This design comes from an exercise in tuning for small area and a short achievable clock period on the open sky130 flow, not from production work.
RTL that was checked went through simulation tests only; none was proved equivalent to the original.
Some runs may be left out. An edit can pass the tests and still lose a function that they never use.
The RTL of runs 2 to 5 and 9 to 14 was laid out without a check of its function.

==> flow/config.mk <==
export PLATFORM = sky130hd
export DESIGN_NAME = Synth
export DESIGN_NICKNAME = Synth
export VERILOG_FILES = /design/flow/design.v
export SDC_FILE = /design/flow/constraint.sdc
export NUM_CORES = 4
export LEC_CHECK = 0
export CAP_MARGIN = 20
export CORE_MARGIN = 2
export CORE_UTILIZATION = 40
export CTS_CLUSTER_DIAMETER = 150
export CTS_CLUSTER_SIZE = 30
export SLEW_MARGIN = 20
export SYNTH_HIERARCHICAL = 1
export SYNTH_MINIMUM_KEEP_SIZE = 0
export TNS_END_PERCENT = 20
==> flow/constraint.sdc <==
create_clock -name core_clock -period 15.0 [get_ports {clock}]
set_input_delay 3.0000 -clock core_clock [delete_from_list [all_inputs] [get_ports {clock}]]
set_output_delay 3.0000 -clock core_clock [all_outputs]
set_load 0.01 [all_outputs]
==> flow/design.v <==
module Synth(
  input         clock,
  input         reset,
  input  [19:0] io_Freq_0,
  input  [19:0] io_Freq_1,
  input  [19:0] io_Freq_2,
  input  [19:0] io_Freq_3,
  input  [19:0] io_Freq_4,
  input  [19:0] io_Freq_5,
  input  [17:0] io_Amp_0,
  input  [17:0] io_Amp_1,
  input  [17:0] io_Amp_2,
  input  [17:0] io_Amp_3,
  input  [17:0] io_Amp_4,
  input  [17:0] io_Amp_5,
  output [22:0] io_Out
);
  reg [11:0] t;              
  reg        ph;             
  reg [19:0] div [0:5];
  reg [19:0] idx [0:5];
  reg [19:0] X0, X1;         
  reg        incR;           
  reg [18:0] WS, WC;         
  reg        Wc;
  reg [19:0] PS, PC;         
  reg        Pc;
  reg [19:0] W1S, W1C;       
  reg        W1c;
  reg [20:0] OS, OC;         
  reg        Oc;
  wire [19:0] freq [0:5];
  wire [17:0] amp  [0:5];
  assign freq[0] = io_Freq_0; assign freq[1] = io_Freq_1; assign freq[2] = io_Freq_2;
  assign freq[3] = io_Freq_3; assign freq[4] = io_Freq_4; assign freq[5] = io_Freq_5;
  assign amp[0] = io_Amp_0; assign amp[1] = io_Amp_1; assign amp[2] = io_Amp_2;
  assign amp[3] = io_Amp_3; assign amp[4] = io_Amp_4; assign amp[5] = io_Amp_5;
  reg [19:0] idx_n [0:5];
  reg [19:0] div_n [0:5];
  reg [20:0] cd, cp;
  reg        eq;
  reg  [5:0] eqv;
  integer i, b;
  always @* begin
    for (i = 0; i < 6; i = i + 1) begin
      eq = ~|(div[i] ^ freq[i]);
      eqv[i] = eq;
      cd[0] = 1'b1;
      cp[0] = 1'b1;
      for (b = 0; b < 20; b = b + 1) begin
        cd[b+1] = cd[b] & div[i][b];
        cp[b+1] = cp[b] & idx[i][b];
      end
      div_n[i] = (div[i] ^ cd[19:0]) & {20{~eq}};
      idx_n[i] = idx[i] ^ (cp[19:0] & {20{eq}});
    end
  end
  always @(posedge clock) begin
    for (i = 0; i < 6; i = i + 1) begin
      div[i] <= div_n[i] & {20{~reset}};
      idx[i] <= idx_n[i] & {20{~reset}};
    end
  end
  reg [19:0] irs_n;
  always @* begin
    irs_n = 20'h0;
    for (i = 0; i < 6; i = i + 1) begin
      if (t[(2*i+11) % 12] | t[2*i]) irs_n = irs_n | idx_n[i];
    end
  end
  wire        cinx  = ph & incR;
  wire idxs_g1_1 = X0[0] & X1[0];
  wire idxs_p1_1 = X0[0] ^ X1[0];
  wire idxs_g2_2 = X0[1] & X1[1];
  wire idxs_p2_2 = X0[1] ^ X1[1];
  wire idxs_g3_3 = X0[2] & X1[2];
  wire idxs_p3_3 = X0[2] ^ X1[2];
  wire idxs_g4_4 = X0[3] & X1[3];
  wire idxs_p4_4 = X0[3] ^ X1[3];
  wire idxs_g5_5 = X0[4] & X1[4];
  wire idxs_p5_5 = X0[4] ^ X1[4];
  wire idxs_g6_6 = X0[5] & X1[5];
  wire idxs_p6_6 = X0[5] ^ X1[5];
  wire idxs_g7_7 = X0[6] & X1[6];
  wire idxs_p7_7 = X0[6] ^ X1[6];
  wire idxs_g8_8 = X0[7] & X1[7];
  wire idxs_p8_8 = X0[7] ^ X1[7];
  wire idxs_g9_9 = X0[8] & X1[8];
  wire idxs_p9_9 = X0[8] ^ X1[8];
  wire idxs_g10_10 = X0[9] & X1[9];
  wire idxs_p10_10 = X0[9] ^ X1[9];
  wire idxs_g11_11 = X0[10] & X1[10];
  wire idxs_p11_11 = X0[10] ^ X1[10];
  wire idxs_g12_12 = X0[11] & X1[11];
  wire idxs_p12_12 = X0[11] ^ X1[11];
  wire idxs_g13_13 = X0[12] & X1[12];
  wire idxs_p13_13 = X0[12] ^ X1[12];
  wire idxs_g14_14 = X0[13] & X1[13];
  wire idxs_p14_14 = X0[13] ^ X1[13];
  wire idxs_g15_15 = X0[14] & X1[14];
  wire idxs_p15_15 = X0[14] ^ X1[14];
  wire idxs_g16_16 = X0[15] & X1[15];
  wire idxs_p16_16 = X0[15] ^ X1[15];
  wire idxs_g17_17 = X0[16] & X1[16];
  wire idxs_p17_17 = X0[16] ^ X1[16];
  wire idxs_g18_18 = X0[17] & X1[17];
  wire idxs_p18_18 = X0[17] ^ X1[17];
  wire idxs_g19_19 = X0[18] & X1[18];
  wire idxs_p19_19 = X0[18] ^ X1[18];
  wire idxs_g20_20 = X0[19] & X1[19];
  wire idxs_p20_20 = X0[19] ^ X1[19];
  wire idxs_g1_0;
  GC uidxs_g1_0 (.gh(idxs_g1_1), .ph(idxs_p1_1), .gl(cinx), .g(idxs_g1_0));
  wire idxs_g3_2, idxs_p3_2;
  GP uidxs_g3_2 (.gh(idxs_g3_3), .ph(idxs_p3_3), .gl(idxs_g2_2), .pl(idxs_p2_2), .g(idxs_g3_2), .p(idxs_p3_2));
  wire idxs_g5_4, idxs_p5_4;
  GP uidxs_g5_4 (.gh(idxs_g5_5), .ph(idxs_p5_5), .gl(idxs_g4_4), .pl(idxs_p4_4), .g(idxs_g5_4), .p(idxs_p5_4));
  wire idxs_g7_6, idxs_p7_6;
  GP uidxs_g7_6 (.gh(idxs_g7_7), .ph(idxs_p7_7), .gl(idxs_g6_6), .pl(idxs_p6_6), .g(idxs_g7_6), .p(idxs_p7_6));
  wire idxs_g9_8, idxs_p9_8;
  GP uidxs_g9_8 (.gh(idxs_g9_9), .ph(idxs_p9_9), .gl(idxs_g8_8), .pl(idxs_p8_8), .g(idxs_g9_8), .p(idxs_p9_8));
  wire idxs_g11_10, idxs_p11_10;
  GP uidxs_g11_10 (.gh(idxs_g11_11), .ph(idxs_p11_11), .gl(idxs_g10_10), .pl(idxs_p10_10), .g(idxs_g11_10), .p(idxs_p11_10));
  wire idxs_g13_12, idxs_p13_12;
  GP uidxs_g13_12 (.gh(idxs_g13_13), .ph(idxs_p13_13), .gl(idxs_g12_12), .pl(idxs_p12_12), .g(idxs_g13_12), .p(idxs_p13_12));
  wire idxs_g15_14, idxs_p15_14;
  GP uidxs_g15_14 (.gh(idxs_g15_15), .ph(idxs_p15_15), .gl(idxs_g14_14), .pl(idxs_p14_14), .g(idxs_g15_14), .p(idxs_p15_14));
  wire idxs_g17_16, idxs_p17_16;
  GP uidxs_g17_16 (.gh(idxs_g17_17), .ph(idxs_p17_17), .gl(idxs_g16_16), .pl(idxs_p16_16), .g(idxs_g17_16), .p(idxs_p17_16));
  wire idxs_g19_18, idxs_p19_18;
  GP uidxs_g19_18 (.gh(idxs_g19_19), .ph(idxs_p19_19), .gl(idxs_g18_18), .pl(idxs_p18_18), .g(idxs_g19_18), .p(idxs_p19_18));
  wire idxs_g2_0;
  GC uidxs_g2_0 (.gh(idxs_g2_2), .ph(idxs_p2_2), .gl(idxs_g1_0), .g(idxs_g2_0));
  wire idxs_g3_0;
  GC uidxs_g3_0 (.gh(idxs_g3_2), .ph(idxs_p3_2), .gl(idxs_g1_0), .g(idxs_g3_0));
  wire idxs_g6_4, idxs_p6_4;
  GP uidxs_g6_4 (.gh(idxs_g6_6), .ph(idxs_p6_6), .gl(idxs_g5_4), .pl(idxs_p5_4), .g(idxs_g6_4), .p(idxs_p6_4));
  wire idxs_g7_4, idxs_p7_4;
  GP uidxs_g7_4 (.gh(idxs_g7_6), .ph(idxs_p7_6), .gl(idxs_g5_4), .pl(idxs_p5_4), .g(idxs_g7_4), .p(idxs_p7_4));
  wire idxs_g10_8, idxs_p10_8;
  GP uidxs_g10_8 (.gh(idxs_g10_10), .ph(idxs_p10_10), .gl(idxs_g9_8), .pl(idxs_p9_8), .g(idxs_g10_8), .p(idxs_p10_8));
  wire idxs_g11_8, idxs_p11_8;
  GP uidxs_g11_8 (.gh(idxs_g11_10), .ph(idxs_p11_10), .gl(idxs_g9_8), .pl(idxs_p9_8), .g(idxs_g11_8), .p(idxs_p11_8));
  wire idxs_g14_12, idxs_p14_12;
  GP uidxs_g14_12 (.gh(idxs_g14_14), .ph(idxs_p14_14), .gl(idxs_g13_12), .pl(idxs_p13_12), .g(idxs_g14_12), .p(idxs_p14_12));
  wire idxs_g15_12, idxs_p15_12;
  GP uidxs_g15_12 (.gh(idxs_g15_14), .ph(idxs_p15_14), .gl(idxs_g13_12), .pl(idxs_p13_12), .g(idxs_g15_12), .p(idxs_p15_12));
  wire idxs_g18_16, idxs_p18_16;
  GP uidxs_g18_16 (.gh(idxs_g18_18), .ph(idxs_p18_18), .gl(idxs_g17_16), .pl(idxs_p17_16), .g(idxs_g18_16), .p(idxs_p18_16));
  wire idxs_g19_16, idxs_p19_16;
  GP uidxs_g19_16 (.gh(idxs_g19_18), .ph(idxs_p19_18), .gl(idxs_g17_16), .pl(idxs_p17_16), .g(idxs_g19_16), .p(idxs_p19_16));
  wire idxs_g4_0;
  GC uidxs_g4_0 (.gh(idxs_g4_4), .ph(idxs_p4_4), .gl(idxs_g3_0), .g(idxs_g4_0));
  wire idxs_g5_0;
  GC uidxs_g5_0 (.gh(idxs_g5_4), .ph(idxs_p5_4), .gl(idxs_g3_0), .g(idxs_g5_0));
  wire idxs_g6_0;
  GC uidxs_g6_0 (.gh(idxs_g6_4), .ph(idxs_p6_4), .gl(idxs_g3_0), .g(idxs_g6_0));
  wire idxs_g7_0;
  GC uidxs_g7_0 (.gh(idxs_g7_4), .ph(idxs_p7_4), .gl(idxs_g3_0), .g(idxs_g7_0));
  wire idxs_g12_8, idxs_p12_8;
  GP uidxs_g12_8 (.gh(idxs_g12_12), .ph(idxs_p12_12), .gl(idxs_g11_8), .pl(idxs_p11_8), .g(idxs_g12_8), .p(idxs_p12_8));
  wire idxs_g13_8, idxs_p13_8;
  GP uidxs_g13_8 (.gh(idxs_g13_12), .ph(idxs_p13_12), .gl(idxs_g11_8), .pl(idxs_p11_8), .g(idxs_g13_8), .p(idxs_p13_8));
  wire idxs_g14_8, idxs_p14_8;
  GP uidxs_g14_8 (.gh(idxs_g14_12), .ph(idxs_p14_12), .gl(idxs_g11_8), .pl(idxs_p11_8), .g(idxs_g14_8), .p(idxs_p14_8));
  wire idxs_g15_8, idxs_p15_8;
  GP uidxs_g15_8 (.gh(idxs_g15_12), .ph(idxs_p15_12), .gl(idxs_g11_8), .pl(idxs_p11_8), .g(idxs_g15_8), .p(idxs_p15_8));
  wire idxs_g20_16, idxs_p20_16;
  GP uidxs_g20_16 (.gh(idxs_g20_20), .ph(idxs_p20_20), .gl(idxs_g19_16), .pl(idxs_p19_16), .g(idxs_g20_16), .p(idxs_p20_16));
  wire idxs_g8_0;
  GC uidxs_g8_0 (.gh(idxs_g8_8), .ph(idxs_p8_8), .gl(idxs_g7_0), .g(idxs_g8_0));
  wire idxs_g9_0;
  GC uidxs_g9_0 (.gh(idxs_g9_8), .ph(idxs_p9_8), .gl(idxs_g7_0), .g(idxs_g9_0));
  wire idxs_g10_0;
  GC uidxs_g10_0 (.gh(idxs_g10_8), .ph(idxs_p10_8), .gl(idxs_g7_0), .g(idxs_g10_0));
  wire idxs_g11_0;
  GC uidxs_g11_0 (.gh(idxs_g11_8), .ph(idxs_p11_8), .gl(idxs_g7_0), .g(idxs_g11_0));
  wire idxs_g12_0;
  GC uidxs_g12_0 (.gh(idxs_g12_8), .ph(idxs_p12_8), .gl(idxs_g7_0), .g(idxs_g12_0));
  wire idxs_g13_0;
  GC uidxs_g13_0 (.gh(idxs_g13_8), .ph(idxs_p13_8), .gl(idxs_g7_0), .g(idxs_g13_0));
  wire idxs_g14_0;
  GC uidxs_g14_0 (.gh(idxs_g14_8), .ph(idxs_p14_8), .gl(idxs_g7_0), .g(idxs_g14_0));
  wire idxs_g15_0;
  GC uidxs_g15_0 (.gh(idxs_g15_8), .ph(idxs_p15_8), .gl(idxs_g7_0), .g(idxs_g15_0));
  wire idxs_g16_0;
  GC uidxs_g16_0 (.gh(idxs_g16_16), .ph(idxs_p16_16), .gl(idxs_g15_0), .g(idxs_g16_0));
  wire idxs_g17_0;
  GC uidxs_g17_0 (.gh(idxs_g17_16), .ph(idxs_p17_16), .gl(idxs_g15_0), .g(idxs_g17_0));
  wire idxs_g18_0;
  GC uidxs_g18_0 (.gh(idxs_g18_16), .ph(idxs_p18_16), .gl(idxs_g15_0), .g(idxs_g18_0));
  wire idxs_g19_0;
  GC uidxs_g19_0 (.gh(idxs_g19_16), .ph(idxs_p19_16), .gl(idxs_g15_0), .g(idxs_g19_0));
  wire idxs_g20_0;
  GC uidxs_g20_0 (.gh(idxs_g20_16), .ph(idxs_p20_16), .gl(idxs_g15_0), .g(idxs_g20_0));
  wire [19:0] idxs = {idxs_p20_20 ^ idxs_g19_0, idxs_p19_19 ^ idxs_g18_0, idxs_p18_18 ^ idxs_g17_0, idxs_p17_17 ^ idxs_g16_0, idxs_p16_16 ^ idxs_g15_0, idxs_p15_15 ^ idxs_g14_0, idxs_p14_14 ^ idxs_g13_0, idxs_p13_13 ^ idxs_g12_0, idxs_p12_12 ^ idxs_g11_0, idxs_p11_11 ^ idxs_g10_0, idxs_p10_10 ^ idxs_g9_0, idxs_p9_9 ^ idxs_g8_0, idxs_p8_8 ^ idxs_g7_0, idxs_p7_7 ^ idxs_g6_0, idxs_p6_6 ^ idxs_g5_0, idxs_p5_5 ^ idxs_g4_0, idxs_p4_4 ^ idxs_g3_0, idxs_p3_3 ^ idxs_g2_0, idxs_p2_2 ^ idxs_g1_0, idxs_p1_1 ^ cinx};
  wire wvs_g1_1 = WS[0] & WC[0];
  wire wvs_p1_1 = WS[0] ^ WC[0];
  wire wvs_g2_2 = WS[1] & WC[1];
  wire wvs_p2_2 = WS[1] ^ WC[1];
  wire wvs_g3_3 = WS[2] & WC[2];
  wire wvs_p3_3 = WS[2] ^ WC[2];
  wire wvs_g4_4 = WS[3] & WC[3];
  wire wvs_p4_4 = WS[3] ^ WC[3];
  wire wvs_g5_5 = WS[4] & WC[4];
  wire wvs_p5_5 = WS[4] ^ WC[4];
  wire wvs_g6_6 = WS[5] & WC[5];
  wire wvs_p6_6 = WS[5] ^ WC[5];
  wire wvs_g7_7 = WS[6] & WC[6];
  wire wvs_p7_7 = WS[6] ^ WC[6];
  wire wvs_g8_8 = WS[7] & WC[7];
  wire wvs_p8_8 = WS[7] ^ WC[7];
  wire wvs_g9_9 = WS[8] & WC[8];
  wire wvs_p9_9 = WS[8] ^ WC[8];
  wire wvs_g10_10 = WS[9] & WC[9];
  wire wvs_p10_10 = WS[9] ^ WC[9];
  wire wvs_g11_11 = WS[10] & WC[10];
  wire wvs_p11_11 = WS[10] ^ WC[10];
  wire wvs_g12_12 = WS[11] & WC[11];
  wire wvs_p12_12 = WS[11] ^ WC[11];
  wire wvs_g13_13 = WS[12] & WC[12];
  wire wvs_p13_13 = WS[12] ^ WC[12];
  wire wvs_g14_14 = WS[13] & WC[13];
  wire wvs_p14_14 = WS[13] ^ WC[13];
  wire wvs_g15_15 = WS[14] & WC[14];
  wire wvs_p15_15 = WS[14] ^ WC[14];
  wire wvs_g16_16 = WS[15] & WC[15];
  wire wvs_p16_16 = WS[15] ^ WC[15];
  wire wvs_g17_17 = WS[16] & WC[16];
  wire wvs_p17_17 = WS[16] ^ WC[16];
  wire wvs_g18_18 = WS[17] & WC[17];
  wire wvs_p18_18 = WS[17] ^ WC[17];
  wire wvs_g19_19 = WS[18] & WC[18];
  wire wvs_p19_19 = WS[18] ^ WC[18];
  wire wvs_g1_0;
  GC uwvs_g1_0 (.gh(wvs_g1_1), .ph(wvs_p1_1), .gl(Wc), .g(wvs_g1_0));
  wire wvs_g3_2, wvs_p3_2;
  GP uwvs_g3_2 (.gh(wvs_g3_3), .ph(wvs_p3_3), .gl(wvs_g2_2), .pl(wvs_p2_2), .g(wvs_g3_2), .p(wvs_p3_2));
  wire wvs_g5_4, wvs_p5_4;
  GP uwvs_g5_4 (.gh(wvs_g5_5), .ph(wvs_p5_5), .gl(wvs_g4_4), .pl(wvs_p4_4), .g(wvs_g5_4), .p(wvs_p5_4));
  wire wvs_g7_6, wvs_p7_6;
  GP uwvs_g7_6 (.gh(wvs_g7_7), .ph(wvs_p7_7), .gl(wvs_g6_6), .pl(wvs_p6_6), .g(wvs_g7_6), .p(wvs_p7_6));
  wire wvs_g9_8, wvs_p9_8;
  GP uwvs_g9_8 (.gh(wvs_g9_9), .ph(wvs_p9_9), .gl(wvs_g8_8), .pl(wvs_p8_8), .g(wvs_g9_8), .p(wvs_p9_8));
  wire wvs_g11_10, wvs_p11_10;
  GP uwvs_g11_10 (.gh(wvs_g11_11), .ph(wvs_p11_11), .gl(wvs_g10_10), .pl(wvs_p10_10), .g(wvs_g11_10), .p(wvs_p11_10));
  wire wvs_g13_12, wvs_p13_12;
  GP uwvs_g13_12 (.gh(wvs_g13_13), .ph(wvs_p13_13), .gl(wvs_g12_12), .pl(wvs_p12_12), .g(wvs_g13_12), .p(wvs_p13_12));
  wire wvs_g15_14, wvs_p15_14;
  GP uwvs_g15_14 (.gh(wvs_g15_15), .ph(wvs_p15_15), .gl(wvs_g14_14), .pl(wvs_p14_14), .g(wvs_g15_14), .p(wvs_p15_14));
  wire wvs_g17_16, wvs_p17_16;
  GP uwvs_g17_16 (.gh(wvs_g17_17), .ph(wvs_p17_17), .gl(wvs_g16_16), .pl(wvs_p16_16), .g(wvs_g17_16), .p(wvs_p17_16));
  wire wvs_g19_18, wvs_p19_18;
  GP uwvs_g19_18 (.gh(wvs_g19_19), .ph(wvs_p19_19), .gl(wvs_g18_18), .pl(wvs_p18_18), .g(wvs_g19_18), .p(wvs_p19_18));
  wire wvs_g2_0;
  GC uwvs_g2_0 (.gh(wvs_g2_2), .ph(wvs_p2_2), .gl(wvs_g1_0), .g(wvs_g2_0));
  wire wvs_g3_0;
  GC uwvs_g3_0 (.gh(wvs_g3_2), .ph(wvs_p3_2), .gl(wvs_g1_0), .g(wvs_g3_0));
  wire wvs_g6_4, wvs_p6_4;
  GP uwvs_g6_4 (.gh(wvs_g6_6), .ph(wvs_p6_6), .gl(wvs_g5_4), .pl(wvs_p5_4), .g(wvs_g6_4), .p(wvs_p6_4));
  wire wvs_g7_4, wvs_p7_4;
  GP uwvs_g7_4 (.gh(wvs_g7_6), .ph(wvs_p7_6), .gl(wvs_g5_4), .pl(wvs_p5_4), .g(wvs_g7_4), .p(wvs_p7_4));
  wire wvs_g10_8, wvs_p10_8;
  GP uwvs_g10_8 (.gh(wvs_g10_10), .ph(wvs_p10_10), .gl(wvs_g9_8), .pl(wvs_p9_8), .g(wvs_g10_8), .p(wvs_p10_8));
  wire wvs_g11_8, wvs_p11_8;
  GP uwvs_g11_8 (.gh(wvs_g11_10), .ph(wvs_p11_10), .gl(wvs_g9_8), .pl(wvs_p9_8), .g(wvs_g11_8), .p(wvs_p11_8));
  wire wvs_g14_12, wvs_p14_12;
  GP uwvs_g14_12 (.gh(wvs_g14_14), .ph(wvs_p14_14), .gl(wvs_g13_12), .pl(wvs_p13_12), .g(wvs_g14_12), .p(wvs_p14_12));
  wire wvs_g15_12, wvs_p15_12;
  GP uwvs_g15_12 (.gh(wvs_g15_14), .ph(wvs_p15_14), .gl(wvs_g13_12), .pl(wvs_p13_12), .g(wvs_g15_12), .p(wvs_p15_12));
  wire wvs_g18_16, wvs_p18_16;
  GP uwvs_g18_16 (.gh(wvs_g18_18), .ph(wvs_p18_18), .gl(wvs_g17_16), .pl(wvs_p17_16), .g(wvs_g18_16), .p(wvs_p18_16));
  wire wvs_g19_16, wvs_p19_16;
  GP uwvs_g19_16 (.gh(wvs_g19_18), .ph(wvs_p19_18), .gl(wvs_g17_16), .pl(wvs_p17_16), .g(wvs_g19_16), .p(wvs_p19_16));
  wire wvs_g4_0;
  GC uwvs_g4_0 (.gh(wvs_g4_4), .ph(wvs_p4_4), .gl(wvs_g3_0), .g(wvs_g4_0));
  wire wvs_g5_0;
  GC uwvs_g5_0 (.gh(wvs_g5_4), .ph(wvs_p5_4), .gl(wvs_g3_0), .g(wvs_g5_0));
  wire wvs_g6_0;
  GC uwvs_g6_0 (.gh(wvs_g6_4), .ph(wvs_p6_4), .gl(wvs_g3_0), .g(wvs_g6_0));
  wire wvs_g7_0;
  GC uwvs_g7_0 (.gh(wvs_g7_4), .ph(wvs_p7_4), .gl(wvs_g3_0), .g(wvs_g7_0));
  wire wvs_g12_8, wvs_p12_8;
  GP uwvs_g12_8 (.gh(wvs_g12_12), .ph(wvs_p12_12), .gl(wvs_g11_8), .pl(wvs_p11_8), .g(wvs_g12_8), .p(wvs_p12_8));
  wire wvs_g13_8, wvs_p13_8;
  GP uwvs_g13_8 (.gh(wvs_g13_12), .ph(wvs_p13_12), .gl(wvs_g11_8), .pl(wvs_p11_8), .g(wvs_g13_8), .p(wvs_p13_8));
  wire wvs_g14_8, wvs_p14_8;
  GP uwvs_g14_8 (.gh(wvs_g14_12), .ph(wvs_p14_12), .gl(wvs_g11_8), .pl(wvs_p11_8), .g(wvs_g14_8), .p(wvs_p14_8));
  wire wvs_g15_8, wvs_p15_8;
  GP uwvs_g15_8 (.gh(wvs_g15_12), .ph(wvs_p15_12), .gl(wvs_g11_8), .pl(wvs_p11_8), .g(wvs_g15_8), .p(wvs_p15_8));
  wire wvs_g8_0;
  GC uwvs_g8_0 (.gh(wvs_g8_8), .ph(wvs_p8_8), .gl(wvs_g7_0), .g(wvs_g8_0));
  wire wvs_g9_0;
  GC uwvs_g9_0 (.gh(wvs_g9_8), .ph(wvs_p9_8), .gl(wvs_g7_0), .g(wvs_g9_0));
  wire wvs_g10_0;
  GC uwvs_g10_0 (.gh(wvs_g10_8), .ph(wvs_p10_8), .gl(wvs_g7_0), .g(wvs_g10_0));
  wire wvs_g11_0;
  GC uwvs_g11_0 (.gh(wvs_g11_8), .ph(wvs_p11_8), .gl(wvs_g7_0), .g(wvs_g11_0));
  wire wvs_g12_0;
  GC uwvs_g12_0 (.gh(wvs_g12_8), .ph(wvs_p12_8), .gl(wvs_g7_0), .g(wvs_g12_0));
  wire wvs_g13_0;
  GC uwvs_g13_0 (.gh(wvs_g13_8), .ph(wvs_p13_8), .gl(wvs_g7_0), .g(wvs_g13_0));
  wire wvs_g14_0;
  GC uwvs_g14_0 (.gh(wvs_g14_8), .ph(wvs_p14_8), .gl(wvs_g7_0), .g(wvs_g14_0));
  wire wvs_g15_0;
  GC uwvs_g15_0 (.gh(wvs_g15_8), .ph(wvs_p15_8), .gl(wvs_g7_0), .g(wvs_g15_0));
  wire wvs_g16_0;
  GC uwvs_g16_0 (.gh(wvs_g16_16), .ph(wvs_p16_16), .gl(wvs_g15_0), .g(wvs_g16_0));
  wire wvs_g17_0;
  GC uwvs_g17_0 (.gh(wvs_g17_16), .ph(wvs_p17_16), .gl(wvs_g15_0), .g(wvs_g17_0));
  wire wvs_g18_0;
  GC uwvs_g18_0 (.gh(wvs_g18_16), .ph(wvs_p18_16), .gl(wvs_g15_0), .g(wvs_g18_0));
  wire wvs_g19_0;
  GC uwvs_g19_0 (.gh(wvs_g19_16), .ph(wvs_p19_16), .gl(wvs_g15_0), .g(wvs_g19_0));
  wire [18:0] wvs = {wvs_p19_19 ^ wvs_g18_0, wvs_p18_18 ^ wvs_g17_0, wvs_p17_17 ^ wvs_g16_0, wvs_p16_16 ^ wvs_g15_0, wvs_p15_15 ^ wvs_g14_0, wvs_p14_14 ^ wvs_g13_0, wvs_p13_13 ^ wvs_g12_0, wvs_p12_12 ^ wvs_g11_0, wvs_p11_11 ^ wvs_g10_0, wvs_p10_10 ^ wvs_g9_0, wvs_p9_9 ^ wvs_g8_0, wvs_p8_8 ^ wvs_g7_0, wvs_p7_7 ^ wvs_g6_0, wvs_p6_6 ^ wvs_g5_0, wvs_p5_5 ^ wvs_g4_0, wvs_p4_4 ^ wvs_g3_0, wvs_p3_3 ^ wvs_g2_0, wvs_p2_2 ^ wvs_g1_0, wvs_p1_1 ^ Wc};
  wire [19:0] index = idxs;
  wire [17:0] fold  = index[18] ? index[17:0] : ~index[17:0];
  wire        negw  = ph & index[19];
  wire [17:0] Wv   = ~wvs[18:1];                     
  wire [19:0] Pres = PS + PC + {19'h0, Pc};         
  wire [22:0] prow = {23{t[11]}} & {{3{Pres[19]}}, Pres};
  wire [17:0] m1 = ph ? Wv : fold;
  wire [17:0] m2;
  wire  [5:0] asel = {t[11], t[9], t[7], t[5], t[3], t[1]};
  wire        ph0 = ~ph;
  genvar q, r;
  generate
    for (q = 0; q < 18; q = q + 1) begin : amux
      wire [6:0] n;
      for (r = 0; r < 6; r = r + 1) begin : an
        NAND2 u (.a(amp[r][q]), .b(asel[r]), .y(n[r]));
      end
      NAND2 uf (.a(fold[q]), .b(ph0), .y(n[6]));
      NAND7 uo (.a(n), .y(m2[q]));
    end
  endgenerate
  wire [20:0] m1x = {2'b00, m1, 1'b0};
  wire [9:0]  neg;
  wire [18:0] pp0, pp1, pp2, pp3, pp4, pp5, pp6, pp7, pp8, pp9;
  wire [18:0] pp [0:9];
  genvar k;
  generate
    for (k = 0; k < 10; k = k + 1) begin : booth
      wire b0 = m1x[2*k];
      wire b1 = m1x[2*k+1];
      wire b2 = m1x[2*k+2];
      wire one = b1 ^ b0;
      wire two = (b2 & ~b1 & ~b0) | (~b2 & b1 & b0);
      assign neg[k] = b2 ^ negw;
      wire [18:0] mag = ({19{one}} & {1'b0, m2}) | ({19{two}} & {m2, 1'b0});
      assign pp[k] = mag ^ {19{neg[k]}};
    end
  endgenerate
  assign pp0 = pp[0]; assign pp1 = pp[1]; assign pp2 = pp[2]; assign pp3 = pp[3];
  assign pp4 = pp[4]; assign pp5 = pp[5]; assign pp6 = pp[6]; assign pp7 = pp[7];
  assign pp8 = pp[8]; assign pp9 = pp[9];
  wire [39:0] R0, R1;
  wire ts1 = neg[0] ^ negw;
  wire tc2 = neg[0] & negw;
  wire ts3 = negw ^ tc2;
  wire tc4 = negw & tc2;
  wire ts5, tc6;
  FA utc6 (.a(neg[1]), .b(negw), .c(tc4), .s(ts5), .co(tc6));
  wire ts7 = ts5 ^ pp0[2];
  wire tc8 = ts5 & pp0[2];
  wire ts9, tc10;
  FA utc10 (.a(negw), .b(tc6), .c(pp0[3]), .s(ts9), .co(tc10));
  wire ts11 = pp1[1] ^ tc8;
  wire tc12 = pp1[1] & tc8;
  wire ts13, tc14;
  FA utc14 (.a(neg[2]), .b(negw), .c(pp0[4]), .s(ts13), .co(tc14));
  wire ts15, tc16;
  FA utc16 (.a(pp1[2]), .b(pp2[0]), .c(tc10), .s(ts15), .co(tc16));
  wire ts17 = tc12 ^ ts13;
  wire tc18 = tc12 & ts13;
  wire ts19, tc20;
  FA utc20 (.a(negw), .b(pp0[5]), .c(pp1[3]), .s(ts19), .co(tc20));
  wire ts21, tc22;
  FA utc22 (.a(pp2[1]), .b(tc14), .c(ts19), .s(ts21), .co(tc22));
  wire ts23 = tc18 ^ tc16;
  wire tc24 = tc18 & tc16;
  wire ts25, tc26;
  FA utc26 (.a(neg[3]), .b(negw), .c(pp0[6]), .s(ts25), .co(tc26));
  wire ts27, tc28;
  FA utc28 (.a(pp1[4]), .b(pp2[2]), .c(pp3[0]), .s(ts27), .co(tc28));
  wire ts29, tc30;
  FA utc30 (.a(tc20), .b(ts25), .c(ts27), .s(ts29), .co(tc30));
  wire ts31 = tc22 ^ tc24;
  wire tc32 = tc22 & tc24;
  wire ts33, tc34;
  FA utc34 (.a(negw), .b(pp0[7]), .c(pp1[5]), .s(ts33), .co(tc34));
  wire ts35, tc36;
  FA utc36 (.a(pp2[3]), .b(pp3[1]), .c(tc26), .s(ts35), .co(tc36));
  wire ts37, tc38;
  FA utc38 (.a(tc28), .b(ts33), .c(tc30), .s(ts37), .co(tc38));
  wire ts39 = ts35 ^ tc32;
  wire tc40 = ts35 & tc32;
  wire ts41, tc42;
  FA utc42 (.a(neg[4]), .b(negw), .c(pp0[8]), .s(ts41), .co(tc42));
  wire ts43, tc44;
  FA utc44 (.a(pp1[6]), .b(pp2[4]), .c(pp3[2]), .s(ts43), .co(tc44));
  wire ts45, tc46;
  FA utc46 (.a(pp4[0]), .b(tc34), .c(ts41), .s(ts45), .co(tc46));
  wire ts47, tc48;
  FA utc48 (.a(ts43), .b(tc36), .c(ts45), .s(ts47), .co(tc48));
  wire ts49 = tc38 ^ tc40;
  wire tc50 = tc38 & tc40;
  wire ts51, tc52;
  FA utc52 (.a(negw), .b(pp0[9]), .c(pp1[7]), .s(ts51), .co(tc52));
  wire ts53, tc54;
  FA utc54 (.a(pp2[5]), .b(pp3[3]), .c(pp4[1]), .s(ts53), .co(tc54));
  wire ts55, tc56;
  FA utc56 (.a(tc42), .b(tc44), .c(ts51), .s(ts55), .co(tc56));
  wire ts57, tc58;
  FA utc58 (.a(ts53), .b(tc46), .c(ts55), .s(ts57), .co(tc58));
  wire ts59 = tc48 ^ ts57;
  wire tc60 = tc48 & ts57;
  wire ts61, tc62;
  FA utc62 (.a(neg[5]), .b(negw), .c(pp0[10]), .s(ts61), .co(tc62));
  wire ts63, tc64;
  FA utc64 (.a(pp1[8]), .b(pp2[6]), .c(pp3[4]), .s(ts63), .co(tc64));
  wire ts65, tc66;
  FA utc66 (.a(pp4[2]), .b(pp5[0]), .c(tc52), .s(ts65), .co(tc66));
  wire ts67, tc68;
  FA utc68 (.a(tc54), .b(ts61), .c(ts63), .s(ts67), .co(tc68));
  wire ts69, tc70;
  FA utc70 (.a(tc56), .b(ts65), .c(ts67), .s(ts69), .co(tc70));
  wire ts71 = tc58 ^ ts69;
  wire tc72 = tc58 & ts69;
  wire ts73, tc74;
  FA utc74 (.a(negw), .b(pp0[11]), .c(pp1[9]), .s(ts73), .co(tc74));
  wire ts75, tc76;
  FA utc76 (.a(pp2[7]), .b(pp3[5]), .c(pp4[3]), .s(ts75), .co(tc76));
  wire ts77, tc78;
  FA utc78 (.a(pp5[1]), .b(tc62), .c(tc64), .s(ts77), .co(tc78));
  wire ts79, tc80;
  FA utc80 (.a(ts73), .b(ts75), .c(tc66), .s(ts79), .co(tc80));
  wire ts81, tc82;
  FA utc82 (.a(tc68), .b(ts77), .c(ts79), .s(ts81), .co(tc82));
  wire ts83 = tc70 ^ tc72;
  wire tc84 = tc70 & tc72;
  wire ts85, tc86;
  FA utc86 (.a(neg[6]), .b(negw), .c(pp0[12]), .s(ts85), .co(tc86));
  wire ts87, tc88;
  FA utc88 (.a(pp1[10]), .b(pp2[8]), .c(pp3[6]), .s(ts87), .co(tc88));
  wire ts89, tc90;
  FA utc90 (.a(pp4[4]), .b(pp5[2]), .c(pp6[0]), .s(ts89), .co(tc90));
  wire ts91, tc92;
  FA utc92 (.a(tc74), .b(tc76), .c(ts85), .s(ts91), .co(tc92));
  wire ts93, tc94;
  FA utc94 (.a(ts87), .b(ts89), .c(tc78), .s(ts93), .co(tc94));
  wire ts95, tc96;
  FA utc96 (.a(ts91), .b(tc80), .c(ts93), .s(ts95), .co(tc96));
  wire ts97 = tc82 ^ ts95;
  wire tc98 = tc82 & ts95;
  wire ts99, tc100;
  FA utc100 (.a(negw), .b(pp0[13]), .c(pp1[11]), .s(ts99), .co(tc100));
  wire ts101, tc102;
  FA utc102 (.a(pp2[9]), .b(pp3[7]), .c(pp4[5]), .s(ts101), .co(tc102));
  wire ts103, tc104;
  FA utc104 (.a(pp5[3]), .b(pp6[1]), .c(tc86), .s(ts103), .co(tc104));
  wire ts105, tc106;
  FA utc106 (.a(tc88), .b(tc90), .c(ts101), .s(ts105), .co(tc106));
  wire ts107, tc108;
  FA utc108 (.a(ts99), .b(tc92), .c(ts103), .s(ts107), .co(tc108));
  wire ts109, tc110;
  FA utc110 (.a(ts105), .b(tc94), .c(ts107), .s(ts109), .co(tc110));
  wire ts111 = tc96 ^ ts109;
  wire tc112 = tc96 & ts109;
  wire ts113, tc114;
  FA utc114 (.a(neg[7]), .b(negw), .c(pp0[14]), .s(ts113), .co(tc114));
  wire ts115, tc116;
  FA utc116 (.a(pp1[12]), .b(pp2[10]), .c(pp3[8]), .s(ts115), .co(tc116));
  wire ts117, tc118;
  FA utc118 (.a(pp4[6]), .b(pp5[4]), .c(pp6[2]), .s(ts117), .co(tc118));
  wire ts119, tc120;
  FA utc120 (.a(pp7[0]), .b(tc100), .c(tc102), .s(ts119), .co(tc120));
  wire ts121, tc122;
  FA utc122 (.a(ts113), .b(ts115), .c(ts117), .s(ts121), .co(tc122));
  wire ts123, tc124;
  FA utc124 (.a(tc104), .b(tc106), .c(ts119), .s(ts123), .co(tc124));
  wire ts125, tc126;
  FA utc126 (.a(ts121), .b(tc108), .c(ts123), .s(ts125), .co(tc126));
  wire ts127 = tc110 ^ ts125;
  wire tc128 = tc110 & ts125;
  wire ts129, tc130;
  FA utc130 (.a(negw), .b(pp0[15]), .c(pp1[13]), .s(ts129), .co(tc130));
  wire ts131, tc132;
  FA utc132 (.a(pp2[11]), .b(pp3[9]), .c(pp4[7]), .s(ts131), .co(tc132));
  wire ts133, tc134;
  FA utc134 (.a(pp5[5]), .b(pp6[3]), .c(pp7[1]), .s(ts133), .co(tc134));
  wire ts135, tc136;
  FA utc136 (.a(tc114), .b(tc116), .c(tc118), .s(ts135), .co(tc136));
  wire ts137, tc138;
  FA utc138 (.a(ts129), .b(ts131), .c(ts133), .s(ts137), .co(tc138));
  wire ts139, tc140;
  FA utc140 (.a(tc120), .b(tc122), .c(ts135), .s(ts139), .co(tc140));
  wire ts141, tc142;
  FA utc142 (.a(ts137), .b(tc124), .c(ts139), .s(ts141), .co(tc142));
  wire ts143 = tc126 ^ ts141;
  wire tc144 = tc126 & ts141;
  wire ts145, tc146;
  FA utc146 (.a(neg[8]), .b(negw), .c(pp0[16]), .s(ts145), .co(tc146));
  wire ts147, tc148;
  FA utc148 (.a(pp1[14]), .b(pp2[12]), .c(pp3[10]), .s(ts147), .co(tc148));
  wire ts149, tc150;
  FA utc150 (.a(pp4[8]), .b(pp5[6]), .c(pp6[4]), .s(ts149), .co(tc150));
  wire ts151, tc152;
  FA utc152 (.a(pp7[2]), .b(pp8[0]), .c(tc130), .s(ts151), .co(tc152));
  wire ts153, tc154;
  FA utc154 (.a(tc132), .b(tc134), .c(ts145), .s(ts153), .co(tc154));
  wire ts155, tc156;
  FA utc156 (.a(ts147), .b(ts149), .c(tc136), .s(ts155), .co(tc156));
  wire ts157, tc158;
  FA utc158 (.a(tc138), .b(ts151), .c(ts153), .s(ts157), .co(tc158));
  wire ts159, tc160;
  FA utc160 (.a(tc140), .b(ts155), .c(ts157), .s(ts159), .co(tc160));
  wire ts161 = tc142 ^ ts159;
  wire tc162 = tc142 & ts159;
  wire ts163, tc164;
  FA utc164 (.a(prow[0]), .b(pp0[17]), .c(pp1[15]), .s(ts163), .co(tc164));
  wire ts165, tc166;
  FA utc166 (.a(pp2[13]), .b(pp3[11]), .c(pp4[9]), .s(ts165), .co(tc166));
  wire ts167, tc168;
  FA utc168 (.a(pp5[7]), .b(pp6[5]), .c(pp7[3]), .s(ts167), .co(tc168));
  wire ts169, tc170;
  FA utc170 (.a(pp8[1]), .b(tc146), .c(tc148), .s(ts169), .co(tc170));
  wire ts171, tc172;
  FA utc172 (.a(tc150), .b(ts163), .c(ts165), .s(ts171), .co(tc172));
  wire ts173, tc174;
  FA utc174 (.a(ts167), .b(tc152), .c(tc154), .s(ts173), .co(tc174));
  wire ts175, tc176;
  FA utc176 (.a(ts169), .b(ts171), .c(tc156), .s(ts175), .co(tc176));
  wire ts177, tc178;
  FA utc178 (.a(tc158), .b(ts173), .c(ts175), .s(ts177), .co(tc178));
  wire ts179 = tc160 ^ ts177;
  wire tc180 = tc160 & ts177;
  wire ts181, tc182;
  FA utc182 (.a(neg[9]), .b(prow[1]), .c(pp0[18]), .s(ts181), .co(tc182));
  wire ts183, tc184;
  FA utc184 (.a(pp1[16]), .b(pp2[14]), .c(pp3[12]), .s(ts183), .co(tc184));
  wire ts185, tc186;
  FA utc186 (.a(pp4[10]), .b(pp5[8]), .c(pp6[6]), .s(ts185), .co(tc186));
  wire ts187, tc188;
  FA utc188 (.a(pp7[4]), .b(pp8[2]), .c(pp9[0]), .s(ts187), .co(tc188));
  wire ts189, tc190;
  FA utc190 (.a(tc164), .b(tc166), .c(tc168), .s(ts189), .co(tc190));
  wire ts191, tc192;
  FA utc192 (.a(ts181), .b(ts183), .c(ts185), .s(ts191), .co(tc192));
  wire ts193, tc194;
  FA utc194 (.a(ts187), .b(tc170), .c(tc172), .s(ts193), .co(tc194));
  wire ts195, tc196;
  FA utc196 (.a(ts189), .b(ts191), .c(tc174), .s(ts195), .co(tc196));
  wire ts197, tc198;
  FA utc198 (.a(ts193), .b(tc176), .c(ts195), .s(ts197), .co(tc198));
  wire ts199 = tc178 ^ ts197;
  wire tc200 = tc178 & ts197;
  wire ts201 = ~(prow[2] ^ ~neg[0]);
  wire tc202 = prow[2] | ~neg[0];
  wire ts203, tc204;
  FA utc204 (.a(ts201), .b(pp1[17]), .c(pp2[15]), .s(ts203), .co(tc204));
  wire ts205, tc206;
  FA utc206 (.a(pp3[13]), .b(pp4[11]), .c(pp5[9]), .s(ts205), .co(tc206));
  wire ts207, tc208;
  FA utc208 (.a(pp6[7]), .b(pp7[5]), .c(pp8[3]), .s(ts207), .co(tc208));
  wire ts209, tc210;
  FA utc210 (.a(pp9[1]), .b(tc182), .c(tc184), .s(ts209), .co(tc210));
  wire ts211, tc212;
  FA utc212 (.a(tc186), .b(tc188), .c(ts203), .s(ts211), .co(tc212));
  wire ts213, tc214;
  FA utc214 (.a(ts205), .b(ts207), .c(tc190), .s(ts213), .co(tc214));
  wire ts215, tc216;
  FA utc216 (.a(tc192), .b(ts209), .c(ts211), .s(ts215), .co(tc216));
  wire ts217, tc218;
  FA utc218 (.a(tc194), .b(ts213), .c(ts215), .s(ts217), .co(tc218));
  wire ts219, tc220;
  FA utc220 (.a(tc196), .b(ts217), .c(tc198), .s(ts219), .co(tc220));
  wire ts221 = ~(prow[3] ^ tc202);
  wire tc222 = prow[3] | tc202;
  wire ts223, tc224;
  FA utc224 (.a(ts221), .b(pp1[18]), .c(pp2[16]), .s(ts223), .co(tc224));
  wire ts225, tc226;
  FA utc226 (.a(pp3[14]), .b(pp4[12]), .c(pp5[10]), .s(ts225), .co(tc226));
  wire ts227, tc228;
  FA utc228 (.a(pp6[8]), .b(pp7[6]), .c(pp8[4]), .s(ts227), .co(tc228));
  wire ts229, tc230;
  FA utc230 (.a(pp9[2]), .b(tc204), .c(tc206), .s(ts229), .co(tc230));
  wire ts231, tc232;
  FA utc232 (.a(tc208), .b(ts223), .c(ts225), .s(ts231), .co(tc232));
  wire ts233, tc234;
  FA utc234 (.a(ts227), .b(tc210), .c(tc212), .s(ts233), .co(tc234));
  wire ts235, tc236;
  FA utc236 (.a(ts229), .b(ts231), .c(tc214), .s(ts235), .co(tc236));
  wire ts237, tc238;
  FA utc238 (.a(tc216), .b(ts233), .c(ts235), .s(ts237), .co(tc238));
  wire ts239 = tc218 ^ ts237;
  wire tc240 = tc218 & ts237;
  wire ts241, tc242;
  FA utc242 (.a(prow[4]), .b(~neg[1]), .c(tc222), .s(ts241), .co(tc242));
  wire ts243, tc244;
  FA utc244 (.a(pp2[17]), .b(pp3[15]), .c(pp4[13]), .s(ts243), .co(tc244));
  wire ts245, tc246;
  FA utc246 (.a(pp5[11]), .b(pp6[9]), .c(pp7[7]), .s(ts245), .co(tc246));
  wire ts247, tc248;
  FA utc248 (.a(pp8[5]), .b(pp9[3]), .c(ts241), .s(ts247), .co(tc248));
  wire ts249, tc250;
  FA utc250 (.a(tc224), .b(tc226), .c(tc228), .s(ts249), .co(tc250));
  wire ts251, tc252;
  FA utc252 (.a(ts243), .b(ts245), .c(tc230), .s(ts251), .co(tc252));
  wire ts253, tc254;
  FA utc254 (.a(ts247), .b(tc232), .c(ts249), .s(ts253), .co(tc254));
  wire ts255, tc256;
  FA utc256 (.a(tc234), .b(ts251), .c(ts253), .s(ts255), .co(tc256));
  wire ts257, tc258;
  FA utc258 (.a(tc236), .b(ts255), .c(tc238), .s(ts257), .co(tc258));
  wire ts259 = ~(prow[5] ^ pp2[18]);
  wire tc260 = prow[5] | pp2[18];
  wire ts261, tc262;
  FA utc262 (.a(pp3[16]), .b(pp4[14]), .c(pp5[12]), .s(ts261), .co(tc262));
  wire ts263, tc264;
  FA utc264 (.a(pp6[10]), .b(pp7[8]), .c(pp8[6]), .s(ts263), .co(tc264));
  wire ts265, tc266;
  FA utc266 (.a(pp9[4]), .b(tc242), .c(tc244), .s(ts265), .co(tc266));
  wire ts267, tc268;
  FA utc268 (.a(tc246), .b(ts259), .c(ts261), .s(ts267), .co(tc268));
  wire ts269, tc270;
  FA utc270 (.a(ts263), .b(tc248), .c(tc250), .s(ts269), .co(tc270));
  wire ts271, tc272;
  FA utc272 (.a(ts265), .b(ts267), .c(tc252), .s(ts271), .co(tc272));
  wire ts273, tc274;
  FA utc274 (.a(tc254), .b(ts269), .c(ts271), .s(ts273), .co(tc274));
  wire ts275 = tc256 ^ ts273;
  wire tc276 = tc256 & ts273;
  wire ts277, tc278;
  FA utc278 (.a(prow[6]), .b(~neg[2]), .c(pp3[17]), .s(ts277), .co(tc278));
  wire ts279, tc280;
  FA utc280 (.a(pp4[15]), .b(pp5[13]), .c(pp6[11]), .s(ts279), .co(tc280));
  wire ts281, tc282;
  FA utc282 (.a(pp7[9]), .b(pp8[7]), .c(pp9[5]), .s(ts281), .co(tc282));
  wire ts283, tc284;
  FA utc284 (.a(tc260), .b(tc262), .c(tc264), .s(ts283), .co(tc284));
  wire ts285, tc286;
  FA utc286 (.a(ts277), .b(ts279), .c(ts281), .s(ts285), .co(tc286));
  wire ts287, tc288;
  FA utc288 (.a(tc266), .b(tc268), .c(ts283), .s(ts287), .co(tc288));
  wire ts289, tc290;
  FA utc290 (.a(ts285), .b(tc270), .c(ts287), .s(ts289), .co(tc290));
  wire ts291, tc292;
  FA utc292 (.a(tc272), .b(ts289), .c(tc274), .s(ts291), .co(tc292));
  wire ts293 = ~(prow[7] ^ pp3[18]);
  wire tc294 = prow[7] | pp3[18];
  wire ts295, tc296;
  FA utc296 (.a(pp4[16]), .b(pp5[14]), .c(pp6[12]), .s(ts295), .co(tc296));
  wire ts297, tc298;
  FA utc298 (.a(pp7[10]), .b(pp8[8]), .c(pp9[6]), .s(ts297), .co(tc298));
  wire ts299, tc300;
  FA utc300 (.a(tc278), .b(tc280), .c(tc282), .s(ts299), .co(tc300));
  wire ts301, tc302;
  FA utc302 (.a(ts293), .b(ts295), .c(ts297), .s(ts301), .co(tc302));
  wire ts303, tc304;
  FA utc304 (.a(tc284), .b(tc286), .c(ts299), .s(ts303), .co(tc304));
  wire ts305, tc306;
  FA utc306 (.a(ts301), .b(tc288), .c(ts303), .s(ts305), .co(tc306));
  wire ts307 = tc290 ^ ts305;
  wire tc308 = tc290 & ts305;
  wire ts309, tc310;
  FA utc310 (.a(prow[8]), .b(~neg[3]), .c(pp4[17]), .s(ts309), .co(tc310));
  wire ts311, tc312;
  FA utc312 (.a(pp5[15]), .b(pp6[13]), .c(pp7[11]), .s(ts311), .co(tc312));
  wire ts313, tc314;
  FA utc314 (.a(pp8[9]), .b(pp9[7]), .c(tc294), .s(ts313), .co(tc314));
  wire ts315, tc316;
  FA utc316 (.a(tc296), .b(tc298), .c(ts309), .s(ts315), .co(tc316));
  wire ts317, tc318;
  FA utc318 (.a(ts311), .b(tc300), .c(tc302), .s(ts317), .co(tc318));
  wire ts319, tc320;
  FA utc320 (.a(ts313), .b(ts315), .c(tc304), .s(ts319), .co(tc320));
  wire ts321, tc322;
  FA utc322 (.a(ts317), .b(tc306), .c(ts319), .s(ts321), .co(tc322));
  wire ts323 = ~(prow[9] ^ pp4[18]);
  wire tc324 = prow[9] | pp4[18];
  wire ts325, tc326;
  FA utc326 (.a(pp5[16]), .b(pp6[14]), .c(pp7[12]), .s(ts325), .co(tc326));
  wire ts327, tc328;
  FA utc328 (.a(pp8[10]), .b(pp9[8]), .c(tc310), .s(ts327), .co(tc328));
  wire ts329, tc330;
  FA utc330 (.a(tc312), .b(ts323), .c(ts325), .s(ts329), .co(tc330));
  wire ts331, tc332;
  FA utc332 (.a(tc314), .b(tc316), .c(ts327), .s(ts331), .co(tc332));
  wire ts333, tc334;
  FA utc334 (.a(ts329), .b(tc318), .c(ts331), .s(ts333), .co(tc334));
  wire ts335 = tc320 ^ ts333;
  wire tc336 = tc320 & ts333;
  wire ts337, tc338;
  FA utc338 (.a(prow[10]), .b(~neg[4]), .c(pp5[17]), .s(ts337), .co(tc338));
  wire ts339, tc340;
  FA utc340 (.a(pp6[15]), .b(pp7[13]), .c(pp8[11]), .s(ts339), .co(tc340));
  wire ts341, tc342;
  FA utc342 (.a(pp9[9]), .b(tc324), .c(tc326), .s(ts341), .co(tc342));
  wire ts343, tc344;
  FA utc344 (.a(ts337), .b(ts339), .c(tc328), .s(ts343), .co(tc344));
  wire ts345, tc346;
  FA utc346 (.a(tc330), .b(ts341), .c(tc332), .s(ts345), .co(tc346));
  wire ts347, tc348;
  FA utc348 (.a(ts343), .b(tc334), .c(ts345), .s(ts347), .co(tc348));
  wire ts349 = ~(prow[11] ^ pp5[18]);
  wire tc350 = prow[11] | pp5[18];
  wire ts351, tc352;
  FA utc352 (.a(pp6[16]), .b(pp7[14]), .c(pp8[12]), .s(ts351), .co(tc352));
  wire ts353, tc354;
  FA utc354 (.a(pp9[10]), .b(tc338), .c(tc340), .s(ts353), .co(tc354));
  wire ts355, tc356;
  FA utc356 (.a(ts349), .b(ts351), .c(tc342), .s(ts355), .co(tc356));
  wire ts357, tc358;
  FA utc358 (.a(ts353), .b(tc344), .c(ts355), .s(ts357), .co(tc358));
  wire ts359 = tc346 ^ ts357;
  wire tc360 = tc346 & ts357;
  wire ts361, tc362;
  FA utc362 (.a(prow[12]), .b(~neg[5]), .c(pp6[17]), .s(ts361), .co(tc362));
  wire ts363, tc364;
  FA utc364 (.a(pp7[15]), .b(pp8[13]), .c(pp9[11]), .s(ts363), .co(tc364));
  wire ts365, tc366;
  FA utc366 (.a(tc350), .b(tc352), .c(ts361), .s(ts365), .co(tc366));
  wire ts367, tc368;
  FA utc368 (.a(ts363), .b(tc354), .c(ts365), .s(ts367), .co(tc368));
  wire ts369, tc370;
  FA utc370 (.a(tc356), .b(ts367), .c(tc358), .s(ts369), .co(tc370));
  wire ts371 = ~(prow[13] ^ pp6[18]);
  wire tc372 = prow[13] | pp6[18];
  wire ts373, tc374;
  FA utc374 (.a(pp7[16]), .b(pp8[14]), .c(pp9[12]), .s(ts373), .co(tc374));
  wire ts375, tc376;
  FA utc376 (.a(tc362), .b(tc364), .c(ts371), .s(ts375), .co(tc376));
  wire ts377, tc378;
  FA utc378 (.a(ts373), .b(tc366), .c(ts375), .s(ts377), .co(tc378));
  wire ts379 = tc368 ^ ts377;
  wire tc380 = tc368 & ts377;
  wire ts381, tc382;
  FA utc382 (.a(prow[14]), .b(~neg[6]), .c(pp7[17]), .s(ts381), .co(tc382));
  wire ts383, tc384;
  FA utc384 (.a(pp8[15]), .b(pp9[13]), .c(tc372), .s(ts383), .co(tc384));
  wire ts385, tc386;
  FA utc386 (.a(tc374), .b(ts381), .c(tc376), .s(ts385), .co(tc386));
  wire ts387, tc388;
  FA utc388 (.a(ts383), .b(tc378), .c(ts385), .s(ts387), .co(tc388));
  wire ts389 = ~(prow[15] ^ pp7[18]);
  wire tc390 = prow[15] | pp7[18];
  wire ts391, tc392;
  FA utc392 (.a(pp8[16]), .b(pp9[14]), .c(tc382), .s(ts391), .co(tc392));
  wire ts393, tc394;
  FA utc394 (.a(ts389), .b(tc384), .c(ts391), .s(ts393), .co(tc394));
  wire ts395 = tc386 ^ ts393;
  wire tc396 = tc386 & ts393;
  wire ts397, tc398;
  FA utc398 (.a(prow[16]), .b(~neg[7]), .c(pp8[17]), .s(ts397), .co(tc398));
  wire ts399, tc400;
  FA utc400 (.a(pp9[15]), .b(tc390), .c(ts397), .s(ts399), .co(tc400));
  wire ts401, tc402;
  FA utc402 (.a(tc392), .b(ts399), .c(tc394), .s(ts401), .co(tc402));
  wire ts403 = ~(prow[17] ^ pp8[18]);
  wire tc404 = prow[17] | pp8[18];
  wire ts405, tc406;
  FA utc406 (.a(pp9[16]), .b(tc398), .c(ts403), .s(ts405), .co(tc406));
  wire ts407 = tc400 ^ ts405;
  wire tc408 = tc400 & ts405;
  wire ts409, tc410;
  FA utc410 (.a(prow[18]), .b(~neg[8]), .c(pp9[17]), .s(ts409), .co(tc410));
  wire ts411, tc412;
  FA utc412 (.a(tc404), .b(ts409), .c(tc406), .s(ts411), .co(tc412));
  wire ts413 = ~(prow[19] ^ pp9[18]);
  wire tc414 = prow[19] | pp9[18];
  wire ts415 = tc410 ^ ts413;
  wire tc416 = tc410 & ts413;
  wire ts417, tc418;
  FA utc418 (.a(prow[20]), .b(~neg[9]), .c(tc414), .s(ts417), .co(tc418));
  wire ts419 = ~prow[21];
  wire tc420 = prow[21];
  wire ts421 = ~prow[22];
  wire tc422 = prow[22];
  wire g0_0 = pp0[0] & ts1;
  wire p0_0 = pp0[0] | ts1;
  wire g1_1 = pp0[1] & ts3;
  wire p1_1 = pp0[1] | ts3;
  wire g2_2 = pp1[0] & ts7;
  wire p2_2 = pp1[0] | ts7;
  wire g3_3 = ts9 & ts11;
  wire p3_3 = ts9 | ts11;
  wire g4_4 = ts15 & ts17;
  wire p4_4 = ts15 | ts17;
  wire g5_5 = ts21 & ts23;
  wire p5_5 = ts21 | ts23;
  wire g6_6 = ts29 & ts31;
  wire p6_6 = ts29 | ts31;
  wire g7_7 = ts37 & ts39;
  wire p7_7 = ts37 | ts39;
  wire g8_8 = ts47 & ts49;
  wire p8_8 = ts47 | ts49;
  wire g9_9 = tc50 & ts59;
  wire p9_9 = tc50 | ts59;
  wire g10_10 = tc60 & ts71;
  wire p10_10 = tc60 | ts71;
  wire g11_11 = ts81 & ts83;
  wire p11_11 = ts81 | ts83;
  wire g12_12 = tc84 & ts97;
  wire p12_12 = tc84 | ts97;
  wire g13_13 = tc98 & ts111;
  wire p13_13 = tc98 | ts111;
  wire g14_14 = tc112 & ts127;
  wire p14_14 = tc112 | ts127;
  wire g15_15 = tc128 & ts143;
  wire p15_15 = tc128 | ts143;
  wire g16_16 = tc144 & ts161;
  wire p16_16 = tc144 | ts161;
  wire g15_16, p15_16;
  GP ugp15_16 (.gh(g16_16), .ph(p16_16), .gl(g15_15), .pl(p15_15), .g(g15_16), .p(p15_16));
  wire g13_14, p13_14;
  GP ugp13_14 (.gh(g14_14), .ph(p14_14), .gl(g13_13), .pl(p13_13), .g(g13_14), .p(p13_14));
  wire g13_16, p13_16;
  GP ugp13_16 (.gh(g15_16), .ph(p15_16), .gl(g13_14), .pl(p13_14), .g(g13_16), .p(p13_16));
  wire g11_12, p11_12;
  GP ugp11_12 (.gh(g12_12), .ph(p12_12), .gl(g11_11), .pl(p11_11), .g(g11_12), .p(p11_12));
  wire g9_10, p9_10;
  GP ugp9_10 (.gh(g10_10), .ph(p10_10), .gl(g9_9), .pl(p9_9), .g(g9_10), .p(p9_10));
  wire g0_1;
  GC ugc0_1 (.gh(g1_1), .ph(p1_1), .gl(g0_0), .g(g0_1));
  wire g0_2;
  GC ugc0_2 (.gh(g2_2), .ph(p2_2), .gl(g0_1), .g(g0_2));
  wire g0_3;
  GC ugc0_3 (.gh(g3_3), .ph(p3_3), .gl(g0_2), .g(g0_3));
  wire g0_4;
  GC ugc0_4 (.gh(g4_4), .ph(p4_4), .gl(g0_3), .g(g0_4));
  wire g0_5;
  GC ugc0_5 (.gh(g5_5), .ph(p5_5), .gl(g0_4), .g(g0_5));
  wire g0_6;
  GC ugc0_6 (.gh(g6_6), .ph(p6_6), .gl(g0_5), .g(g0_6));
  wire g0_7;
  GC ugc0_7 (.gh(g7_7), .ph(p7_7), .gl(g0_6), .g(g0_7));
  wire g0_8;
  GC ugc0_8 (.gh(g8_8), .ph(p8_8), .gl(g0_7), .g(g0_8));
  wire g0_10;
  GC ugc0_10 (.gh(g9_10), .ph(p9_10), .gl(g0_8), .g(g0_10));
  wire g0_12;
  GC ugc0_12 (.gh(g11_12), .ph(p11_12), .gl(g0_10), .g(g0_12));
  wire g0_16;
  GC ugc0_16 (.gh(g13_16), .ph(p13_16), .gl(g0_12), .g(g0_16));
  wire c17 = g0_16;
  assign R0 = {tc420, tc418, tc416, tc412, tc408, tc402, tc396, tc388, tc380, tc370, tc360, tc348, tc336, tc322, tc308, tc292, tc276, tc258, tc240, tc220, tc200, tc180, tc162, tc144, tc128, tc112, tc98, tc84, ts81, tc60, tc50, ts47, ts37, ts29, ts21, ts15, ts9, pp1[0], pp0[1], pp0[0]};
  assign R1 = {ts421, ts419, ts417, ts415, ts411, ts407, ts401, ts395, ts387, ts379, ts369, ts359, ts347, ts335, ts321, ts307, ts291, ts275, ts257, ts239, ts219, ts199, ts179, ts161, ts143, ts127, ts111, ts97, ts83, ts71, ts59, ts49, ts39, ts31, ts23, ts17, ts11, ts7, ts3, ts1};
  wire [19:0] A0 = t[7] ? W1S : t[11] ? 20'h0 : R0[36:17];
  wire [19:0] A1 = t[7] ? W1C : t[11] ? 20'h0 : R1[36:17];
  wire        ac = t[7] ? W1c : t[11] ? 1'b0  : c17;
  wire [19:0] X0n = A0 ^ A1 ^ irs_n;
  wire [19:0] X1n = {(A0[18:0] & A1[18:0]) | (A0[18:0] & irs_n[18:0]) | (A1[18:0] & irs_n[18:0]), ac};
  always @(posedge clock) begin
    if (reset) begin
      t <= 12'h001;
      ph <= 1'b0;
      incR <= 1'b0;
      X0 <= 20'h0;
      X1 <= 20'h0;
    end else begin
      t <= {t[10:0], t[11]};
      ph <= ~ph;
      incR <= |(eqv & {t[10], t[8], t[6], t[4], t[2], t[0]});
      if (ph) begin
        X0 <= X0n;
        X1 <= X1n;
      end
    end
    WS <= R0[35:17];
    WC <= R1[35:17];
    Wc <= c17;
    if (t[7]) begin
      PS <= R0[36:17];
      PC <= R1[36:17];
      Pc <= c17;
    end
    if (reset) begin
      W1S <= 20'h0;
      W1C <= 20'h0;
      W1c <= 1'b0;
    end else if (t[9]) begin
      W1S <= R0[36:17];
      W1C <= R1[36:17];
      W1c <= c17;
    end
    if (reset) begin
      OS <= 21'h0;
      OC <= 21'h0;
      Oc <= 1'b0;
    end else if (t[11]) begin
      OS <= R0[37:17];
      OC <= R1[37:17];
      Oc <= c17;
    end
  end
  wire [20:0] outs = OS + OC + {20'h0, Oc};
  assign io_Out = {{2{outs[20]}}, outs};
endmodule
module FA(
  input  a,
  input  b,
  input  c,
  output s,
  output co
);
  assign s  = a ^ b ^ c;
  assign co = (a & b) | (a & c) | (b & c);
endmodule
module GP(
  input  gh,
  input  ph,
  input  gl,
  input  pl,
  output g,
  output p
);
  assign g = gh | (ph & gl);
  assign p = ph & pl;
endmodule
module GC(
  input  gh,
  input  ph,
  input  gl,
  output g
);
  assign g = gh | (ph & gl);
endmodule
module NAND2(
  input  a,
  input  b,
  output y
);
  assign y = ~(a & b);
endmodule
module NAND7(
  input  [6:0] a,
  output       y
);
  assign y = ~&a;
endmodule
==> flow/flow/run.sh <==
#!/bin/bash
# Standard ORFS layout with a tighter setup-repair target and minimum-size
# port buffers. Full tool output goes to standard.log in the work folder.
set -euo pipefail
bash standard.sh SETUP_SLACK_MARGIN=8.5 'BUFFER_PORTS_ARGS=-buffer_cell sky130_fd_sc_hd__buf_1' finish > standard.log 2>&1
==> flow/standard.sh <==
#!/bin/bash
# synth_recipe.tcl (not shown) runs the flow's synth.tcl, then flattens the netlist and writes it again
# the make line also repeats each setting of config.mk as NAME=value (left out here)
make -C /OpenROAD-flow-scripts/flow DESIGN_CONFIG=/design/flow/config.mk WORK_HOME=/design/flow/orfs CLKGATE_MAP_FILE= SYNTH_SCRIPT=/design/flow/synth_recipe.tcl "${@:-finish}"
==> run_1/m2.png <==
(2 px per µm)
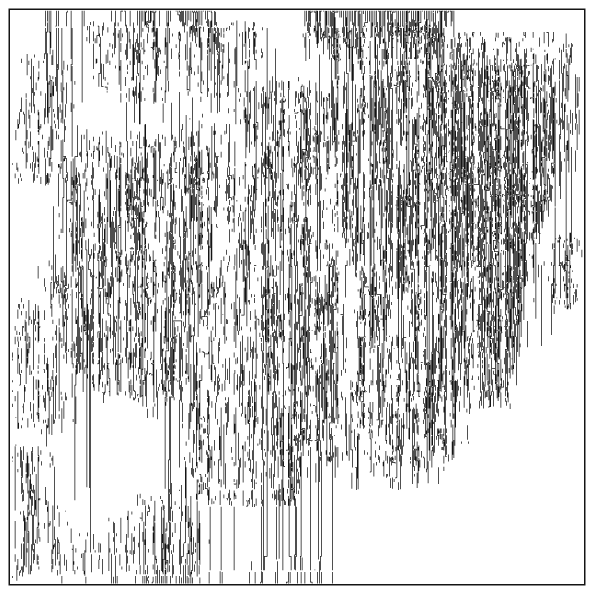
main direction: vertical
wire length on this layer: 45.6 mm
longest straight run: 119 µm
Vias: 25300
routing usage on met2: 38.6%
Total Wirelength: 94300 µm

==> run_1/m3.png <==
(2 px per µm)
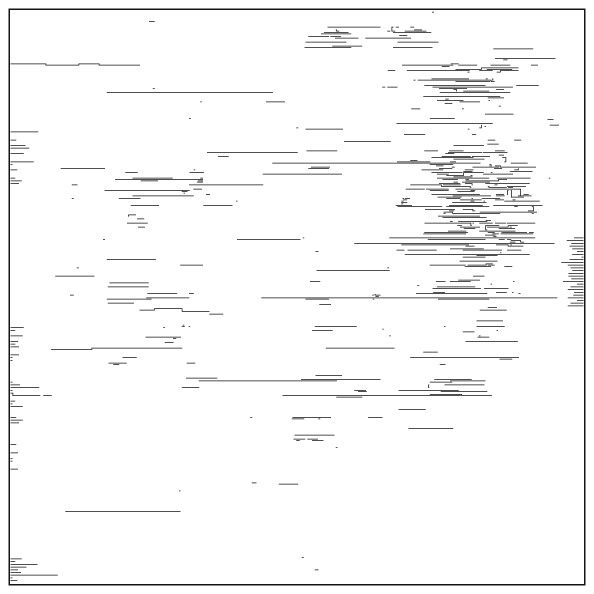
main direction: horizontal
share of all routed wire: 5.5%

==> reports/metrics.cfg, run 1 <==
[clocking]
path_clk_slew_ns = 0.12
hold_buffers = 0
cts_max_path_buffers = 3
cts_setup_buffers = 127
clk-insertion-delay-late_ns = 0.56
htree_levels = 1
clockRootBuffer = clkbuf_16

[timing]
finalSetupViolations = 0
slew_headroom_pct = 27.8
clock_skew_ns = 0.0327
tns_ns = 0
maxSlewViolCount = 0
period_share_pct = 47.5
min_period_ns = 7.13
fin_ws_ns = 7.87
rsz0062_at_grt = true
fmax_ghz = 0.140

[critical_path]
cp_cell_sequence = buf_1 > nand2_1 > and4_1 > nand4_1 > buf_8 > and3_1 > a21oi_4 > xnor2_2 > fa_1 > fa_2 > fa_2 > fa_1 > fa_2 > fa_2 > nor3b_4 > a21oi_2 > fa_2 > a211oi_2
path_class = in -> reg
r2r_cells = 31
cp-startpoint = io_Amp_2[15]
rr_endpoint = X1[0]$_SDFFE_PP0P_
cp_num_buf_inv = 2
endpoint = X0[2]$_SDFFE_PP0P_
cp_slowest_stage_delay_ns = 0.59
end_kind = flop
ff2ff_setup_slack_ns = 7.93
crit_family = adder cells
path_max_fanout = 3

[cells_and_area]
nonClkBufAreaFrac_pct = 8.13
layout_commonest_cell = dfxtp_1
fillers = 7486
seq-cell-share_pct = 25.3
regArea_mm2 = 0.00961
reg_top3 = div: 120 flops, idx: 120 flops
post-route-util_pct = 47.9
drive_gt1_share_pct = 16.3
nets = 4302
nClkBuffers = 27
multi_input_area_share_pct = 60.8
nonClockBufferCount = 461
final_cell_count_no_fill = 4710
seq_cells = 458

[floorplan]
core_area_mm2 = 0.0791
tapCellCount = 1050
fp.dieW_um = 287
dieArea_mm2 = 0.0824
start_util_pct = 40.5
die_h_um = 287

[worst_hold_path]
hp-start = X0[13]$_SDFFE_PP0P_
hold_path_class = reg -> reg
whs_path_depth = 2
holdPathEnd = X0[13]$_SDFFE_PP0P_

[synth]
ys_types = 73
synth_edf_count = 41
netlist.area_leader.share_pct = 26.1
ys_top_cells_by_count = dfxtp_1 (417), xnor2_1 (340), nor2_1 (318)
ys.warnings.count = 15
synth_top_family_by_area = adder cells
avgSynthCellArea_um2 = 9.63
synthArstFlopShare_pct = 0
yosysMostFrequentCell = dfxtp_1
synthesis.area_mm2 = 0.0320
synth_cells = 3327

[global_routing]
global_route.usage.met3_pct = 2.28
grt_pass1_vias = 25000
grt_pass1_wl_um = 144000
grt_max_degree = 167
gr-usage-all-layers_pct = 22.3
antenna_found_initial = 1
use_met1_pct = 29.6

[status]
outcome = finished clean

[route]
wl_met1_um = 40400
wl_met3_um = 5190
via_per_inst = 5.37
drt_iter0_markers = 1822
highest_layer = met4
dr_wl_met2_um = 45600
antenna_left = 0
drc_errors = 0
drtPass1Iterations = 5

[placed_design]
dpl_worst_slack_ns = 6.01
dp_hpwl_um = 65800
portBuffers = 252
place_area_mm2 = 0.0342

[flow_run]
maxCapViolations = 0

==> run_1/m4.png <==
(1.5 px per µm) Supply wires on this layer in gray.
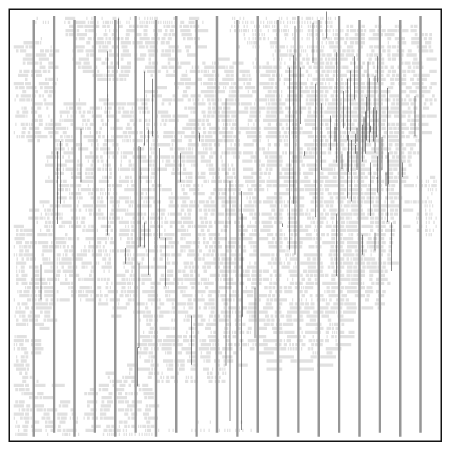
share of all routed wire: 3.3%
wire length on this layer: 3070 µm

==> run_1/util_map.png <==
(1 px per µm) 29 x 29 tiles, from dark blue (low) to red (high), 0 to 100% covered.
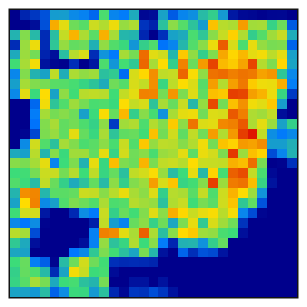

==> run 2: changes to the inputs <==
--- a/flow/design.v
+++ b/flow/design.v
@@ -319,7 +319,6 @@
   wire [17:0] Wv   = ~wvs[18:1];                     
   wire [19:0] Pres = PS + PC + {19'h0, Pc};         
   wire [22:0] prow = {23{t[11]}} & {{3{Pres[19]}}, Pres};
-  wire [17:0] m1 = ph ? Wv : fold;
   wire [17:0] m2;
   wire  [5:0] asel = {t[11], t[9], t[7], t[5], t[3], t[1]};
   wire        ph0 = ~ph;
@@ -334,19 +333,25 @@
       NAND7 uo (.a(n), .y(m2[q]));
     end
   endgenerate
-  wire [20:0] m1x = {2'b00, m1, 1'b0};
+  wire [20:0] wx = {2'b00, Wv, 1'b0};
+  wire [20:0] fx = {2'b00, fold, 1'b0};
+  wire [20:0] ix = {2'b00, index[17:0], 1'b0};
   wire [9:0]  neg;
   wire [18:0] pp0, pp1, pp2, pp3, pp4, pp5, pp6, pp7, pp8, pp9;
   wire [18:0] pp [0:9];
   genvar k;
   generate
     for (k = 0; k < 10; k = k + 1) begin : booth
-      wire b0 = m1x[2*k];
-      wire b1 = m1x[2*k+1];
-      wire b2 = m1x[2*k+2];
-      wire one = b1 ^ b0;
-      wire two = (b2 & ~b1 & ~b0) | (~b2 & b1 & b0);
-      assign neg[k] = b2 ^ negw;
+      wire oneW = wx[2*k+1] ^ wx[2*k];
+      wire twoW = (wx[2*k+2] & ~wx[2*k+1] & ~wx[2*k]) | (~wx[2*k+2] & wx[2*k+1] & wx[2*k]);
+      wire negW = wx[2*k+2] ^ negw;
+      wire [20:0] ux = (k >= 1 && k <= 8) ? ix : fx;
+      wire oneX = ux[2*k+1] ^ ux[2*k];
+      wire twoX = (ux[2*k+2] & ~ux[2*k+1] & ~ux[2*k]) | (~ux[2*k+2] & ux[2*k+1] & ux[2*k]);
+      wire negX = fx[2*k+2];
+      wire one = ph ? oneW : oneX;
+      wire two = ph ? twoW : twoX;
+      assign neg[k] = ph ? negW : negX;
       wire [18:0] mag = ({19{one}} & {1'b0, m2}) | ({19{two}} & {m2, 1'b0});
       assign pp[k] = mag ^ {19{neg[k]}};
     end
--- a/flow/config.mk
+++ b/flow/config.mk
@@ -9,7 +9,7 @@
 export CORE_MARGIN = 2
 export CORE_UTILIZATION = 40
 export CTS_CLUSTER_DIAMETER = 150
-export CTS_CLUSTER_SIZE = 30
+export CTS_CLUSTER_SIZE = 24
 export SLEW_MARGIN = 20
 export SYNTH_HIERARCHICAL = 1
 export SYNTH_MINIMUM_KEEP_SIZE = 0
==> run_2/util_map.png <==
(1 px per µm) 29 x 29 tiles, from dark blue (low) to red (high), 0 to 100% covered.
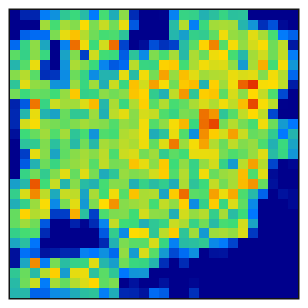
nearly empty tiles: 17%
fullest tile: 95%
densest ninth of the die: middle
tiles over 75% full: 7.7%

==> run_2/critical_path.png <==
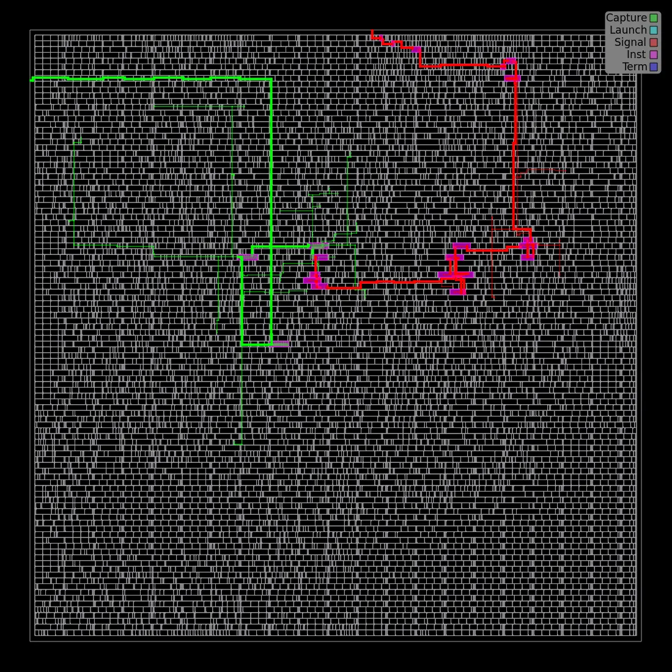
Setup TNS Final: 0 ns
non-filler cells, final: 4712
post-layout min period: 7.12 ns
Finished Core Util: 46.3%
Final WS setup: 7.88 ns

==> run_2/m3.png <==
(2 px per µm)
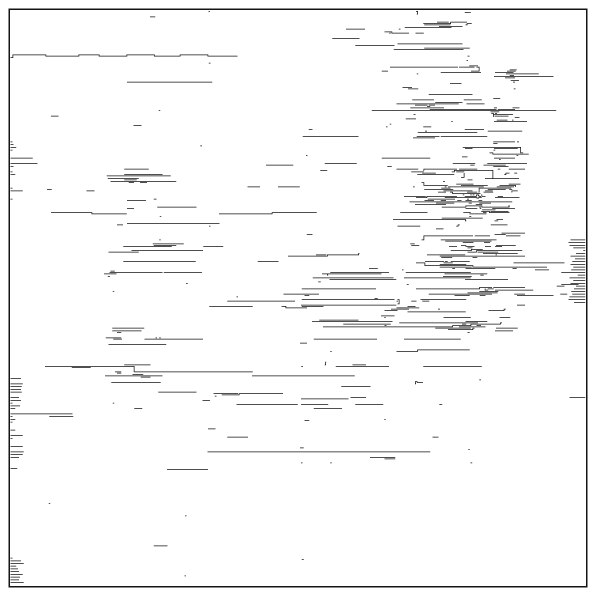
share of all routed wire: 5.6%
wire length on this layer: 5270 µm

==> run 2 against run 1 <==
Synthesized area grew 0.66%. Wire length shrank 0.47%. Register-to-register slack gained 0.06 ns. Critical path type unchanged. Highest routed layer is now met5.
==> reports/metrics.cfg, run 2 <==
[timing]
finalSetupViolations = 0  ; unchanged
maxSlewViolCount = 0  ; unchanged
rsz0062_at_grt = true
clock_skew_ns = 0.0258  ; -0.00688 ns
slew_headroom_pct = 36.9  ; +9.1 points
fmax_ghz = 0.140  ; +0.12%
period_share_pct = 47.5  ; -0.058 points

[cells_and_area]
nonClkBufAreaFrac_pct = 6.45  ; -1.7 points
nonClockBufferCount = 402  ; -13%
reg_top3 = div: 120 flops, idx: 120 flops
nets = 4294  ; -0.19%
seq_cells = 458  ; unchanged
nClkBuffers = 29  ; +7.4%
fillers = 7856  ; +4.9%
drive_gt1_share_pct = 12.6  ; -3.7 points
multi_input_area_share_pct = 61.8  ; +1.0 points
fin_area_mm2 = 0.0371
layout_commonest_cell = dfxtp_1
regArea_mm2 = 0.00960  ; about the same

[synth]
synthFlopType = dfxtp_1
netlist.area_leader.share_pct = 25.9  ; -0.17 points
synthArstFlopShare_pct = 0  ; unchanged
synthesis.area_mm2 = 0.0323  ; +0.66%
avgSynthCellArea_um2 = 9.54  ; -0.94%
yosysMostFrequentCell = dfxtp_1
ys_types = 73  ; unchanged
synth_edf_count = 41  ; unchanged
synth_top_family_by_area = adder cells
ys.warnings.count = 15  ; unchanged
ys_top_cells_by_count = dfxtp_1 (417), xor2_1 (363), nor2_1 (309)
synth_cells = 3381  ; +1.6%

[critical_path]
r2r_cells = 26  ; -16%
path_class = in -> reg
cp_slowest_stage_delay_ns = 0.58  ; about the same
crit_family = adder cells
path_max_fanout = 7  ; +4
cp_num_buf_inv = 3  ; +1
cp_cell_sequence = buf_1 > nand2_1 > and4_4 > nand4_1 > buf_6 > buf_12 > a22oi_2 > xor2_2 > fa_2 > fa_2 > fa_2 > fa_1 > fa_2 > fa_2 > nor3b_2 > a21oi_2 > fa_2 > a211oi_2
rr_endpoint = X0[2]$_SDFFE_PP0P_
endpoint = X0[6]$_SDFFE_PP0P_
end_kind = flop
cp-startpoint = io_Amp_4[12]

[placed_design]
place_area_mm2 = 0.0349  ; +1.9%
dpl_worst_slack_ns = 7.01  ; +1.00 ns
dp_hpwl_um = 67100  ; +1.9%
portBuffers = 252  ; unchanged

[global_routing]
grt-ovfl-total = 0
grt_max_degree = 81  ; -51%
global_route.usage.met3_pct = 2.00  ; -0.27 points
grt_pass1_vias = 25100  ; +0.32%
use_met2_pct = 38.3  ; -0.32 points
use_met1_pct = 29.4  ; -0.17 points
gr-usage-all-layers_pct = 22.1  ; -0.25 points
grt_pass1_wl_um = 143000  ; -0.73%
antenna_found_initial = 6  ; +5

[floorplan]
dieArea_mm2 = 0.0829  ; +0.65%
start_util_pct = 40.2  ; -0.25 points
core_area_mm2 = 0.0802  ; +1.3%
tapCellCount = 1060  ; +0.95%
fp.dieW_um = 288  ; +0.33%
die_h_um = 288  ; +0.33%

[route]
via_per_inst = 5.40  ; +0.61%
wl_met1_um = 40400  ; -0.19%
drc_errors = 0  ; unchanged
wl_met3_um = 5270  ; +1.6%
antenna_left = 0  ; unchanged
wl_um = 93900  ; -0.47%
dr_wl_met2_um = 45600  ; about the same
drt_iter0_markers = 1835  ; +0.71%
highest_layer = met5
drtPass1Iterations = 6  ; +1

[clocking]
cts_setup_buffers = 59  ; -54%
clock-sinks = 458
clockRootBuffer = clkbuf_16
hold_buffers = 0  ; unchanged
htree_levels = 1  ; unchanged
cts_max_path_buffers = 3  ; unchanged
clk-insertion-delay-late_ns = 0.57  ; about the same
path_clk_slew_ns = 0.09  ; -0.03 ns

[worst_hold_path]
holdPathEnd = div[5][0]$_DFF_P_
whs_path_depth = 1  ; -1
hp-start = div[5][0]$_DFF_P_

[status]
outcome = finished clean

[flow_run]
maxCapViolations = 0  ; unchanged

==> run_2/m4.png <==
(1.5 px per µm) Supply wires on this layer in gray.
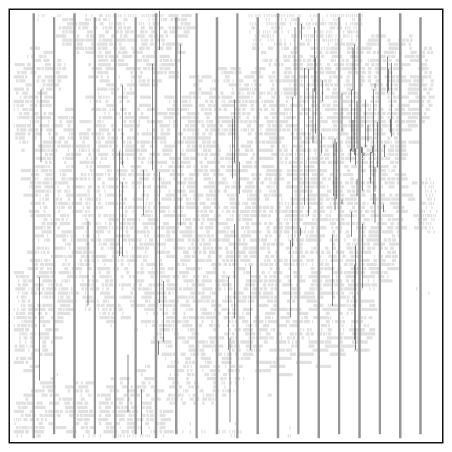

==> run 3: changes to the inputs <==
--- a/flow/config.mk
+++ b/flow/config.mk
@@ -8,8 +8,6 @@
 export CAP_MARGIN = 20
 export CORE_MARGIN = 2
 export CORE_UTILIZATION = 40
-export CTS_CLUSTER_DIAMETER = 150
-export CTS_CLUSTER_SIZE = 24
 export SLEW_MARGIN = 20
 export SYNTH_HIERARCHICAL = 1
 export SYNTH_MINIMUM_KEEP_SIZE = 0
==> run_3/m4.png <==
(1.5 px per µm) Supply wires on this layer in gray.
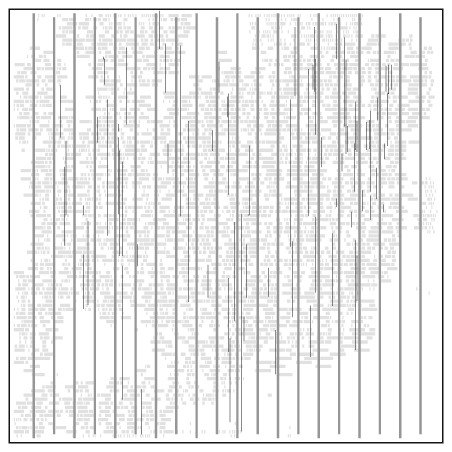
longest straight run: 145 µm
share of all routed wire: 3.0%
main direction: vertical
wire length on this layer: 2830 µm
nets with wire on the layer: 51
Vias: 25700
Total Wirelength: 94900 µm

==> run_3/util_map.png <==
(1 px per µm) 29 x 29 tiles, from dark blue (low) to red (high), 0 to 100% covered.
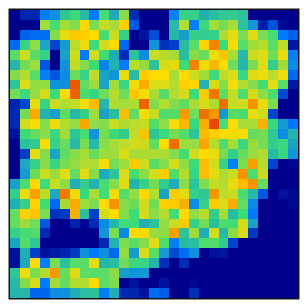
fullest tile: 92%
mean over tiles: 44%
tiles over 75% full: 8.3%
emptiest ninth of the die: bottom right

==> run 3 against run 2 <==
First-iteration DRC count increased by 13%. Cell area increased by 2.0%. Sequential share of layout area decreased by 0.52 points. Die area unchanged. Global-route usage increased by 0.35 points. Non-clock buffer count decreased by 10. Setup slack got worse by 0.024 ns. Clock skew increased by 0.0021 ns. Wire length increased by 1.1%. Critical path type unchanged. Largest cell class unchanged.
==> reports/metrics.cfg, run 3 <==
[status]
outcome = finished clean

[critical_path]
path_max_fanout = 5  ; -2
cp.depth = 18
crit_family = adder cells
end_kind = flop
path_class = in -> reg
r2r_cells = 27  ; +3.8%
cp_num_buf_inv = 3  ; unchanged
endpoint = X0[6]$_SDFFE_PP0P_
cp-startpoint = io_Amp_3[9]

[cells_and_area]
nets = 4312  ; +0.42%
drive_gt1_share_pct = 12.7  ; +0.15 points
fin_area_mm2 = 0.0379  ; +2.0%
nonClockBufferCount = 392  ; -2.5%
layout_commonest_cell = dfxtp_1
regArea_mm2 = 0.00960  ; unchanged
reg_top3 = div: 120 flops, idx: 120 flops
seq_cells = 458  ; unchanged
multi_input_area_share_pct = 60.2  ; -1.7 points
nClkBuffers = 72  ; +150%

[floorplan]
dieArea_mm2 = 0.0829  ; unchanged
tapCellCount = 1060  ; unchanged
rows = 104
core_area_mm2 = 0.0802  ; unchanged
die_h_um = 288  ; unchanged

[clocking]
clockRootBuffer = clkbuf_16
hold_buffers = 0  ; unchanged
htree_levels = 2  ; +1
path_clk_slew_ns = 0.06  ; -0.03 ns
cts_max_path_buffers = 3  ; unchanged
clock-sinks = 458  ; unchanged

[timing]
finalSetupViolations = 0  ; unchanged
clock_skew_ns = 0.0278  ; +0.00207 ns
tns_ns = 0  ; unchanged
maxSlewViolCount = 0  ; unchanged
period_share_pct = 47.6  ; +0.16 points
slew_headroom_pct = 24.7  ; -12 points
rsz0062_at_grt = true

[global_routing]
grt_pass1_vias = 25400  ; +1.4%
use_met1_pct = 29.6  ; +0.21 points
use_met2_pct = 38.2  ; -0.11 points
gr-usage-all-layers_pct = 22.4  ; +0.35 points
global_route.usage.met3_pct = 2.81  ; +0.81 points
grt-ovfl-total = 0  ; unchanged
grt_max_degree = 81  ; unchanged
antenna_found_initial = 4  ; -2
grt_pass1_wl_um = 145000  ; +1.2%

[synth]
netlist.area_leader.share_pct = 25.9  ; unchanged
synthesis.area_mm2 = 0.0323  ; unchanged
yosysMostFrequentCell = dfxtp_1
ys_top_cells_by_count = dfxtp_1 (417), xor2_1 (363), nor2_1 (309)
synthFlopType = dfxtp_1
synth_simple_gate_area_share_pct = 18.3
ys_types = 73  ; unchanged
avgSynthCellArea_um2 = 9.54  ; unchanged
synth_edf_count = 41  ; unchanged
ys.warnings.count = 15  ; unchanged

[placed_design]
dpl_worst_slack_ns = 7.01  ; unchanged
dp_hpwl_um = 67100  ; unchanged
portBuffers = 252  ; unchanged
place_area_mm2 = 0.0349  ; unchanged

[route]
highest_layer = met5
antenna_left = 0  ; unchanged
dr_wl_met2_um = 45300  ; -0.62%
wl_met1_um = 41100  ; +1.9%

[flow_run]
maxCapViolations = 0  ; unchanged

[worst_hold_path]
whs_path_depth = 1  ; unchanged

==> run_3/critical_path.png <==
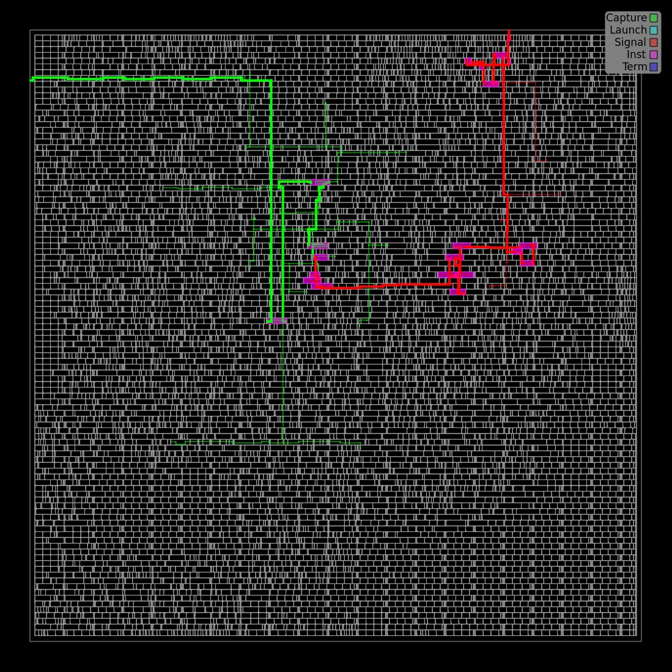
non-filler cells, final: 4761
Finished Core Util: 47.3%
Final WS setup: 7.85 ns
post-layout min period: 7.15 ns

==> run_3/m3.png <==
(2 px per µm)
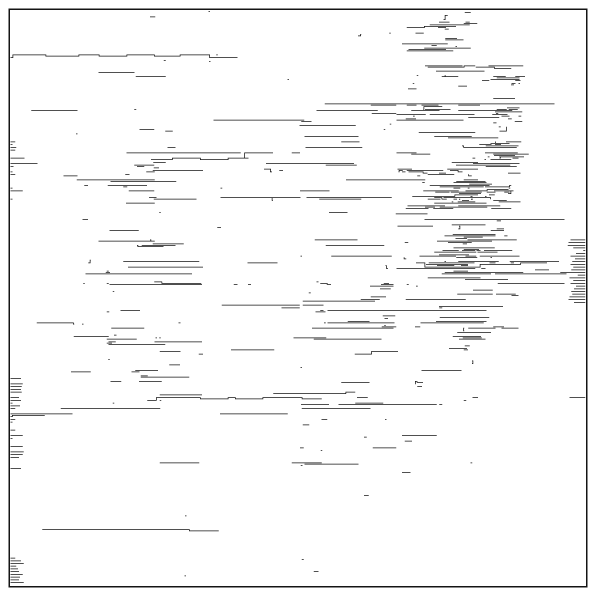

==> run 4: changes to the inputs <==
==> flow/flow/run.sh (replaced) <==
#!/bin/bash
# Standard ORFS layout with a tighter setup-repair target and minimum-size
# port buffers. Full tool output goes to standard.log in the work folder.
set -euo pipefail
bash standard.sh SETUP_SLACK_MARGIN=9.5 'BUFFER_PORTS_ARGS=-buffer_cell sky130_fd_sc_hd__buf_1' finish > standard.log 2>&1
--- a/flow/config.mk
+++ b/flow/config.mk
@@ -8,6 +8,8 @@
 export CAP_MARGIN = 20
 export CORE_MARGIN = 2
 export CORE_UTILIZATION = 40
+export CTS_CLUSTER_DIAMETER = 150
+export CTS_CLUSTER_SIZE = 24
 export SLEW_MARGIN = 20
 export SYNTH_HIERARCHICAL = 1
 export SYNTH_MINIMUM_KEEP_SIZE = 0
==> run_4/m3.png <==
(2 px per µm)
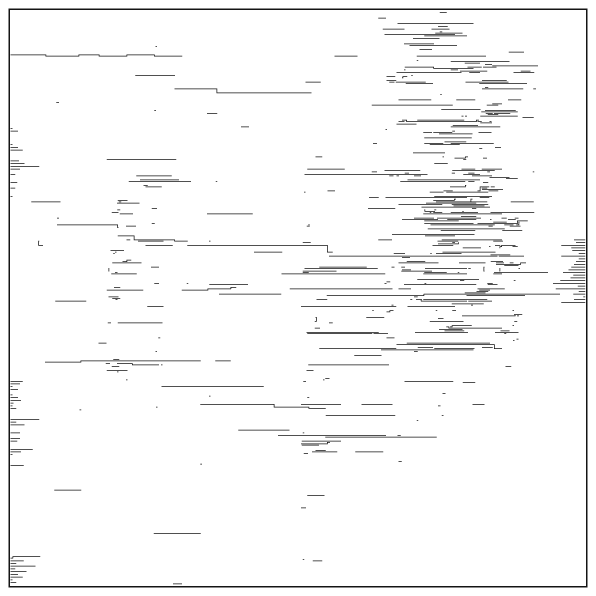
longest straight run: 84.0 µm
nets with wire on the layer: 295
main direction: horizontal
share of all routed wire: 5.6%

==> run_4/util_map.png <==
(1 px per µm) 29 x 29 tiles, from dark blue (low) to red (high), 0 to 100% covered.
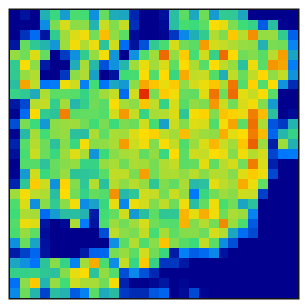
densest ninth of the die: middle
tiles over 75% full: 7.7%
fullest tile: 95%
emptiest ninth of the die: bottom right

==> run 4 against run 3 <==
Core utilization shrank 0.18 points. Cell area shrank 0.39%. Setup slack lost 0.022 ns. Die area is the same. Flip-flop and latch count is the same. Synthesized area is the same. Global-route usage grew 0.19 points. Worst hold slack gained 0.011 ns. Critical path type unchanged. Largest cell class unchanged.
==> reports/metrics.cfg, run 4 <==
[status]
outcome = finished clean

[route]
wl_met1_um = 41100  ; about the same
antenna_left = 0  ; unchanged

[cells_and_area]
nonClockBufferCount = 422  ; +7.7%
seq_cells = 458  ; unchanged
multi_input_area_share_pct = 61.7  ; +1.5 points
fin_area_mm2 = 0.0377  ; -0.39%
layout_commonest_cell = dfxtp_1
regArea_mm2 = 0.00960  ; about the same
nClkBuffers = 30  ; -58%
drive_gt1_share_pct = 14.9  ; +2.2 points

[critical_path]
r2r_cells = 24  ; -11%
path_max_fanout = 4  ; -1
cp_num_buf_inv = 3  ; unchanged
cp.depth = 17  ; -1
endpoint = X0[2]$_SDFFE_PP0P_

[timing]
tns_ns = 0  ; unchanged
period_share_pct = 47.8  ; +0.15 points
fin_ws_ns = 7.83  ; -0.0222 ns
slew_headroom_pct = 17.0  ; -7.7 points
min_period_ns = 7.17  ; +0.0222 ns
maxSlewViolCount = 0  ; unchanged
finalSetupViolations = 0  ; unchanged

[floorplan]
die_h_um = 288  ; unchanged
rows = 104  ; unchanged
dieArea_mm2 = 0.0829  ; unchanged
tapCellCount = 1060  ; unchanged

[flow_run]
maxCapViolations = 0  ; unchanged

[synth]
avgSynthCellArea_um2 = 9.54  ; unchanged
synth_simple_gate_area_share_pct = 18.3  ; unchanged
yosysMostFrequentCell = dfxtp_1
ys_top_cells_by_count = dfxtp_1 (417), xor2_1 (363), nor2_1 (309)
synthesis.area_mm2 = 0.0323  ; unchanged

[global_routing]
gr-usage-all-layers_pct = 22.6  ; +0.19 points
grt_pass1_wl_um = 147000  ; +1.1%
global_route.usage.met3_pct = 2.56  ; -0.25 points
grt_max_degree = 95  ; +17%
use_met1_pct = 29.8  ; +0.19 points

[clocking]
path_clk_slew_ns = 0.10  ; +0.04 ns
cts_max_path_buffers = 3  ; unchanged
htree_levels = 1  ; -1

[worst_hold_path]
whs_path_depth = 2  ; +1

==> run_4/m2.png <==
(2 px per µm)
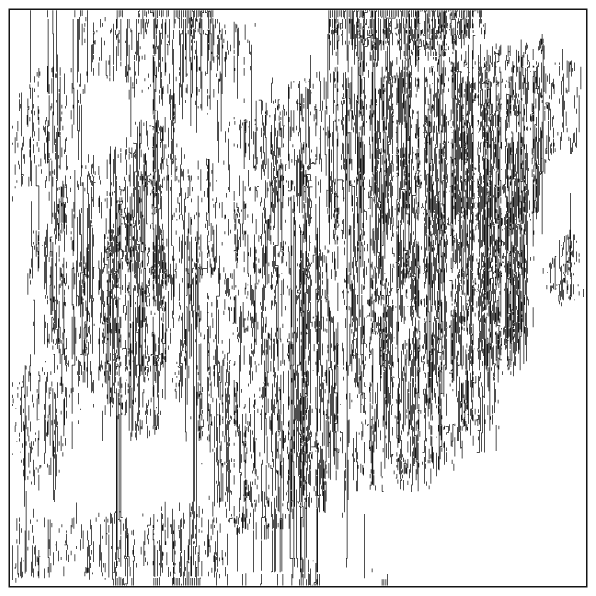
nets with wire on the layer: 3570
wire length on this layer: 46.1 mm
routing usage on met2: 38.6%
Total Wirelength: 95800 µm
Vias: 25600

==> run_4/m4.png <==
(1.5 px per µm) Supply wires on this layer in gray.
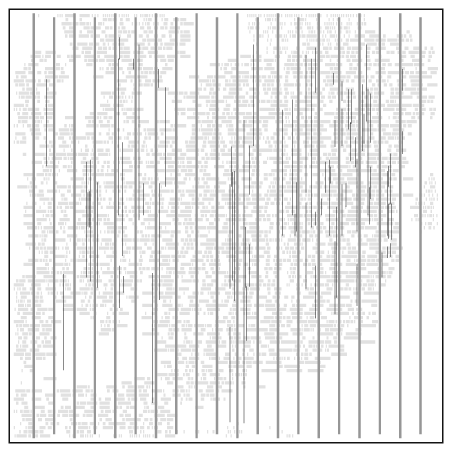

==> run 5: changes to the inputs <==
==> flow/flow/run.sh (replaced) <==
#!/bin/bash
# Standard ORFS layout with a tighter setup-repair target and minimum-size
# port buffers. Full tool output goes to standard.log in the work folder.
set -euo pipefail
bash standard.sh SETUP_SLACK_MARGIN=8.0 'BUFFER_PORTS_ARGS=-buffer_cell sky130_fd_sc_hd__buf_1' finish > standard.log 2>&1
--- a/flow/config.mk
+++ b/flow/config.mk
@@ -13,4 +13,4 @@
 export SLEW_MARGIN = 20
 export SYNTH_HIERARCHICAL = 1
 export SYNTH_MINIMUM_KEEP_SIZE = 0
-export TNS_END_PERCENT = 20
+export TNS_END_PERCENT = 10
==> run_5/m4.png <==
(1.5 px per µm) Supply wires on this layer in gray.
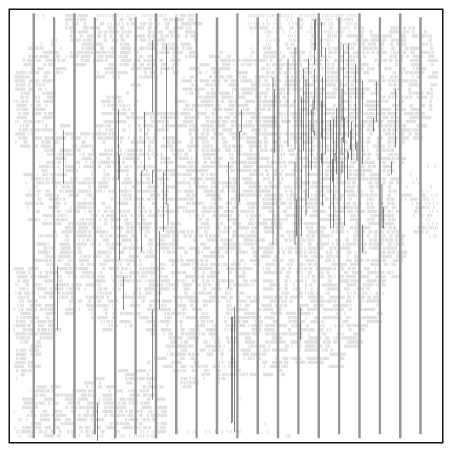
main direction: vertical
share of all routed wire: 3.1%
Total Wirelength: 94100 µm
Vias: 25500

==> run_5/critical_path.png <==
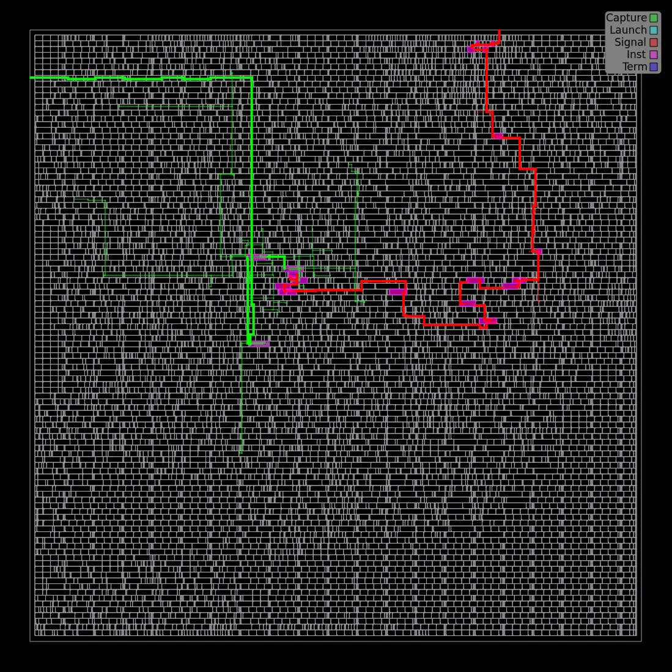
Final WS setup: 7.82 ns
non-filler cells, final: 4706

==> run 5 against run 4 <==
Synthesized cell count did not move. Synthesized area unchanged. Worst hold slack lost 0.00055 ns. Register-to-register slack hardly changed. Wire length shrank 1.8%. Sequential share of layout area grew 0.66 points. Critical path depth unchanged.
==> reports/metrics.cfg, run 5 <==
[status]
outcome = finished clean

[route]
wl_met1_um = 40200  ; -2.3%
wl_met3_um = 5060
antenna_left = 0  ; unchanged

[timing]
finalSetupViolations = 0  ; unchanged
maxSlewViolCount = 0  ; unchanged
hold_viol_final = 0
slew_headroom_pct = 23.3  ; +6.3 points
period_share_pct = 47.9  ; +0.082 points
min_period_ns = 7.18  ; +0.0122 ns

[floorplan]
fp.dieW_um = 288
dieArea_mm2 = 0.0829  ; unchanged
tapCellCount = 1060  ; unchanged

[critical_path]
r2r_cells = 30  ; +25%
endpoint = X0[6]$_SDFFE_PP0P_
path_max_fanout = 5  ; +1
cp.depth = 17  ; unchanged
cp_num_buf_inv = 3  ; unchanged

[global_routing]
grt_pass1_wl_um = 144000  ; -1.9%
use_met2_pct = 38.4  ; -0.23 points
use_met1_pct = 29.0  ; -0.79 points
grt_pass1_vias = 25200
gr-usage-all-layers_pct = 22.2  ; -0.46 points
global_route.usage.met3_pct = 2.41  ; -0.15 points

[synth]
yosysMostFrequentCell = dfxtp_1
synth_simple_gate_area_share_pct = 18.3  ; unchanged
synthesis.area_mm2 = 0.0323  ; unchanged
avgSynthCellArea_um2 = 9.54  ; unchanged

[cells_and_area]
regArea_mm2 = 0.00960  ; about the same
layout_commonest_cell = dfxtp_1
seq-cell-share_pct = 26.1
nClkBuffers = 29  ; -3.3%
multi_input_area_share_pct = 61.5  ; -0.24 points
drive_gt1_share_pct = 10.5  ; -4.4 points
fin_area_mm2 = 0.0368  ; -2.6%

[clocking]
path_clk_slew_ns = 0.10  ; about the same
cts_max_path_buffers = 3  ; unchanged
htree_levels = 1  ; unchanged

[flow_run]
maxCapViolations = 0  ; unchanged

[worst_hold_path]
whs_path_depth = 1  ; -1

==> run_5/util_map.png <==
(1 px per µm) 29 x 29 tiles, from dark blue (low) to red (high), 0 to 100% covered.
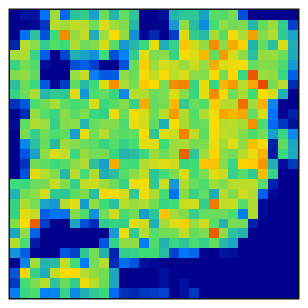
tiles over 75% full: 6.5%
nearly empty tiles: 18%
densest ninth of the die: middle
mean over tiles: 43%
Starting Density: 40.2%
core area: 0.0802 mm²
Finished Core Util: 45.9%

==> run_5/m3.png <==
(2 px per µm)
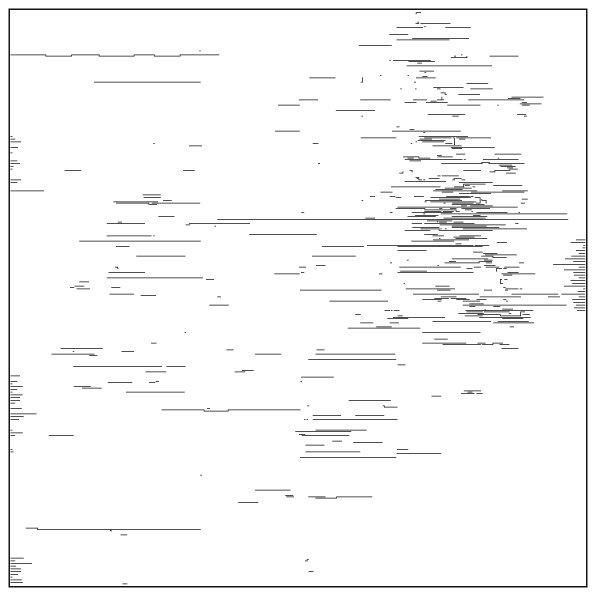

==> run 6: changes to the inputs <==
--- a/flow/design.v
+++ b/flow/design.v
@@ -325,12 +325,14 @@
   genvar q, r;
   generate
     for (q = 0; q < 18; q = q + 1) begin : amux
-      wire [6:0] n;
+      wire [5:0] n;
       for (r = 0; r < 6; r = r + 1) begin : an
         NAND2 u (.a(amp[r][q]), .b(asel[r]), .y(n[r]));
       end
-      NAND2 uf (.a(fold[q]), .b(ph0), .y(n[6]));
-      NAND7 uo (.a(n), .y(m2[q]));
+      wire na, nf;
+      AND6 ua (.a(n[5:0]), .y(na));
+      NAND2 uf (.a(fold[q]), .b(ph0), .y(nf));
+      NAND2 uo (.a(na), .b(nf), .y(m2[q]));
     end
   endgenerate
   wire [20:0] wx = {2'b00, Wv, 1'b0};
@@ -851,9 +853,10 @@
   wire c17 = g0_16;
   assign R0 = {tc420, tc418, tc416, tc412, tc408, tc402, tc396, tc388, tc380, tc370, tc360, tc348, tc336, tc322, tc308, tc292, tc276, tc258, tc240, tc220, tc200, tc180, tc162, tc144, tc128, tc112, tc98, tc84, ts81, tc60, tc50, ts47, ts37, ts29, ts21, ts15, ts9, pp1[0], pp0[1], pp0[0]};
   assign R1 = {ts421, ts419, ts417, ts415, ts411, ts407, ts401, ts395, ts387, ts379, ts369, ts359, ts347, ts335, ts321, ts307, ts291, ts275, ts257, ts239, ts219, ts199, ts179, ts161, ts143, ts127, ts111, ts97, ts83, ts71, ts59, ts49, ts39, ts31, ts23, ts17, ts11, ts7, ts3, ts1};
-  wire [19:0] A0 = t[7] ? W1S : t[11] ? 20'h0 : R0[36:17];
-  wire [19:0] A1 = t[7] ? W1C : t[11] ? 20'h0 : R1[36:17];
-  wire        ac = t[7] ? W1c : t[11] ? 1'b0  : c17;
+  wire        gR = ~(t[7] | t[11]);
+  wire [19:0] A0 = ({20{gR}} & R0[36:17]) | ({20{t[7]}} & W1S);
+  wire [19:0] A1 = ({20{gR}} & R1[36:17]) | ({20{t[7]}} & W1C);
+  wire        ac = (gR & c17) | (t[7] & W1c);
   wire [19:0] X0n = A0 ^ A1 ^ irs_n;
   wire [19:0] X1n = {(A0[18:0] & A1[18:0]) | (A0[18:0] & irs_n[18:0]) | (A1[18:0] & irs_n[18:0]), ac};
   always @(posedge clock) begin
@@ -938,9 +941,9 @@
 );
   assign y = ~(a & b);
 endmodule
-module NAND7(
-  input  [6:0] a,
+module AND6(
+  input  [5:0] a,
   output       y
 );
-  assign y = ~&a;
+  assign y = &a;
 endmodule
==> run_6/m3.png <==
(2 px per µm)
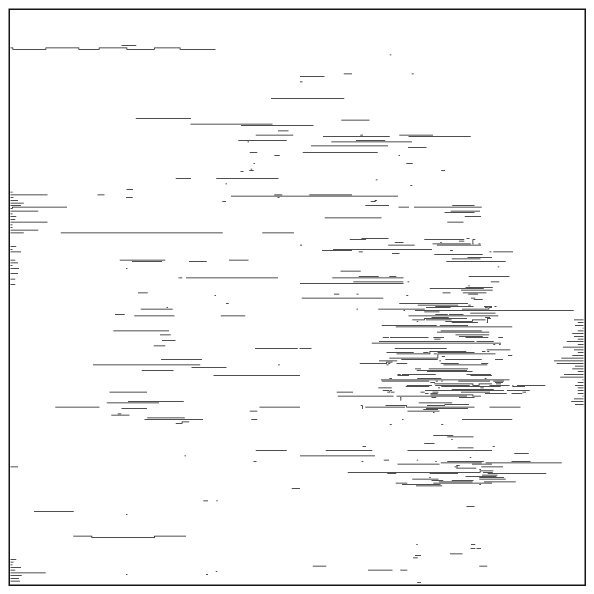
longest straight run: 83.3 µm
main direction: horizontal
nets with wire on the layer: 280
share of all routed wire: 5.5%
wire length on this layer: 4960 µm
Total Wirelength: 90400 µm
met3 Track Usage GR: 2.41%
Vias: 24800

==> run_6/m2.png <==
(2 px per µm)
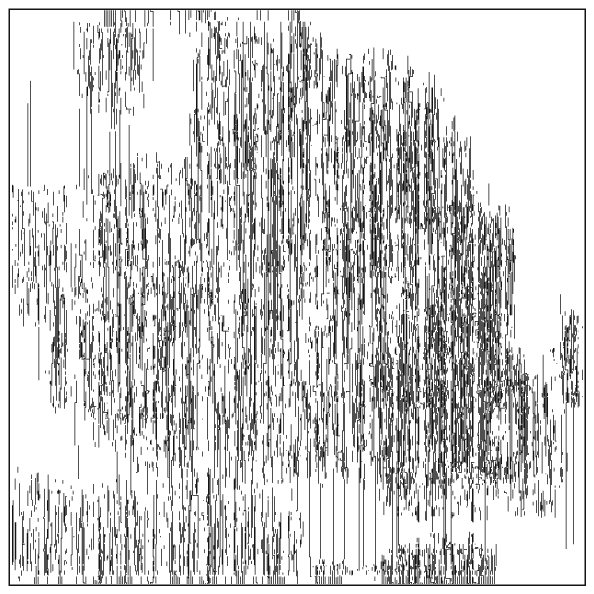
nets with wire on the layer: 3505
main direction: vertical
share of all routed wire: 49%
wire length on this layer: 43.9 mm

==> run 6 against run 5 <==
Still clean. Worst hold slack improved by 0.0060 ns. Via count decreased by 2.8%. Die area decreased by 0.51%. Core utilization increased by 0.14 points. Register-to-register slack improved by 0.10 ns. Cell area decreased by 0.83%. Critical path type unchanged. Critical endpoint is now X0[2]$_SDFFE_PP0P_.
==> reports/metrics.cfg, run 6 <==
[status]
outcome = finished clean

[route]
drc_errors = 0
wl_met3_um = 4960  ; -1.9%
antenna_left = 0  ; unchanged
wl_met1_um = 38600  ; -3.9%

[placed_design]
place_area_mm2 = 0.0342

[synth]
avgSynthCellArea_um2 = 9.46  ; -0.81%
yosysMostFrequentCell = dfxtp_1
synthXorXnorAreaFrac_pct = 15.1
synth_simple_gate_area_share_pct = 17.6  ; -0.72 points
ys_seq_area_share_pct = 29.9
synthFlopType = dfxtp_1
synthesis.area_mm2 = 0.0321  ; -0.52%

[critical_path]
cp_cell_sequence = buf_1 > nand2_1 > nand4_1 > nor2_4 > nand2_8 > a22oi_2 > xor2_1 > fa_2 > fa_1 > fa_1 > fa_1 > fa_2 > nand2b_1 > o21ai_2 > fa_1 > mux2i_1 > nor2_1
path_max_fanout = 10  ; +5
cp.depth = 17  ; unchanged
cp_num_buf_inv = 1  ; -2
r2r_cells = 27  ; -10%
endpoint = X0[2]$_SDFFE_PP0P_

[cells_and_area]
regArea_mm2 = 0.00959  ; about the same
seq-cell-share_pct = 26.3  ; +0.19 points
fin_area_mm2 = 0.0365  ; -0.83%
nClkBuffers = 32  ; +10%
multi_input_area_share_pct = 61.9  ; +0.43 points
layout_commonest_cell = dfxtp_1
drive_gt1_share_pct = 10.1  ; -0.45 points

[floorplan]
start_util_pct = 40.5  ; +0.25 points
dieArea_mm2 = 0.0825  ; -0.51%
core_area_mm2 = 0.0793  ; -1.1%
tapCellCount = 1050  ; -0.94%
fp.dieW_um = 287  ; -0.25%

[global_routing]
use_met2_pct = 37.6  ; -0.77 points
gr-usage-all-layers_pct = 21.5  ; -0.67 points
grt_pass1_vias = 24900  ; -1.3%
grt_pass1_wl_um = 140000  ; -2.9%

[clocking]
htree_levels = 1  ; unchanged
cts_max_path_buffers = 3  ; unchanged
path_clk_slew_ns = 0.09  ; about the same

[timing]
hold_viol_final = 0  ; unchanged
finalSetupViolations = 0  ; unchanged
maxSlewViolCount = 0  ; unchanged

[flow_run]
maxCapViolations = 0  ; unchanged

[worst_hold_path]
whs_path_depth = 1  ; unchanged

==> run_6/critical_path.png <==
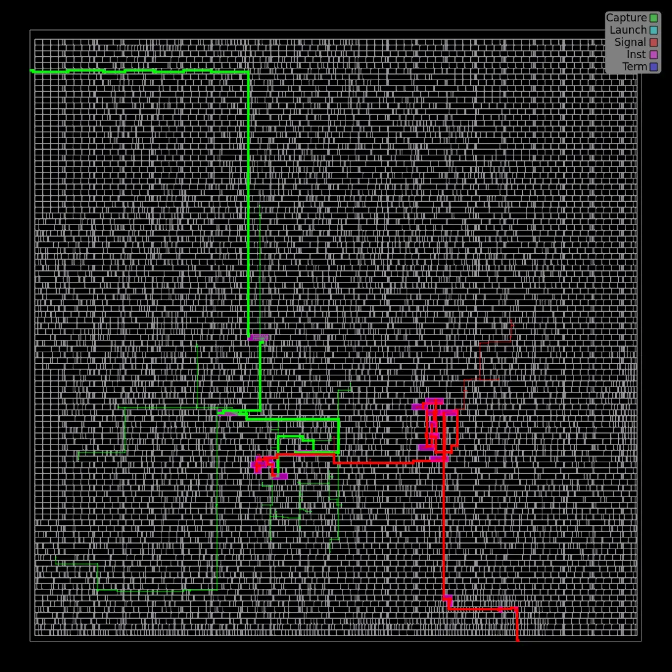
Final WS setup: 7.89 ns
post-layout min period: 7.11 ns
Finished Core Util: 46.0%
non-filler cells, final: 4696

==> run_6/util_map.png <==
(1 px per µm) 29 x 29 tiles, from dark blue (low) to red (high), 0 to 100% covered.
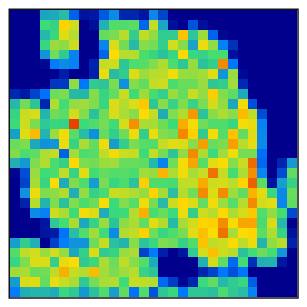

==> run 7: changes to the inputs <==
--- a/flow/config.mk
+++ b/flow/config.mk
@@ -7,7 +7,7 @@
 export LEC_CHECK = 0
 export CAP_MARGIN = 20
 export CORE_MARGIN = 2
-export CORE_UTILIZATION = 40
+export CORE_UTILIZATION = 50
 export CTS_CLUSTER_DIAMETER = 150
 export CTS_CLUSTER_SIZE = 24
 export SLEW_MARGIN = 20
==> run_7/util_map.png <==
(1.5 px per µm) 26 x 26 tiles, from dark blue (low) to red (high), 0 to 100% covered.
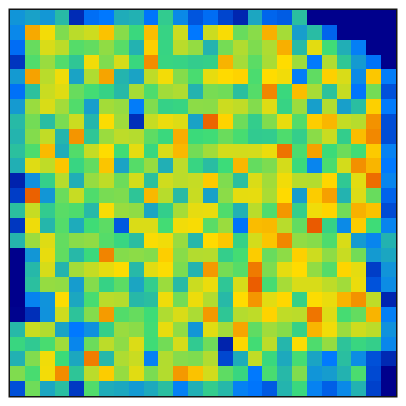
emptiest ninth of the die: top right
fullest tile: 90%
mean over tiles: 53%
tiles over 75% full: 12%
nearly empty tiles: 3.0%

==> run_7/m2.png <==
(2 px per µm)
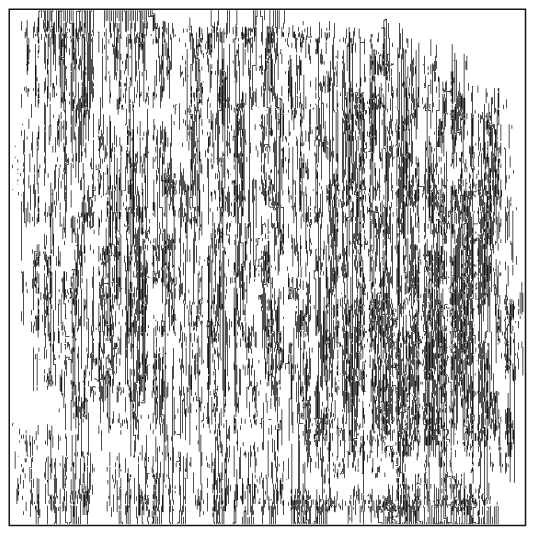
wire length on this layer: 47.1 mm
nets with wire on the layer: 3682
Total Wirelength: 95800 µm
routing usage on met2: 50.0%
Vias: 25700

==> run_7/critical_path.png <==
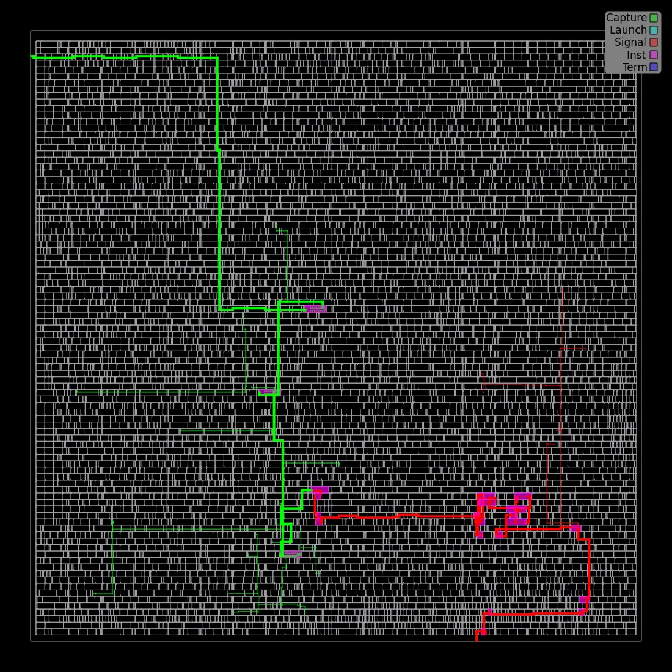
non-filler cells, final: 4513
post-layout min period: 7.22 ns
Final WS setup: 7.78 ns
Finished Core Util: 57.4%

==> run 7 against run 6 <==
Register-to-register slack got worse by 0.18 ns. Global-route usage rose by 7.1 points. Non-clock buffer count rose by 17. Core utilization rose by 11 points. Synthesized cell count did not move. Critical path type unchanged. Critical endpoint is now X1[0]$_SDFFE_PP0P_.
==> reports/metrics.cfg, run 7 <==
[critical_path]
end_kind = flop
start_kind = primary input
cp_cell_sequence = buf_1 > nand2_1 > nand4_1 > nor2_4 > nand2_4 > a22oi_1 > xor2_1 > fa_2 > fa_1 > fa_2 > fa_1 > ha_1 > or2_2 > and2_1 > a21o_1 > a21o_1 > nor3b_1 > a21oi_1 > a211oi_1
critPathSlowestCell = fa_2
cp.depth = 19  ; +2
r2r_cells = 27  ; unchanged
cp_num_buf_inv = 1  ; unchanged
timing.rr.start = X1[0]$_SDFFE_PP0P_
path_max_fanout = 8  ; -2
endpoint = X1[0]$_SDFFE_PP0P_
crit_family = adder cells
cp.required_ns = 15.40
cp-startpoint = io_Amp_3[8]
rr_endpoint = X1[0]$_SDFFE_PP0P_
ff2ff_setup_slack_ns = 7.82

[cells_and_area]
regArea_mm2 = 0.00960  ; about the same
area_growth_pct = 13.2
nets = 4307
nClkBuffers = 31  ; -3.1%
drive_gt1_share_pct = 10.4  ; +0.38 points
layout_commonest_cell = dfxtp_1
fillers = 5718
multi_input_gates = 2721
seq-cell-share_pct = 26.4  ; +0.12 points
multiInputGateArea_mm2 = 0.0225
seq_cells = 458
nonClockBufferCount = 399
multi_input_area_share_pct = 62.1  ; +0.17 points
fin_area_mm2 = 0.0363  ; -0.45%
antenna_cells = 1

[placed_design]
place_area_mm2 = 0.0339  ; -0.76%
routabilityCongestion = 0.951

[floorplan]
start_util_pct = 50.7  ; +10 points
tapCellCount = 846  ; -19%
core_area_mm2 = 0.0633  ; -20%
fp.dieW_um = 257  ; -10%
dieArea_mm2 = 0.0662  ; -20%

[flow_run]
maxCapViolations = 0  ; unchanged

[clocking]
cts_resized = 160
path_clk_slew_ns = 0.09  ; about the same
cts_max_path_buffers = 3  ; unchanged
clockRootBuffer = clkbuf_16
clk-insertion-delay-late_ns = 0.59
htree_levels = 1  ; unchanged

[synth]
ys_top_cells_by_count = dfxtp_1 (417), xor2_1 (341), nor2_1 (322)
ys_types = 72
yosysMostFrequentCell = dfxtp_1
synth_cells = 3391
synth_mux_area_share_pct = 3.84
synth_simple_gate_area_share_pct = 17.6  ; unchanged
netlist.area_leader.share_pct = 26.0
synthesis.area_mm2 = 0.0321  ; unchanged
ys.warnings.count = 15
synthXorXnorAreaFrac_pct = 15.1  ; unchanged
yosysTopAreaCell = dfxtp_1
synthFlopType = dfxtp_1
synth_nets = 4041
ys_seq_area_share_pct = 29.9  ; unchanged
avgSynthCellArea_um2 = 9.46  ; unchanged

[timing]
slew_headroom_pct = 16.3
tns_ns = 0
finalSetupViolations = 0  ; unchanged
worst_slew_pin_slew_ns = 1.26
timing.hold.ws_ns = 0.493
period_share_pct = 48.2
maxSlewViolCount = 0  ; unchanged
hold_viol_final = 0  ; unchanged

[route]
highest_layer = met4
wl_met3_um = 5440  ; +9.7%
antenna_left = 0  ; unchanged
drtPass1Iterations = 6
dr_wl_met2_um = 47100
drc_errors = 0  ; unchanged
wl_met1_um = 40000  ; +3.5%

[global_routing]
use_met1_pct = 36.7
grt-ovfl-total = 0
global_route.usage.met3_pct = 3.20  ; +0.79 points
grt_pass1_vias = 26500  ; +6.6%
gr-usage-all-layers_pct = 28.6  ; +7.1 points
grt_pass1_wl_um = 150000  ; +7.2%

[status]
outcome = finished clean

[worst_hold_path]
whs_path_depth = 1  ; unchanged
hold_path_class = reg -> reg

==> run_7/m4.png <==
(2 px per µm) Supply wires on this layer in gray.
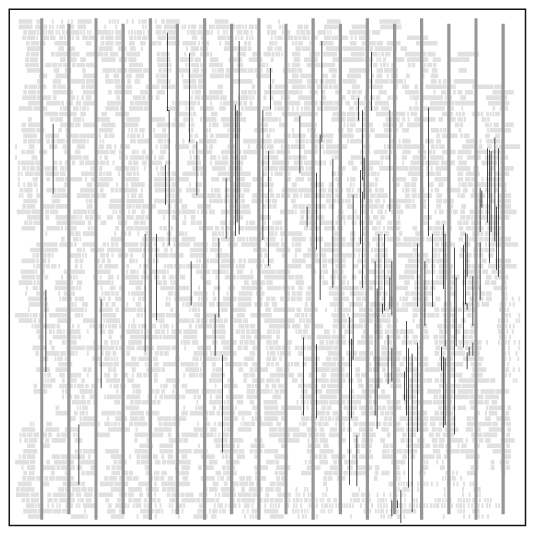

==> run 8: changes to the inputs <==
==> flow/flow/run.sh (replaced) <==
#!/bin/bash
# Standard ORFS layout with a tighter setup-repair target and minimum-size
# port buffers. Full tool output goes to standard.log in the work folder.
set -euo pipefail
bash standard.sh SETUP_SLACK_MARGIN=8.5 'BUFFER_PORTS_ARGS=-buffer_cell sky130_fd_sc_hd__buf_1' finish > standard.log 2>&1
--- a/flow/config.mk
+++ b/flow/config.mk
@@ -7,10 +7,10 @@
 export LEC_CHECK = 0
 export CAP_MARGIN = 20
 export CORE_MARGIN = 2
-export CORE_UTILIZATION = 50
+export CORE_UTILIZATION = 40
 export CTS_CLUSTER_DIAMETER = 150
 export CTS_CLUSTER_SIZE = 24
 export SLEW_MARGIN = 20
 export SYNTH_HIERARCHICAL = 1
 export SYNTH_MINIMUM_KEEP_SIZE = 0
-export TNS_END_PERCENT = 10
+export TNS_END_PERCENT = 20
==> run_8/m4.png <==
(1.5 px per µm) Supply wires on this layer in gray.
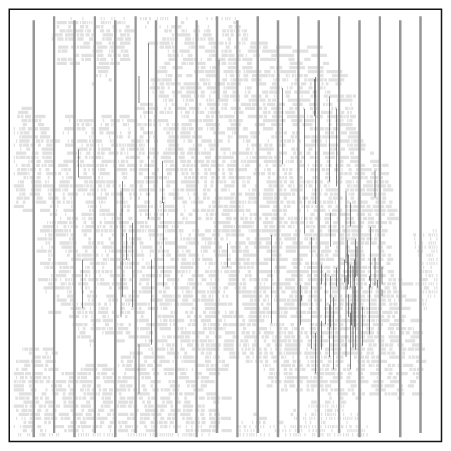
nets with wire on the layer: 47
wire length on this layer: 2000 µm
longest straight run: 117 µm
share of all routed wire: 2.2%
Vias: 25000
Total Wirelength: 91000 µm

==> run_8/critical_path.png <==
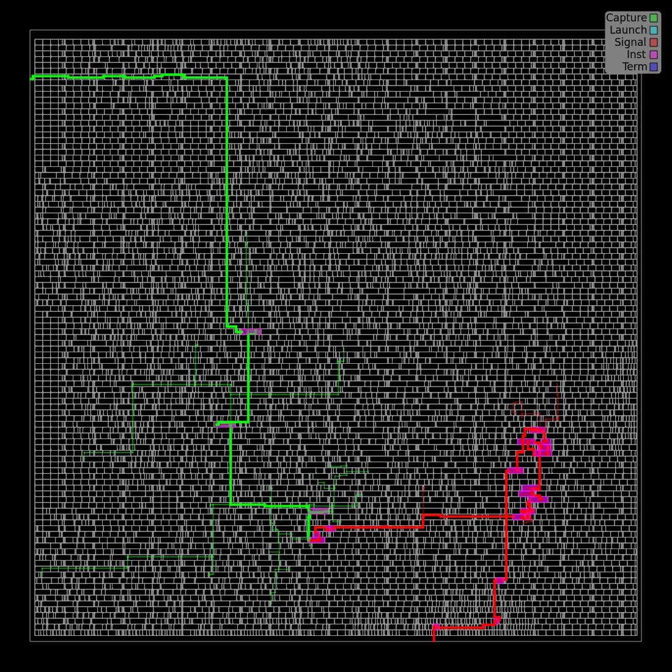
Final WS setup: 7.98 ns
post-layout min period: 7.02 ns
Finished Core Util: 47.0%
non-filler cells, final: 4730

==> run 8 against run 7 <==
Cell area rose by 2.6%. Worst hold slack got worse by 0.0017 ns. Via count fell by 2.5%. Non-clock buffer count rose by 9. Largest cell class unchanged. Global-route usage fell by 6.7 points.
==> reports/metrics.cfg, run 8 <==
[status]
outcome = finished clean

[cells_and_area]
seq-cell-share_pct = 25.8  ; -0.66 points
area_growth_pct = 16.1
multi_input_area_share_pct = 62.0  ; about the same
fillers = 7660  ; +34%
layout_commonest_cell = dfxtp_1
multiInputGateArea_mm2 = 0.0231  ; +2.5%
nonClockBufferCount = 408  ; +2.3%

[critical_path]
ff2ff_setup_slack_ns = 8.07  ; +0.25 ns
cp-startpoint = io_Amp_5[7]
cp.depth = 20  ; +1
endpoint = X1[0]$_SDFFE_PP0P_
critPathSlowestCell = fa_2
cp.required_ns = 15.44  ; +0.04 ns
start_kind = primary input
r2r_cells = 28  ; +3.7%
end_kind = flop

[global_routing]
global_route.usage.met3_pct = 3.04  ; -0.16 points
use_met2_pct = 37.9  ; -12 points
use_met1_pct = 28.7  ; -8.0 points
grt-ovfl-total = 0  ; unchanged
grt_pass1_wl_um = 143000  ; -4.7%

[timing]
maxSlewViolCount = 0  ; unchanged
finalSetupViolations = 0  ; unchanged
hold_viol_final = 0  ; unchanged
timing.hold.ws_ns = 0.491  ; -0.00175 ns

[synth]
synth_cells = 3391  ; unchanged
yosysMostFrequentCell = dfxtp_1
ys_top_cells_by_count = dfxtp_1 (417), xor2_1 (341), nor2_1 (322)
synthXorXnorAreaFrac_pct = 15.1  ; unchanged
synth_nets = 4041  ; unchanged
synth_mux_area_share_pct = 3.84  ; unchanged
synth_simple_gate_area_share_pct = 17.6  ; unchanged
netlist.area_leader.share_pct = 26.0  ; unchanged
ys_seq_area_share_pct = 29.9  ; unchanged

[route]
antenna_left = 0  ; unchanged
drtPass1Iterations = 6  ; unchanged
wl_met3_um = 5360  ; -1.6%
highest_layer = met4
wl_met1_um = 39300  ; -1.6%
dr_wl_met2_um = 44300  ; -5.9%
drc_errors = 0  ; unchanged

[clocking]
clk-insertion-delay-late_ns = 0.57  ; -0.02 ns
cts_max_path_buffers = 3  ; unchanged
path_clk_slew_ns = 0.09  ; about the same
clockRootBuffer = clkbuf_16

[flow_run]
maxCapViolations = 0  ; unchanged

[floorplan]
fp.dieW_um = 287  ; +12%

[worst_hold_path]
hold_path_class = reg -> reg

==> run_8/m3.png <==
(2 px per µm)
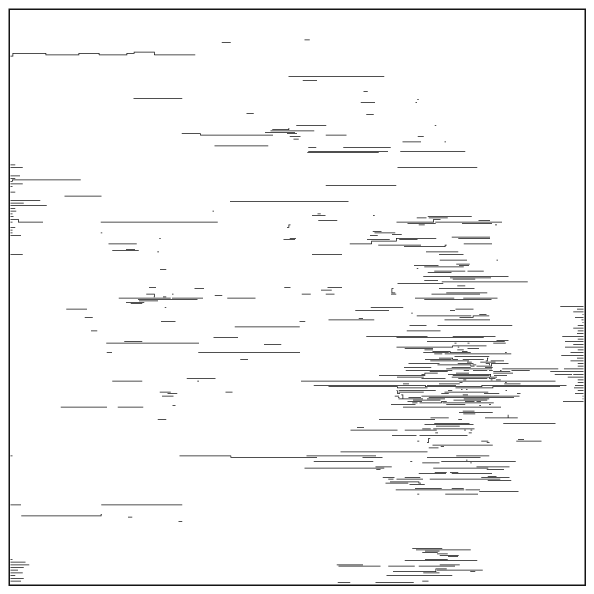
wire length on this layer: 5360 µm
longest straight run: 127 µm
share of all routed wire: 5.9%
main direction: horizontal

==> run_8/util_map.png <==
(1 px per µm) 29 x 29 tiles, from dark blue (low) to red (high), 0 to 100% covered.
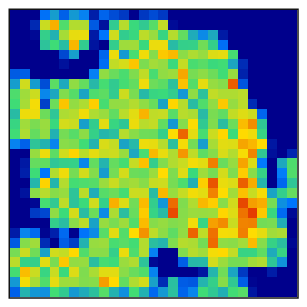

==> run 9: changes to the inputs <==
--- a/flow/design.v
+++ b/flow/design.v
@@ -21,7 +21,7 @@
   reg [19:0] idx [0:5];
   reg [19:0] X0, X1;         
   reg        incR;           
-  reg [18:0] WS, WC;         
+  reg [17:0] WS, WC;         
   reg        Wc;
   reg [19:0] PS, PC;         
   reg        Pc;
@@ -230,8 +230,6 @@
   wire wvs_p17_17 = WS[16] ^ WC[16];
   wire wvs_g18_18 = WS[17] & WC[17];
   wire wvs_p18_18 = WS[17] ^ WC[17];
-  wire wvs_g19_19 = WS[18] & WC[18];
-  wire wvs_p19_19 = WS[18] ^ WC[18];
   wire wvs_g1_0;
   GC uwvs_g1_0 (.gh(wvs_g1_1), .ph(wvs_p1_1), .gl(Wc), .g(wvs_g1_0));
   wire wvs_g3_2, wvs_p3_2;
@@ -250,8 +248,6 @@
   GP uwvs_g15_14 (.gh(wvs_g15_15), .ph(wvs_p15_15), .gl(wvs_g14_14), .pl(wvs_p14_14), .g(wvs_g15_14), .p(wvs_p15_14));
   wire wvs_g17_16, wvs_p17_16;
   GP uwvs_g17_16 (.gh(wvs_g17_17), .ph(wvs_p17_17), .gl(wvs_g16_16), .pl(wvs_p16_16), .g(wvs_g17_16), .p(wvs_p17_16));
-  wire wvs_g19_18, wvs_p19_18;
-  GP uwvs_g19_18 (.gh(wvs_g19_19), .ph(wvs_p19_19), .gl(wvs_g18_18), .pl(wvs_p18_18), .g(wvs_g19_18), .p(wvs_p19_18));
   wire wvs_g2_0;
   GC uwvs_g2_0 (.gh(wvs_g2_2), .ph(wvs_p2_2), .gl(wvs_g1_0), .g(wvs_g2_0));
   wire wvs_g3_0;
@@ -270,8 +266,6 @@
   GP uwvs_g15_12 (.gh(wvs_g15_14), .ph(wvs_p15_14), .gl(wvs_g13_12), .pl(wvs_p13_12), .g(wvs_g15_12), .p(wvs_p15_12));
   wire wvs_g18_16, wvs_p18_16;
   GP uwvs_g18_16 (.gh(wvs_g18_18), .ph(wvs_p18_18), .gl(wvs_g17_16), .pl(wvs_p17_16), .g(wvs_g18_16), .p(wvs_p18_16));
-  wire wvs_g19_16, wvs_p19_16;
-  GP uwvs_g19_16 (.gh(wvs_g19_18), .ph(wvs_p19_18), .gl(wvs_g17_16), .pl(wvs_p17_16), .g(wvs_g19_16), .p(wvs_p19_16));
   wire wvs_g4_0;
   GC uwvs_g4_0 (.gh(wvs_g4_4), .ph(wvs_p4_4), .gl(wvs_g3_0), .g(wvs_g4_0));
   wire wvs_g5_0;
@@ -310,50 +304,295 @@
   GC uwvs_g17_0 (.gh(wvs_g17_16), .ph(wvs_p17_16), .gl(wvs_g15_0), .g(wvs_g17_0));
   wire wvs_g18_0;
   GC uwvs_g18_0 (.gh(wvs_g18_16), .ph(wvs_p18_16), .gl(wvs_g15_0), .g(wvs_g18_0));
-  wire wvs_g19_0;
-  GC uwvs_g19_0 (.gh(wvs_g19_16), .ph(wvs_p19_16), .gl(wvs_g15_0), .g(wvs_g19_0));
-  wire [18:0] wvs = {wvs_p19_19 ^ wvs_g18_0, wvs_p18_18 ^ wvs_g17_0, wvs_p17_17 ^ wvs_g16_0, wvs_p16_16 ^ wvs_g15_0, wvs_p15_15 ^ wvs_g14_0, wvs_p14_14 ^ wvs_g13_0, wvs_p13_13 ^ wvs_g12_0, wvs_p12_12 ^ wvs_g11_0, wvs_p11_11 ^ wvs_g10_0, wvs_p10_10 ^ wvs_g9_0, wvs_p9_9 ^ wvs_g8_0, wvs_p8_8 ^ wvs_g7_0, wvs_p7_7 ^ wvs_g6_0, wvs_p6_6 ^ wvs_g5_0, wvs_p5_5 ^ wvs_g4_0, wvs_p4_4 ^ wvs_g3_0, wvs_p3_3 ^ wvs_g2_0, wvs_p2_2 ^ wvs_g1_0, wvs_p1_1 ^ Wc};
+  wire [17:0] wvs = {wvs_p18_18 ^ wvs_g17_0, wvs_p17_17 ^ wvs_g16_0, wvs_p16_16 ^ wvs_g15_0, wvs_p15_15 ^ wvs_g14_0, wvs_p14_14 ^ wvs_g13_0, wvs_p13_13 ^ wvs_g12_0, wvs_p12_12 ^ wvs_g11_0, wvs_p11_11 ^ wvs_g10_0, wvs_p10_10 ^ wvs_g9_0, wvs_p9_9 ^ wvs_g8_0, wvs_p8_8 ^ wvs_g7_0, wvs_p7_7 ^ wvs_g6_0, wvs_p6_6 ^ wvs_g5_0, wvs_p5_5 ^ wvs_g4_0, wvs_p4_4 ^ wvs_g3_0, wvs_p3_3 ^ wvs_g2_0, wvs_p2_2 ^ wvs_g1_0, wvs_p1_1 ^ Wc};
+  wire outs_g1_1 = OS[0] & OC[0];
+  wire outs_p1_1 = OS[0] ^ OC[0];
+  wire outs_g2_2 = OS[1] & OC[1];
+  wire outs_p2_2 = OS[1] ^ OC[1];
+  wire outs_g3_3 = OS[2] & OC[2];
+  wire outs_p3_3 = OS[2] ^ OC[2];
+  wire outs_g4_4 = OS[3] & OC[3];
+  wire outs_p4_4 = OS[3] ^ OC[3];
+  wire outs_g5_5 = OS[4] & OC[4];
+  wire outs_p5_5 = OS[4] ^ OC[4];
+  wire outs_g6_6 = OS[5] & OC[5];
+  wire outs_p6_6 = OS[5] ^ OC[5];
+  wire outs_g7_7 = OS[6] & OC[6];
+  wire outs_p7_7 = OS[6] ^ OC[6];
+  wire outs_g8_8 = OS[7] & OC[7];
+  wire outs_p8_8 = OS[7] ^ OC[7];
+  wire outs_g9_9 = OS[8] & OC[8];
+  wire outs_p9_9 = OS[8] ^ OC[8];
+  wire outs_g10_10 = OS[9] & OC[9];
+  wire outs_p10_10 = OS[9] ^ OC[9];
+  wire outs_g11_11 = OS[10] & OC[10];
+  wire outs_p11_11 = OS[10] ^ OC[10];
+  wire outs_g12_12 = OS[11] & OC[11];
+  wire outs_p12_12 = OS[11] ^ OC[11];
+  wire outs_g13_13 = OS[12] & OC[12];
+  wire outs_p13_13 = OS[12] ^ OC[12];
+  wire outs_g14_14 = OS[13] & OC[13];
+  wire outs_p14_14 = OS[13] ^ OC[13];
+  wire outs_g15_15 = OS[14] & OC[14];
+  wire outs_p15_15 = OS[14] ^ OC[14];
+  wire outs_g16_16 = OS[15] & OC[15];
+  wire outs_p16_16 = OS[15] ^ OC[15];
+  wire outs_g17_17 = OS[16] & OC[16];
+  wire outs_p17_17 = OS[16] ^ OC[16];
+  wire outs_g18_18 = OS[17] & OC[17];
+  wire outs_p18_18 = OS[17] ^ OC[17];
+  wire outs_g19_19 = OS[18] & OC[18];
+  wire outs_p19_19 = OS[18] ^ OC[18];
+  wire outs_g20_20 = OS[19] & OC[19];
+  wire outs_p20_20 = OS[19] ^ OC[19];
+  wire outs_g21_21 = OS[20] & OC[20];
+  wire outs_p21_21 = OS[20] ^ OC[20];
+  wire outs_g1_0;
+  GC uouts_g1_0 (.gh(outs_g1_1), .ph(outs_p1_1), .gl(Oc), .g(outs_g1_0));
+  wire outs_g3_2, outs_p3_2;
+  GP uouts_g3_2 (.gh(outs_g3_3), .ph(outs_p3_3), .gl(outs_g2_2), .pl(outs_p2_2), .g(outs_g3_2), .p(outs_p3_2));
+  wire outs_g5_4, outs_p5_4;
+  GP uouts_g5_4 (.gh(outs_g5_5), .ph(outs_p5_5), .gl(outs_g4_4), .pl(outs_p4_4), .g(outs_g5_4), .p(outs_p5_4));
+  wire outs_g7_6, outs_p7_6;
+  GP uouts_g7_6 (.gh(outs_g7_7), .ph(outs_p7_7), .gl(outs_g6_6), .pl(outs_p6_6), .g(outs_g7_6), .p(outs_p7_6));
+  wire outs_g9_8, outs_p9_8;
+  GP uouts_g9_8 (.gh(outs_g9_9), .ph(outs_p9_9), .gl(outs_g8_8), .pl(outs_p8_8), .g(outs_g9_8), .p(outs_p9_8));
+  wire outs_g11_10, outs_p11_10;
+  GP uouts_g11_10 (.gh(outs_g11_11), .ph(outs_p11_11), .gl(outs_g10_10), .pl(outs_p10_10), .g(outs_g11_10), .p(outs_p11_10));
+  wire outs_g13_12, outs_p13_12;
+  GP uouts_g13_12 (.gh(outs_g13_13), .ph(outs_p13_13), .gl(outs_g12_12), .pl(outs_p12_12), .g(outs_g13_12), .p(outs_p13_12));
+  wire outs_g15_14, outs_p15_14;
+  GP uouts_g15_14 (.gh(outs_g15_15), .ph(outs_p15_15), .gl(outs_g14_14), .pl(outs_p14_14), .g(outs_g15_14), .p(outs_p15_14));
+  wire outs_g17_16, outs_p17_16;
+  GP uouts_g17_16 (.gh(outs_g17_17), .ph(outs_p17_17), .gl(outs_g16_16), .pl(outs_p16_16), .g(outs_g17_16), .p(outs_p17_16));
+  wire outs_g19_18, outs_p19_18;
+  GP uouts_g19_18 (.gh(outs_g19_19), .ph(outs_p19_19), .gl(outs_g18_18), .pl(outs_p18_18), .g(outs_g19_18), .p(outs_p19_18));
+  wire outs_g21_20, outs_p21_20;
+  GP uouts_g21_20 (.gh(outs_g21_21), .ph(outs_p21_21), .gl(outs_g20_20), .pl(outs_p20_20), .g(outs_g21_20), .p(outs_p21_20));
+  wire outs_g2_0;
+  GC uouts_g2_0 (.gh(outs_g2_2), .ph(outs_p2_2), .gl(outs_g1_0), .g(outs_g2_0));
+  wire outs_g3_0;
+  GC uouts_g3_0 (.gh(outs_g3_2), .ph(outs_p3_2), .gl(outs_g1_0), .g(outs_g3_0));
+  wire outs_g6_4, outs_p6_4;
+  GP uouts_g6_4 (.gh(outs_g6_6), .ph(outs_p6_6), .gl(outs_g5_4), .pl(outs_p5_4), .g(outs_g6_4), .p(outs_p6_4));
+  wire outs_g7_4, outs_p7_4;
+  GP uouts_g7_4 (.gh(outs_g7_6), .ph(outs_p7_6), .gl(outs_g5_4), .pl(outs_p5_4), .g(outs_g7_4), .p(outs_p7_4));
+  wire outs_g10_8, outs_p10_8;
+  GP uouts_g10_8 (.gh(outs_g10_10), .ph(outs_p10_10), .gl(outs_g9_8), .pl(outs_p9_8), .g(outs_g10_8), .p(outs_p10_8));
+  wire outs_g11_8, outs_p11_8;
+  GP uouts_g11_8 (.gh(outs_g11_10), .ph(outs_p11_10), .gl(outs_g9_8), .pl(outs_p9_8), .g(outs_g11_8), .p(outs_p11_8));
+  wire outs_g14_12, outs_p14_12;
+  GP uouts_g14_12 (.gh(outs_g14_14), .ph(outs_p14_14), .gl(outs_g13_12), .pl(outs_p13_12), .g(outs_g14_12), .p(outs_p14_12));
+  wire outs_g15_12, outs_p15_12;
+  GP uouts_g15_12 (.gh(outs_g15_14), .ph(outs_p15_14), .gl(outs_g13_12), .pl(outs_p13_12), .g(outs_g15_12), .p(outs_p15_12));
+  wire outs_g18_16, outs_p18_16;
+  GP uouts_g18_16 (.gh(outs_g18_18), .ph(outs_p18_18), .gl(outs_g17_16), .pl(outs_p17_16), .g(outs_g18_16), .p(outs_p18_16));
+  wire outs_g19_16, outs_p19_16;
+  GP uouts_g19_16 (.gh(outs_g19_18), .ph(outs_p19_18), .gl(outs_g17_16), .pl(outs_p17_16), .g(outs_g19_16), .p(outs_p19_16));
+  wire outs_g4_0;
+  GC uouts_g4_0 (.gh(outs_g4_4), .ph(outs_p4_4), .gl(outs_g3_0), .g(outs_g4_0));
+  wire outs_g5_0;
+  GC uouts_g5_0 (.gh(outs_g5_4), .ph(outs_p5_4), .gl(outs_g3_0), .g(outs_g5_0));
+  wire outs_g6_0;
+  GC uouts_g6_0 (.gh(outs_g6_4), .ph(outs_p6_4), .gl(outs_g3_0), .g(outs_g6_0));
+  wire outs_g7_0;
+  GC uouts_g7_0 (.gh(outs_g7_4), .ph(outs_p7_4), .gl(outs_g3_0), .g(outs_g7_0));
+  wire outs_g12_8, outs_p12_8;
+  GP uouts_g12_8 (.gh(outs_g12_12), .ph(outs_p12_12), .gl(outs_g11_8), .pl(outs_p11_8), .g(outs_g12_8), .p(outs_p12_8));
+  wire outs_g13_8, outs_p13_8;
+  GP uouts_g13_8 (.gh(outs_g13_12), .ph(outs_p13_12), .gl(outs_g11_8), .pl(outs_p11_8), .g(outs_g13_8), .p(outs_p13_8));
+  wire outs_g14_8, outs_p14_8;
+  GP uouts_g14_8 (.gh(outs_g14_12), .ph(outs_p14_12), .gl(outs_g11_8), .pl(outs_p11_8), .g(outs_g14_8), .p(outs_p14_8));
+  wire outs_g15_8, outs_p15_8;
+  GP uouts_g15_8 (.gh(outs_g15_12), .ph(outs_p15_12), .gl(outs_g11_8), .pl(outs_p11_8), .g(outs_g15_8), .p(outs_p15_8));
+  wire outs_g20_16, outs_p20_16;
+  GP uouts_g20_16 (.gh(outs_g20_20), .ph(outs_p20_20), .gl(outs_g19_16), .pl(outs_p19_16), .g(outs_g20_16), .p(outs_p20_16));
+  wire outs_g21_16, outs_p21_16;
+  GP uouts_g21_16 (.gh(outs_g21_20), .ph(outs_p21_20), .gl(outs_g19_16), .pl(outs_p19_16), .g(outs_g21_16), .p(outs_p21_16));
+  wire outs_g8_0;
+  GC uouts_g8_0 (.gh(outs_g8_8), .ph(outs_p8_8), .gl(outs_g7_0), .g(outs_g8_0));
+  wire outs_g9_0;
+  GC uouts_g9_0 (.gh(outs_g9_8), .ph(outs_p9_8), .gl(outs_g7_0), .g(outs_g9_0));
+  wire outs_g10_0;
+  GC uouts_g10_0 (.gh(outs_g10_8), .ph(outs_p10_8), .gl(outs_g7_0), .g(outs_g10_0));
+  wire outs_g11_0;
+  GC uouts_g11_0 (.gh(outs_g11_8), .ph(outs_p11_8), .gl(outs_g7_0), .g(outs_g11_0));
+  wire outs_g12_0;
+  GC uouts_g12_0 (.gh(outs_g12_8), .ph(outs_p12_8), .gl(outs_g7_0), .g(outs_g12_0));
+  wire outs_g13_0;
+  GC uouts_g13_0 (.gh(outs_g13_8), .ph(outs_p13_8), .gl(outs_g7_0), .g(outs_g13_0));
+  wire outs_g14_0;
+  GC uouts_g14_0 (.gh(outs_g14_8), .ph(outs_p14_8), .gl(outs_g7_0), .g(outs_g14_0));
+  wire outs_g15_0;
+  GC uouts_g15_0 (.gh(outs_g15_8), .ph(outs_p15_8), .gl(outs_g7_0), .g(outs_g15_0));
+  wire outs_g16_0;
+  GC uouts_g16_0 (.gh(outs_g16_16), .ph(outs_p16_16), .gl(outs_g15_0), .g(outs_g16_0));
+  wire outs_g17_0;
+  GC uouts_g17_0 (.gh(outs_g17_16), .ph(outs_p17_16), .gl(outs_g15_0), .g(outs_g17_0));
+  wire outs_g18_0;
+  GC uouts_g18_0 (.gh(outs_g18_16), .ph(outs_p18_16), .gl(outs_g15_0), .g(outs_g18_0));
+  wire outs_g19_0;
+  GC uouts_g19_0 (.gh(outs_g19_16), .ph(outs_p19_16), .gl(outs_g15_0), .g(outs_g19_0));
+  wire outs_g20_0;
+  GC uouts_g20_0 (.gh(outs_g20_16), .ph(outs_p20_16), .gl(outs_g15_0), .g(outs_g20_0));
+  wire outs_g21_0;
+  GC uouts_g21_0 (.gh(outs_g21_16), .ph(outs_p21_16), .gl(outs_g15_0), .g(outs_g21_0));
+  wire [20:0] outs = {outs_p21_21 ^ outs_g20_0, outs_p20_20 ^ outs_g19_0, outs_p19_19 ^ outs_g18_0, outs_p18_18 ^ outs_g17_0, outs_p17_17 ^ outs_g16_0, outs_p16_16 ^ outs_g15_0, outs_p15_15 ^ outs_g14_0, outs_p14_14 ^ outs_g13_0, outs_p13_13 ^ outs_g12_0, outs_p12_12 ^ outs_g11_0, outs_p11_11 ^ outs_g10_0, outs_p10_10 ^ outs_g9_0, outs_p9_9 ^ outs_g8_0, outs_p8_8 ^ outs_g7_0, outs_p7_7 ^ outs_g6_0, outs_p6_6 ^ outs_g5_0, outs_p5_5 ^ outs_g4_0, outs_p4_4 ^ outs_g3_0, outs_p3_3 ^ outs_g2_0, outs_p2_2 ^ outs_g1_0, outs_p1_1 ^ Oc};
+  wire pres_g1_1 = PS[0] & PC[0];
+  wire pres_p1_1 = PS[0] ^ PC[0];
+  wire pres_g2_2 = PS[1] & PC[1];
+  wire pres_p2_2 = PS[1] ^ PC[1];
+  wire pres_g3_3 = PS[2] & PC[2];
+  wire pres_p3_3 = PS[2] ^ PC[2];
+  wire pres_g4_4 = PS[3] & PC[3];
+  wire pres_p4_4 = PS[3] ^ PC[3];
+  wire pres_g5_5 = PS[4] & PC[4];
+  wire pres_p5_5 = PS[4] ^ PC[4];
+  wire pres_g6_6 = PS[5] & PC[5];
+  wire pres_p6_6 = PS[5] ^ PC[5];
+  wire pres_g7_7 = PS[6] & PC[6];
+  wire pres_p7_7 = PS[6] ^ PC[6];
+  wire pres_g8_8 = PS[7] & PC[7];
+  wire pres_p8_8 = PS[7] ^ PC[7];
+  wire pres_g9_9 = PS[8] & PC[8];
+  wire pres_p9_9 = PS[8] ^ PC[8];
+  wire pres_g10_10 = PS[9] & PC[9];
+  wire pres_p10_10 = PS[9] ^ PC[9];
+  wire pres_g11_11 = PS[10] & PC[10];
+  wire pres_p11_11 = PS[10] ^ PC[10];
+  wire pres_g12_12 = PS[11] & PC[11];
+  wire pres_p12_12 = PS[11] ^ PC[11];
+  wire pres_g13_13 = PS[12] & PC[12];
+  wire pres_p13_13 = PS[12] ^ PC[12];
+  wire pres_g14_14 = PS[13] & PC[13];
+  wire pres_p14_14 = PS[13] ^ PC[13];
+  wire pres_g15_15 = PS[14] & PC[14];
+  wire pres_p15_15 = PS[14] ^ PC[14];
+  wire pres_g16_16 = PS[15] & PC[15];
+  wire pres_p16_16 = PS[15] ^ PC[15];
+  wire pres_g17_17 = PS[16] & PC[16];
+  wire pres_p17_17 = PS[16] ^ PC[16];
+  wire pres_g18_18 = PS[17] & PC[17];
+  wire pres_p18_18 = PS[17] ^ PC[17];
+  wire pres_g19_19 = PS[18] & PC[18];
+  wire pres_p19_19 = PS[18] ^ PC[18];
+  wire pres_g20_20 = PS[19] & PC[19];
+  wire pres_p20_20 = PS[19] ^ PC[19];
+  wire pres_g1_0;
+  GC upres_g1_0 (.gh(pres_g1_1), .ph(pres_p1_1), .gl(Pc), .g(pres_g1_0));
+  wire pres_g3_2, pres_p3_2;
+  GP upres_g3_2 (.gh(pres_g3_3), .ph(pres_p3_3), .gl(pres_g2_2), .pl(pres_p2_2), .g(pres_g3_2), .p(pres_p3_2));
+  wire pres_g5_4, pres_p5_4;
+  GP upres_g5_4 (.gh(pres_g5_5), .ph(pres_p5_5), .gl(pres_g4_4), .pl(pres_p4_4), .g(pres_g5_4), .p(pres_p5_4));
+  wire pres_g7_6, pres_p7_6;
+  GP upres_g7_6 (.gh(pres_g7_7), .ph(pres_p7_7), .gl(pres_g6_6), .pl(pres_p6_6), .g(pres_g7_6), .p(pres_p7_6));
+  wire pres_g9_8, pres_p9_8;
+  GP upres_g9_8 (.gh(pres_g9_9), .ph(pres_p9_9), .gl(pres_g8_8), .pl(pres_p8_8), .g(pres_g9_8), .p(pres_p9_8));
+  wire pres_g11_10, pres_p11_10;
+  GP upres_g11_10 (.gh(pres_g11_11), .ph(pres_p11_11), .gl(pres_g10_10), .pl(pres_p10_10), .g(pres_g11_10), .p(pres_p11_10));
+  wire pres_g13_12, pres_p13_12;
+  GP upres_g13_12 (.gh(pres_g13_13), .ph(pres_p13_13), .gl(pres_g12_12), .pl(pres_p12_12), .g(pres_g13_12), .p(pres_p13_12));
+  wire pres_g15_14, pres_p15_14;
+  GP upres_g15_14 (.gh(pres_g15_15), .ph(pres_p15_15), .gl(pres_g14_14), .pl(pres_p14_14), .g(pres_g15_14), .p(pres_p15_14));
+  wire pres_g17_16, pres_p17_16;
+  GP upres_g17_16 (.gh(pres_g17_17), .ph(pres_p17_17), .gl(pres_g16_16), .pl(pres_p16_16), .g(pres_g17_16), .p(pres_p17_16));
+  wire pres_g19_18, pres_p19_18;
+  GP upres_g19_18 (.gh(pres_g19_19), .ph(pres_p19_19), .gl(pres_g18_18), .pl(pres_p18_18), .g(pres_g19_18), .p(pres_p19_18));
+  wire pres_g2_0;
+  GC upres_g2_0 (.gh(pres_g2_2), .ph(pres_p2_2), .gl(pres_g1_0), .g(pres_g2_0));
+  wire pres_g3_0;
+  GC upres_g3_0 (.gh(pres_g3_2), .ph(pres_p3_2), .gl(pres_g1_0), .g(pres_g3_0));
+  wire pres_g6_4, pres_p6_4;
+  GP upres_g6_4 (.gh(pres_g6_6), .ph(pres_p6_6), .gl(pres_g5_4), .pl(pres_p5_4), .g(pres_g6_4), .p(pres_p6_4));
+  wire pres_g7_4, pres_p7_4;
+  GP upres_g7_4 (.gh(pres_g7_6), .ph(pres_p7_6), .gl(pres_g5_4), .pl(pres_p5_4), .g(pres_g7_4), .p(pres_p7_4));
+  wire pres_g10_8, pres_p10_8;
+  GP upres_g10_8 (.gh(pres_g10_10), .ph(pres_p10_10), .gl(pres_g9_8), .pl(pres_p9_8), .g(pres_g10_8), .p(pres_p10_8));
+  wire pres_g11_8, pres_p11_8;
+  GP upres_g11_8 (.gh(pres_g11_10), .ph(pres_p11_10), .gl(pres_g9_8), .pl(pres_p9_8), .g(pres_g11_8), .p(pres_p11_8));
+  wire pres_g14_12, pres_p14_12;
+  GP upres_g14_12 (.gh(pres_g14_14), .ph(pres_p14_14), .gl(pres_g13_12), .pl(pres_p13_12), .g(pres_g14_12), .p(pres_p14_12));
+  wire pres_g15_12, pres_p15_12;
+  GP upres_g15_12 (.gh(pres_g15_14), .ph(pres_p15_14), .gl(pres_g13_12), .pl(pres_p13_12), .g(pres_g15_12), .p(pres_p15_12));
+  wire pres_g18_16, pres_p18_16;
+  GP upres_g18_16 (.gh(pres_g18_18), .ph(pres_p18_18), .gl(pres_g17_16), .pl(pres_p17_16), .g(pres_g18_16), .p(pres_p18_16));
+  wire pres_g19_16, pres_p19_16;
+  GP upres_g19_16 (.gh(pres_g19_18), .ph(pres_p19_18), .gl(pres_g17_16), .pl(pres_p17_16), .g(pres_g19_16), .p(pres_p19_16));
+  wire pres_g4_0;
+  GC upres_g4_0 (.gh(pres_g4_4), .ph(pres_p4_4), .gl(pres_g3_0), .g(pres_g4_0));
+  wire pres_g5_0;
+  GC upres_g5_0 (.gh(pres_g5_4), .ph(pres_p5_4), .gl(pres_g3_0), .g(pres_g5_0));
+  wire pres_g6_0;
+  GC upres_g6_0 (.gh(pres_g6_4), .ph(pres_p6_4), .gl(pres_g3_0), .g(pres_g6_0));
+  wire pres_g7_0;
+  GC upres_g7_0 (.gh(pres_g7_4), .ph(pres_p7_4), .gl(pres_g3_0), .g(pres_g7_0));
+  wire pres_g12_8, pres_p12_8;
+  GP upres_g12_8 (.gh(pres_g12_12), .ph(pres_p12_12), .gl(pres_g11_8), .pl(pres_p11_8), .g(pres_g12_8), .p(pres_p12_8));
+  wire pres_g13_8, pres_p13_8;
+  GP upres_g13_8 (.gh(pres_g13_12), .ph(pres_p13_12), .gl(pres_g11_8), .pl(pres_p11_8), .g(pres_g13_8), .p(pres_p13_8));
+  wire pres_g14_8, pres_p14_8;
+  GP upres_g14_8 (.gh(pres_g14_12), .ph(pres_p14_12), .gl(pres_g11_8), .pl(pres_p11_8), .g(pres_g14_8), .p(pres_p14_8));
+  wire pres_g15_8, pres_p15_8;
+  GP upres_g15_8 (.gh(pres_g15_12), .ph(pres_p15_12), .gl(pres_g11_8), .pl(pres_p11_8), .g(pres_g15_8), .p(pres_p15_8));
+  wire pres_g20_16, pres_p20_16;
+  GP upres_g20_16 (.gh(pres_g20_20), .ph(pres_p20_20), .gl(pres_g19_16), .pl(pres_p19_16), .g(pres_g20_16), .p(pres_p20_16));
+  wire pres_g8_0;
+  GC upres_g8_0 (.gh(pres_g8_8), .ph(pres_p8_8), .gl(pres_g7_0), .g(pres_g8_0));
+  wire pres_g9_0;
+  GC upres_g9_0 (.gh(pres_g9_8), .ph(pres_p9_8), .gl(pres_g7_0), .g(pres_g9_0));
+  wire pres_g10_0;
+  GC upres_g10_0 (.gh(pres_g10_8), .ph(pres_p10_8), .gl(pres_g7_0), .g(pres_g10_0));
+  wire pres_g11_0;
+  GC upres_g11_0 (.gh(pres_g11_8), .ph(pres_p11_8), .gl(pres_g7_0), .g(pres_g11_0));
+  wire pres_g12_0;
+  GC upres_g12_0 (.gh(pres_g12_8), .ph(pres_p12_8), .gl(pres_g7_0), .g(pres_g12_0));
+  wire pres_g13_0;
+  GC upres_g13_0 (.gh(pres_g13_8), .ph(pres_p13_8), .gl(pres_g7_0), .g(pres_g13_0));
+  wire pres_g14_0;
+  GC upres_g14_0 (.gh(pres_g14_8), .ph(pres_p14_8), .gl(pres_g7_0), .g(pres_g14_0));
+  wire pres_g15_0;
+  GC upres_g15_0 (.gh(pres_g15_8), .ph(pres_p15_8), .gl(pres_g7_0), .g(pres_g15_0));
+  wire pres_g16_0;
+  GC upres_g16_0 (.gh(pres_g16_16), .ph(pres_p16_16), .gl(pres_g15_0), .g(pres_g16_0));
+  wire pres_g17_0;
+  GC upres_g17_0 (.gh(pres_g17_16), .ph(pres_p17_16), .gl(pres_g15_0), .g(pres_g17_0));
+  wire pres_g18_0;
+  GC upres_g18_0 (.gh(pres_g18_16), .ph(pres_p18_16), .gl(pres_g15_0), .g(pres_g18_0));
+  wire pres_g19_0;
+  GC upres_g19_0 (.gh(pres_g19_16), .ph(pres_p19_16), .gl(pres_g15_0), .g(pres_g19_0));
+  wire pres_g20_0;
+  GC upres_g20_0 (.gh(pres_g20_16), .ph(pres_p20_16), .gl(pres_g15_0), .g(pres_g20_0));
+  wire [19:0] pres = {pres_p20_20 ^ pres_g19_0, pres_p19_19 ^ pres_g18_0, pres_p18_18 ^ pres_g17_0, pres_p17_17 ^ pres_g16_0, pres_p16_16 ^ pres_g15_0, pres_p15_15 ^ pres_g14_0, pres_p14_14 ^ pres_g13_0, pres_p13_13 ^ pres_g12_0, pres_p12_12 ^ pres_g11_0, pres_p11_11 ^ pres_g10_0, pres_p10_10 ^ pres_g9_0, pres_p9_9 ^ pres_g8_0, pres_p8_8 ^ pres_g7_0, pres_p7_7 ^ pres_g6_0, pres_p6_6 ^ pres_g5_0, pres_p5_5 ^ pres_g4_0, pres_p4_4 ^ pres_g3_0, pres_p3_3 ^ pres_g2_0, pres_p2_2 ^ pres_g1_0, pres_p1_1 ^ Pc};
   wire [19:0] index = idxs;
   wire [17:0] fold  = index[18] ? index[17:0] : ~index[17:0];
   wire        negw  = ph & index[19];
-  wire [17:0] Wv   = ~wvs[18:1];                     
-  wire [19:0] Pres = PS + PC + {19'h0, Pc};         
+  wire [17:0] Wv   = ~wvs;                          
+  wire [19:0] Pres = pres;                          
   wire [22:0] prow = {23{t[11]}} & {{3{Pres[19]}}, Pres};
+  wire [17:0] m1 = ph ? Wv : fold;
   wire [17:0] m2;
+  wire [17:0] foldq = {18{~ph}} & fold;
   wire  [5:0] asel = {t[11], t[9], t[7], t[5], t[3], t[1]};
-  wire        ph0 = ~ph;
-  genvar q, r;
+  genvar q;
   generate
     for (q = 0; q < 18; q = q + 1) begin : amux
-      wire [5:0] n;
-      for (r = 0; r < 6; r = r + 1) begin : an
-        NAND2 u (.a(amp[r][q]), .b(asel[r]), .y(n[r]));
-      end
-      wire na, nf;
-      AND6 ua (.a(n[5:0]), .y(na));
-      NAND2 uf (.a(fold[q]), .b(ph0), .y(nf));
-      NAND2 uo (.a(na), .b(nf), .y(m2[q]));
+      AMUX u (.a({amp[5][q], amp[4][q], amp[3][q], amp[2][q], amp[1][q], amp[0][q]}),
+              .s(asel), .f(foldq[q]), .y(m2[q]));
     end
   endgenerate
-  wire [20:0] wx = {2'b00, Wv, 1'b0};
-  wire [20:0] fx = {2'b00, fold, 1'b0};
-  wire [20:0] ix = {2'b00, index[17:0], 1'b0};
+  wire [20:0] m1x = {2'b00, m1, 1'b0};
   wire [9:0]  neg;
   wire [18:0] pp0, pp1, pp2, pp3, pp4, pp5, pp6, pp7, pp8, pp9;
   wire [18:0] pp [0:9];
   genvar k;
   generate
     for (k = 0; k < 10; k = k + 1) begin : booth
-      wire oneW = wx[2*k+1] ^ wx[2*k];
-      wire twoW = (wx[2*k+2] & ~wx[2*k+1] & ~wx[2*k]) | (~wx[2*k+2] & wx[2*k+1] & wx[2*k]);
-      wire negW = wx[2*k+2] ^ negw;
-      wire [20:0] ux = (k >= 1 && k <= 8) ? ix : fx;
-      wire oneX = ux[2*k+1] ^ ux[2*k];
-      wire twoX = (ux[2*k+2] & ~ux[2*k+1] & ~ux[2*k]) | (~ux[2*k+2] & ux[2*k+1] & ux[2*k]);
-      wire negX = fx[2*k+2];
-      wire one = ph ? oneW : oneX;
-      wire two = ph ? twoW : twoX;
-      assign neg[k] = ph ? negW : negX;
+      wire b0 = m1x[2*k];
+      wire b1 = m1x[2*k+1];
+      wire b2 = m1x[2*k+2];
+      wire one = b1 ^ b0;
+      wire two = (b2 & ~b1 & ~b0) | (~b2 & b1 & b0);
+      assign neg[k] = b2 ^ negw;
       wire [18:0] mag = ({19{one}} & {1'b0, m2}) | ({19{two}} & {m2, 1'b0});
       assign pp[k] = mag ^ {19{neg[k]}};
     end
@@ -853,10 +1092,10 @@
   wire c17 = g0_16;
   assign R0 = {tc420, tc418, tc416, tc412, tc408, tc402, tc396, tc388, tc380, tc370, tc360, tc348, tc336, tc322, tc308, tc292, tc276, tc258, tc240, tc220, tc200, tc180, tc162, tc144, tc128, tc112, tc98, tc84, ts81, tc60, tc50, ts47, ts37, ts29, ts21, ts15, ts9, pp1[0], pp0[1], pp0[0]};
   assign R1 = {ts421, ts419, ts417, ts415, ts411, ts407, ts401, ts395, ts387, ts379, ts369, ts359, ts347, ts335, ts321, ts307, ts291, ts275, ts257, ts239, ts219, ts199, ts179, ts161, ts143, ts127, ts111, ts97, ts83, ts71, ts59, ts49, ts39, ts31, ts23, ts17, ts11, ts7, ts3, ts1};
-  wire        gR = ~(t[7] | t[11]);
-  wire [19:0] A0 = ({20{gR}} & R0[36:17]) | ({20{t[7]}} & W1S);
-  wire [19:0] A1 = ({20{gR}} & R1[36:17]) | ({20{t[7]}} & W1C);
-  wire        ac = (gR & c17) | (t[7] & W1c);
+  wire        c18 = (R0[17] & R1[17]) | ((R0[17] | R1[17]) & c17);
+  wire [19:0] A0 = t[7] ? W1S : t[11] ? 20'h0 : R0[36:17];
+  wire [19:0] A1 = t[7] ? W1C : t[11] ? 20'h0 : R1[36:17];
+  wire        ac = t[7] ? W1c : t[11] ? 1'b0  : c17;
   wire [19:0] X0n = A0 ^ A1 ^ irs_n;
   wire [19:0] X1n = {(A0[18:0] & A1[18:0]) | (A0[18:0] & irs_n[18:0]) | (A1[18:0] & irs_n[18:0]), ac};
   always @(posedge clock) begin
@@ -875,9 +1114,9 @@
         X1 <= X1n;
       end
     end
-    WS <= R0[35:17];
-    WC <= R1[35:17];
-    Wc <= c17;
+    WS <= R0[35:18];
+    WC <= R1[35:18];
+    Wc <= c18;
     if (t[7]) begin
       PS <= R0[36:17];
       PC <= R1[36:17];
@@ -902,7 +1141,6 @@
       Oc <= c17;
     end
   end
-  wire [20:0] outs = OS + OC + {20'h0, Oc};
   assign io_Out = {{2{outs[20]}}, outs};
 endmodule
 module FA(
@@ -934,16 +1172,11 @@
 );
   assign g = gh | (ph & gl);
 endmodule
-module NAND2(
-  input  a,
-  input  b,
-  output y
-);
-  assign y = ~(a & b);
-endmodule
-module AND6(
+module AMUX(
   input  [5:0] a,
+  input  [5:0] s,
+  input        f,
   output       y
 );
-  assign y = &a;
+  assign y = |(a & s) | f;
 endmodule
--- a/flow/config.mk
+++ b/flow/config.mk
@@ -8,8 +8,6 @@
 export CAP_MARGIN = 20
 export CORE_MARGIN = 2
 export CORE_UTILIZATION = 40
-export CTS_CLUSTER_DIAMETER = 150
-export CTS_CLUSTER_SIZE = 24
 export SLEW_MARGIN = 20
 export SYNTH_HIERARCHICAL = 1
 export SYNTH_MINIMUM_KEEP_SIZE = 0
==> run_9/util_map.png <==
(1 px per µm) 29 x 29 tiles, from dark blue (low) to red (high), 0 to 100% covered.
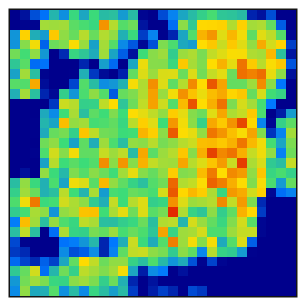
fullest tile: 95%
tiles over 75% full: 13%
emptiest ninth of the die: bottom right
core area: 0.0789 mm²
Starting Density: 40.3%
Finished Core Util: 49.3%

==> run_9/m3.png <==
(2 px per µm)
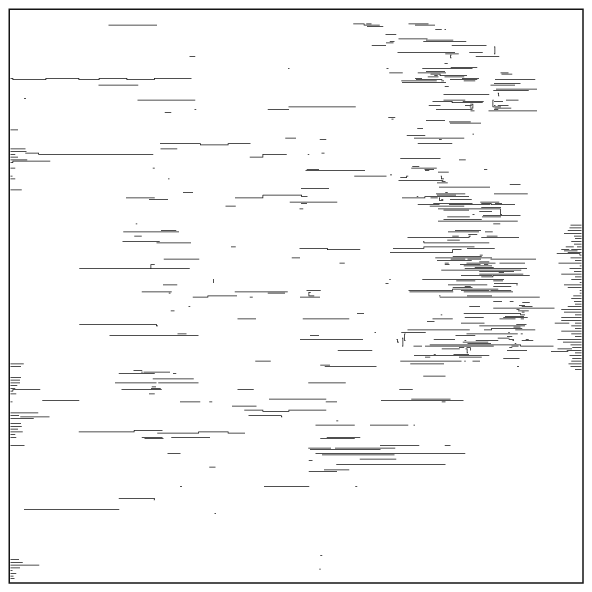
wire length on this layer: 5190 µm
nets with wire on the layer: 315
met3 Track Usage GR: 2.90%
Total Wirelength: 91900 µm
Vias: 24700

==> run 9 against run 8 <==
Still clean on timing, DRC and antenna. Die area shrank 0.82%. Non-clock buffer count rose by 18. Via count decreased by 1.3%. Clock skew up 0.0012 ns. Global-route usage increased by 0.34 points. Worst hold slack got worse by 0.0036 ns. Critical endpoint is now X0[2]$_SDFFE_PP0P_. Largest cell class unchanged. Highest routed layer unchanged.
==> reports/metrics.cfg, run 9 <==
[status]
outcome = finished clean

[timing]
maxSlewViolCount = 0  ; unchanged
fin_ws_ns = 7.72  ; -0.260 ns
hold_viol_final = 0  ; unchanged
timing.hold.ws_ns = 0.487  ; -0.00362 ns
min_period_ns = 7.28  ; +0.260 ns

[synth]
netlist.area_leader.share_pct = 26.1  ; +0.092 points
ys_top_cells_by_count = dfxtp_1 (415), xnor2_1 (331), nor2_1 (278)
ys_seq_area_share_pct = 30.0  ; +0.12 points
synth_cells = 3181  ; -6.2%
synth_mux_area_share_pct = 2.67  ; -1.2 points
synth_nets = 3828  ; -5.3%
synthXorXnorAreaFrac_pct = 15.2  ; +0.11 points
synth_simple_gate_area_share_pct = 15.6  ; -2.0 points

[critical_path]
r2r_cells = 26  ; -7.1%
start_kind = primary input
endpoint = X0[2]$_SDFFE_PP0P_
ff2ff_setup_slack_ns = 7.82  ; -0.25 ns
critPathSlowestCell = fa_2

[cells_and_area]
multi_input_area_share_pct = 59.8  ; -2.2 points
area_growth_pct = 22.1
multiInputGateArea_mm2 = 0.0232  ; +0.56%
layout_commonest_cell = dfxtp_1
nonClockBufferCount = 426  ; +4.4%
seq-cell-share_pct = 24.6  ; -1.2 points
final_cell_count_no_fill = 4590  ; -3.0%

[worst_hold_path]
hold_path_class = reg -> reg

[route]
drtPass1Iterations = 8  ; +2
wl_met3_um = 5190  ; -3.1%
highest_layer = met4
drc_errors = 0  ; unchanged
antenna_left = 0  ; unchanged

[floorplan]
fp.dieW_um = 286  ; -0.41%

[global_routing]
grt_pass1_wl_um = 144000  ; +0.80%
use_met1_pct = 28.5  ; -0.25 points

[clocking]
clockRootBuffer = clkbuf_16
path_clk_slew_ns = 0.06  ; -0.03 ns

[flow_run]
maxCapViolations = 0  ; unchanged

==> run_9/m2.png <==
(2 px per µm)
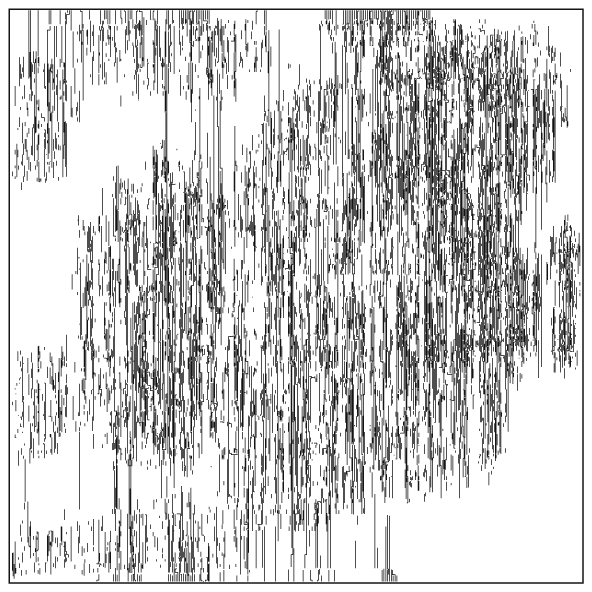
share of all routed wire: 49%
wire length on this layer: 45.2 mm
main direction: vertical
longest straight run: 127 µm
routing usage on met2: 38.9%

==> run_9/critical_path.png <==
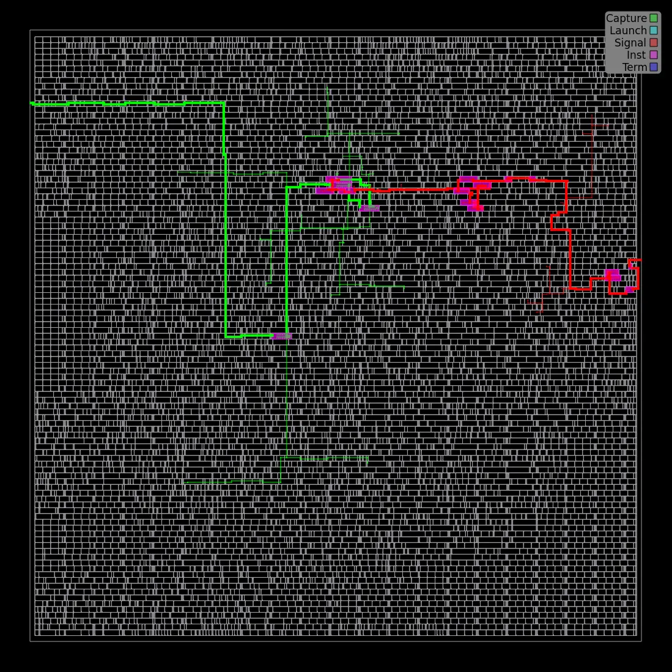

==> run 10: too many edits to list; what changed since run 9 <==
flow/design.v: 1182 -> 1235 lines; modules unchanged: 4
  Synth: edited, 1145 -> 1198 lines
==> run_10/critical_path.png <==
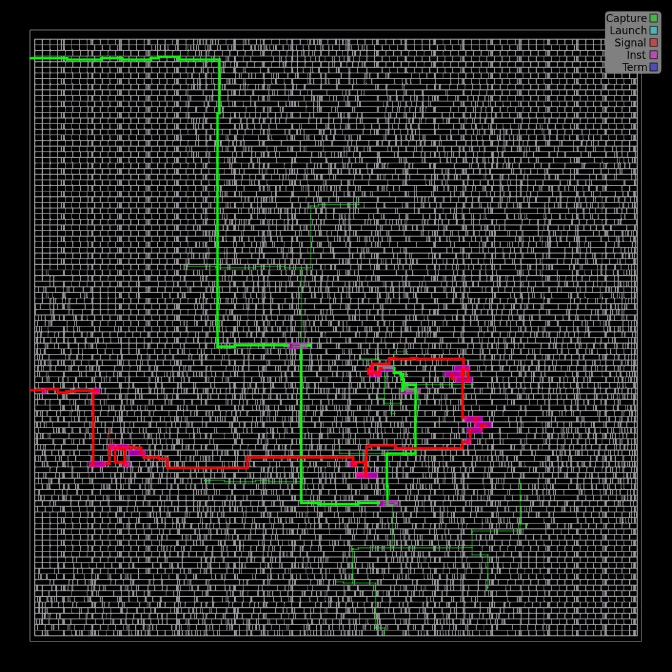
Final WS setup: 7.45 ns
Finished Core Util: 50.1%
post-layout min period: 7.55 ns
non-filler cells, final: 5043

==> run_10/m2.png <==
(2 px per µm)
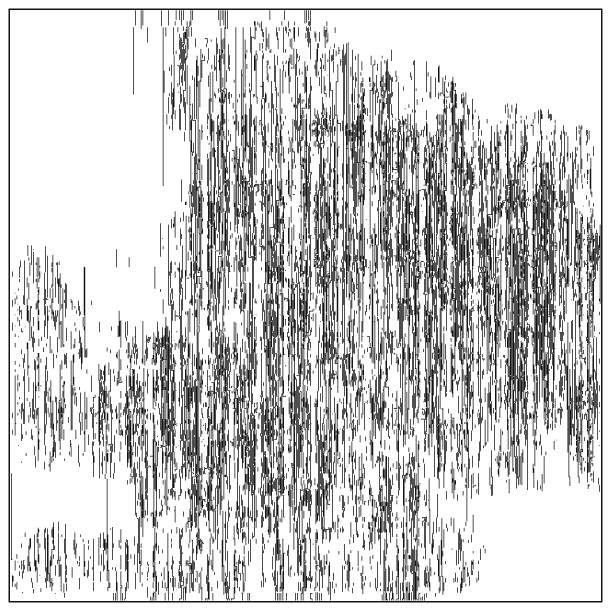
longest straight run: 127 µm
nets with wire on the layer: 3814

==> run 10 against run 9 <==
Worst hold slack worse by 0.010 ns. Wire length up 18%. Register-to-register slack worse by 0.24 ns. Non-clock buffer count up 63. Core utilization up 0.86 points. Cell area up 8.3%. Clock skew up 0.016 ns. Count of clock-buffer cells in the layout up 3. Critical endpoint is now X1[6]$_SDFFE_PP0P_. Largest cell class unchanged.
==> reports/metrics.cfg, run 10 <==
[clocking]
cts_resized = 274
clockRootBuffer = clkbuf_16
path_clk_slew_ns = 0.06  ; about the same

[route]
wl_met3_um = 8060  ; +55%
drc_errors = 0  ; unchanged
antenna_left = 0  ; unchanged
drtPass1Iterations = 7  ; -1
wl_met1_um = 46000
wl_per_cell_um = 21.5
drt_iter0_markers = 2168
wl_um = 108000  ; +18%
dr_wl_met2_um = 50100
highest_layer = met5
vias = 27700  ; +12%

[timing]
maxSlewViolCount = 0  ; unchanged
worst_slew_pin_slew_ns = 1.08
timing.hold.ws_ns = 0.477  ; -0.0102 ns
hold_viol_final = 0  ; unchanged

[global_routing]
use_met2_pct = 40.2  ; +1.4 points
grt_pass1_wl_um = 163000  ; +13%
global_route.usage.met3_pct = 4.42  ; +1.5 points
busiest_layer = met2
use_met1_pct = 31.8  ; +3.3 points

[synth]
synthesis.area_mm2 = 0.0340
synthArstFlopShare_pct = 0
synth_simple_gate_area_share_pct = 15.5  ; -0.083 points
synth_compound_area_share_pct = 13.2
ys.warnings.count = 11
netlist.area_leader.share_pct = 25.7  ; -0.43 points
synthXorXnorAreaFrac_pct = 13.9  ; -1.3 points
ys_seq_area_share_pct = 29.3  ; -0.67 points
synth_mux_area_share_pct = 2.95  ; +0.28 points
synth_nets = 4178  ; +9.1%
ys_top_cells_by_count = dfxtp_1 (436), xnor2_1 (320), nor2_1 (307)
synth_cells = 3494  ; +9.8%

[flow_run]
maxCapViolations = 0  ; unchanged

[floorplan]
fp.dieW_um = 296  ; +3.3%
core_area_mm2 = 0.0840  ; +6.4%
start_util_pct = 40.5  ; +0.14 points

[cells_and_area]
reg_top3 = div: 120 flops, idx: 120 flops
mostFrequentLayoutCells = dfxtp_1 (425), xnor2_1 (290), nor2_1 (271), buf_1 (250), and2_1 (218)
layout_commonest_cell = dfxtp_1
multi_input_area_share_pct = 60.4  ; +0.58 points
seq-cell-share_pct = 23.7  ; -0.88 points
multiInputGateArea_mm2 = 0.0254  ; +9.3%
seq_cells = 477
nonClkBufAreaFrac_pct = 7.15
area_growth_pct = 23.8
nonClockBufferCount = 489  ; +15%

[worst_hold_path]
hp-start = X0[1]$_SDFFE_PP0P_
holdPathEnd = X0[1]$_SDFFE_PP0P_
hold_path_class = reg -> reg

[critical_path]
critPathSlowestCell = fa_2
crit_family = adder cells
endpoint = X1[6]$_SDFFE_PP0P_
ff2ff_setup_slack_ns = 7.58  ; -0.24 ns
cp.required_ns = 15.55
r2r_cells = 26  ; unchanged
cp_cell_sequence = buf_1 > xor2_1 > nor4_4 > buf_4 > buf_4 > a41oi_2 > a31oi_4 > o21ai_2 > a2111oi_4 > nor2_2 > fa_1 > fa_2 > fa_2 > fa_1 > fa_2 > fa_2 > o21ai_1 > o21ai_1 > o21ai_0 > nor2_1
start_kind = primary input
arrival_ns = 8.10

[status]
outcome = finished clean

==> run_10/m4.png <==
(1.5 px per µm) Supply wires on this layer in gray.
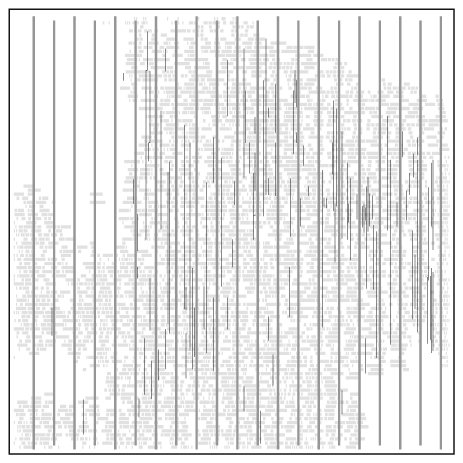
main direction: vertical
longest straight run: 139 µm
wire length on this layer: 4070 µm

==> run_10/util_map.png <==
(1 px per µm) 30 x 30 tiles, from dark blue (low) to red (high), 0 to 100% covered.
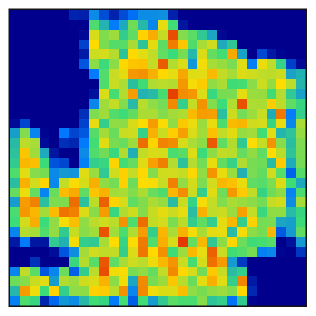

==> run 11: changes to the inputs <==
--- a/flow/config.mk
+++ b/flow/config.mk
@@ -7,7 +7,8 @@
 export LEC_CHECK = 0
 export CAP_MARGIN = 20
 export CORE_MARGIN = 2
-export CORE_UTILIZATION = 40
+export CORE_UTILIZATION = 55
+export CTS_BUF_LIST = sky130_fd_sc_hd__clkbuf_4 sky130_fd_sc_hd__clkbuf_8
 export SLEW_MARGIN = 20
 export SYNTH_HIERARCHICAL = 1
 export SYNTH_MINIMUM_KEEP_SIZE = 0
==> run_11/util_map.png <==
(1.5 px per µm) 25 x 25 tiles, from dark blue (low) to red (high), 0 to 100% covered.
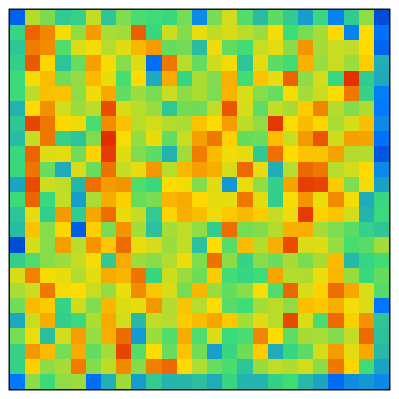
fullest tile: 95%
mean over tiles: 64%
tiles over 75% full: 29%
Starting Density: 55.4%
Finished Core Util: 68.5%
core area: 0.0614 mm²

==> run_11/m3.png <==
(2 px per µm)
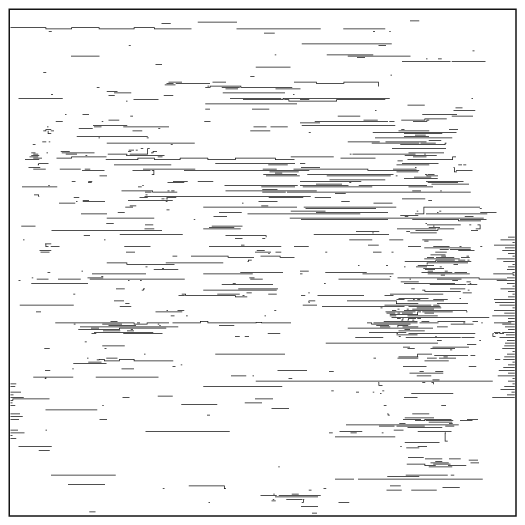
wire length on this layer: 8010 µm
share of all routed wire: 7.2%
nets with wire on the layer: 460
longest straight run: 118 µm

==> run_11/m2.png <==
(2 px per µm)
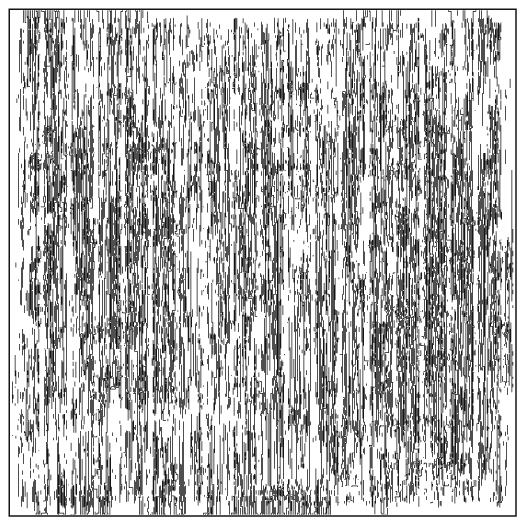
share of all routed wire: 48%
main direction: vertical
longest straight run: 86.7 µm

==> run 11 against run 10 <==
Still clean. Global-route usage rose by 10 points. Critical path depth is 2 higher. Sequential share of layout area about the same. Wire length rose by 2.4%. Non-clock buffer count rose by 53. Cell area hardly changed. Setup slack worse by 0.014 ns.
==> reports/metrics.cfg, run 11 <==
[cells_and_area]
reg_top3 = div: 120 flops, idx: 120 flops
seq_cells = 477  ; unchanged
multiInputGateArea_mm2 = 0.0254  ; -0.11%
final_cell_count_no_fill = 4808  ; -4.7%
seq-cell-share_pct = 23.7  ; +0.025 points
nonClockBufferCount = 542  ; +11%
mostFrequentLayoutCells = dfxtp_1 (421), xnor2_1 (282), nor2_1 (278), buf_1 (250), buf_4 (247)
area_growth_pct = 23.8  ; about the same
multi_input_area_share_pct = 60.3  ; about the same
inv_count = 106
nonClkBufAreaFrac_pct = 8.35  ; +1.2 points

[critical_path]
endpoint = X1[6]$_SDFFE_PP0P_
arrival_ns = 8.14  ; +0.04 ns
ff2ff_setup_slack_ns = 7.66  ; +0.08 ns
crit_family = adder cells
critPathSlowestCell = fa_2
cp.required_ns = 15.57  ; +0.02 ns
r2r_cells = 27  ; +3.8%
cp_cell_sequence = buf_1 > xor2_1 > nor4_2 > nand3_4 > buf_4 > buf_4 > nor3_2 > xnor2_1 > o2bb2ai_2 > a2111oi_4 > buf_4 > or2_2 > ha_1 > inv_1 > fa_2 > fa_2 > fa_1 > fa_2 > o21ai_1 > o21ai_1 > o21ai_1 > nor2_1

[synth]
ys.warnings.count = 11  ; unchanged
synth_compound_area_share_pct = 13.2  ; unchanged
synth_simple_gate_area_share_pct = 15.5  ; unchanged
synth_mux_area_share_pct = 2.95  ; unchanged
synthXorXnorAreaFrac_pct = 13.9  ; unchanged
synth_adder_area_share_pct = 21.8
ys_top_cells_by_count = dfxtp_1 (436), xnor2_1 (320), nor2_1 (307)
synth_cells = 3494  ; unchanged
ys_seq_area_share_pct = 29.3  ; unchanged
synth_nets = 4178  ; unchanged
netlist.area_leader.share_pct = 25.7  ; unchanged
ys_types = 69
synthArstFlopShare_pct = 0  ; unchanged

[timing]
fin_ws_ns = 7.43  ; -0.0136 ns
timing.hold.ws_ns = 0.483  ; +0.00568 ns
min_period_ns = 7.57  ; +0.0136 ns
maxSlewViolCount = 0  ; unchanged
worst_slew_pin_slew_ns = 1.06  ; -0.0191 ns
hold_viol_final = 0  ; unchanged

[route]
dr_wl_met2_um = 53200  ; +6.1%
wl_met1_um = 43500  ; -5.5%
antenna_left = 0  ; unchanged
wl_um = 111000  ; +2.4%
drt_iter0_markers = 2432  ; +12%
drtPass1Iterations = 6  ; -1
vias = 28600  ; +3.2%
wl_per_cell_um = 23.0  ; +7.4%
drc_errors = 0  ; unchanged
wl_met3_um = 8010  ; -0.66%

[floorplan]
die_h_um = 253
fp.dieW_um = 253  ; -15%

[clocking]
htree_levels = 3
cts_resized = 253  ; -7.7%
clockRootBuffer = clkbuf_8

[global_routing]
use_met2_pct = 57.6  ; +17 points
grt_max_degree = 176
grt_pass1_wl_um = 168000  ; +3.4%
use_met1_pct = 42.8  ; +11 points
busiest_layer = met2
global_route.usage.met3_pct = 5.67  ; +1.3 points

[worst_hold_path]
holdPathEnd = X0[1]$_SDFFE_PP0P_
hp-start = X0[1]$_SDFFE_PP0P_
hold_path_class = reg -> reg

[placed_design]
portBuffers = 252

[flow_run]
maxCapViolations = 0  ; unchanged

[status]
outcome = finished clean

==> run_11/critical_path.png <==
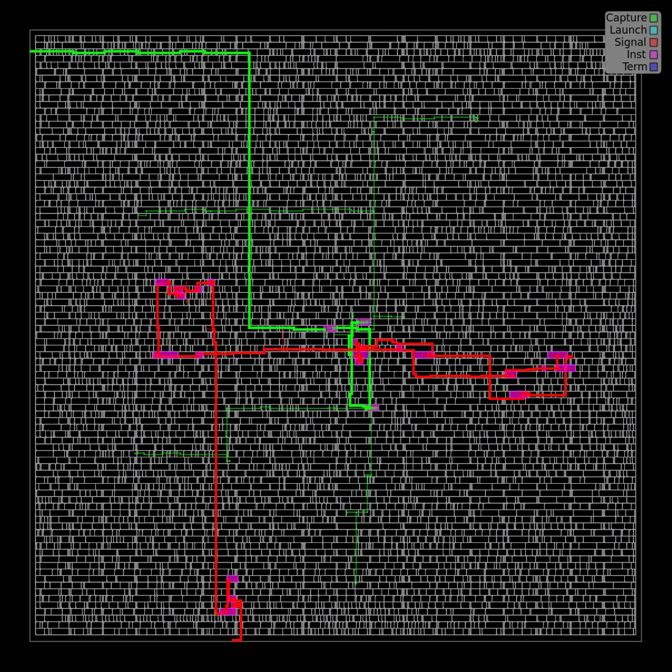

## Run 12: large edit since run 11, in outline
flow/design.v: 1235 -> 1248 lines; modules unchanged: 4
  Synth: edited, 1198 -> 1211 lines
--- a/flow/config.mk
+++ b/flow/config.mk
@@ -8,6 +8,5 @@
 export CAP_MARGIN = 20
 export CORE_MARGIN = 2
-export CORE_UTILIZATION = 55
-export CTS_BUF_LIST = sky130_fd_sc_hd__clkbuf_4 sky130_fd_sc_hd__clkbuf_8
+export CORE_UTILIZATION = 40
 export SLEW_MARGIN = 20
 export SYNTH_HIERARCHICAL = 1
==> run_12/critical_path.png <==
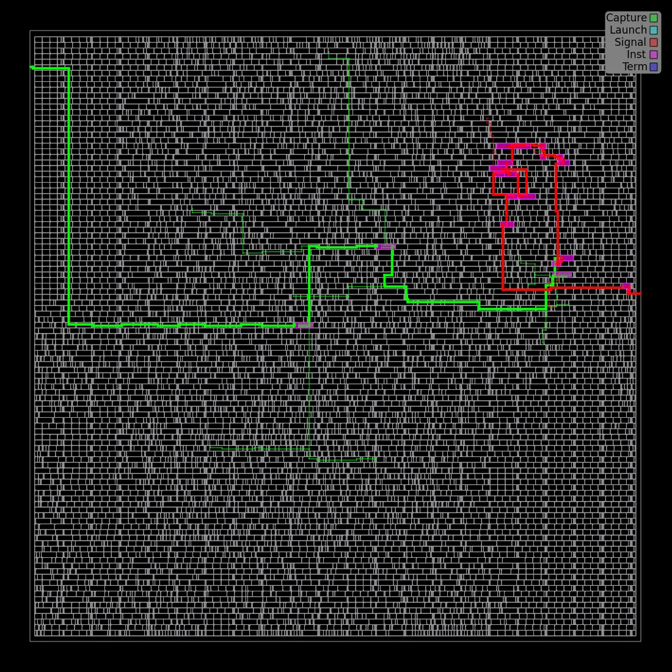
non-filler cells, final: 5017
Finished Core Util: 47.7%
post-layout min period: 7.15 ns
Final WS setup: 7.85 ns

==> run_12/m2.png <==
(2 px per µm)
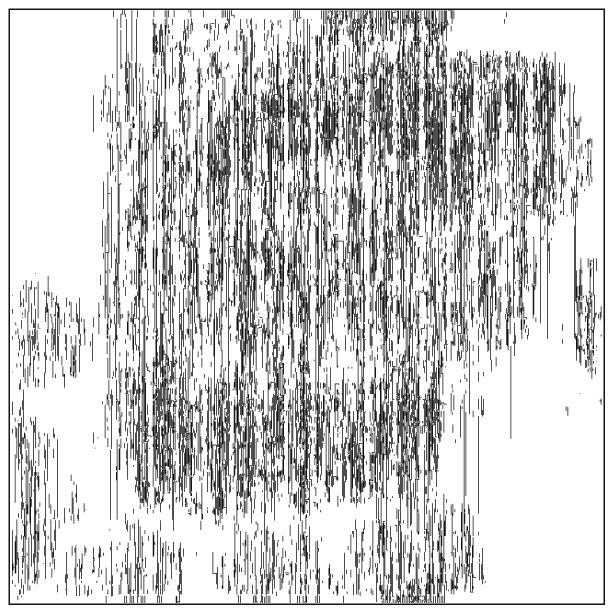
share of all routed wire: 45%
wire length on this layer: 49.1 mm
main direction: vertical
routing usage on met2: 38.7%
Vias: 27700
Total Wirelength: 108000 µm

==> run 12 against run 11 <==
Register-to-register slack better by 0.35 ns. Count of clock-buffer cells in the layout is 49 lower. Non-clock buffer count is 133 lower. Worst hold slack worse by 0.017 ns. Global-route usage is 10 points lower. Flip-flop and latch count stayed put. Maximum frequency is 5.8% higher. Core utilization is 21 points lower. Critical path type unchanged.
==> reports/metrics.cfg, run 12 <==
[status]
outcome = finished clean

[route]
drt_iter0_markers = 2385  ; -1.9%
drc_errors = 0  ; unchanged
wl_met3_um = 7230  ; -9.7%
drtPass1Iterations = 10  ; +4
antenna_left = 0  ; unchanged
wl_met1_um = 45300  ; +4.3%

[synth]
synth_nets = 4248  ; +1.7%
ys_seq_area_share_pct = 29.0  ; -0.26 points
netlist.area_leader.share_pct = 25.5  ; -0.23 points
synth_mux_area_share_pct = 2.94  ; -0.0041 points
synth_simple_gate_area_share_pct = 14.7  ; -0.79 points
synth_cells = 3562  ; +1.9%
synth_adder_area_share_pct = 21.7  ; -0.097 points
ys_types = 69  ; unchanged
ys.warnings.count = 11  ; unchanged
synth_compound_area_share_pct = 14.0  ; +0.81 points
synthXorXnorAreaFrac_pct = 14.1  ; +0.13 points
synthArstFlopShare_pct = 0  ; unchanged
ys_top_cells_by_count = dfxtp_1 (436), xnor2_1 (379), nor2_1 (295)

[cells_and_area]
area_growth_pct = 18.2
inv_count = 114  ; +7.5%
nonClkBufAreaFrac_pct = 6.01  ; -2.3 points
reg_top3 = div: 120 flops, idx: 120 flops
multi_input_area_share_pct = 60.1  ; -0.24 points
seq_cells = 477  ; unchanged
largestClassByArea = multi-input combinational cells
multiInputGateArea_mm2 = 0.0243  ; -4.1%
mostFrequentLayoutCells = dfxtp_1 (423), xnor2_1 (358), nor2_1 (276), buf_1 (251), ha_1 (207)
multi_input_gates = 2772
antenna_cells = 0
seq-cell-share_pct = 24.6  ; +0.90 points

[critical_path]
cp.required_ns = 15.49  ; -0.08 ns
arrival_ns = 7.64  ; -0.50 ns
ff2ff_setup_slack_ns = 8.01  ; +0.35 ns
endpoint = Wc$_DFF_P_
critPathSlowestCell = a222oi_1
crit_family = adder cells
r2r_cells = 28  ; +3.7%

[global_routing]
antenna_found_initial = 0
busiest_layer = met2
use_met1_pct = 30.9  ; -12 points
grt_pass1_wl_um = 166000  ; -1.2%
gr-usage-all-layers_pct = 24.1
global_route.usage.met3_pct = 4.48  ; -1.2 points
grt_max_degree = 75  ; -57%
grt-ovfl-total = 0

[floorplan]
start_util_pct = 40.3  ; -15 points
io_pins = 253
die_h_um = 297  ; +18%
core_area_mm2 = 0.0850  ; +39%
fp.dieW_um = 297  ; +18%

[clocking]
cts_resized = 195  ; -23%
clockRootBuffer = clkbuf_16
htree_levels = 2  ; -1

[worst_hold_path]
hold_path_class = reg -> reg
holdPathEnd = t[11]$_SDFF_PP0_

[flow_run]
maxCapViolations = 0  ; unchanged

[timing]
worst_slew_pin_slew_ns = 1.07  ; +0.0149 ns
timing.hold.ws_ns = 0.466  ; -0.0169 ns
hold_viol_final = 0  ; unchanged

[placed_design]
portBuffers = 252  ; unchanged
place_area_mm2 = 0.0365

==> run_12/m3.png <==
(2 px per µm)
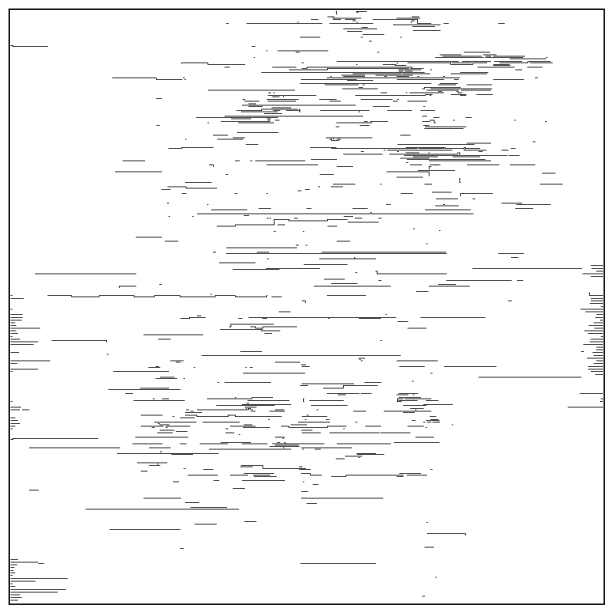
nets with wire on the layer: 369
share of all routed wire: 6.7%
main direction: horizontal

==> run_12/util_map.png <==
(1 px per µm) 30 x 30 tiles, from dark blue (low) to red (high), 0 to 100% covered.
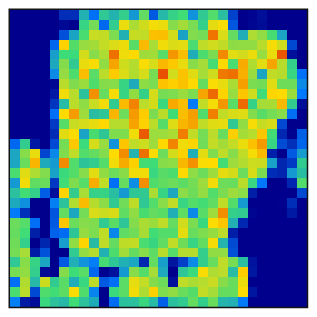

==> run 13: changes to the inputs <==
--- a/flow/design.v
+++ b/flow/design.v
@@ -21,7 +21,6 @@
   reg [19:0] idx [0:5];
   reg [19:0] X0, X1;         
   reg        Xc;
-  reg [19:0] IR5;            
   reg        negR;           
   reg [17:0] WS, WC;         
   reg        Wc;
@@ -1147,11 +1146,9 @@
   assign R0 = {tc462, tc460, tc456, tc450, tc444, tc436, tc428, tc418, tc408, tc396, tc384, tc370, tc356, tc340, tc324, tc306, tc288, tc268, tc248, tc226, tc204, tc182, ts179, tc144, tc128, tc112, tc98, tc84, ts81, tc60, tc50, ts47, ts37, ts29, ts21, ts15, ts9, pp1[0], pp0[1], pp0[0]};
   assign R1 = {ts463, ts461, ts459, ts455, ts449, ts443, ts435, ts427, ts417, ts407, ts395, ts383, ts369, ts355, ts339, ts323, ts305, ts287, ts267, ts247, ts225, ts203, ts181, ts161, ts143, ts127, ts111, ts97, ts83, ts71, ts59, ts49, ts39, ts31, ts23, ts17, ts11, ts7, ts3, ts1};
   wire        c18 = (R0[17] & R1[17]) | ((R0[17] | R1[17]) & c17);
-  wire [19:0] nIR5 = ~IR5;
-  wire [19:0] s1 = W1S ^ W1C ^ nIR5;
-  wire [19:0] k1 = {(W1S[18:0] & W1C[18:0]) | (W1S[18:0] & nIR5[18:0]) | (W1C[18:0] & nIR5[18:0]), W1c};
-  wire [19:0] Y0 = s1 ^ k1 ^ irs_n;
-  wire [19:0] Y1 = {(s1[18:0] & k1[18:0]) | (s1[18:0] & irs_n[18:0]) | (k1[18:0] & irs_n[18:0]), 1'b1};
+  wire [19:0] wop = t[10] ? ~irs_c : irs_n;
+  wire [19:0] Y0 = W1S ^ W1C ^ wop;
+  wire [19:0] Y1 = {(W1S[18:0] & W1C[18:0]) | (W1S[18:0] & wop[18:0]) | (W1C[18:0] & wop[18:0]), W1c};
   always @(posedge clock) begin
     if (reset) begin
       t <= 12'h001;
@@ -1187,12 +1184,14 @@
       Pc <= c17;
     end
     if (reset) begin
-      IR5 <= 20'h0;
       W1S <= 20'h0;
       W1C <= 20'h0;
       W1c <= 1'b0;
+    end else if (t[10]) begin
+      W1S <= Y0;
+      W1C <= Y1;
+      W1c <= 1'b1;
     end else if (t[9]) begin
-      IR5 <= irs_n;
       W1S <= R0[36:17];
       W1C <= R1[36:17];
       W1c <= c17;
==> run_13/util_map.png <==
(1 px per µm) 30 x 30 tiles, from dark blue (low) to red (high), 0 to 100% covered.
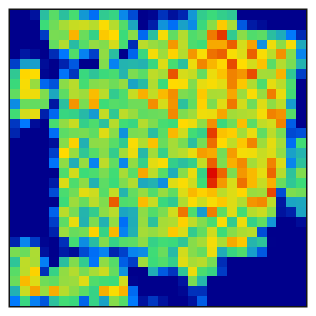
emptiest ninth of the die: bottom right
fullest tile: 99%
tiles over 75% full: 12%
nearly empty tiles: 18%
core area: 0.0849 mm²
Starting Density: 40.2%
Finished Core Util: 47.7%

==> run_13/m2.png <==
(2 px per µm)
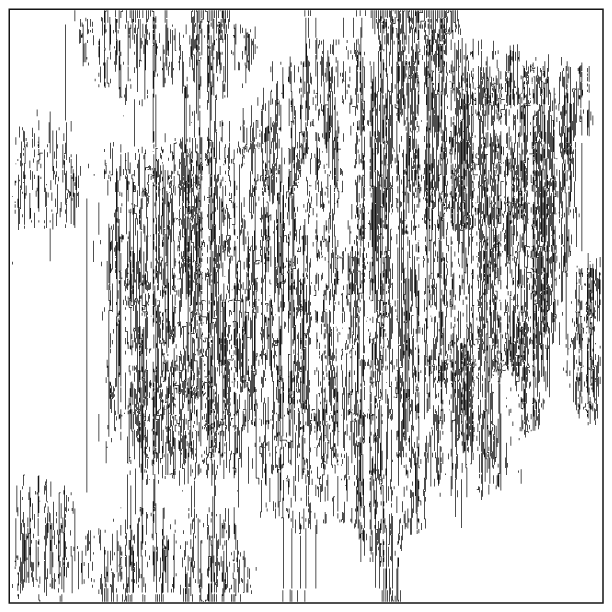
main direction: vertical
longest straight run: 147 µm
share of all routed wire: 46%
Vias: 28400
Total Wirelength: 108000 µm
routing usage on met2: 39.3%

==> run_13/m4.png <==
(1.5 px per µm) Supply wires on this layer in gray.
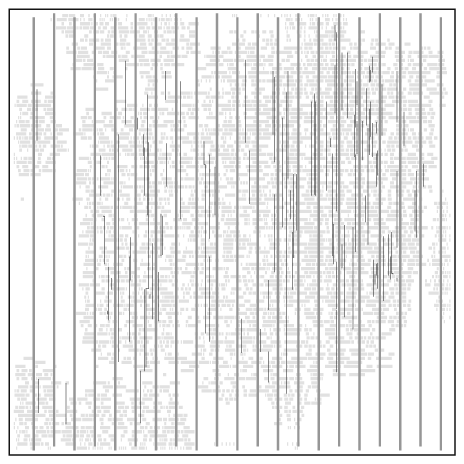
share of all routed wire: 3.6%
main direction: vertical
wire length on this layer: 3880 µm
longest straight run: 201 µm
nets with wire on the layer: 79

==> run 13 against run 12 <==
Still clean on timing, DRC and antenna. Via count is 2.5% higher. Cell area about the same. Die area down 0.45%. Cell count rose by 0.52%. Synthesized cell count is essentially flat. Non-clock buffer count up 42. Sequential share of layout area down 1.0 points. Clock skew fell by 0.037 ns. Largest cell class unchanged.
==> reports/metrics.cfg, run 13 <==
[status]
outcome = finished clean

[timing]
min_period_ns = 7.05  ; -0.0987 ns
worst_slew_pin_slew_ns = 1.13  ; +0.0570 ns
clock_skew_ns = 0.0175
fin_ws_ns = 7.95  ; +0.0987 ns
timing.hold.ws_ns = 0.478  ; +0.0121 ns
hold_viol_final = 0  ; unchanged

[placed_design]
routabilityCongestion = 0.890
portBuffers = 252  ; unchanged
place_area_mm2 = 0.0362  ; -0.96%

[cells_and_area]
multi_input_area_share_pct = 60.4  ; +0.29 points
multiInputGateArea_mm2 = 0.0245  ; +0.46%
reg_top3 = div: 120 flops, idx: 120 flops
largestClassByArea = multi-input combinational cells
area_growth_pct = 18.7
nonClkBufAreaFrac_pct = 6.97  ; +0.95 points
seq-cell-share_pct = 23.6  ; -1.0 points
antenna_cells = 1  ; +1
final_cell_count_no_fill = 5043  ; +0.52%
inv_count = 96  ; -16%
multi_input_gates = 2795  ; +0.83%
seq_cells = 457  ; -4.2%

[synth]
synth_simple_gate_area_share_pct = 15.1  ; +0.38 points
ys_seq_area_share_pct = 28.0  ; -1.0 points
synthArstFlopShare_pct = 0  ; unchanged
synth_mux_area_share_pct = 1.76  ; -1.2 points
synth_nets = 4226  ; -0.52%
netlist.area_leader.share_pct = 24.4  ; -1.1 points
synth_top_family_by_area = adder cells
synth_cells = 3559  ; -0.084%
synth_adder_area_share_pct = 20.7  ; -1.0 points
ys_types = 81  ; +17%
ys.warnings.count = 11  ; unchanged
ys_top_cells_by_count = dfxtp_1 (416), xnor2_1 (371), nor2_1 (274)
synth_edf_count = 41

[flow_run]
maxCapViolations = 0  ; unchanged

[worst_hold_path]
holdPathEnd = t[9]$_SDFF_PP0_
hold_path_class = reg -> reg
hp-start = t[8]$_SDFF_PP0_
whs_path_depth = 1

[route]
drt_iter0_markers = 2269  ; -4.9%
drtPass1Iterations = 7  ; -3
antenna_left = 0  ; unchanged
wl_met3_um = 8710  ; +20%
wl_met1_um = 46300  ; +2.3%
drc_errors = 0  ; unchanged

[clocking]
cts_setup_buffers = 122
cts_resized = 154  ; -21%
htree_levels = 2  ; unchanged
clockRootBuffer = clkbuf_16
path_clk_slew_ns = 0.06
clk-insertion-delay-late_ns = 0.60

[critical_path]
r2r_cells = 27  ; -3.6%
ff2ff_setup_slack_ns = 8.00  ; about the same
end_kind = flop
arrival_ns = 7.53  ; -0.11 ns
timing.rr.start = X1[0]$_SDFFE_PP0P_
endpoint = Wc$_DFF_P_
crit_family = adder cells
cp.required_ns = 15.48  ; about the same
critPathSlowestCell = fa_2

[global_routing]
antenna_found_initial = 5  ; +5
global_route.usage.met3_pct = 4.38  ; -0.092 points
busiest_layer = met2
grt_pass1_wl_um = 166000  ; -0.20%
gr-usage-all-layers_pct = 24.4  ; +0.30 points
use_met1_pct = 32.9  ; +2.1 points
grt-ovfl-total = 0  ; unchanged

[floorplan]
fp.dieW_um = 296  ; -0.23%
die_h_um = 296  ; -0.23%
io_pins = 253  ; unchanged

==> run_13/m3.png <==
(2 px per µm)
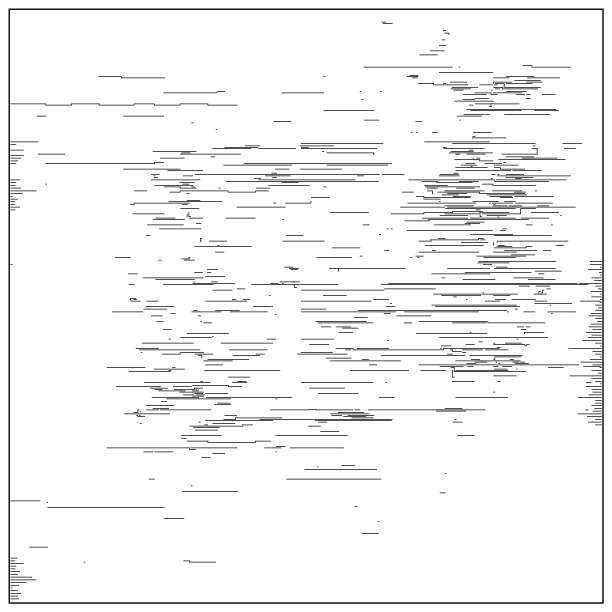

## Run 14: large edit since run 13, in outline
flow/design.v: 1247 -> 1006 lines; modules unchanged: 3
  Synth: edited, 1210 -> 964 lines
  NAND2: new, 7 lines
  NAND7: new, 6 lines
  removed: AMUX
==> module NAND7 as of run 14 <==
module NAND7(
  input  [6:0] a,
  output       y
);
  assign y = ~&a;
endmodule
==> module NAND2 as of run 14 <==
module NAND2(
  input  a,
  input  b,
  output y
);
  assign y = ~(a & b);
endmodule
==> run_14/m3.png <==
(2 px per µm)
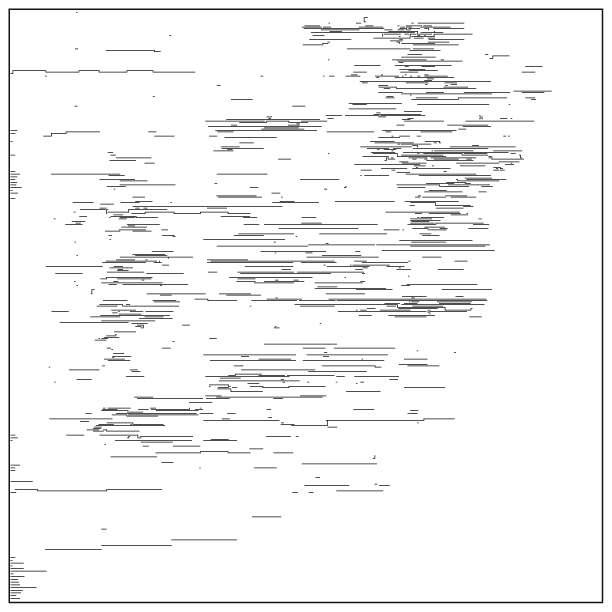
wire length on this layer: 8950 µm
share of all routed wire: 8.0%
longest straight run: 78.7 µm
Vias: 28900
Total Wirelength: 112000 µm

==> run_14/critical_path.png <==
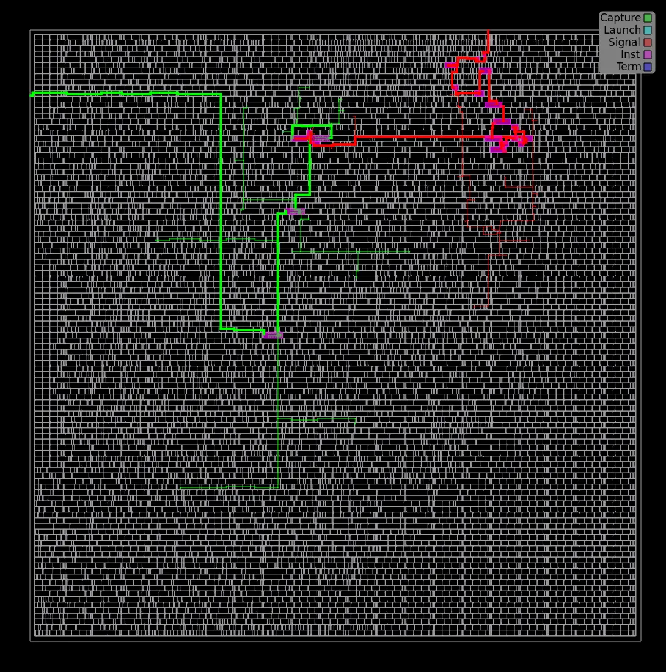
non-filler cells, final: 5195
Finished Core Util: 48.9%

==> run_14/util_map.png <==
(1 px per µm) 30 x 30 tiles, from dark blue (low) to red (high), 0 to 100% covered.
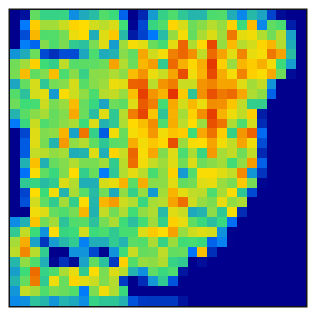
emptiest ninth of the die: bottom right
tiles over 75% full: 16%
mean over tiles: 46%
fullest tile: 94%

==> run 14 against run 13 <==
Still clean. Wire length increased by 3.0%. Non-clock buffer count increased by 43. Synthesized area decreased by 0.15%. Highest routed layer is now met4. Register-to-register slack improved by 0.19 ns.
==> reports/metrics.cfg, run 14 <==
[worst_hold_path]
holdPathEnd = t[1]$_SDFF_PP0_
hold_path_class = reg -> reg
hp-start = t[0]$_SDFF_PP1_

[flow_run]
maxCapViolations = 0  ; unchanged

[critical_path]
start_kind = primary input
endpoint = W1c$_SDFFE_PP0N_
end_kind = flop
cp.required_ns = 15.43  ; -0.05 ns
cp.depth = 18
timing.rr.start = X0[8]$_SDFFE_PP0P_
r2r_cells = 29  ; +7.4%
path_class = in -> reg
crit_family = adder cells
critPathSlowestCell = fa_2
arrival_ns = 7.29  ; -0.24 ns

[clocking]
path_clk_slew_ns = 0.06  ; about the same
htree_levels = 2  ; unchanged
clk-insertion-delay-late_ns = 0.62  ; +0.02 ns
clockRootBuffer = clkbuf_16
cts_setup_buffers = 131  ; +7.4%
cts_resized = 219  ; +42%

[cells_and_area]
multi_input_area_share_pct = 59.9  ; -0.44 points
reg_top3 = div: 120 flops, idx: 120 flops
inv_count = 119  ; +24%
largestClassByArea = multi-input combinational cells
nonClkBufAreaFrac_pct = 7.92  ; +0.95 points
seq_cells = 459  ; +0.44%
nets = 4680
multi_input_gates = 2886  ; +3.3%
nonClockBufferCount = 494
area_growth_pct = 21.6
antenna_cells = 0  ; -1
multiInputGateArea_mm2 = 0.0248  ; +1.5%

[synth]
ys_types = 86  ; +6.2%
ys.warnings.count = 15  ; +4
netlist.area_leader.share_pct = 24.6  ; +0.15 points
synth_compound_area_share_pct = 13.5
synth_nets = 4328  ; +2.4%
synth_simple_gate_area_share_pct = 17.9  ; +2.8 points
synth_adder_area_share_pct = 20.9  ; +0.20 points
synth_cells = 3658  ; +2.8%
synth_edf_count = 41  ; unchanged
ys_top_cells_by_count = dfxtp_1 (418), xnor2_1 (347), nor2_1 (318)
yosysMostFrequentCell = dfxtp_1
synthFlopType = dfxtp_1
synthesis.area_mm2 = 0.0341
ys_seq_area_share_pct = 28.2  ; +0.16 points
synthArstFlopShare_pct = 0  ; unchanged
synth_mux_area_share_pct = 2.11  ; +0.36 points
synth_top_family_by_area = adder cells

[global_routing]
grt_pass1_wl_um = 166000  ; +0.15%
grt_pass1_vias = 27900
busiest_layer = met2
gr-usage-all-layers_pct = 24.7  ; +0.29 points
use_met2_pct = 40.5  ; +1.3 points
use_met1_pct = 32.3  ; -0.63 points
antenna_found_initial = 1  ; -4
global_route.usage.met3_pct = 3.77  ; -0.61 points
grt-ovfl-total = 0  ; unchanged

[route]
antenna_left = 0  ; unchanged
drtPass1Iterations = 6  ; -1
wl_met1_um = 45200  ; -2.4%
drt_iter0_markers = 2803  ; +24%
wl_met3_um = 8950  ; +2.7%
drc_errors = 0  ; unchanged

[timing]
fin_ws_ns = 8.14  ; +0.189 ns
clock_skew_ns = 0.0448  ; +0.0273 ns
hold_viol_final = 0  ; unchanged
tns_ns = 0
timing.hold.ws_ns = 0.482  ; +0.00434 ns
min_period_ns = 6.86  ; -0.189 ns
finalSetupViolations = 0
worst_slew_pin_slew_ns = 1.15  ; +0.0167 ns

[placed_design]
routabilityCongestion = 0.901  ; +1.2%
dp_hpwl_um = 78200
portBuffers = 252  ; unchanged
place_area_mm2 = 0.0364  ; +0.52%

[status]
outcome = finished clean

[floorplan]
die_h_um = 296  ; about the same
start_util_pct = 40.2  ; about the same
io_pins = 253  ; unchanged
fp.dieW_um = 296  ; about the same
core_area_mm2 = 0.0847  ; -0.16%

==> static timing again, ports no longer ideal <==
No port has a modelled driver above. Below, the same layouts with a new extraction and two added sets of constraints. Step 1 (the two cells are an assumption about what drives the block):
set clk [get_ports {clock}]
set_driving_cell -lib_cell sky130_fd_sc_hd__clkbuf_16 $clk
set_driving_cell -lib_cell sky130_fd_sc_hd__buf_2 [delete_from_list [all_inputs] $clk]
Step 2 moves the port delays by t, midway between the first and last clock arrival at a register: inputs arrive t later, outputs are due t later. That takes back most of the time a late clock gives input paths. Slacks: ideal / step 1 / step 2; pairs: ideal / step 1.
| run | t, ns | slack for setup (ns) | worst hold slack (ns) | worst register clock-pin slew, ns |
|---|---|---|---|---|
| run 1 | 0.613 | 7.869 / 7.906 / 7.293 | 0.488 / 0.488 / 0.488 | 0.12 / 0.12 |
| run 2 | 0.623 | 7.878 / 7.917 / 7.293 | 0.487 / 0.487 / 0.487 | 0.11 / 0.11 |
| run 3 | 0.646 | 7.854 / 7.894 / 7.248 | 0.477 / 0.477 / 0.477 | 0.07 / 0.07 |
| run 4 | 0.619 | 7.832 / 7.865 / 7.246 | 0.488 / 0.488 / 0.488 | 0.10 / 0.10 |
| run 5 | 0.615 | 7.819 / 7.853 / 7.239 | 0.488 / 0.488 / 0.488 | 0.11 / 0.11 |
| run 6 | 0.624 | 7.891 / 7.922 / 7.298 | 0.494 / 0.494 / 0.494 | 0.11 / 0.11 |
| run 7 | 0.630 | 7.777 / 7.816 / 7.186 | 0.493 / 0.493 / 0.493 | 0.11 / 0.11 |
| run 8 | 0.619 | 7.981 / 8.015 / 7.396 | 0.491 / 0.491 / 0.491 | 0.10 / 0.10 |
| run 9 | 0.643 | 7.721 / 7.759 / 7.116 | 0.487 / 0.487 / 0.487 | 0.07 / 0.07 |
| run 10 | 0.680 | 7.446 / 7.476 / 6.795 | 0.477 / 0.477 / 0.477 | 0.07 / 0.07 |
| run 11 | 0.729 | 7.432 / 7.460 / 6.731 | 0.483 / 0.483 / 0.483 | 0.07 / 0.07 |
| run 12 | 0.681 | 7.850 / 7.889 / 7.208 | 0.466 / 0.466 / 0.466 | 0.07 / 0.07 |
| run 13 | 0.648 | 7.949 / 7.984 / 7.336 | 0.478 / 0.478 / 0.478 | 0.06 / 0.06 |
| run 14 | 0.661 | 8.137 / 8.166 / 7.505 | 0.482 / 0.482 / 0.482 | 0.08 / 0.08 |
After both steps every run listed still meets setup and hold. The setup slack of run 11, which loses most, moves by +0.028 ns with the drivers and by -0.701 ns with both steps.
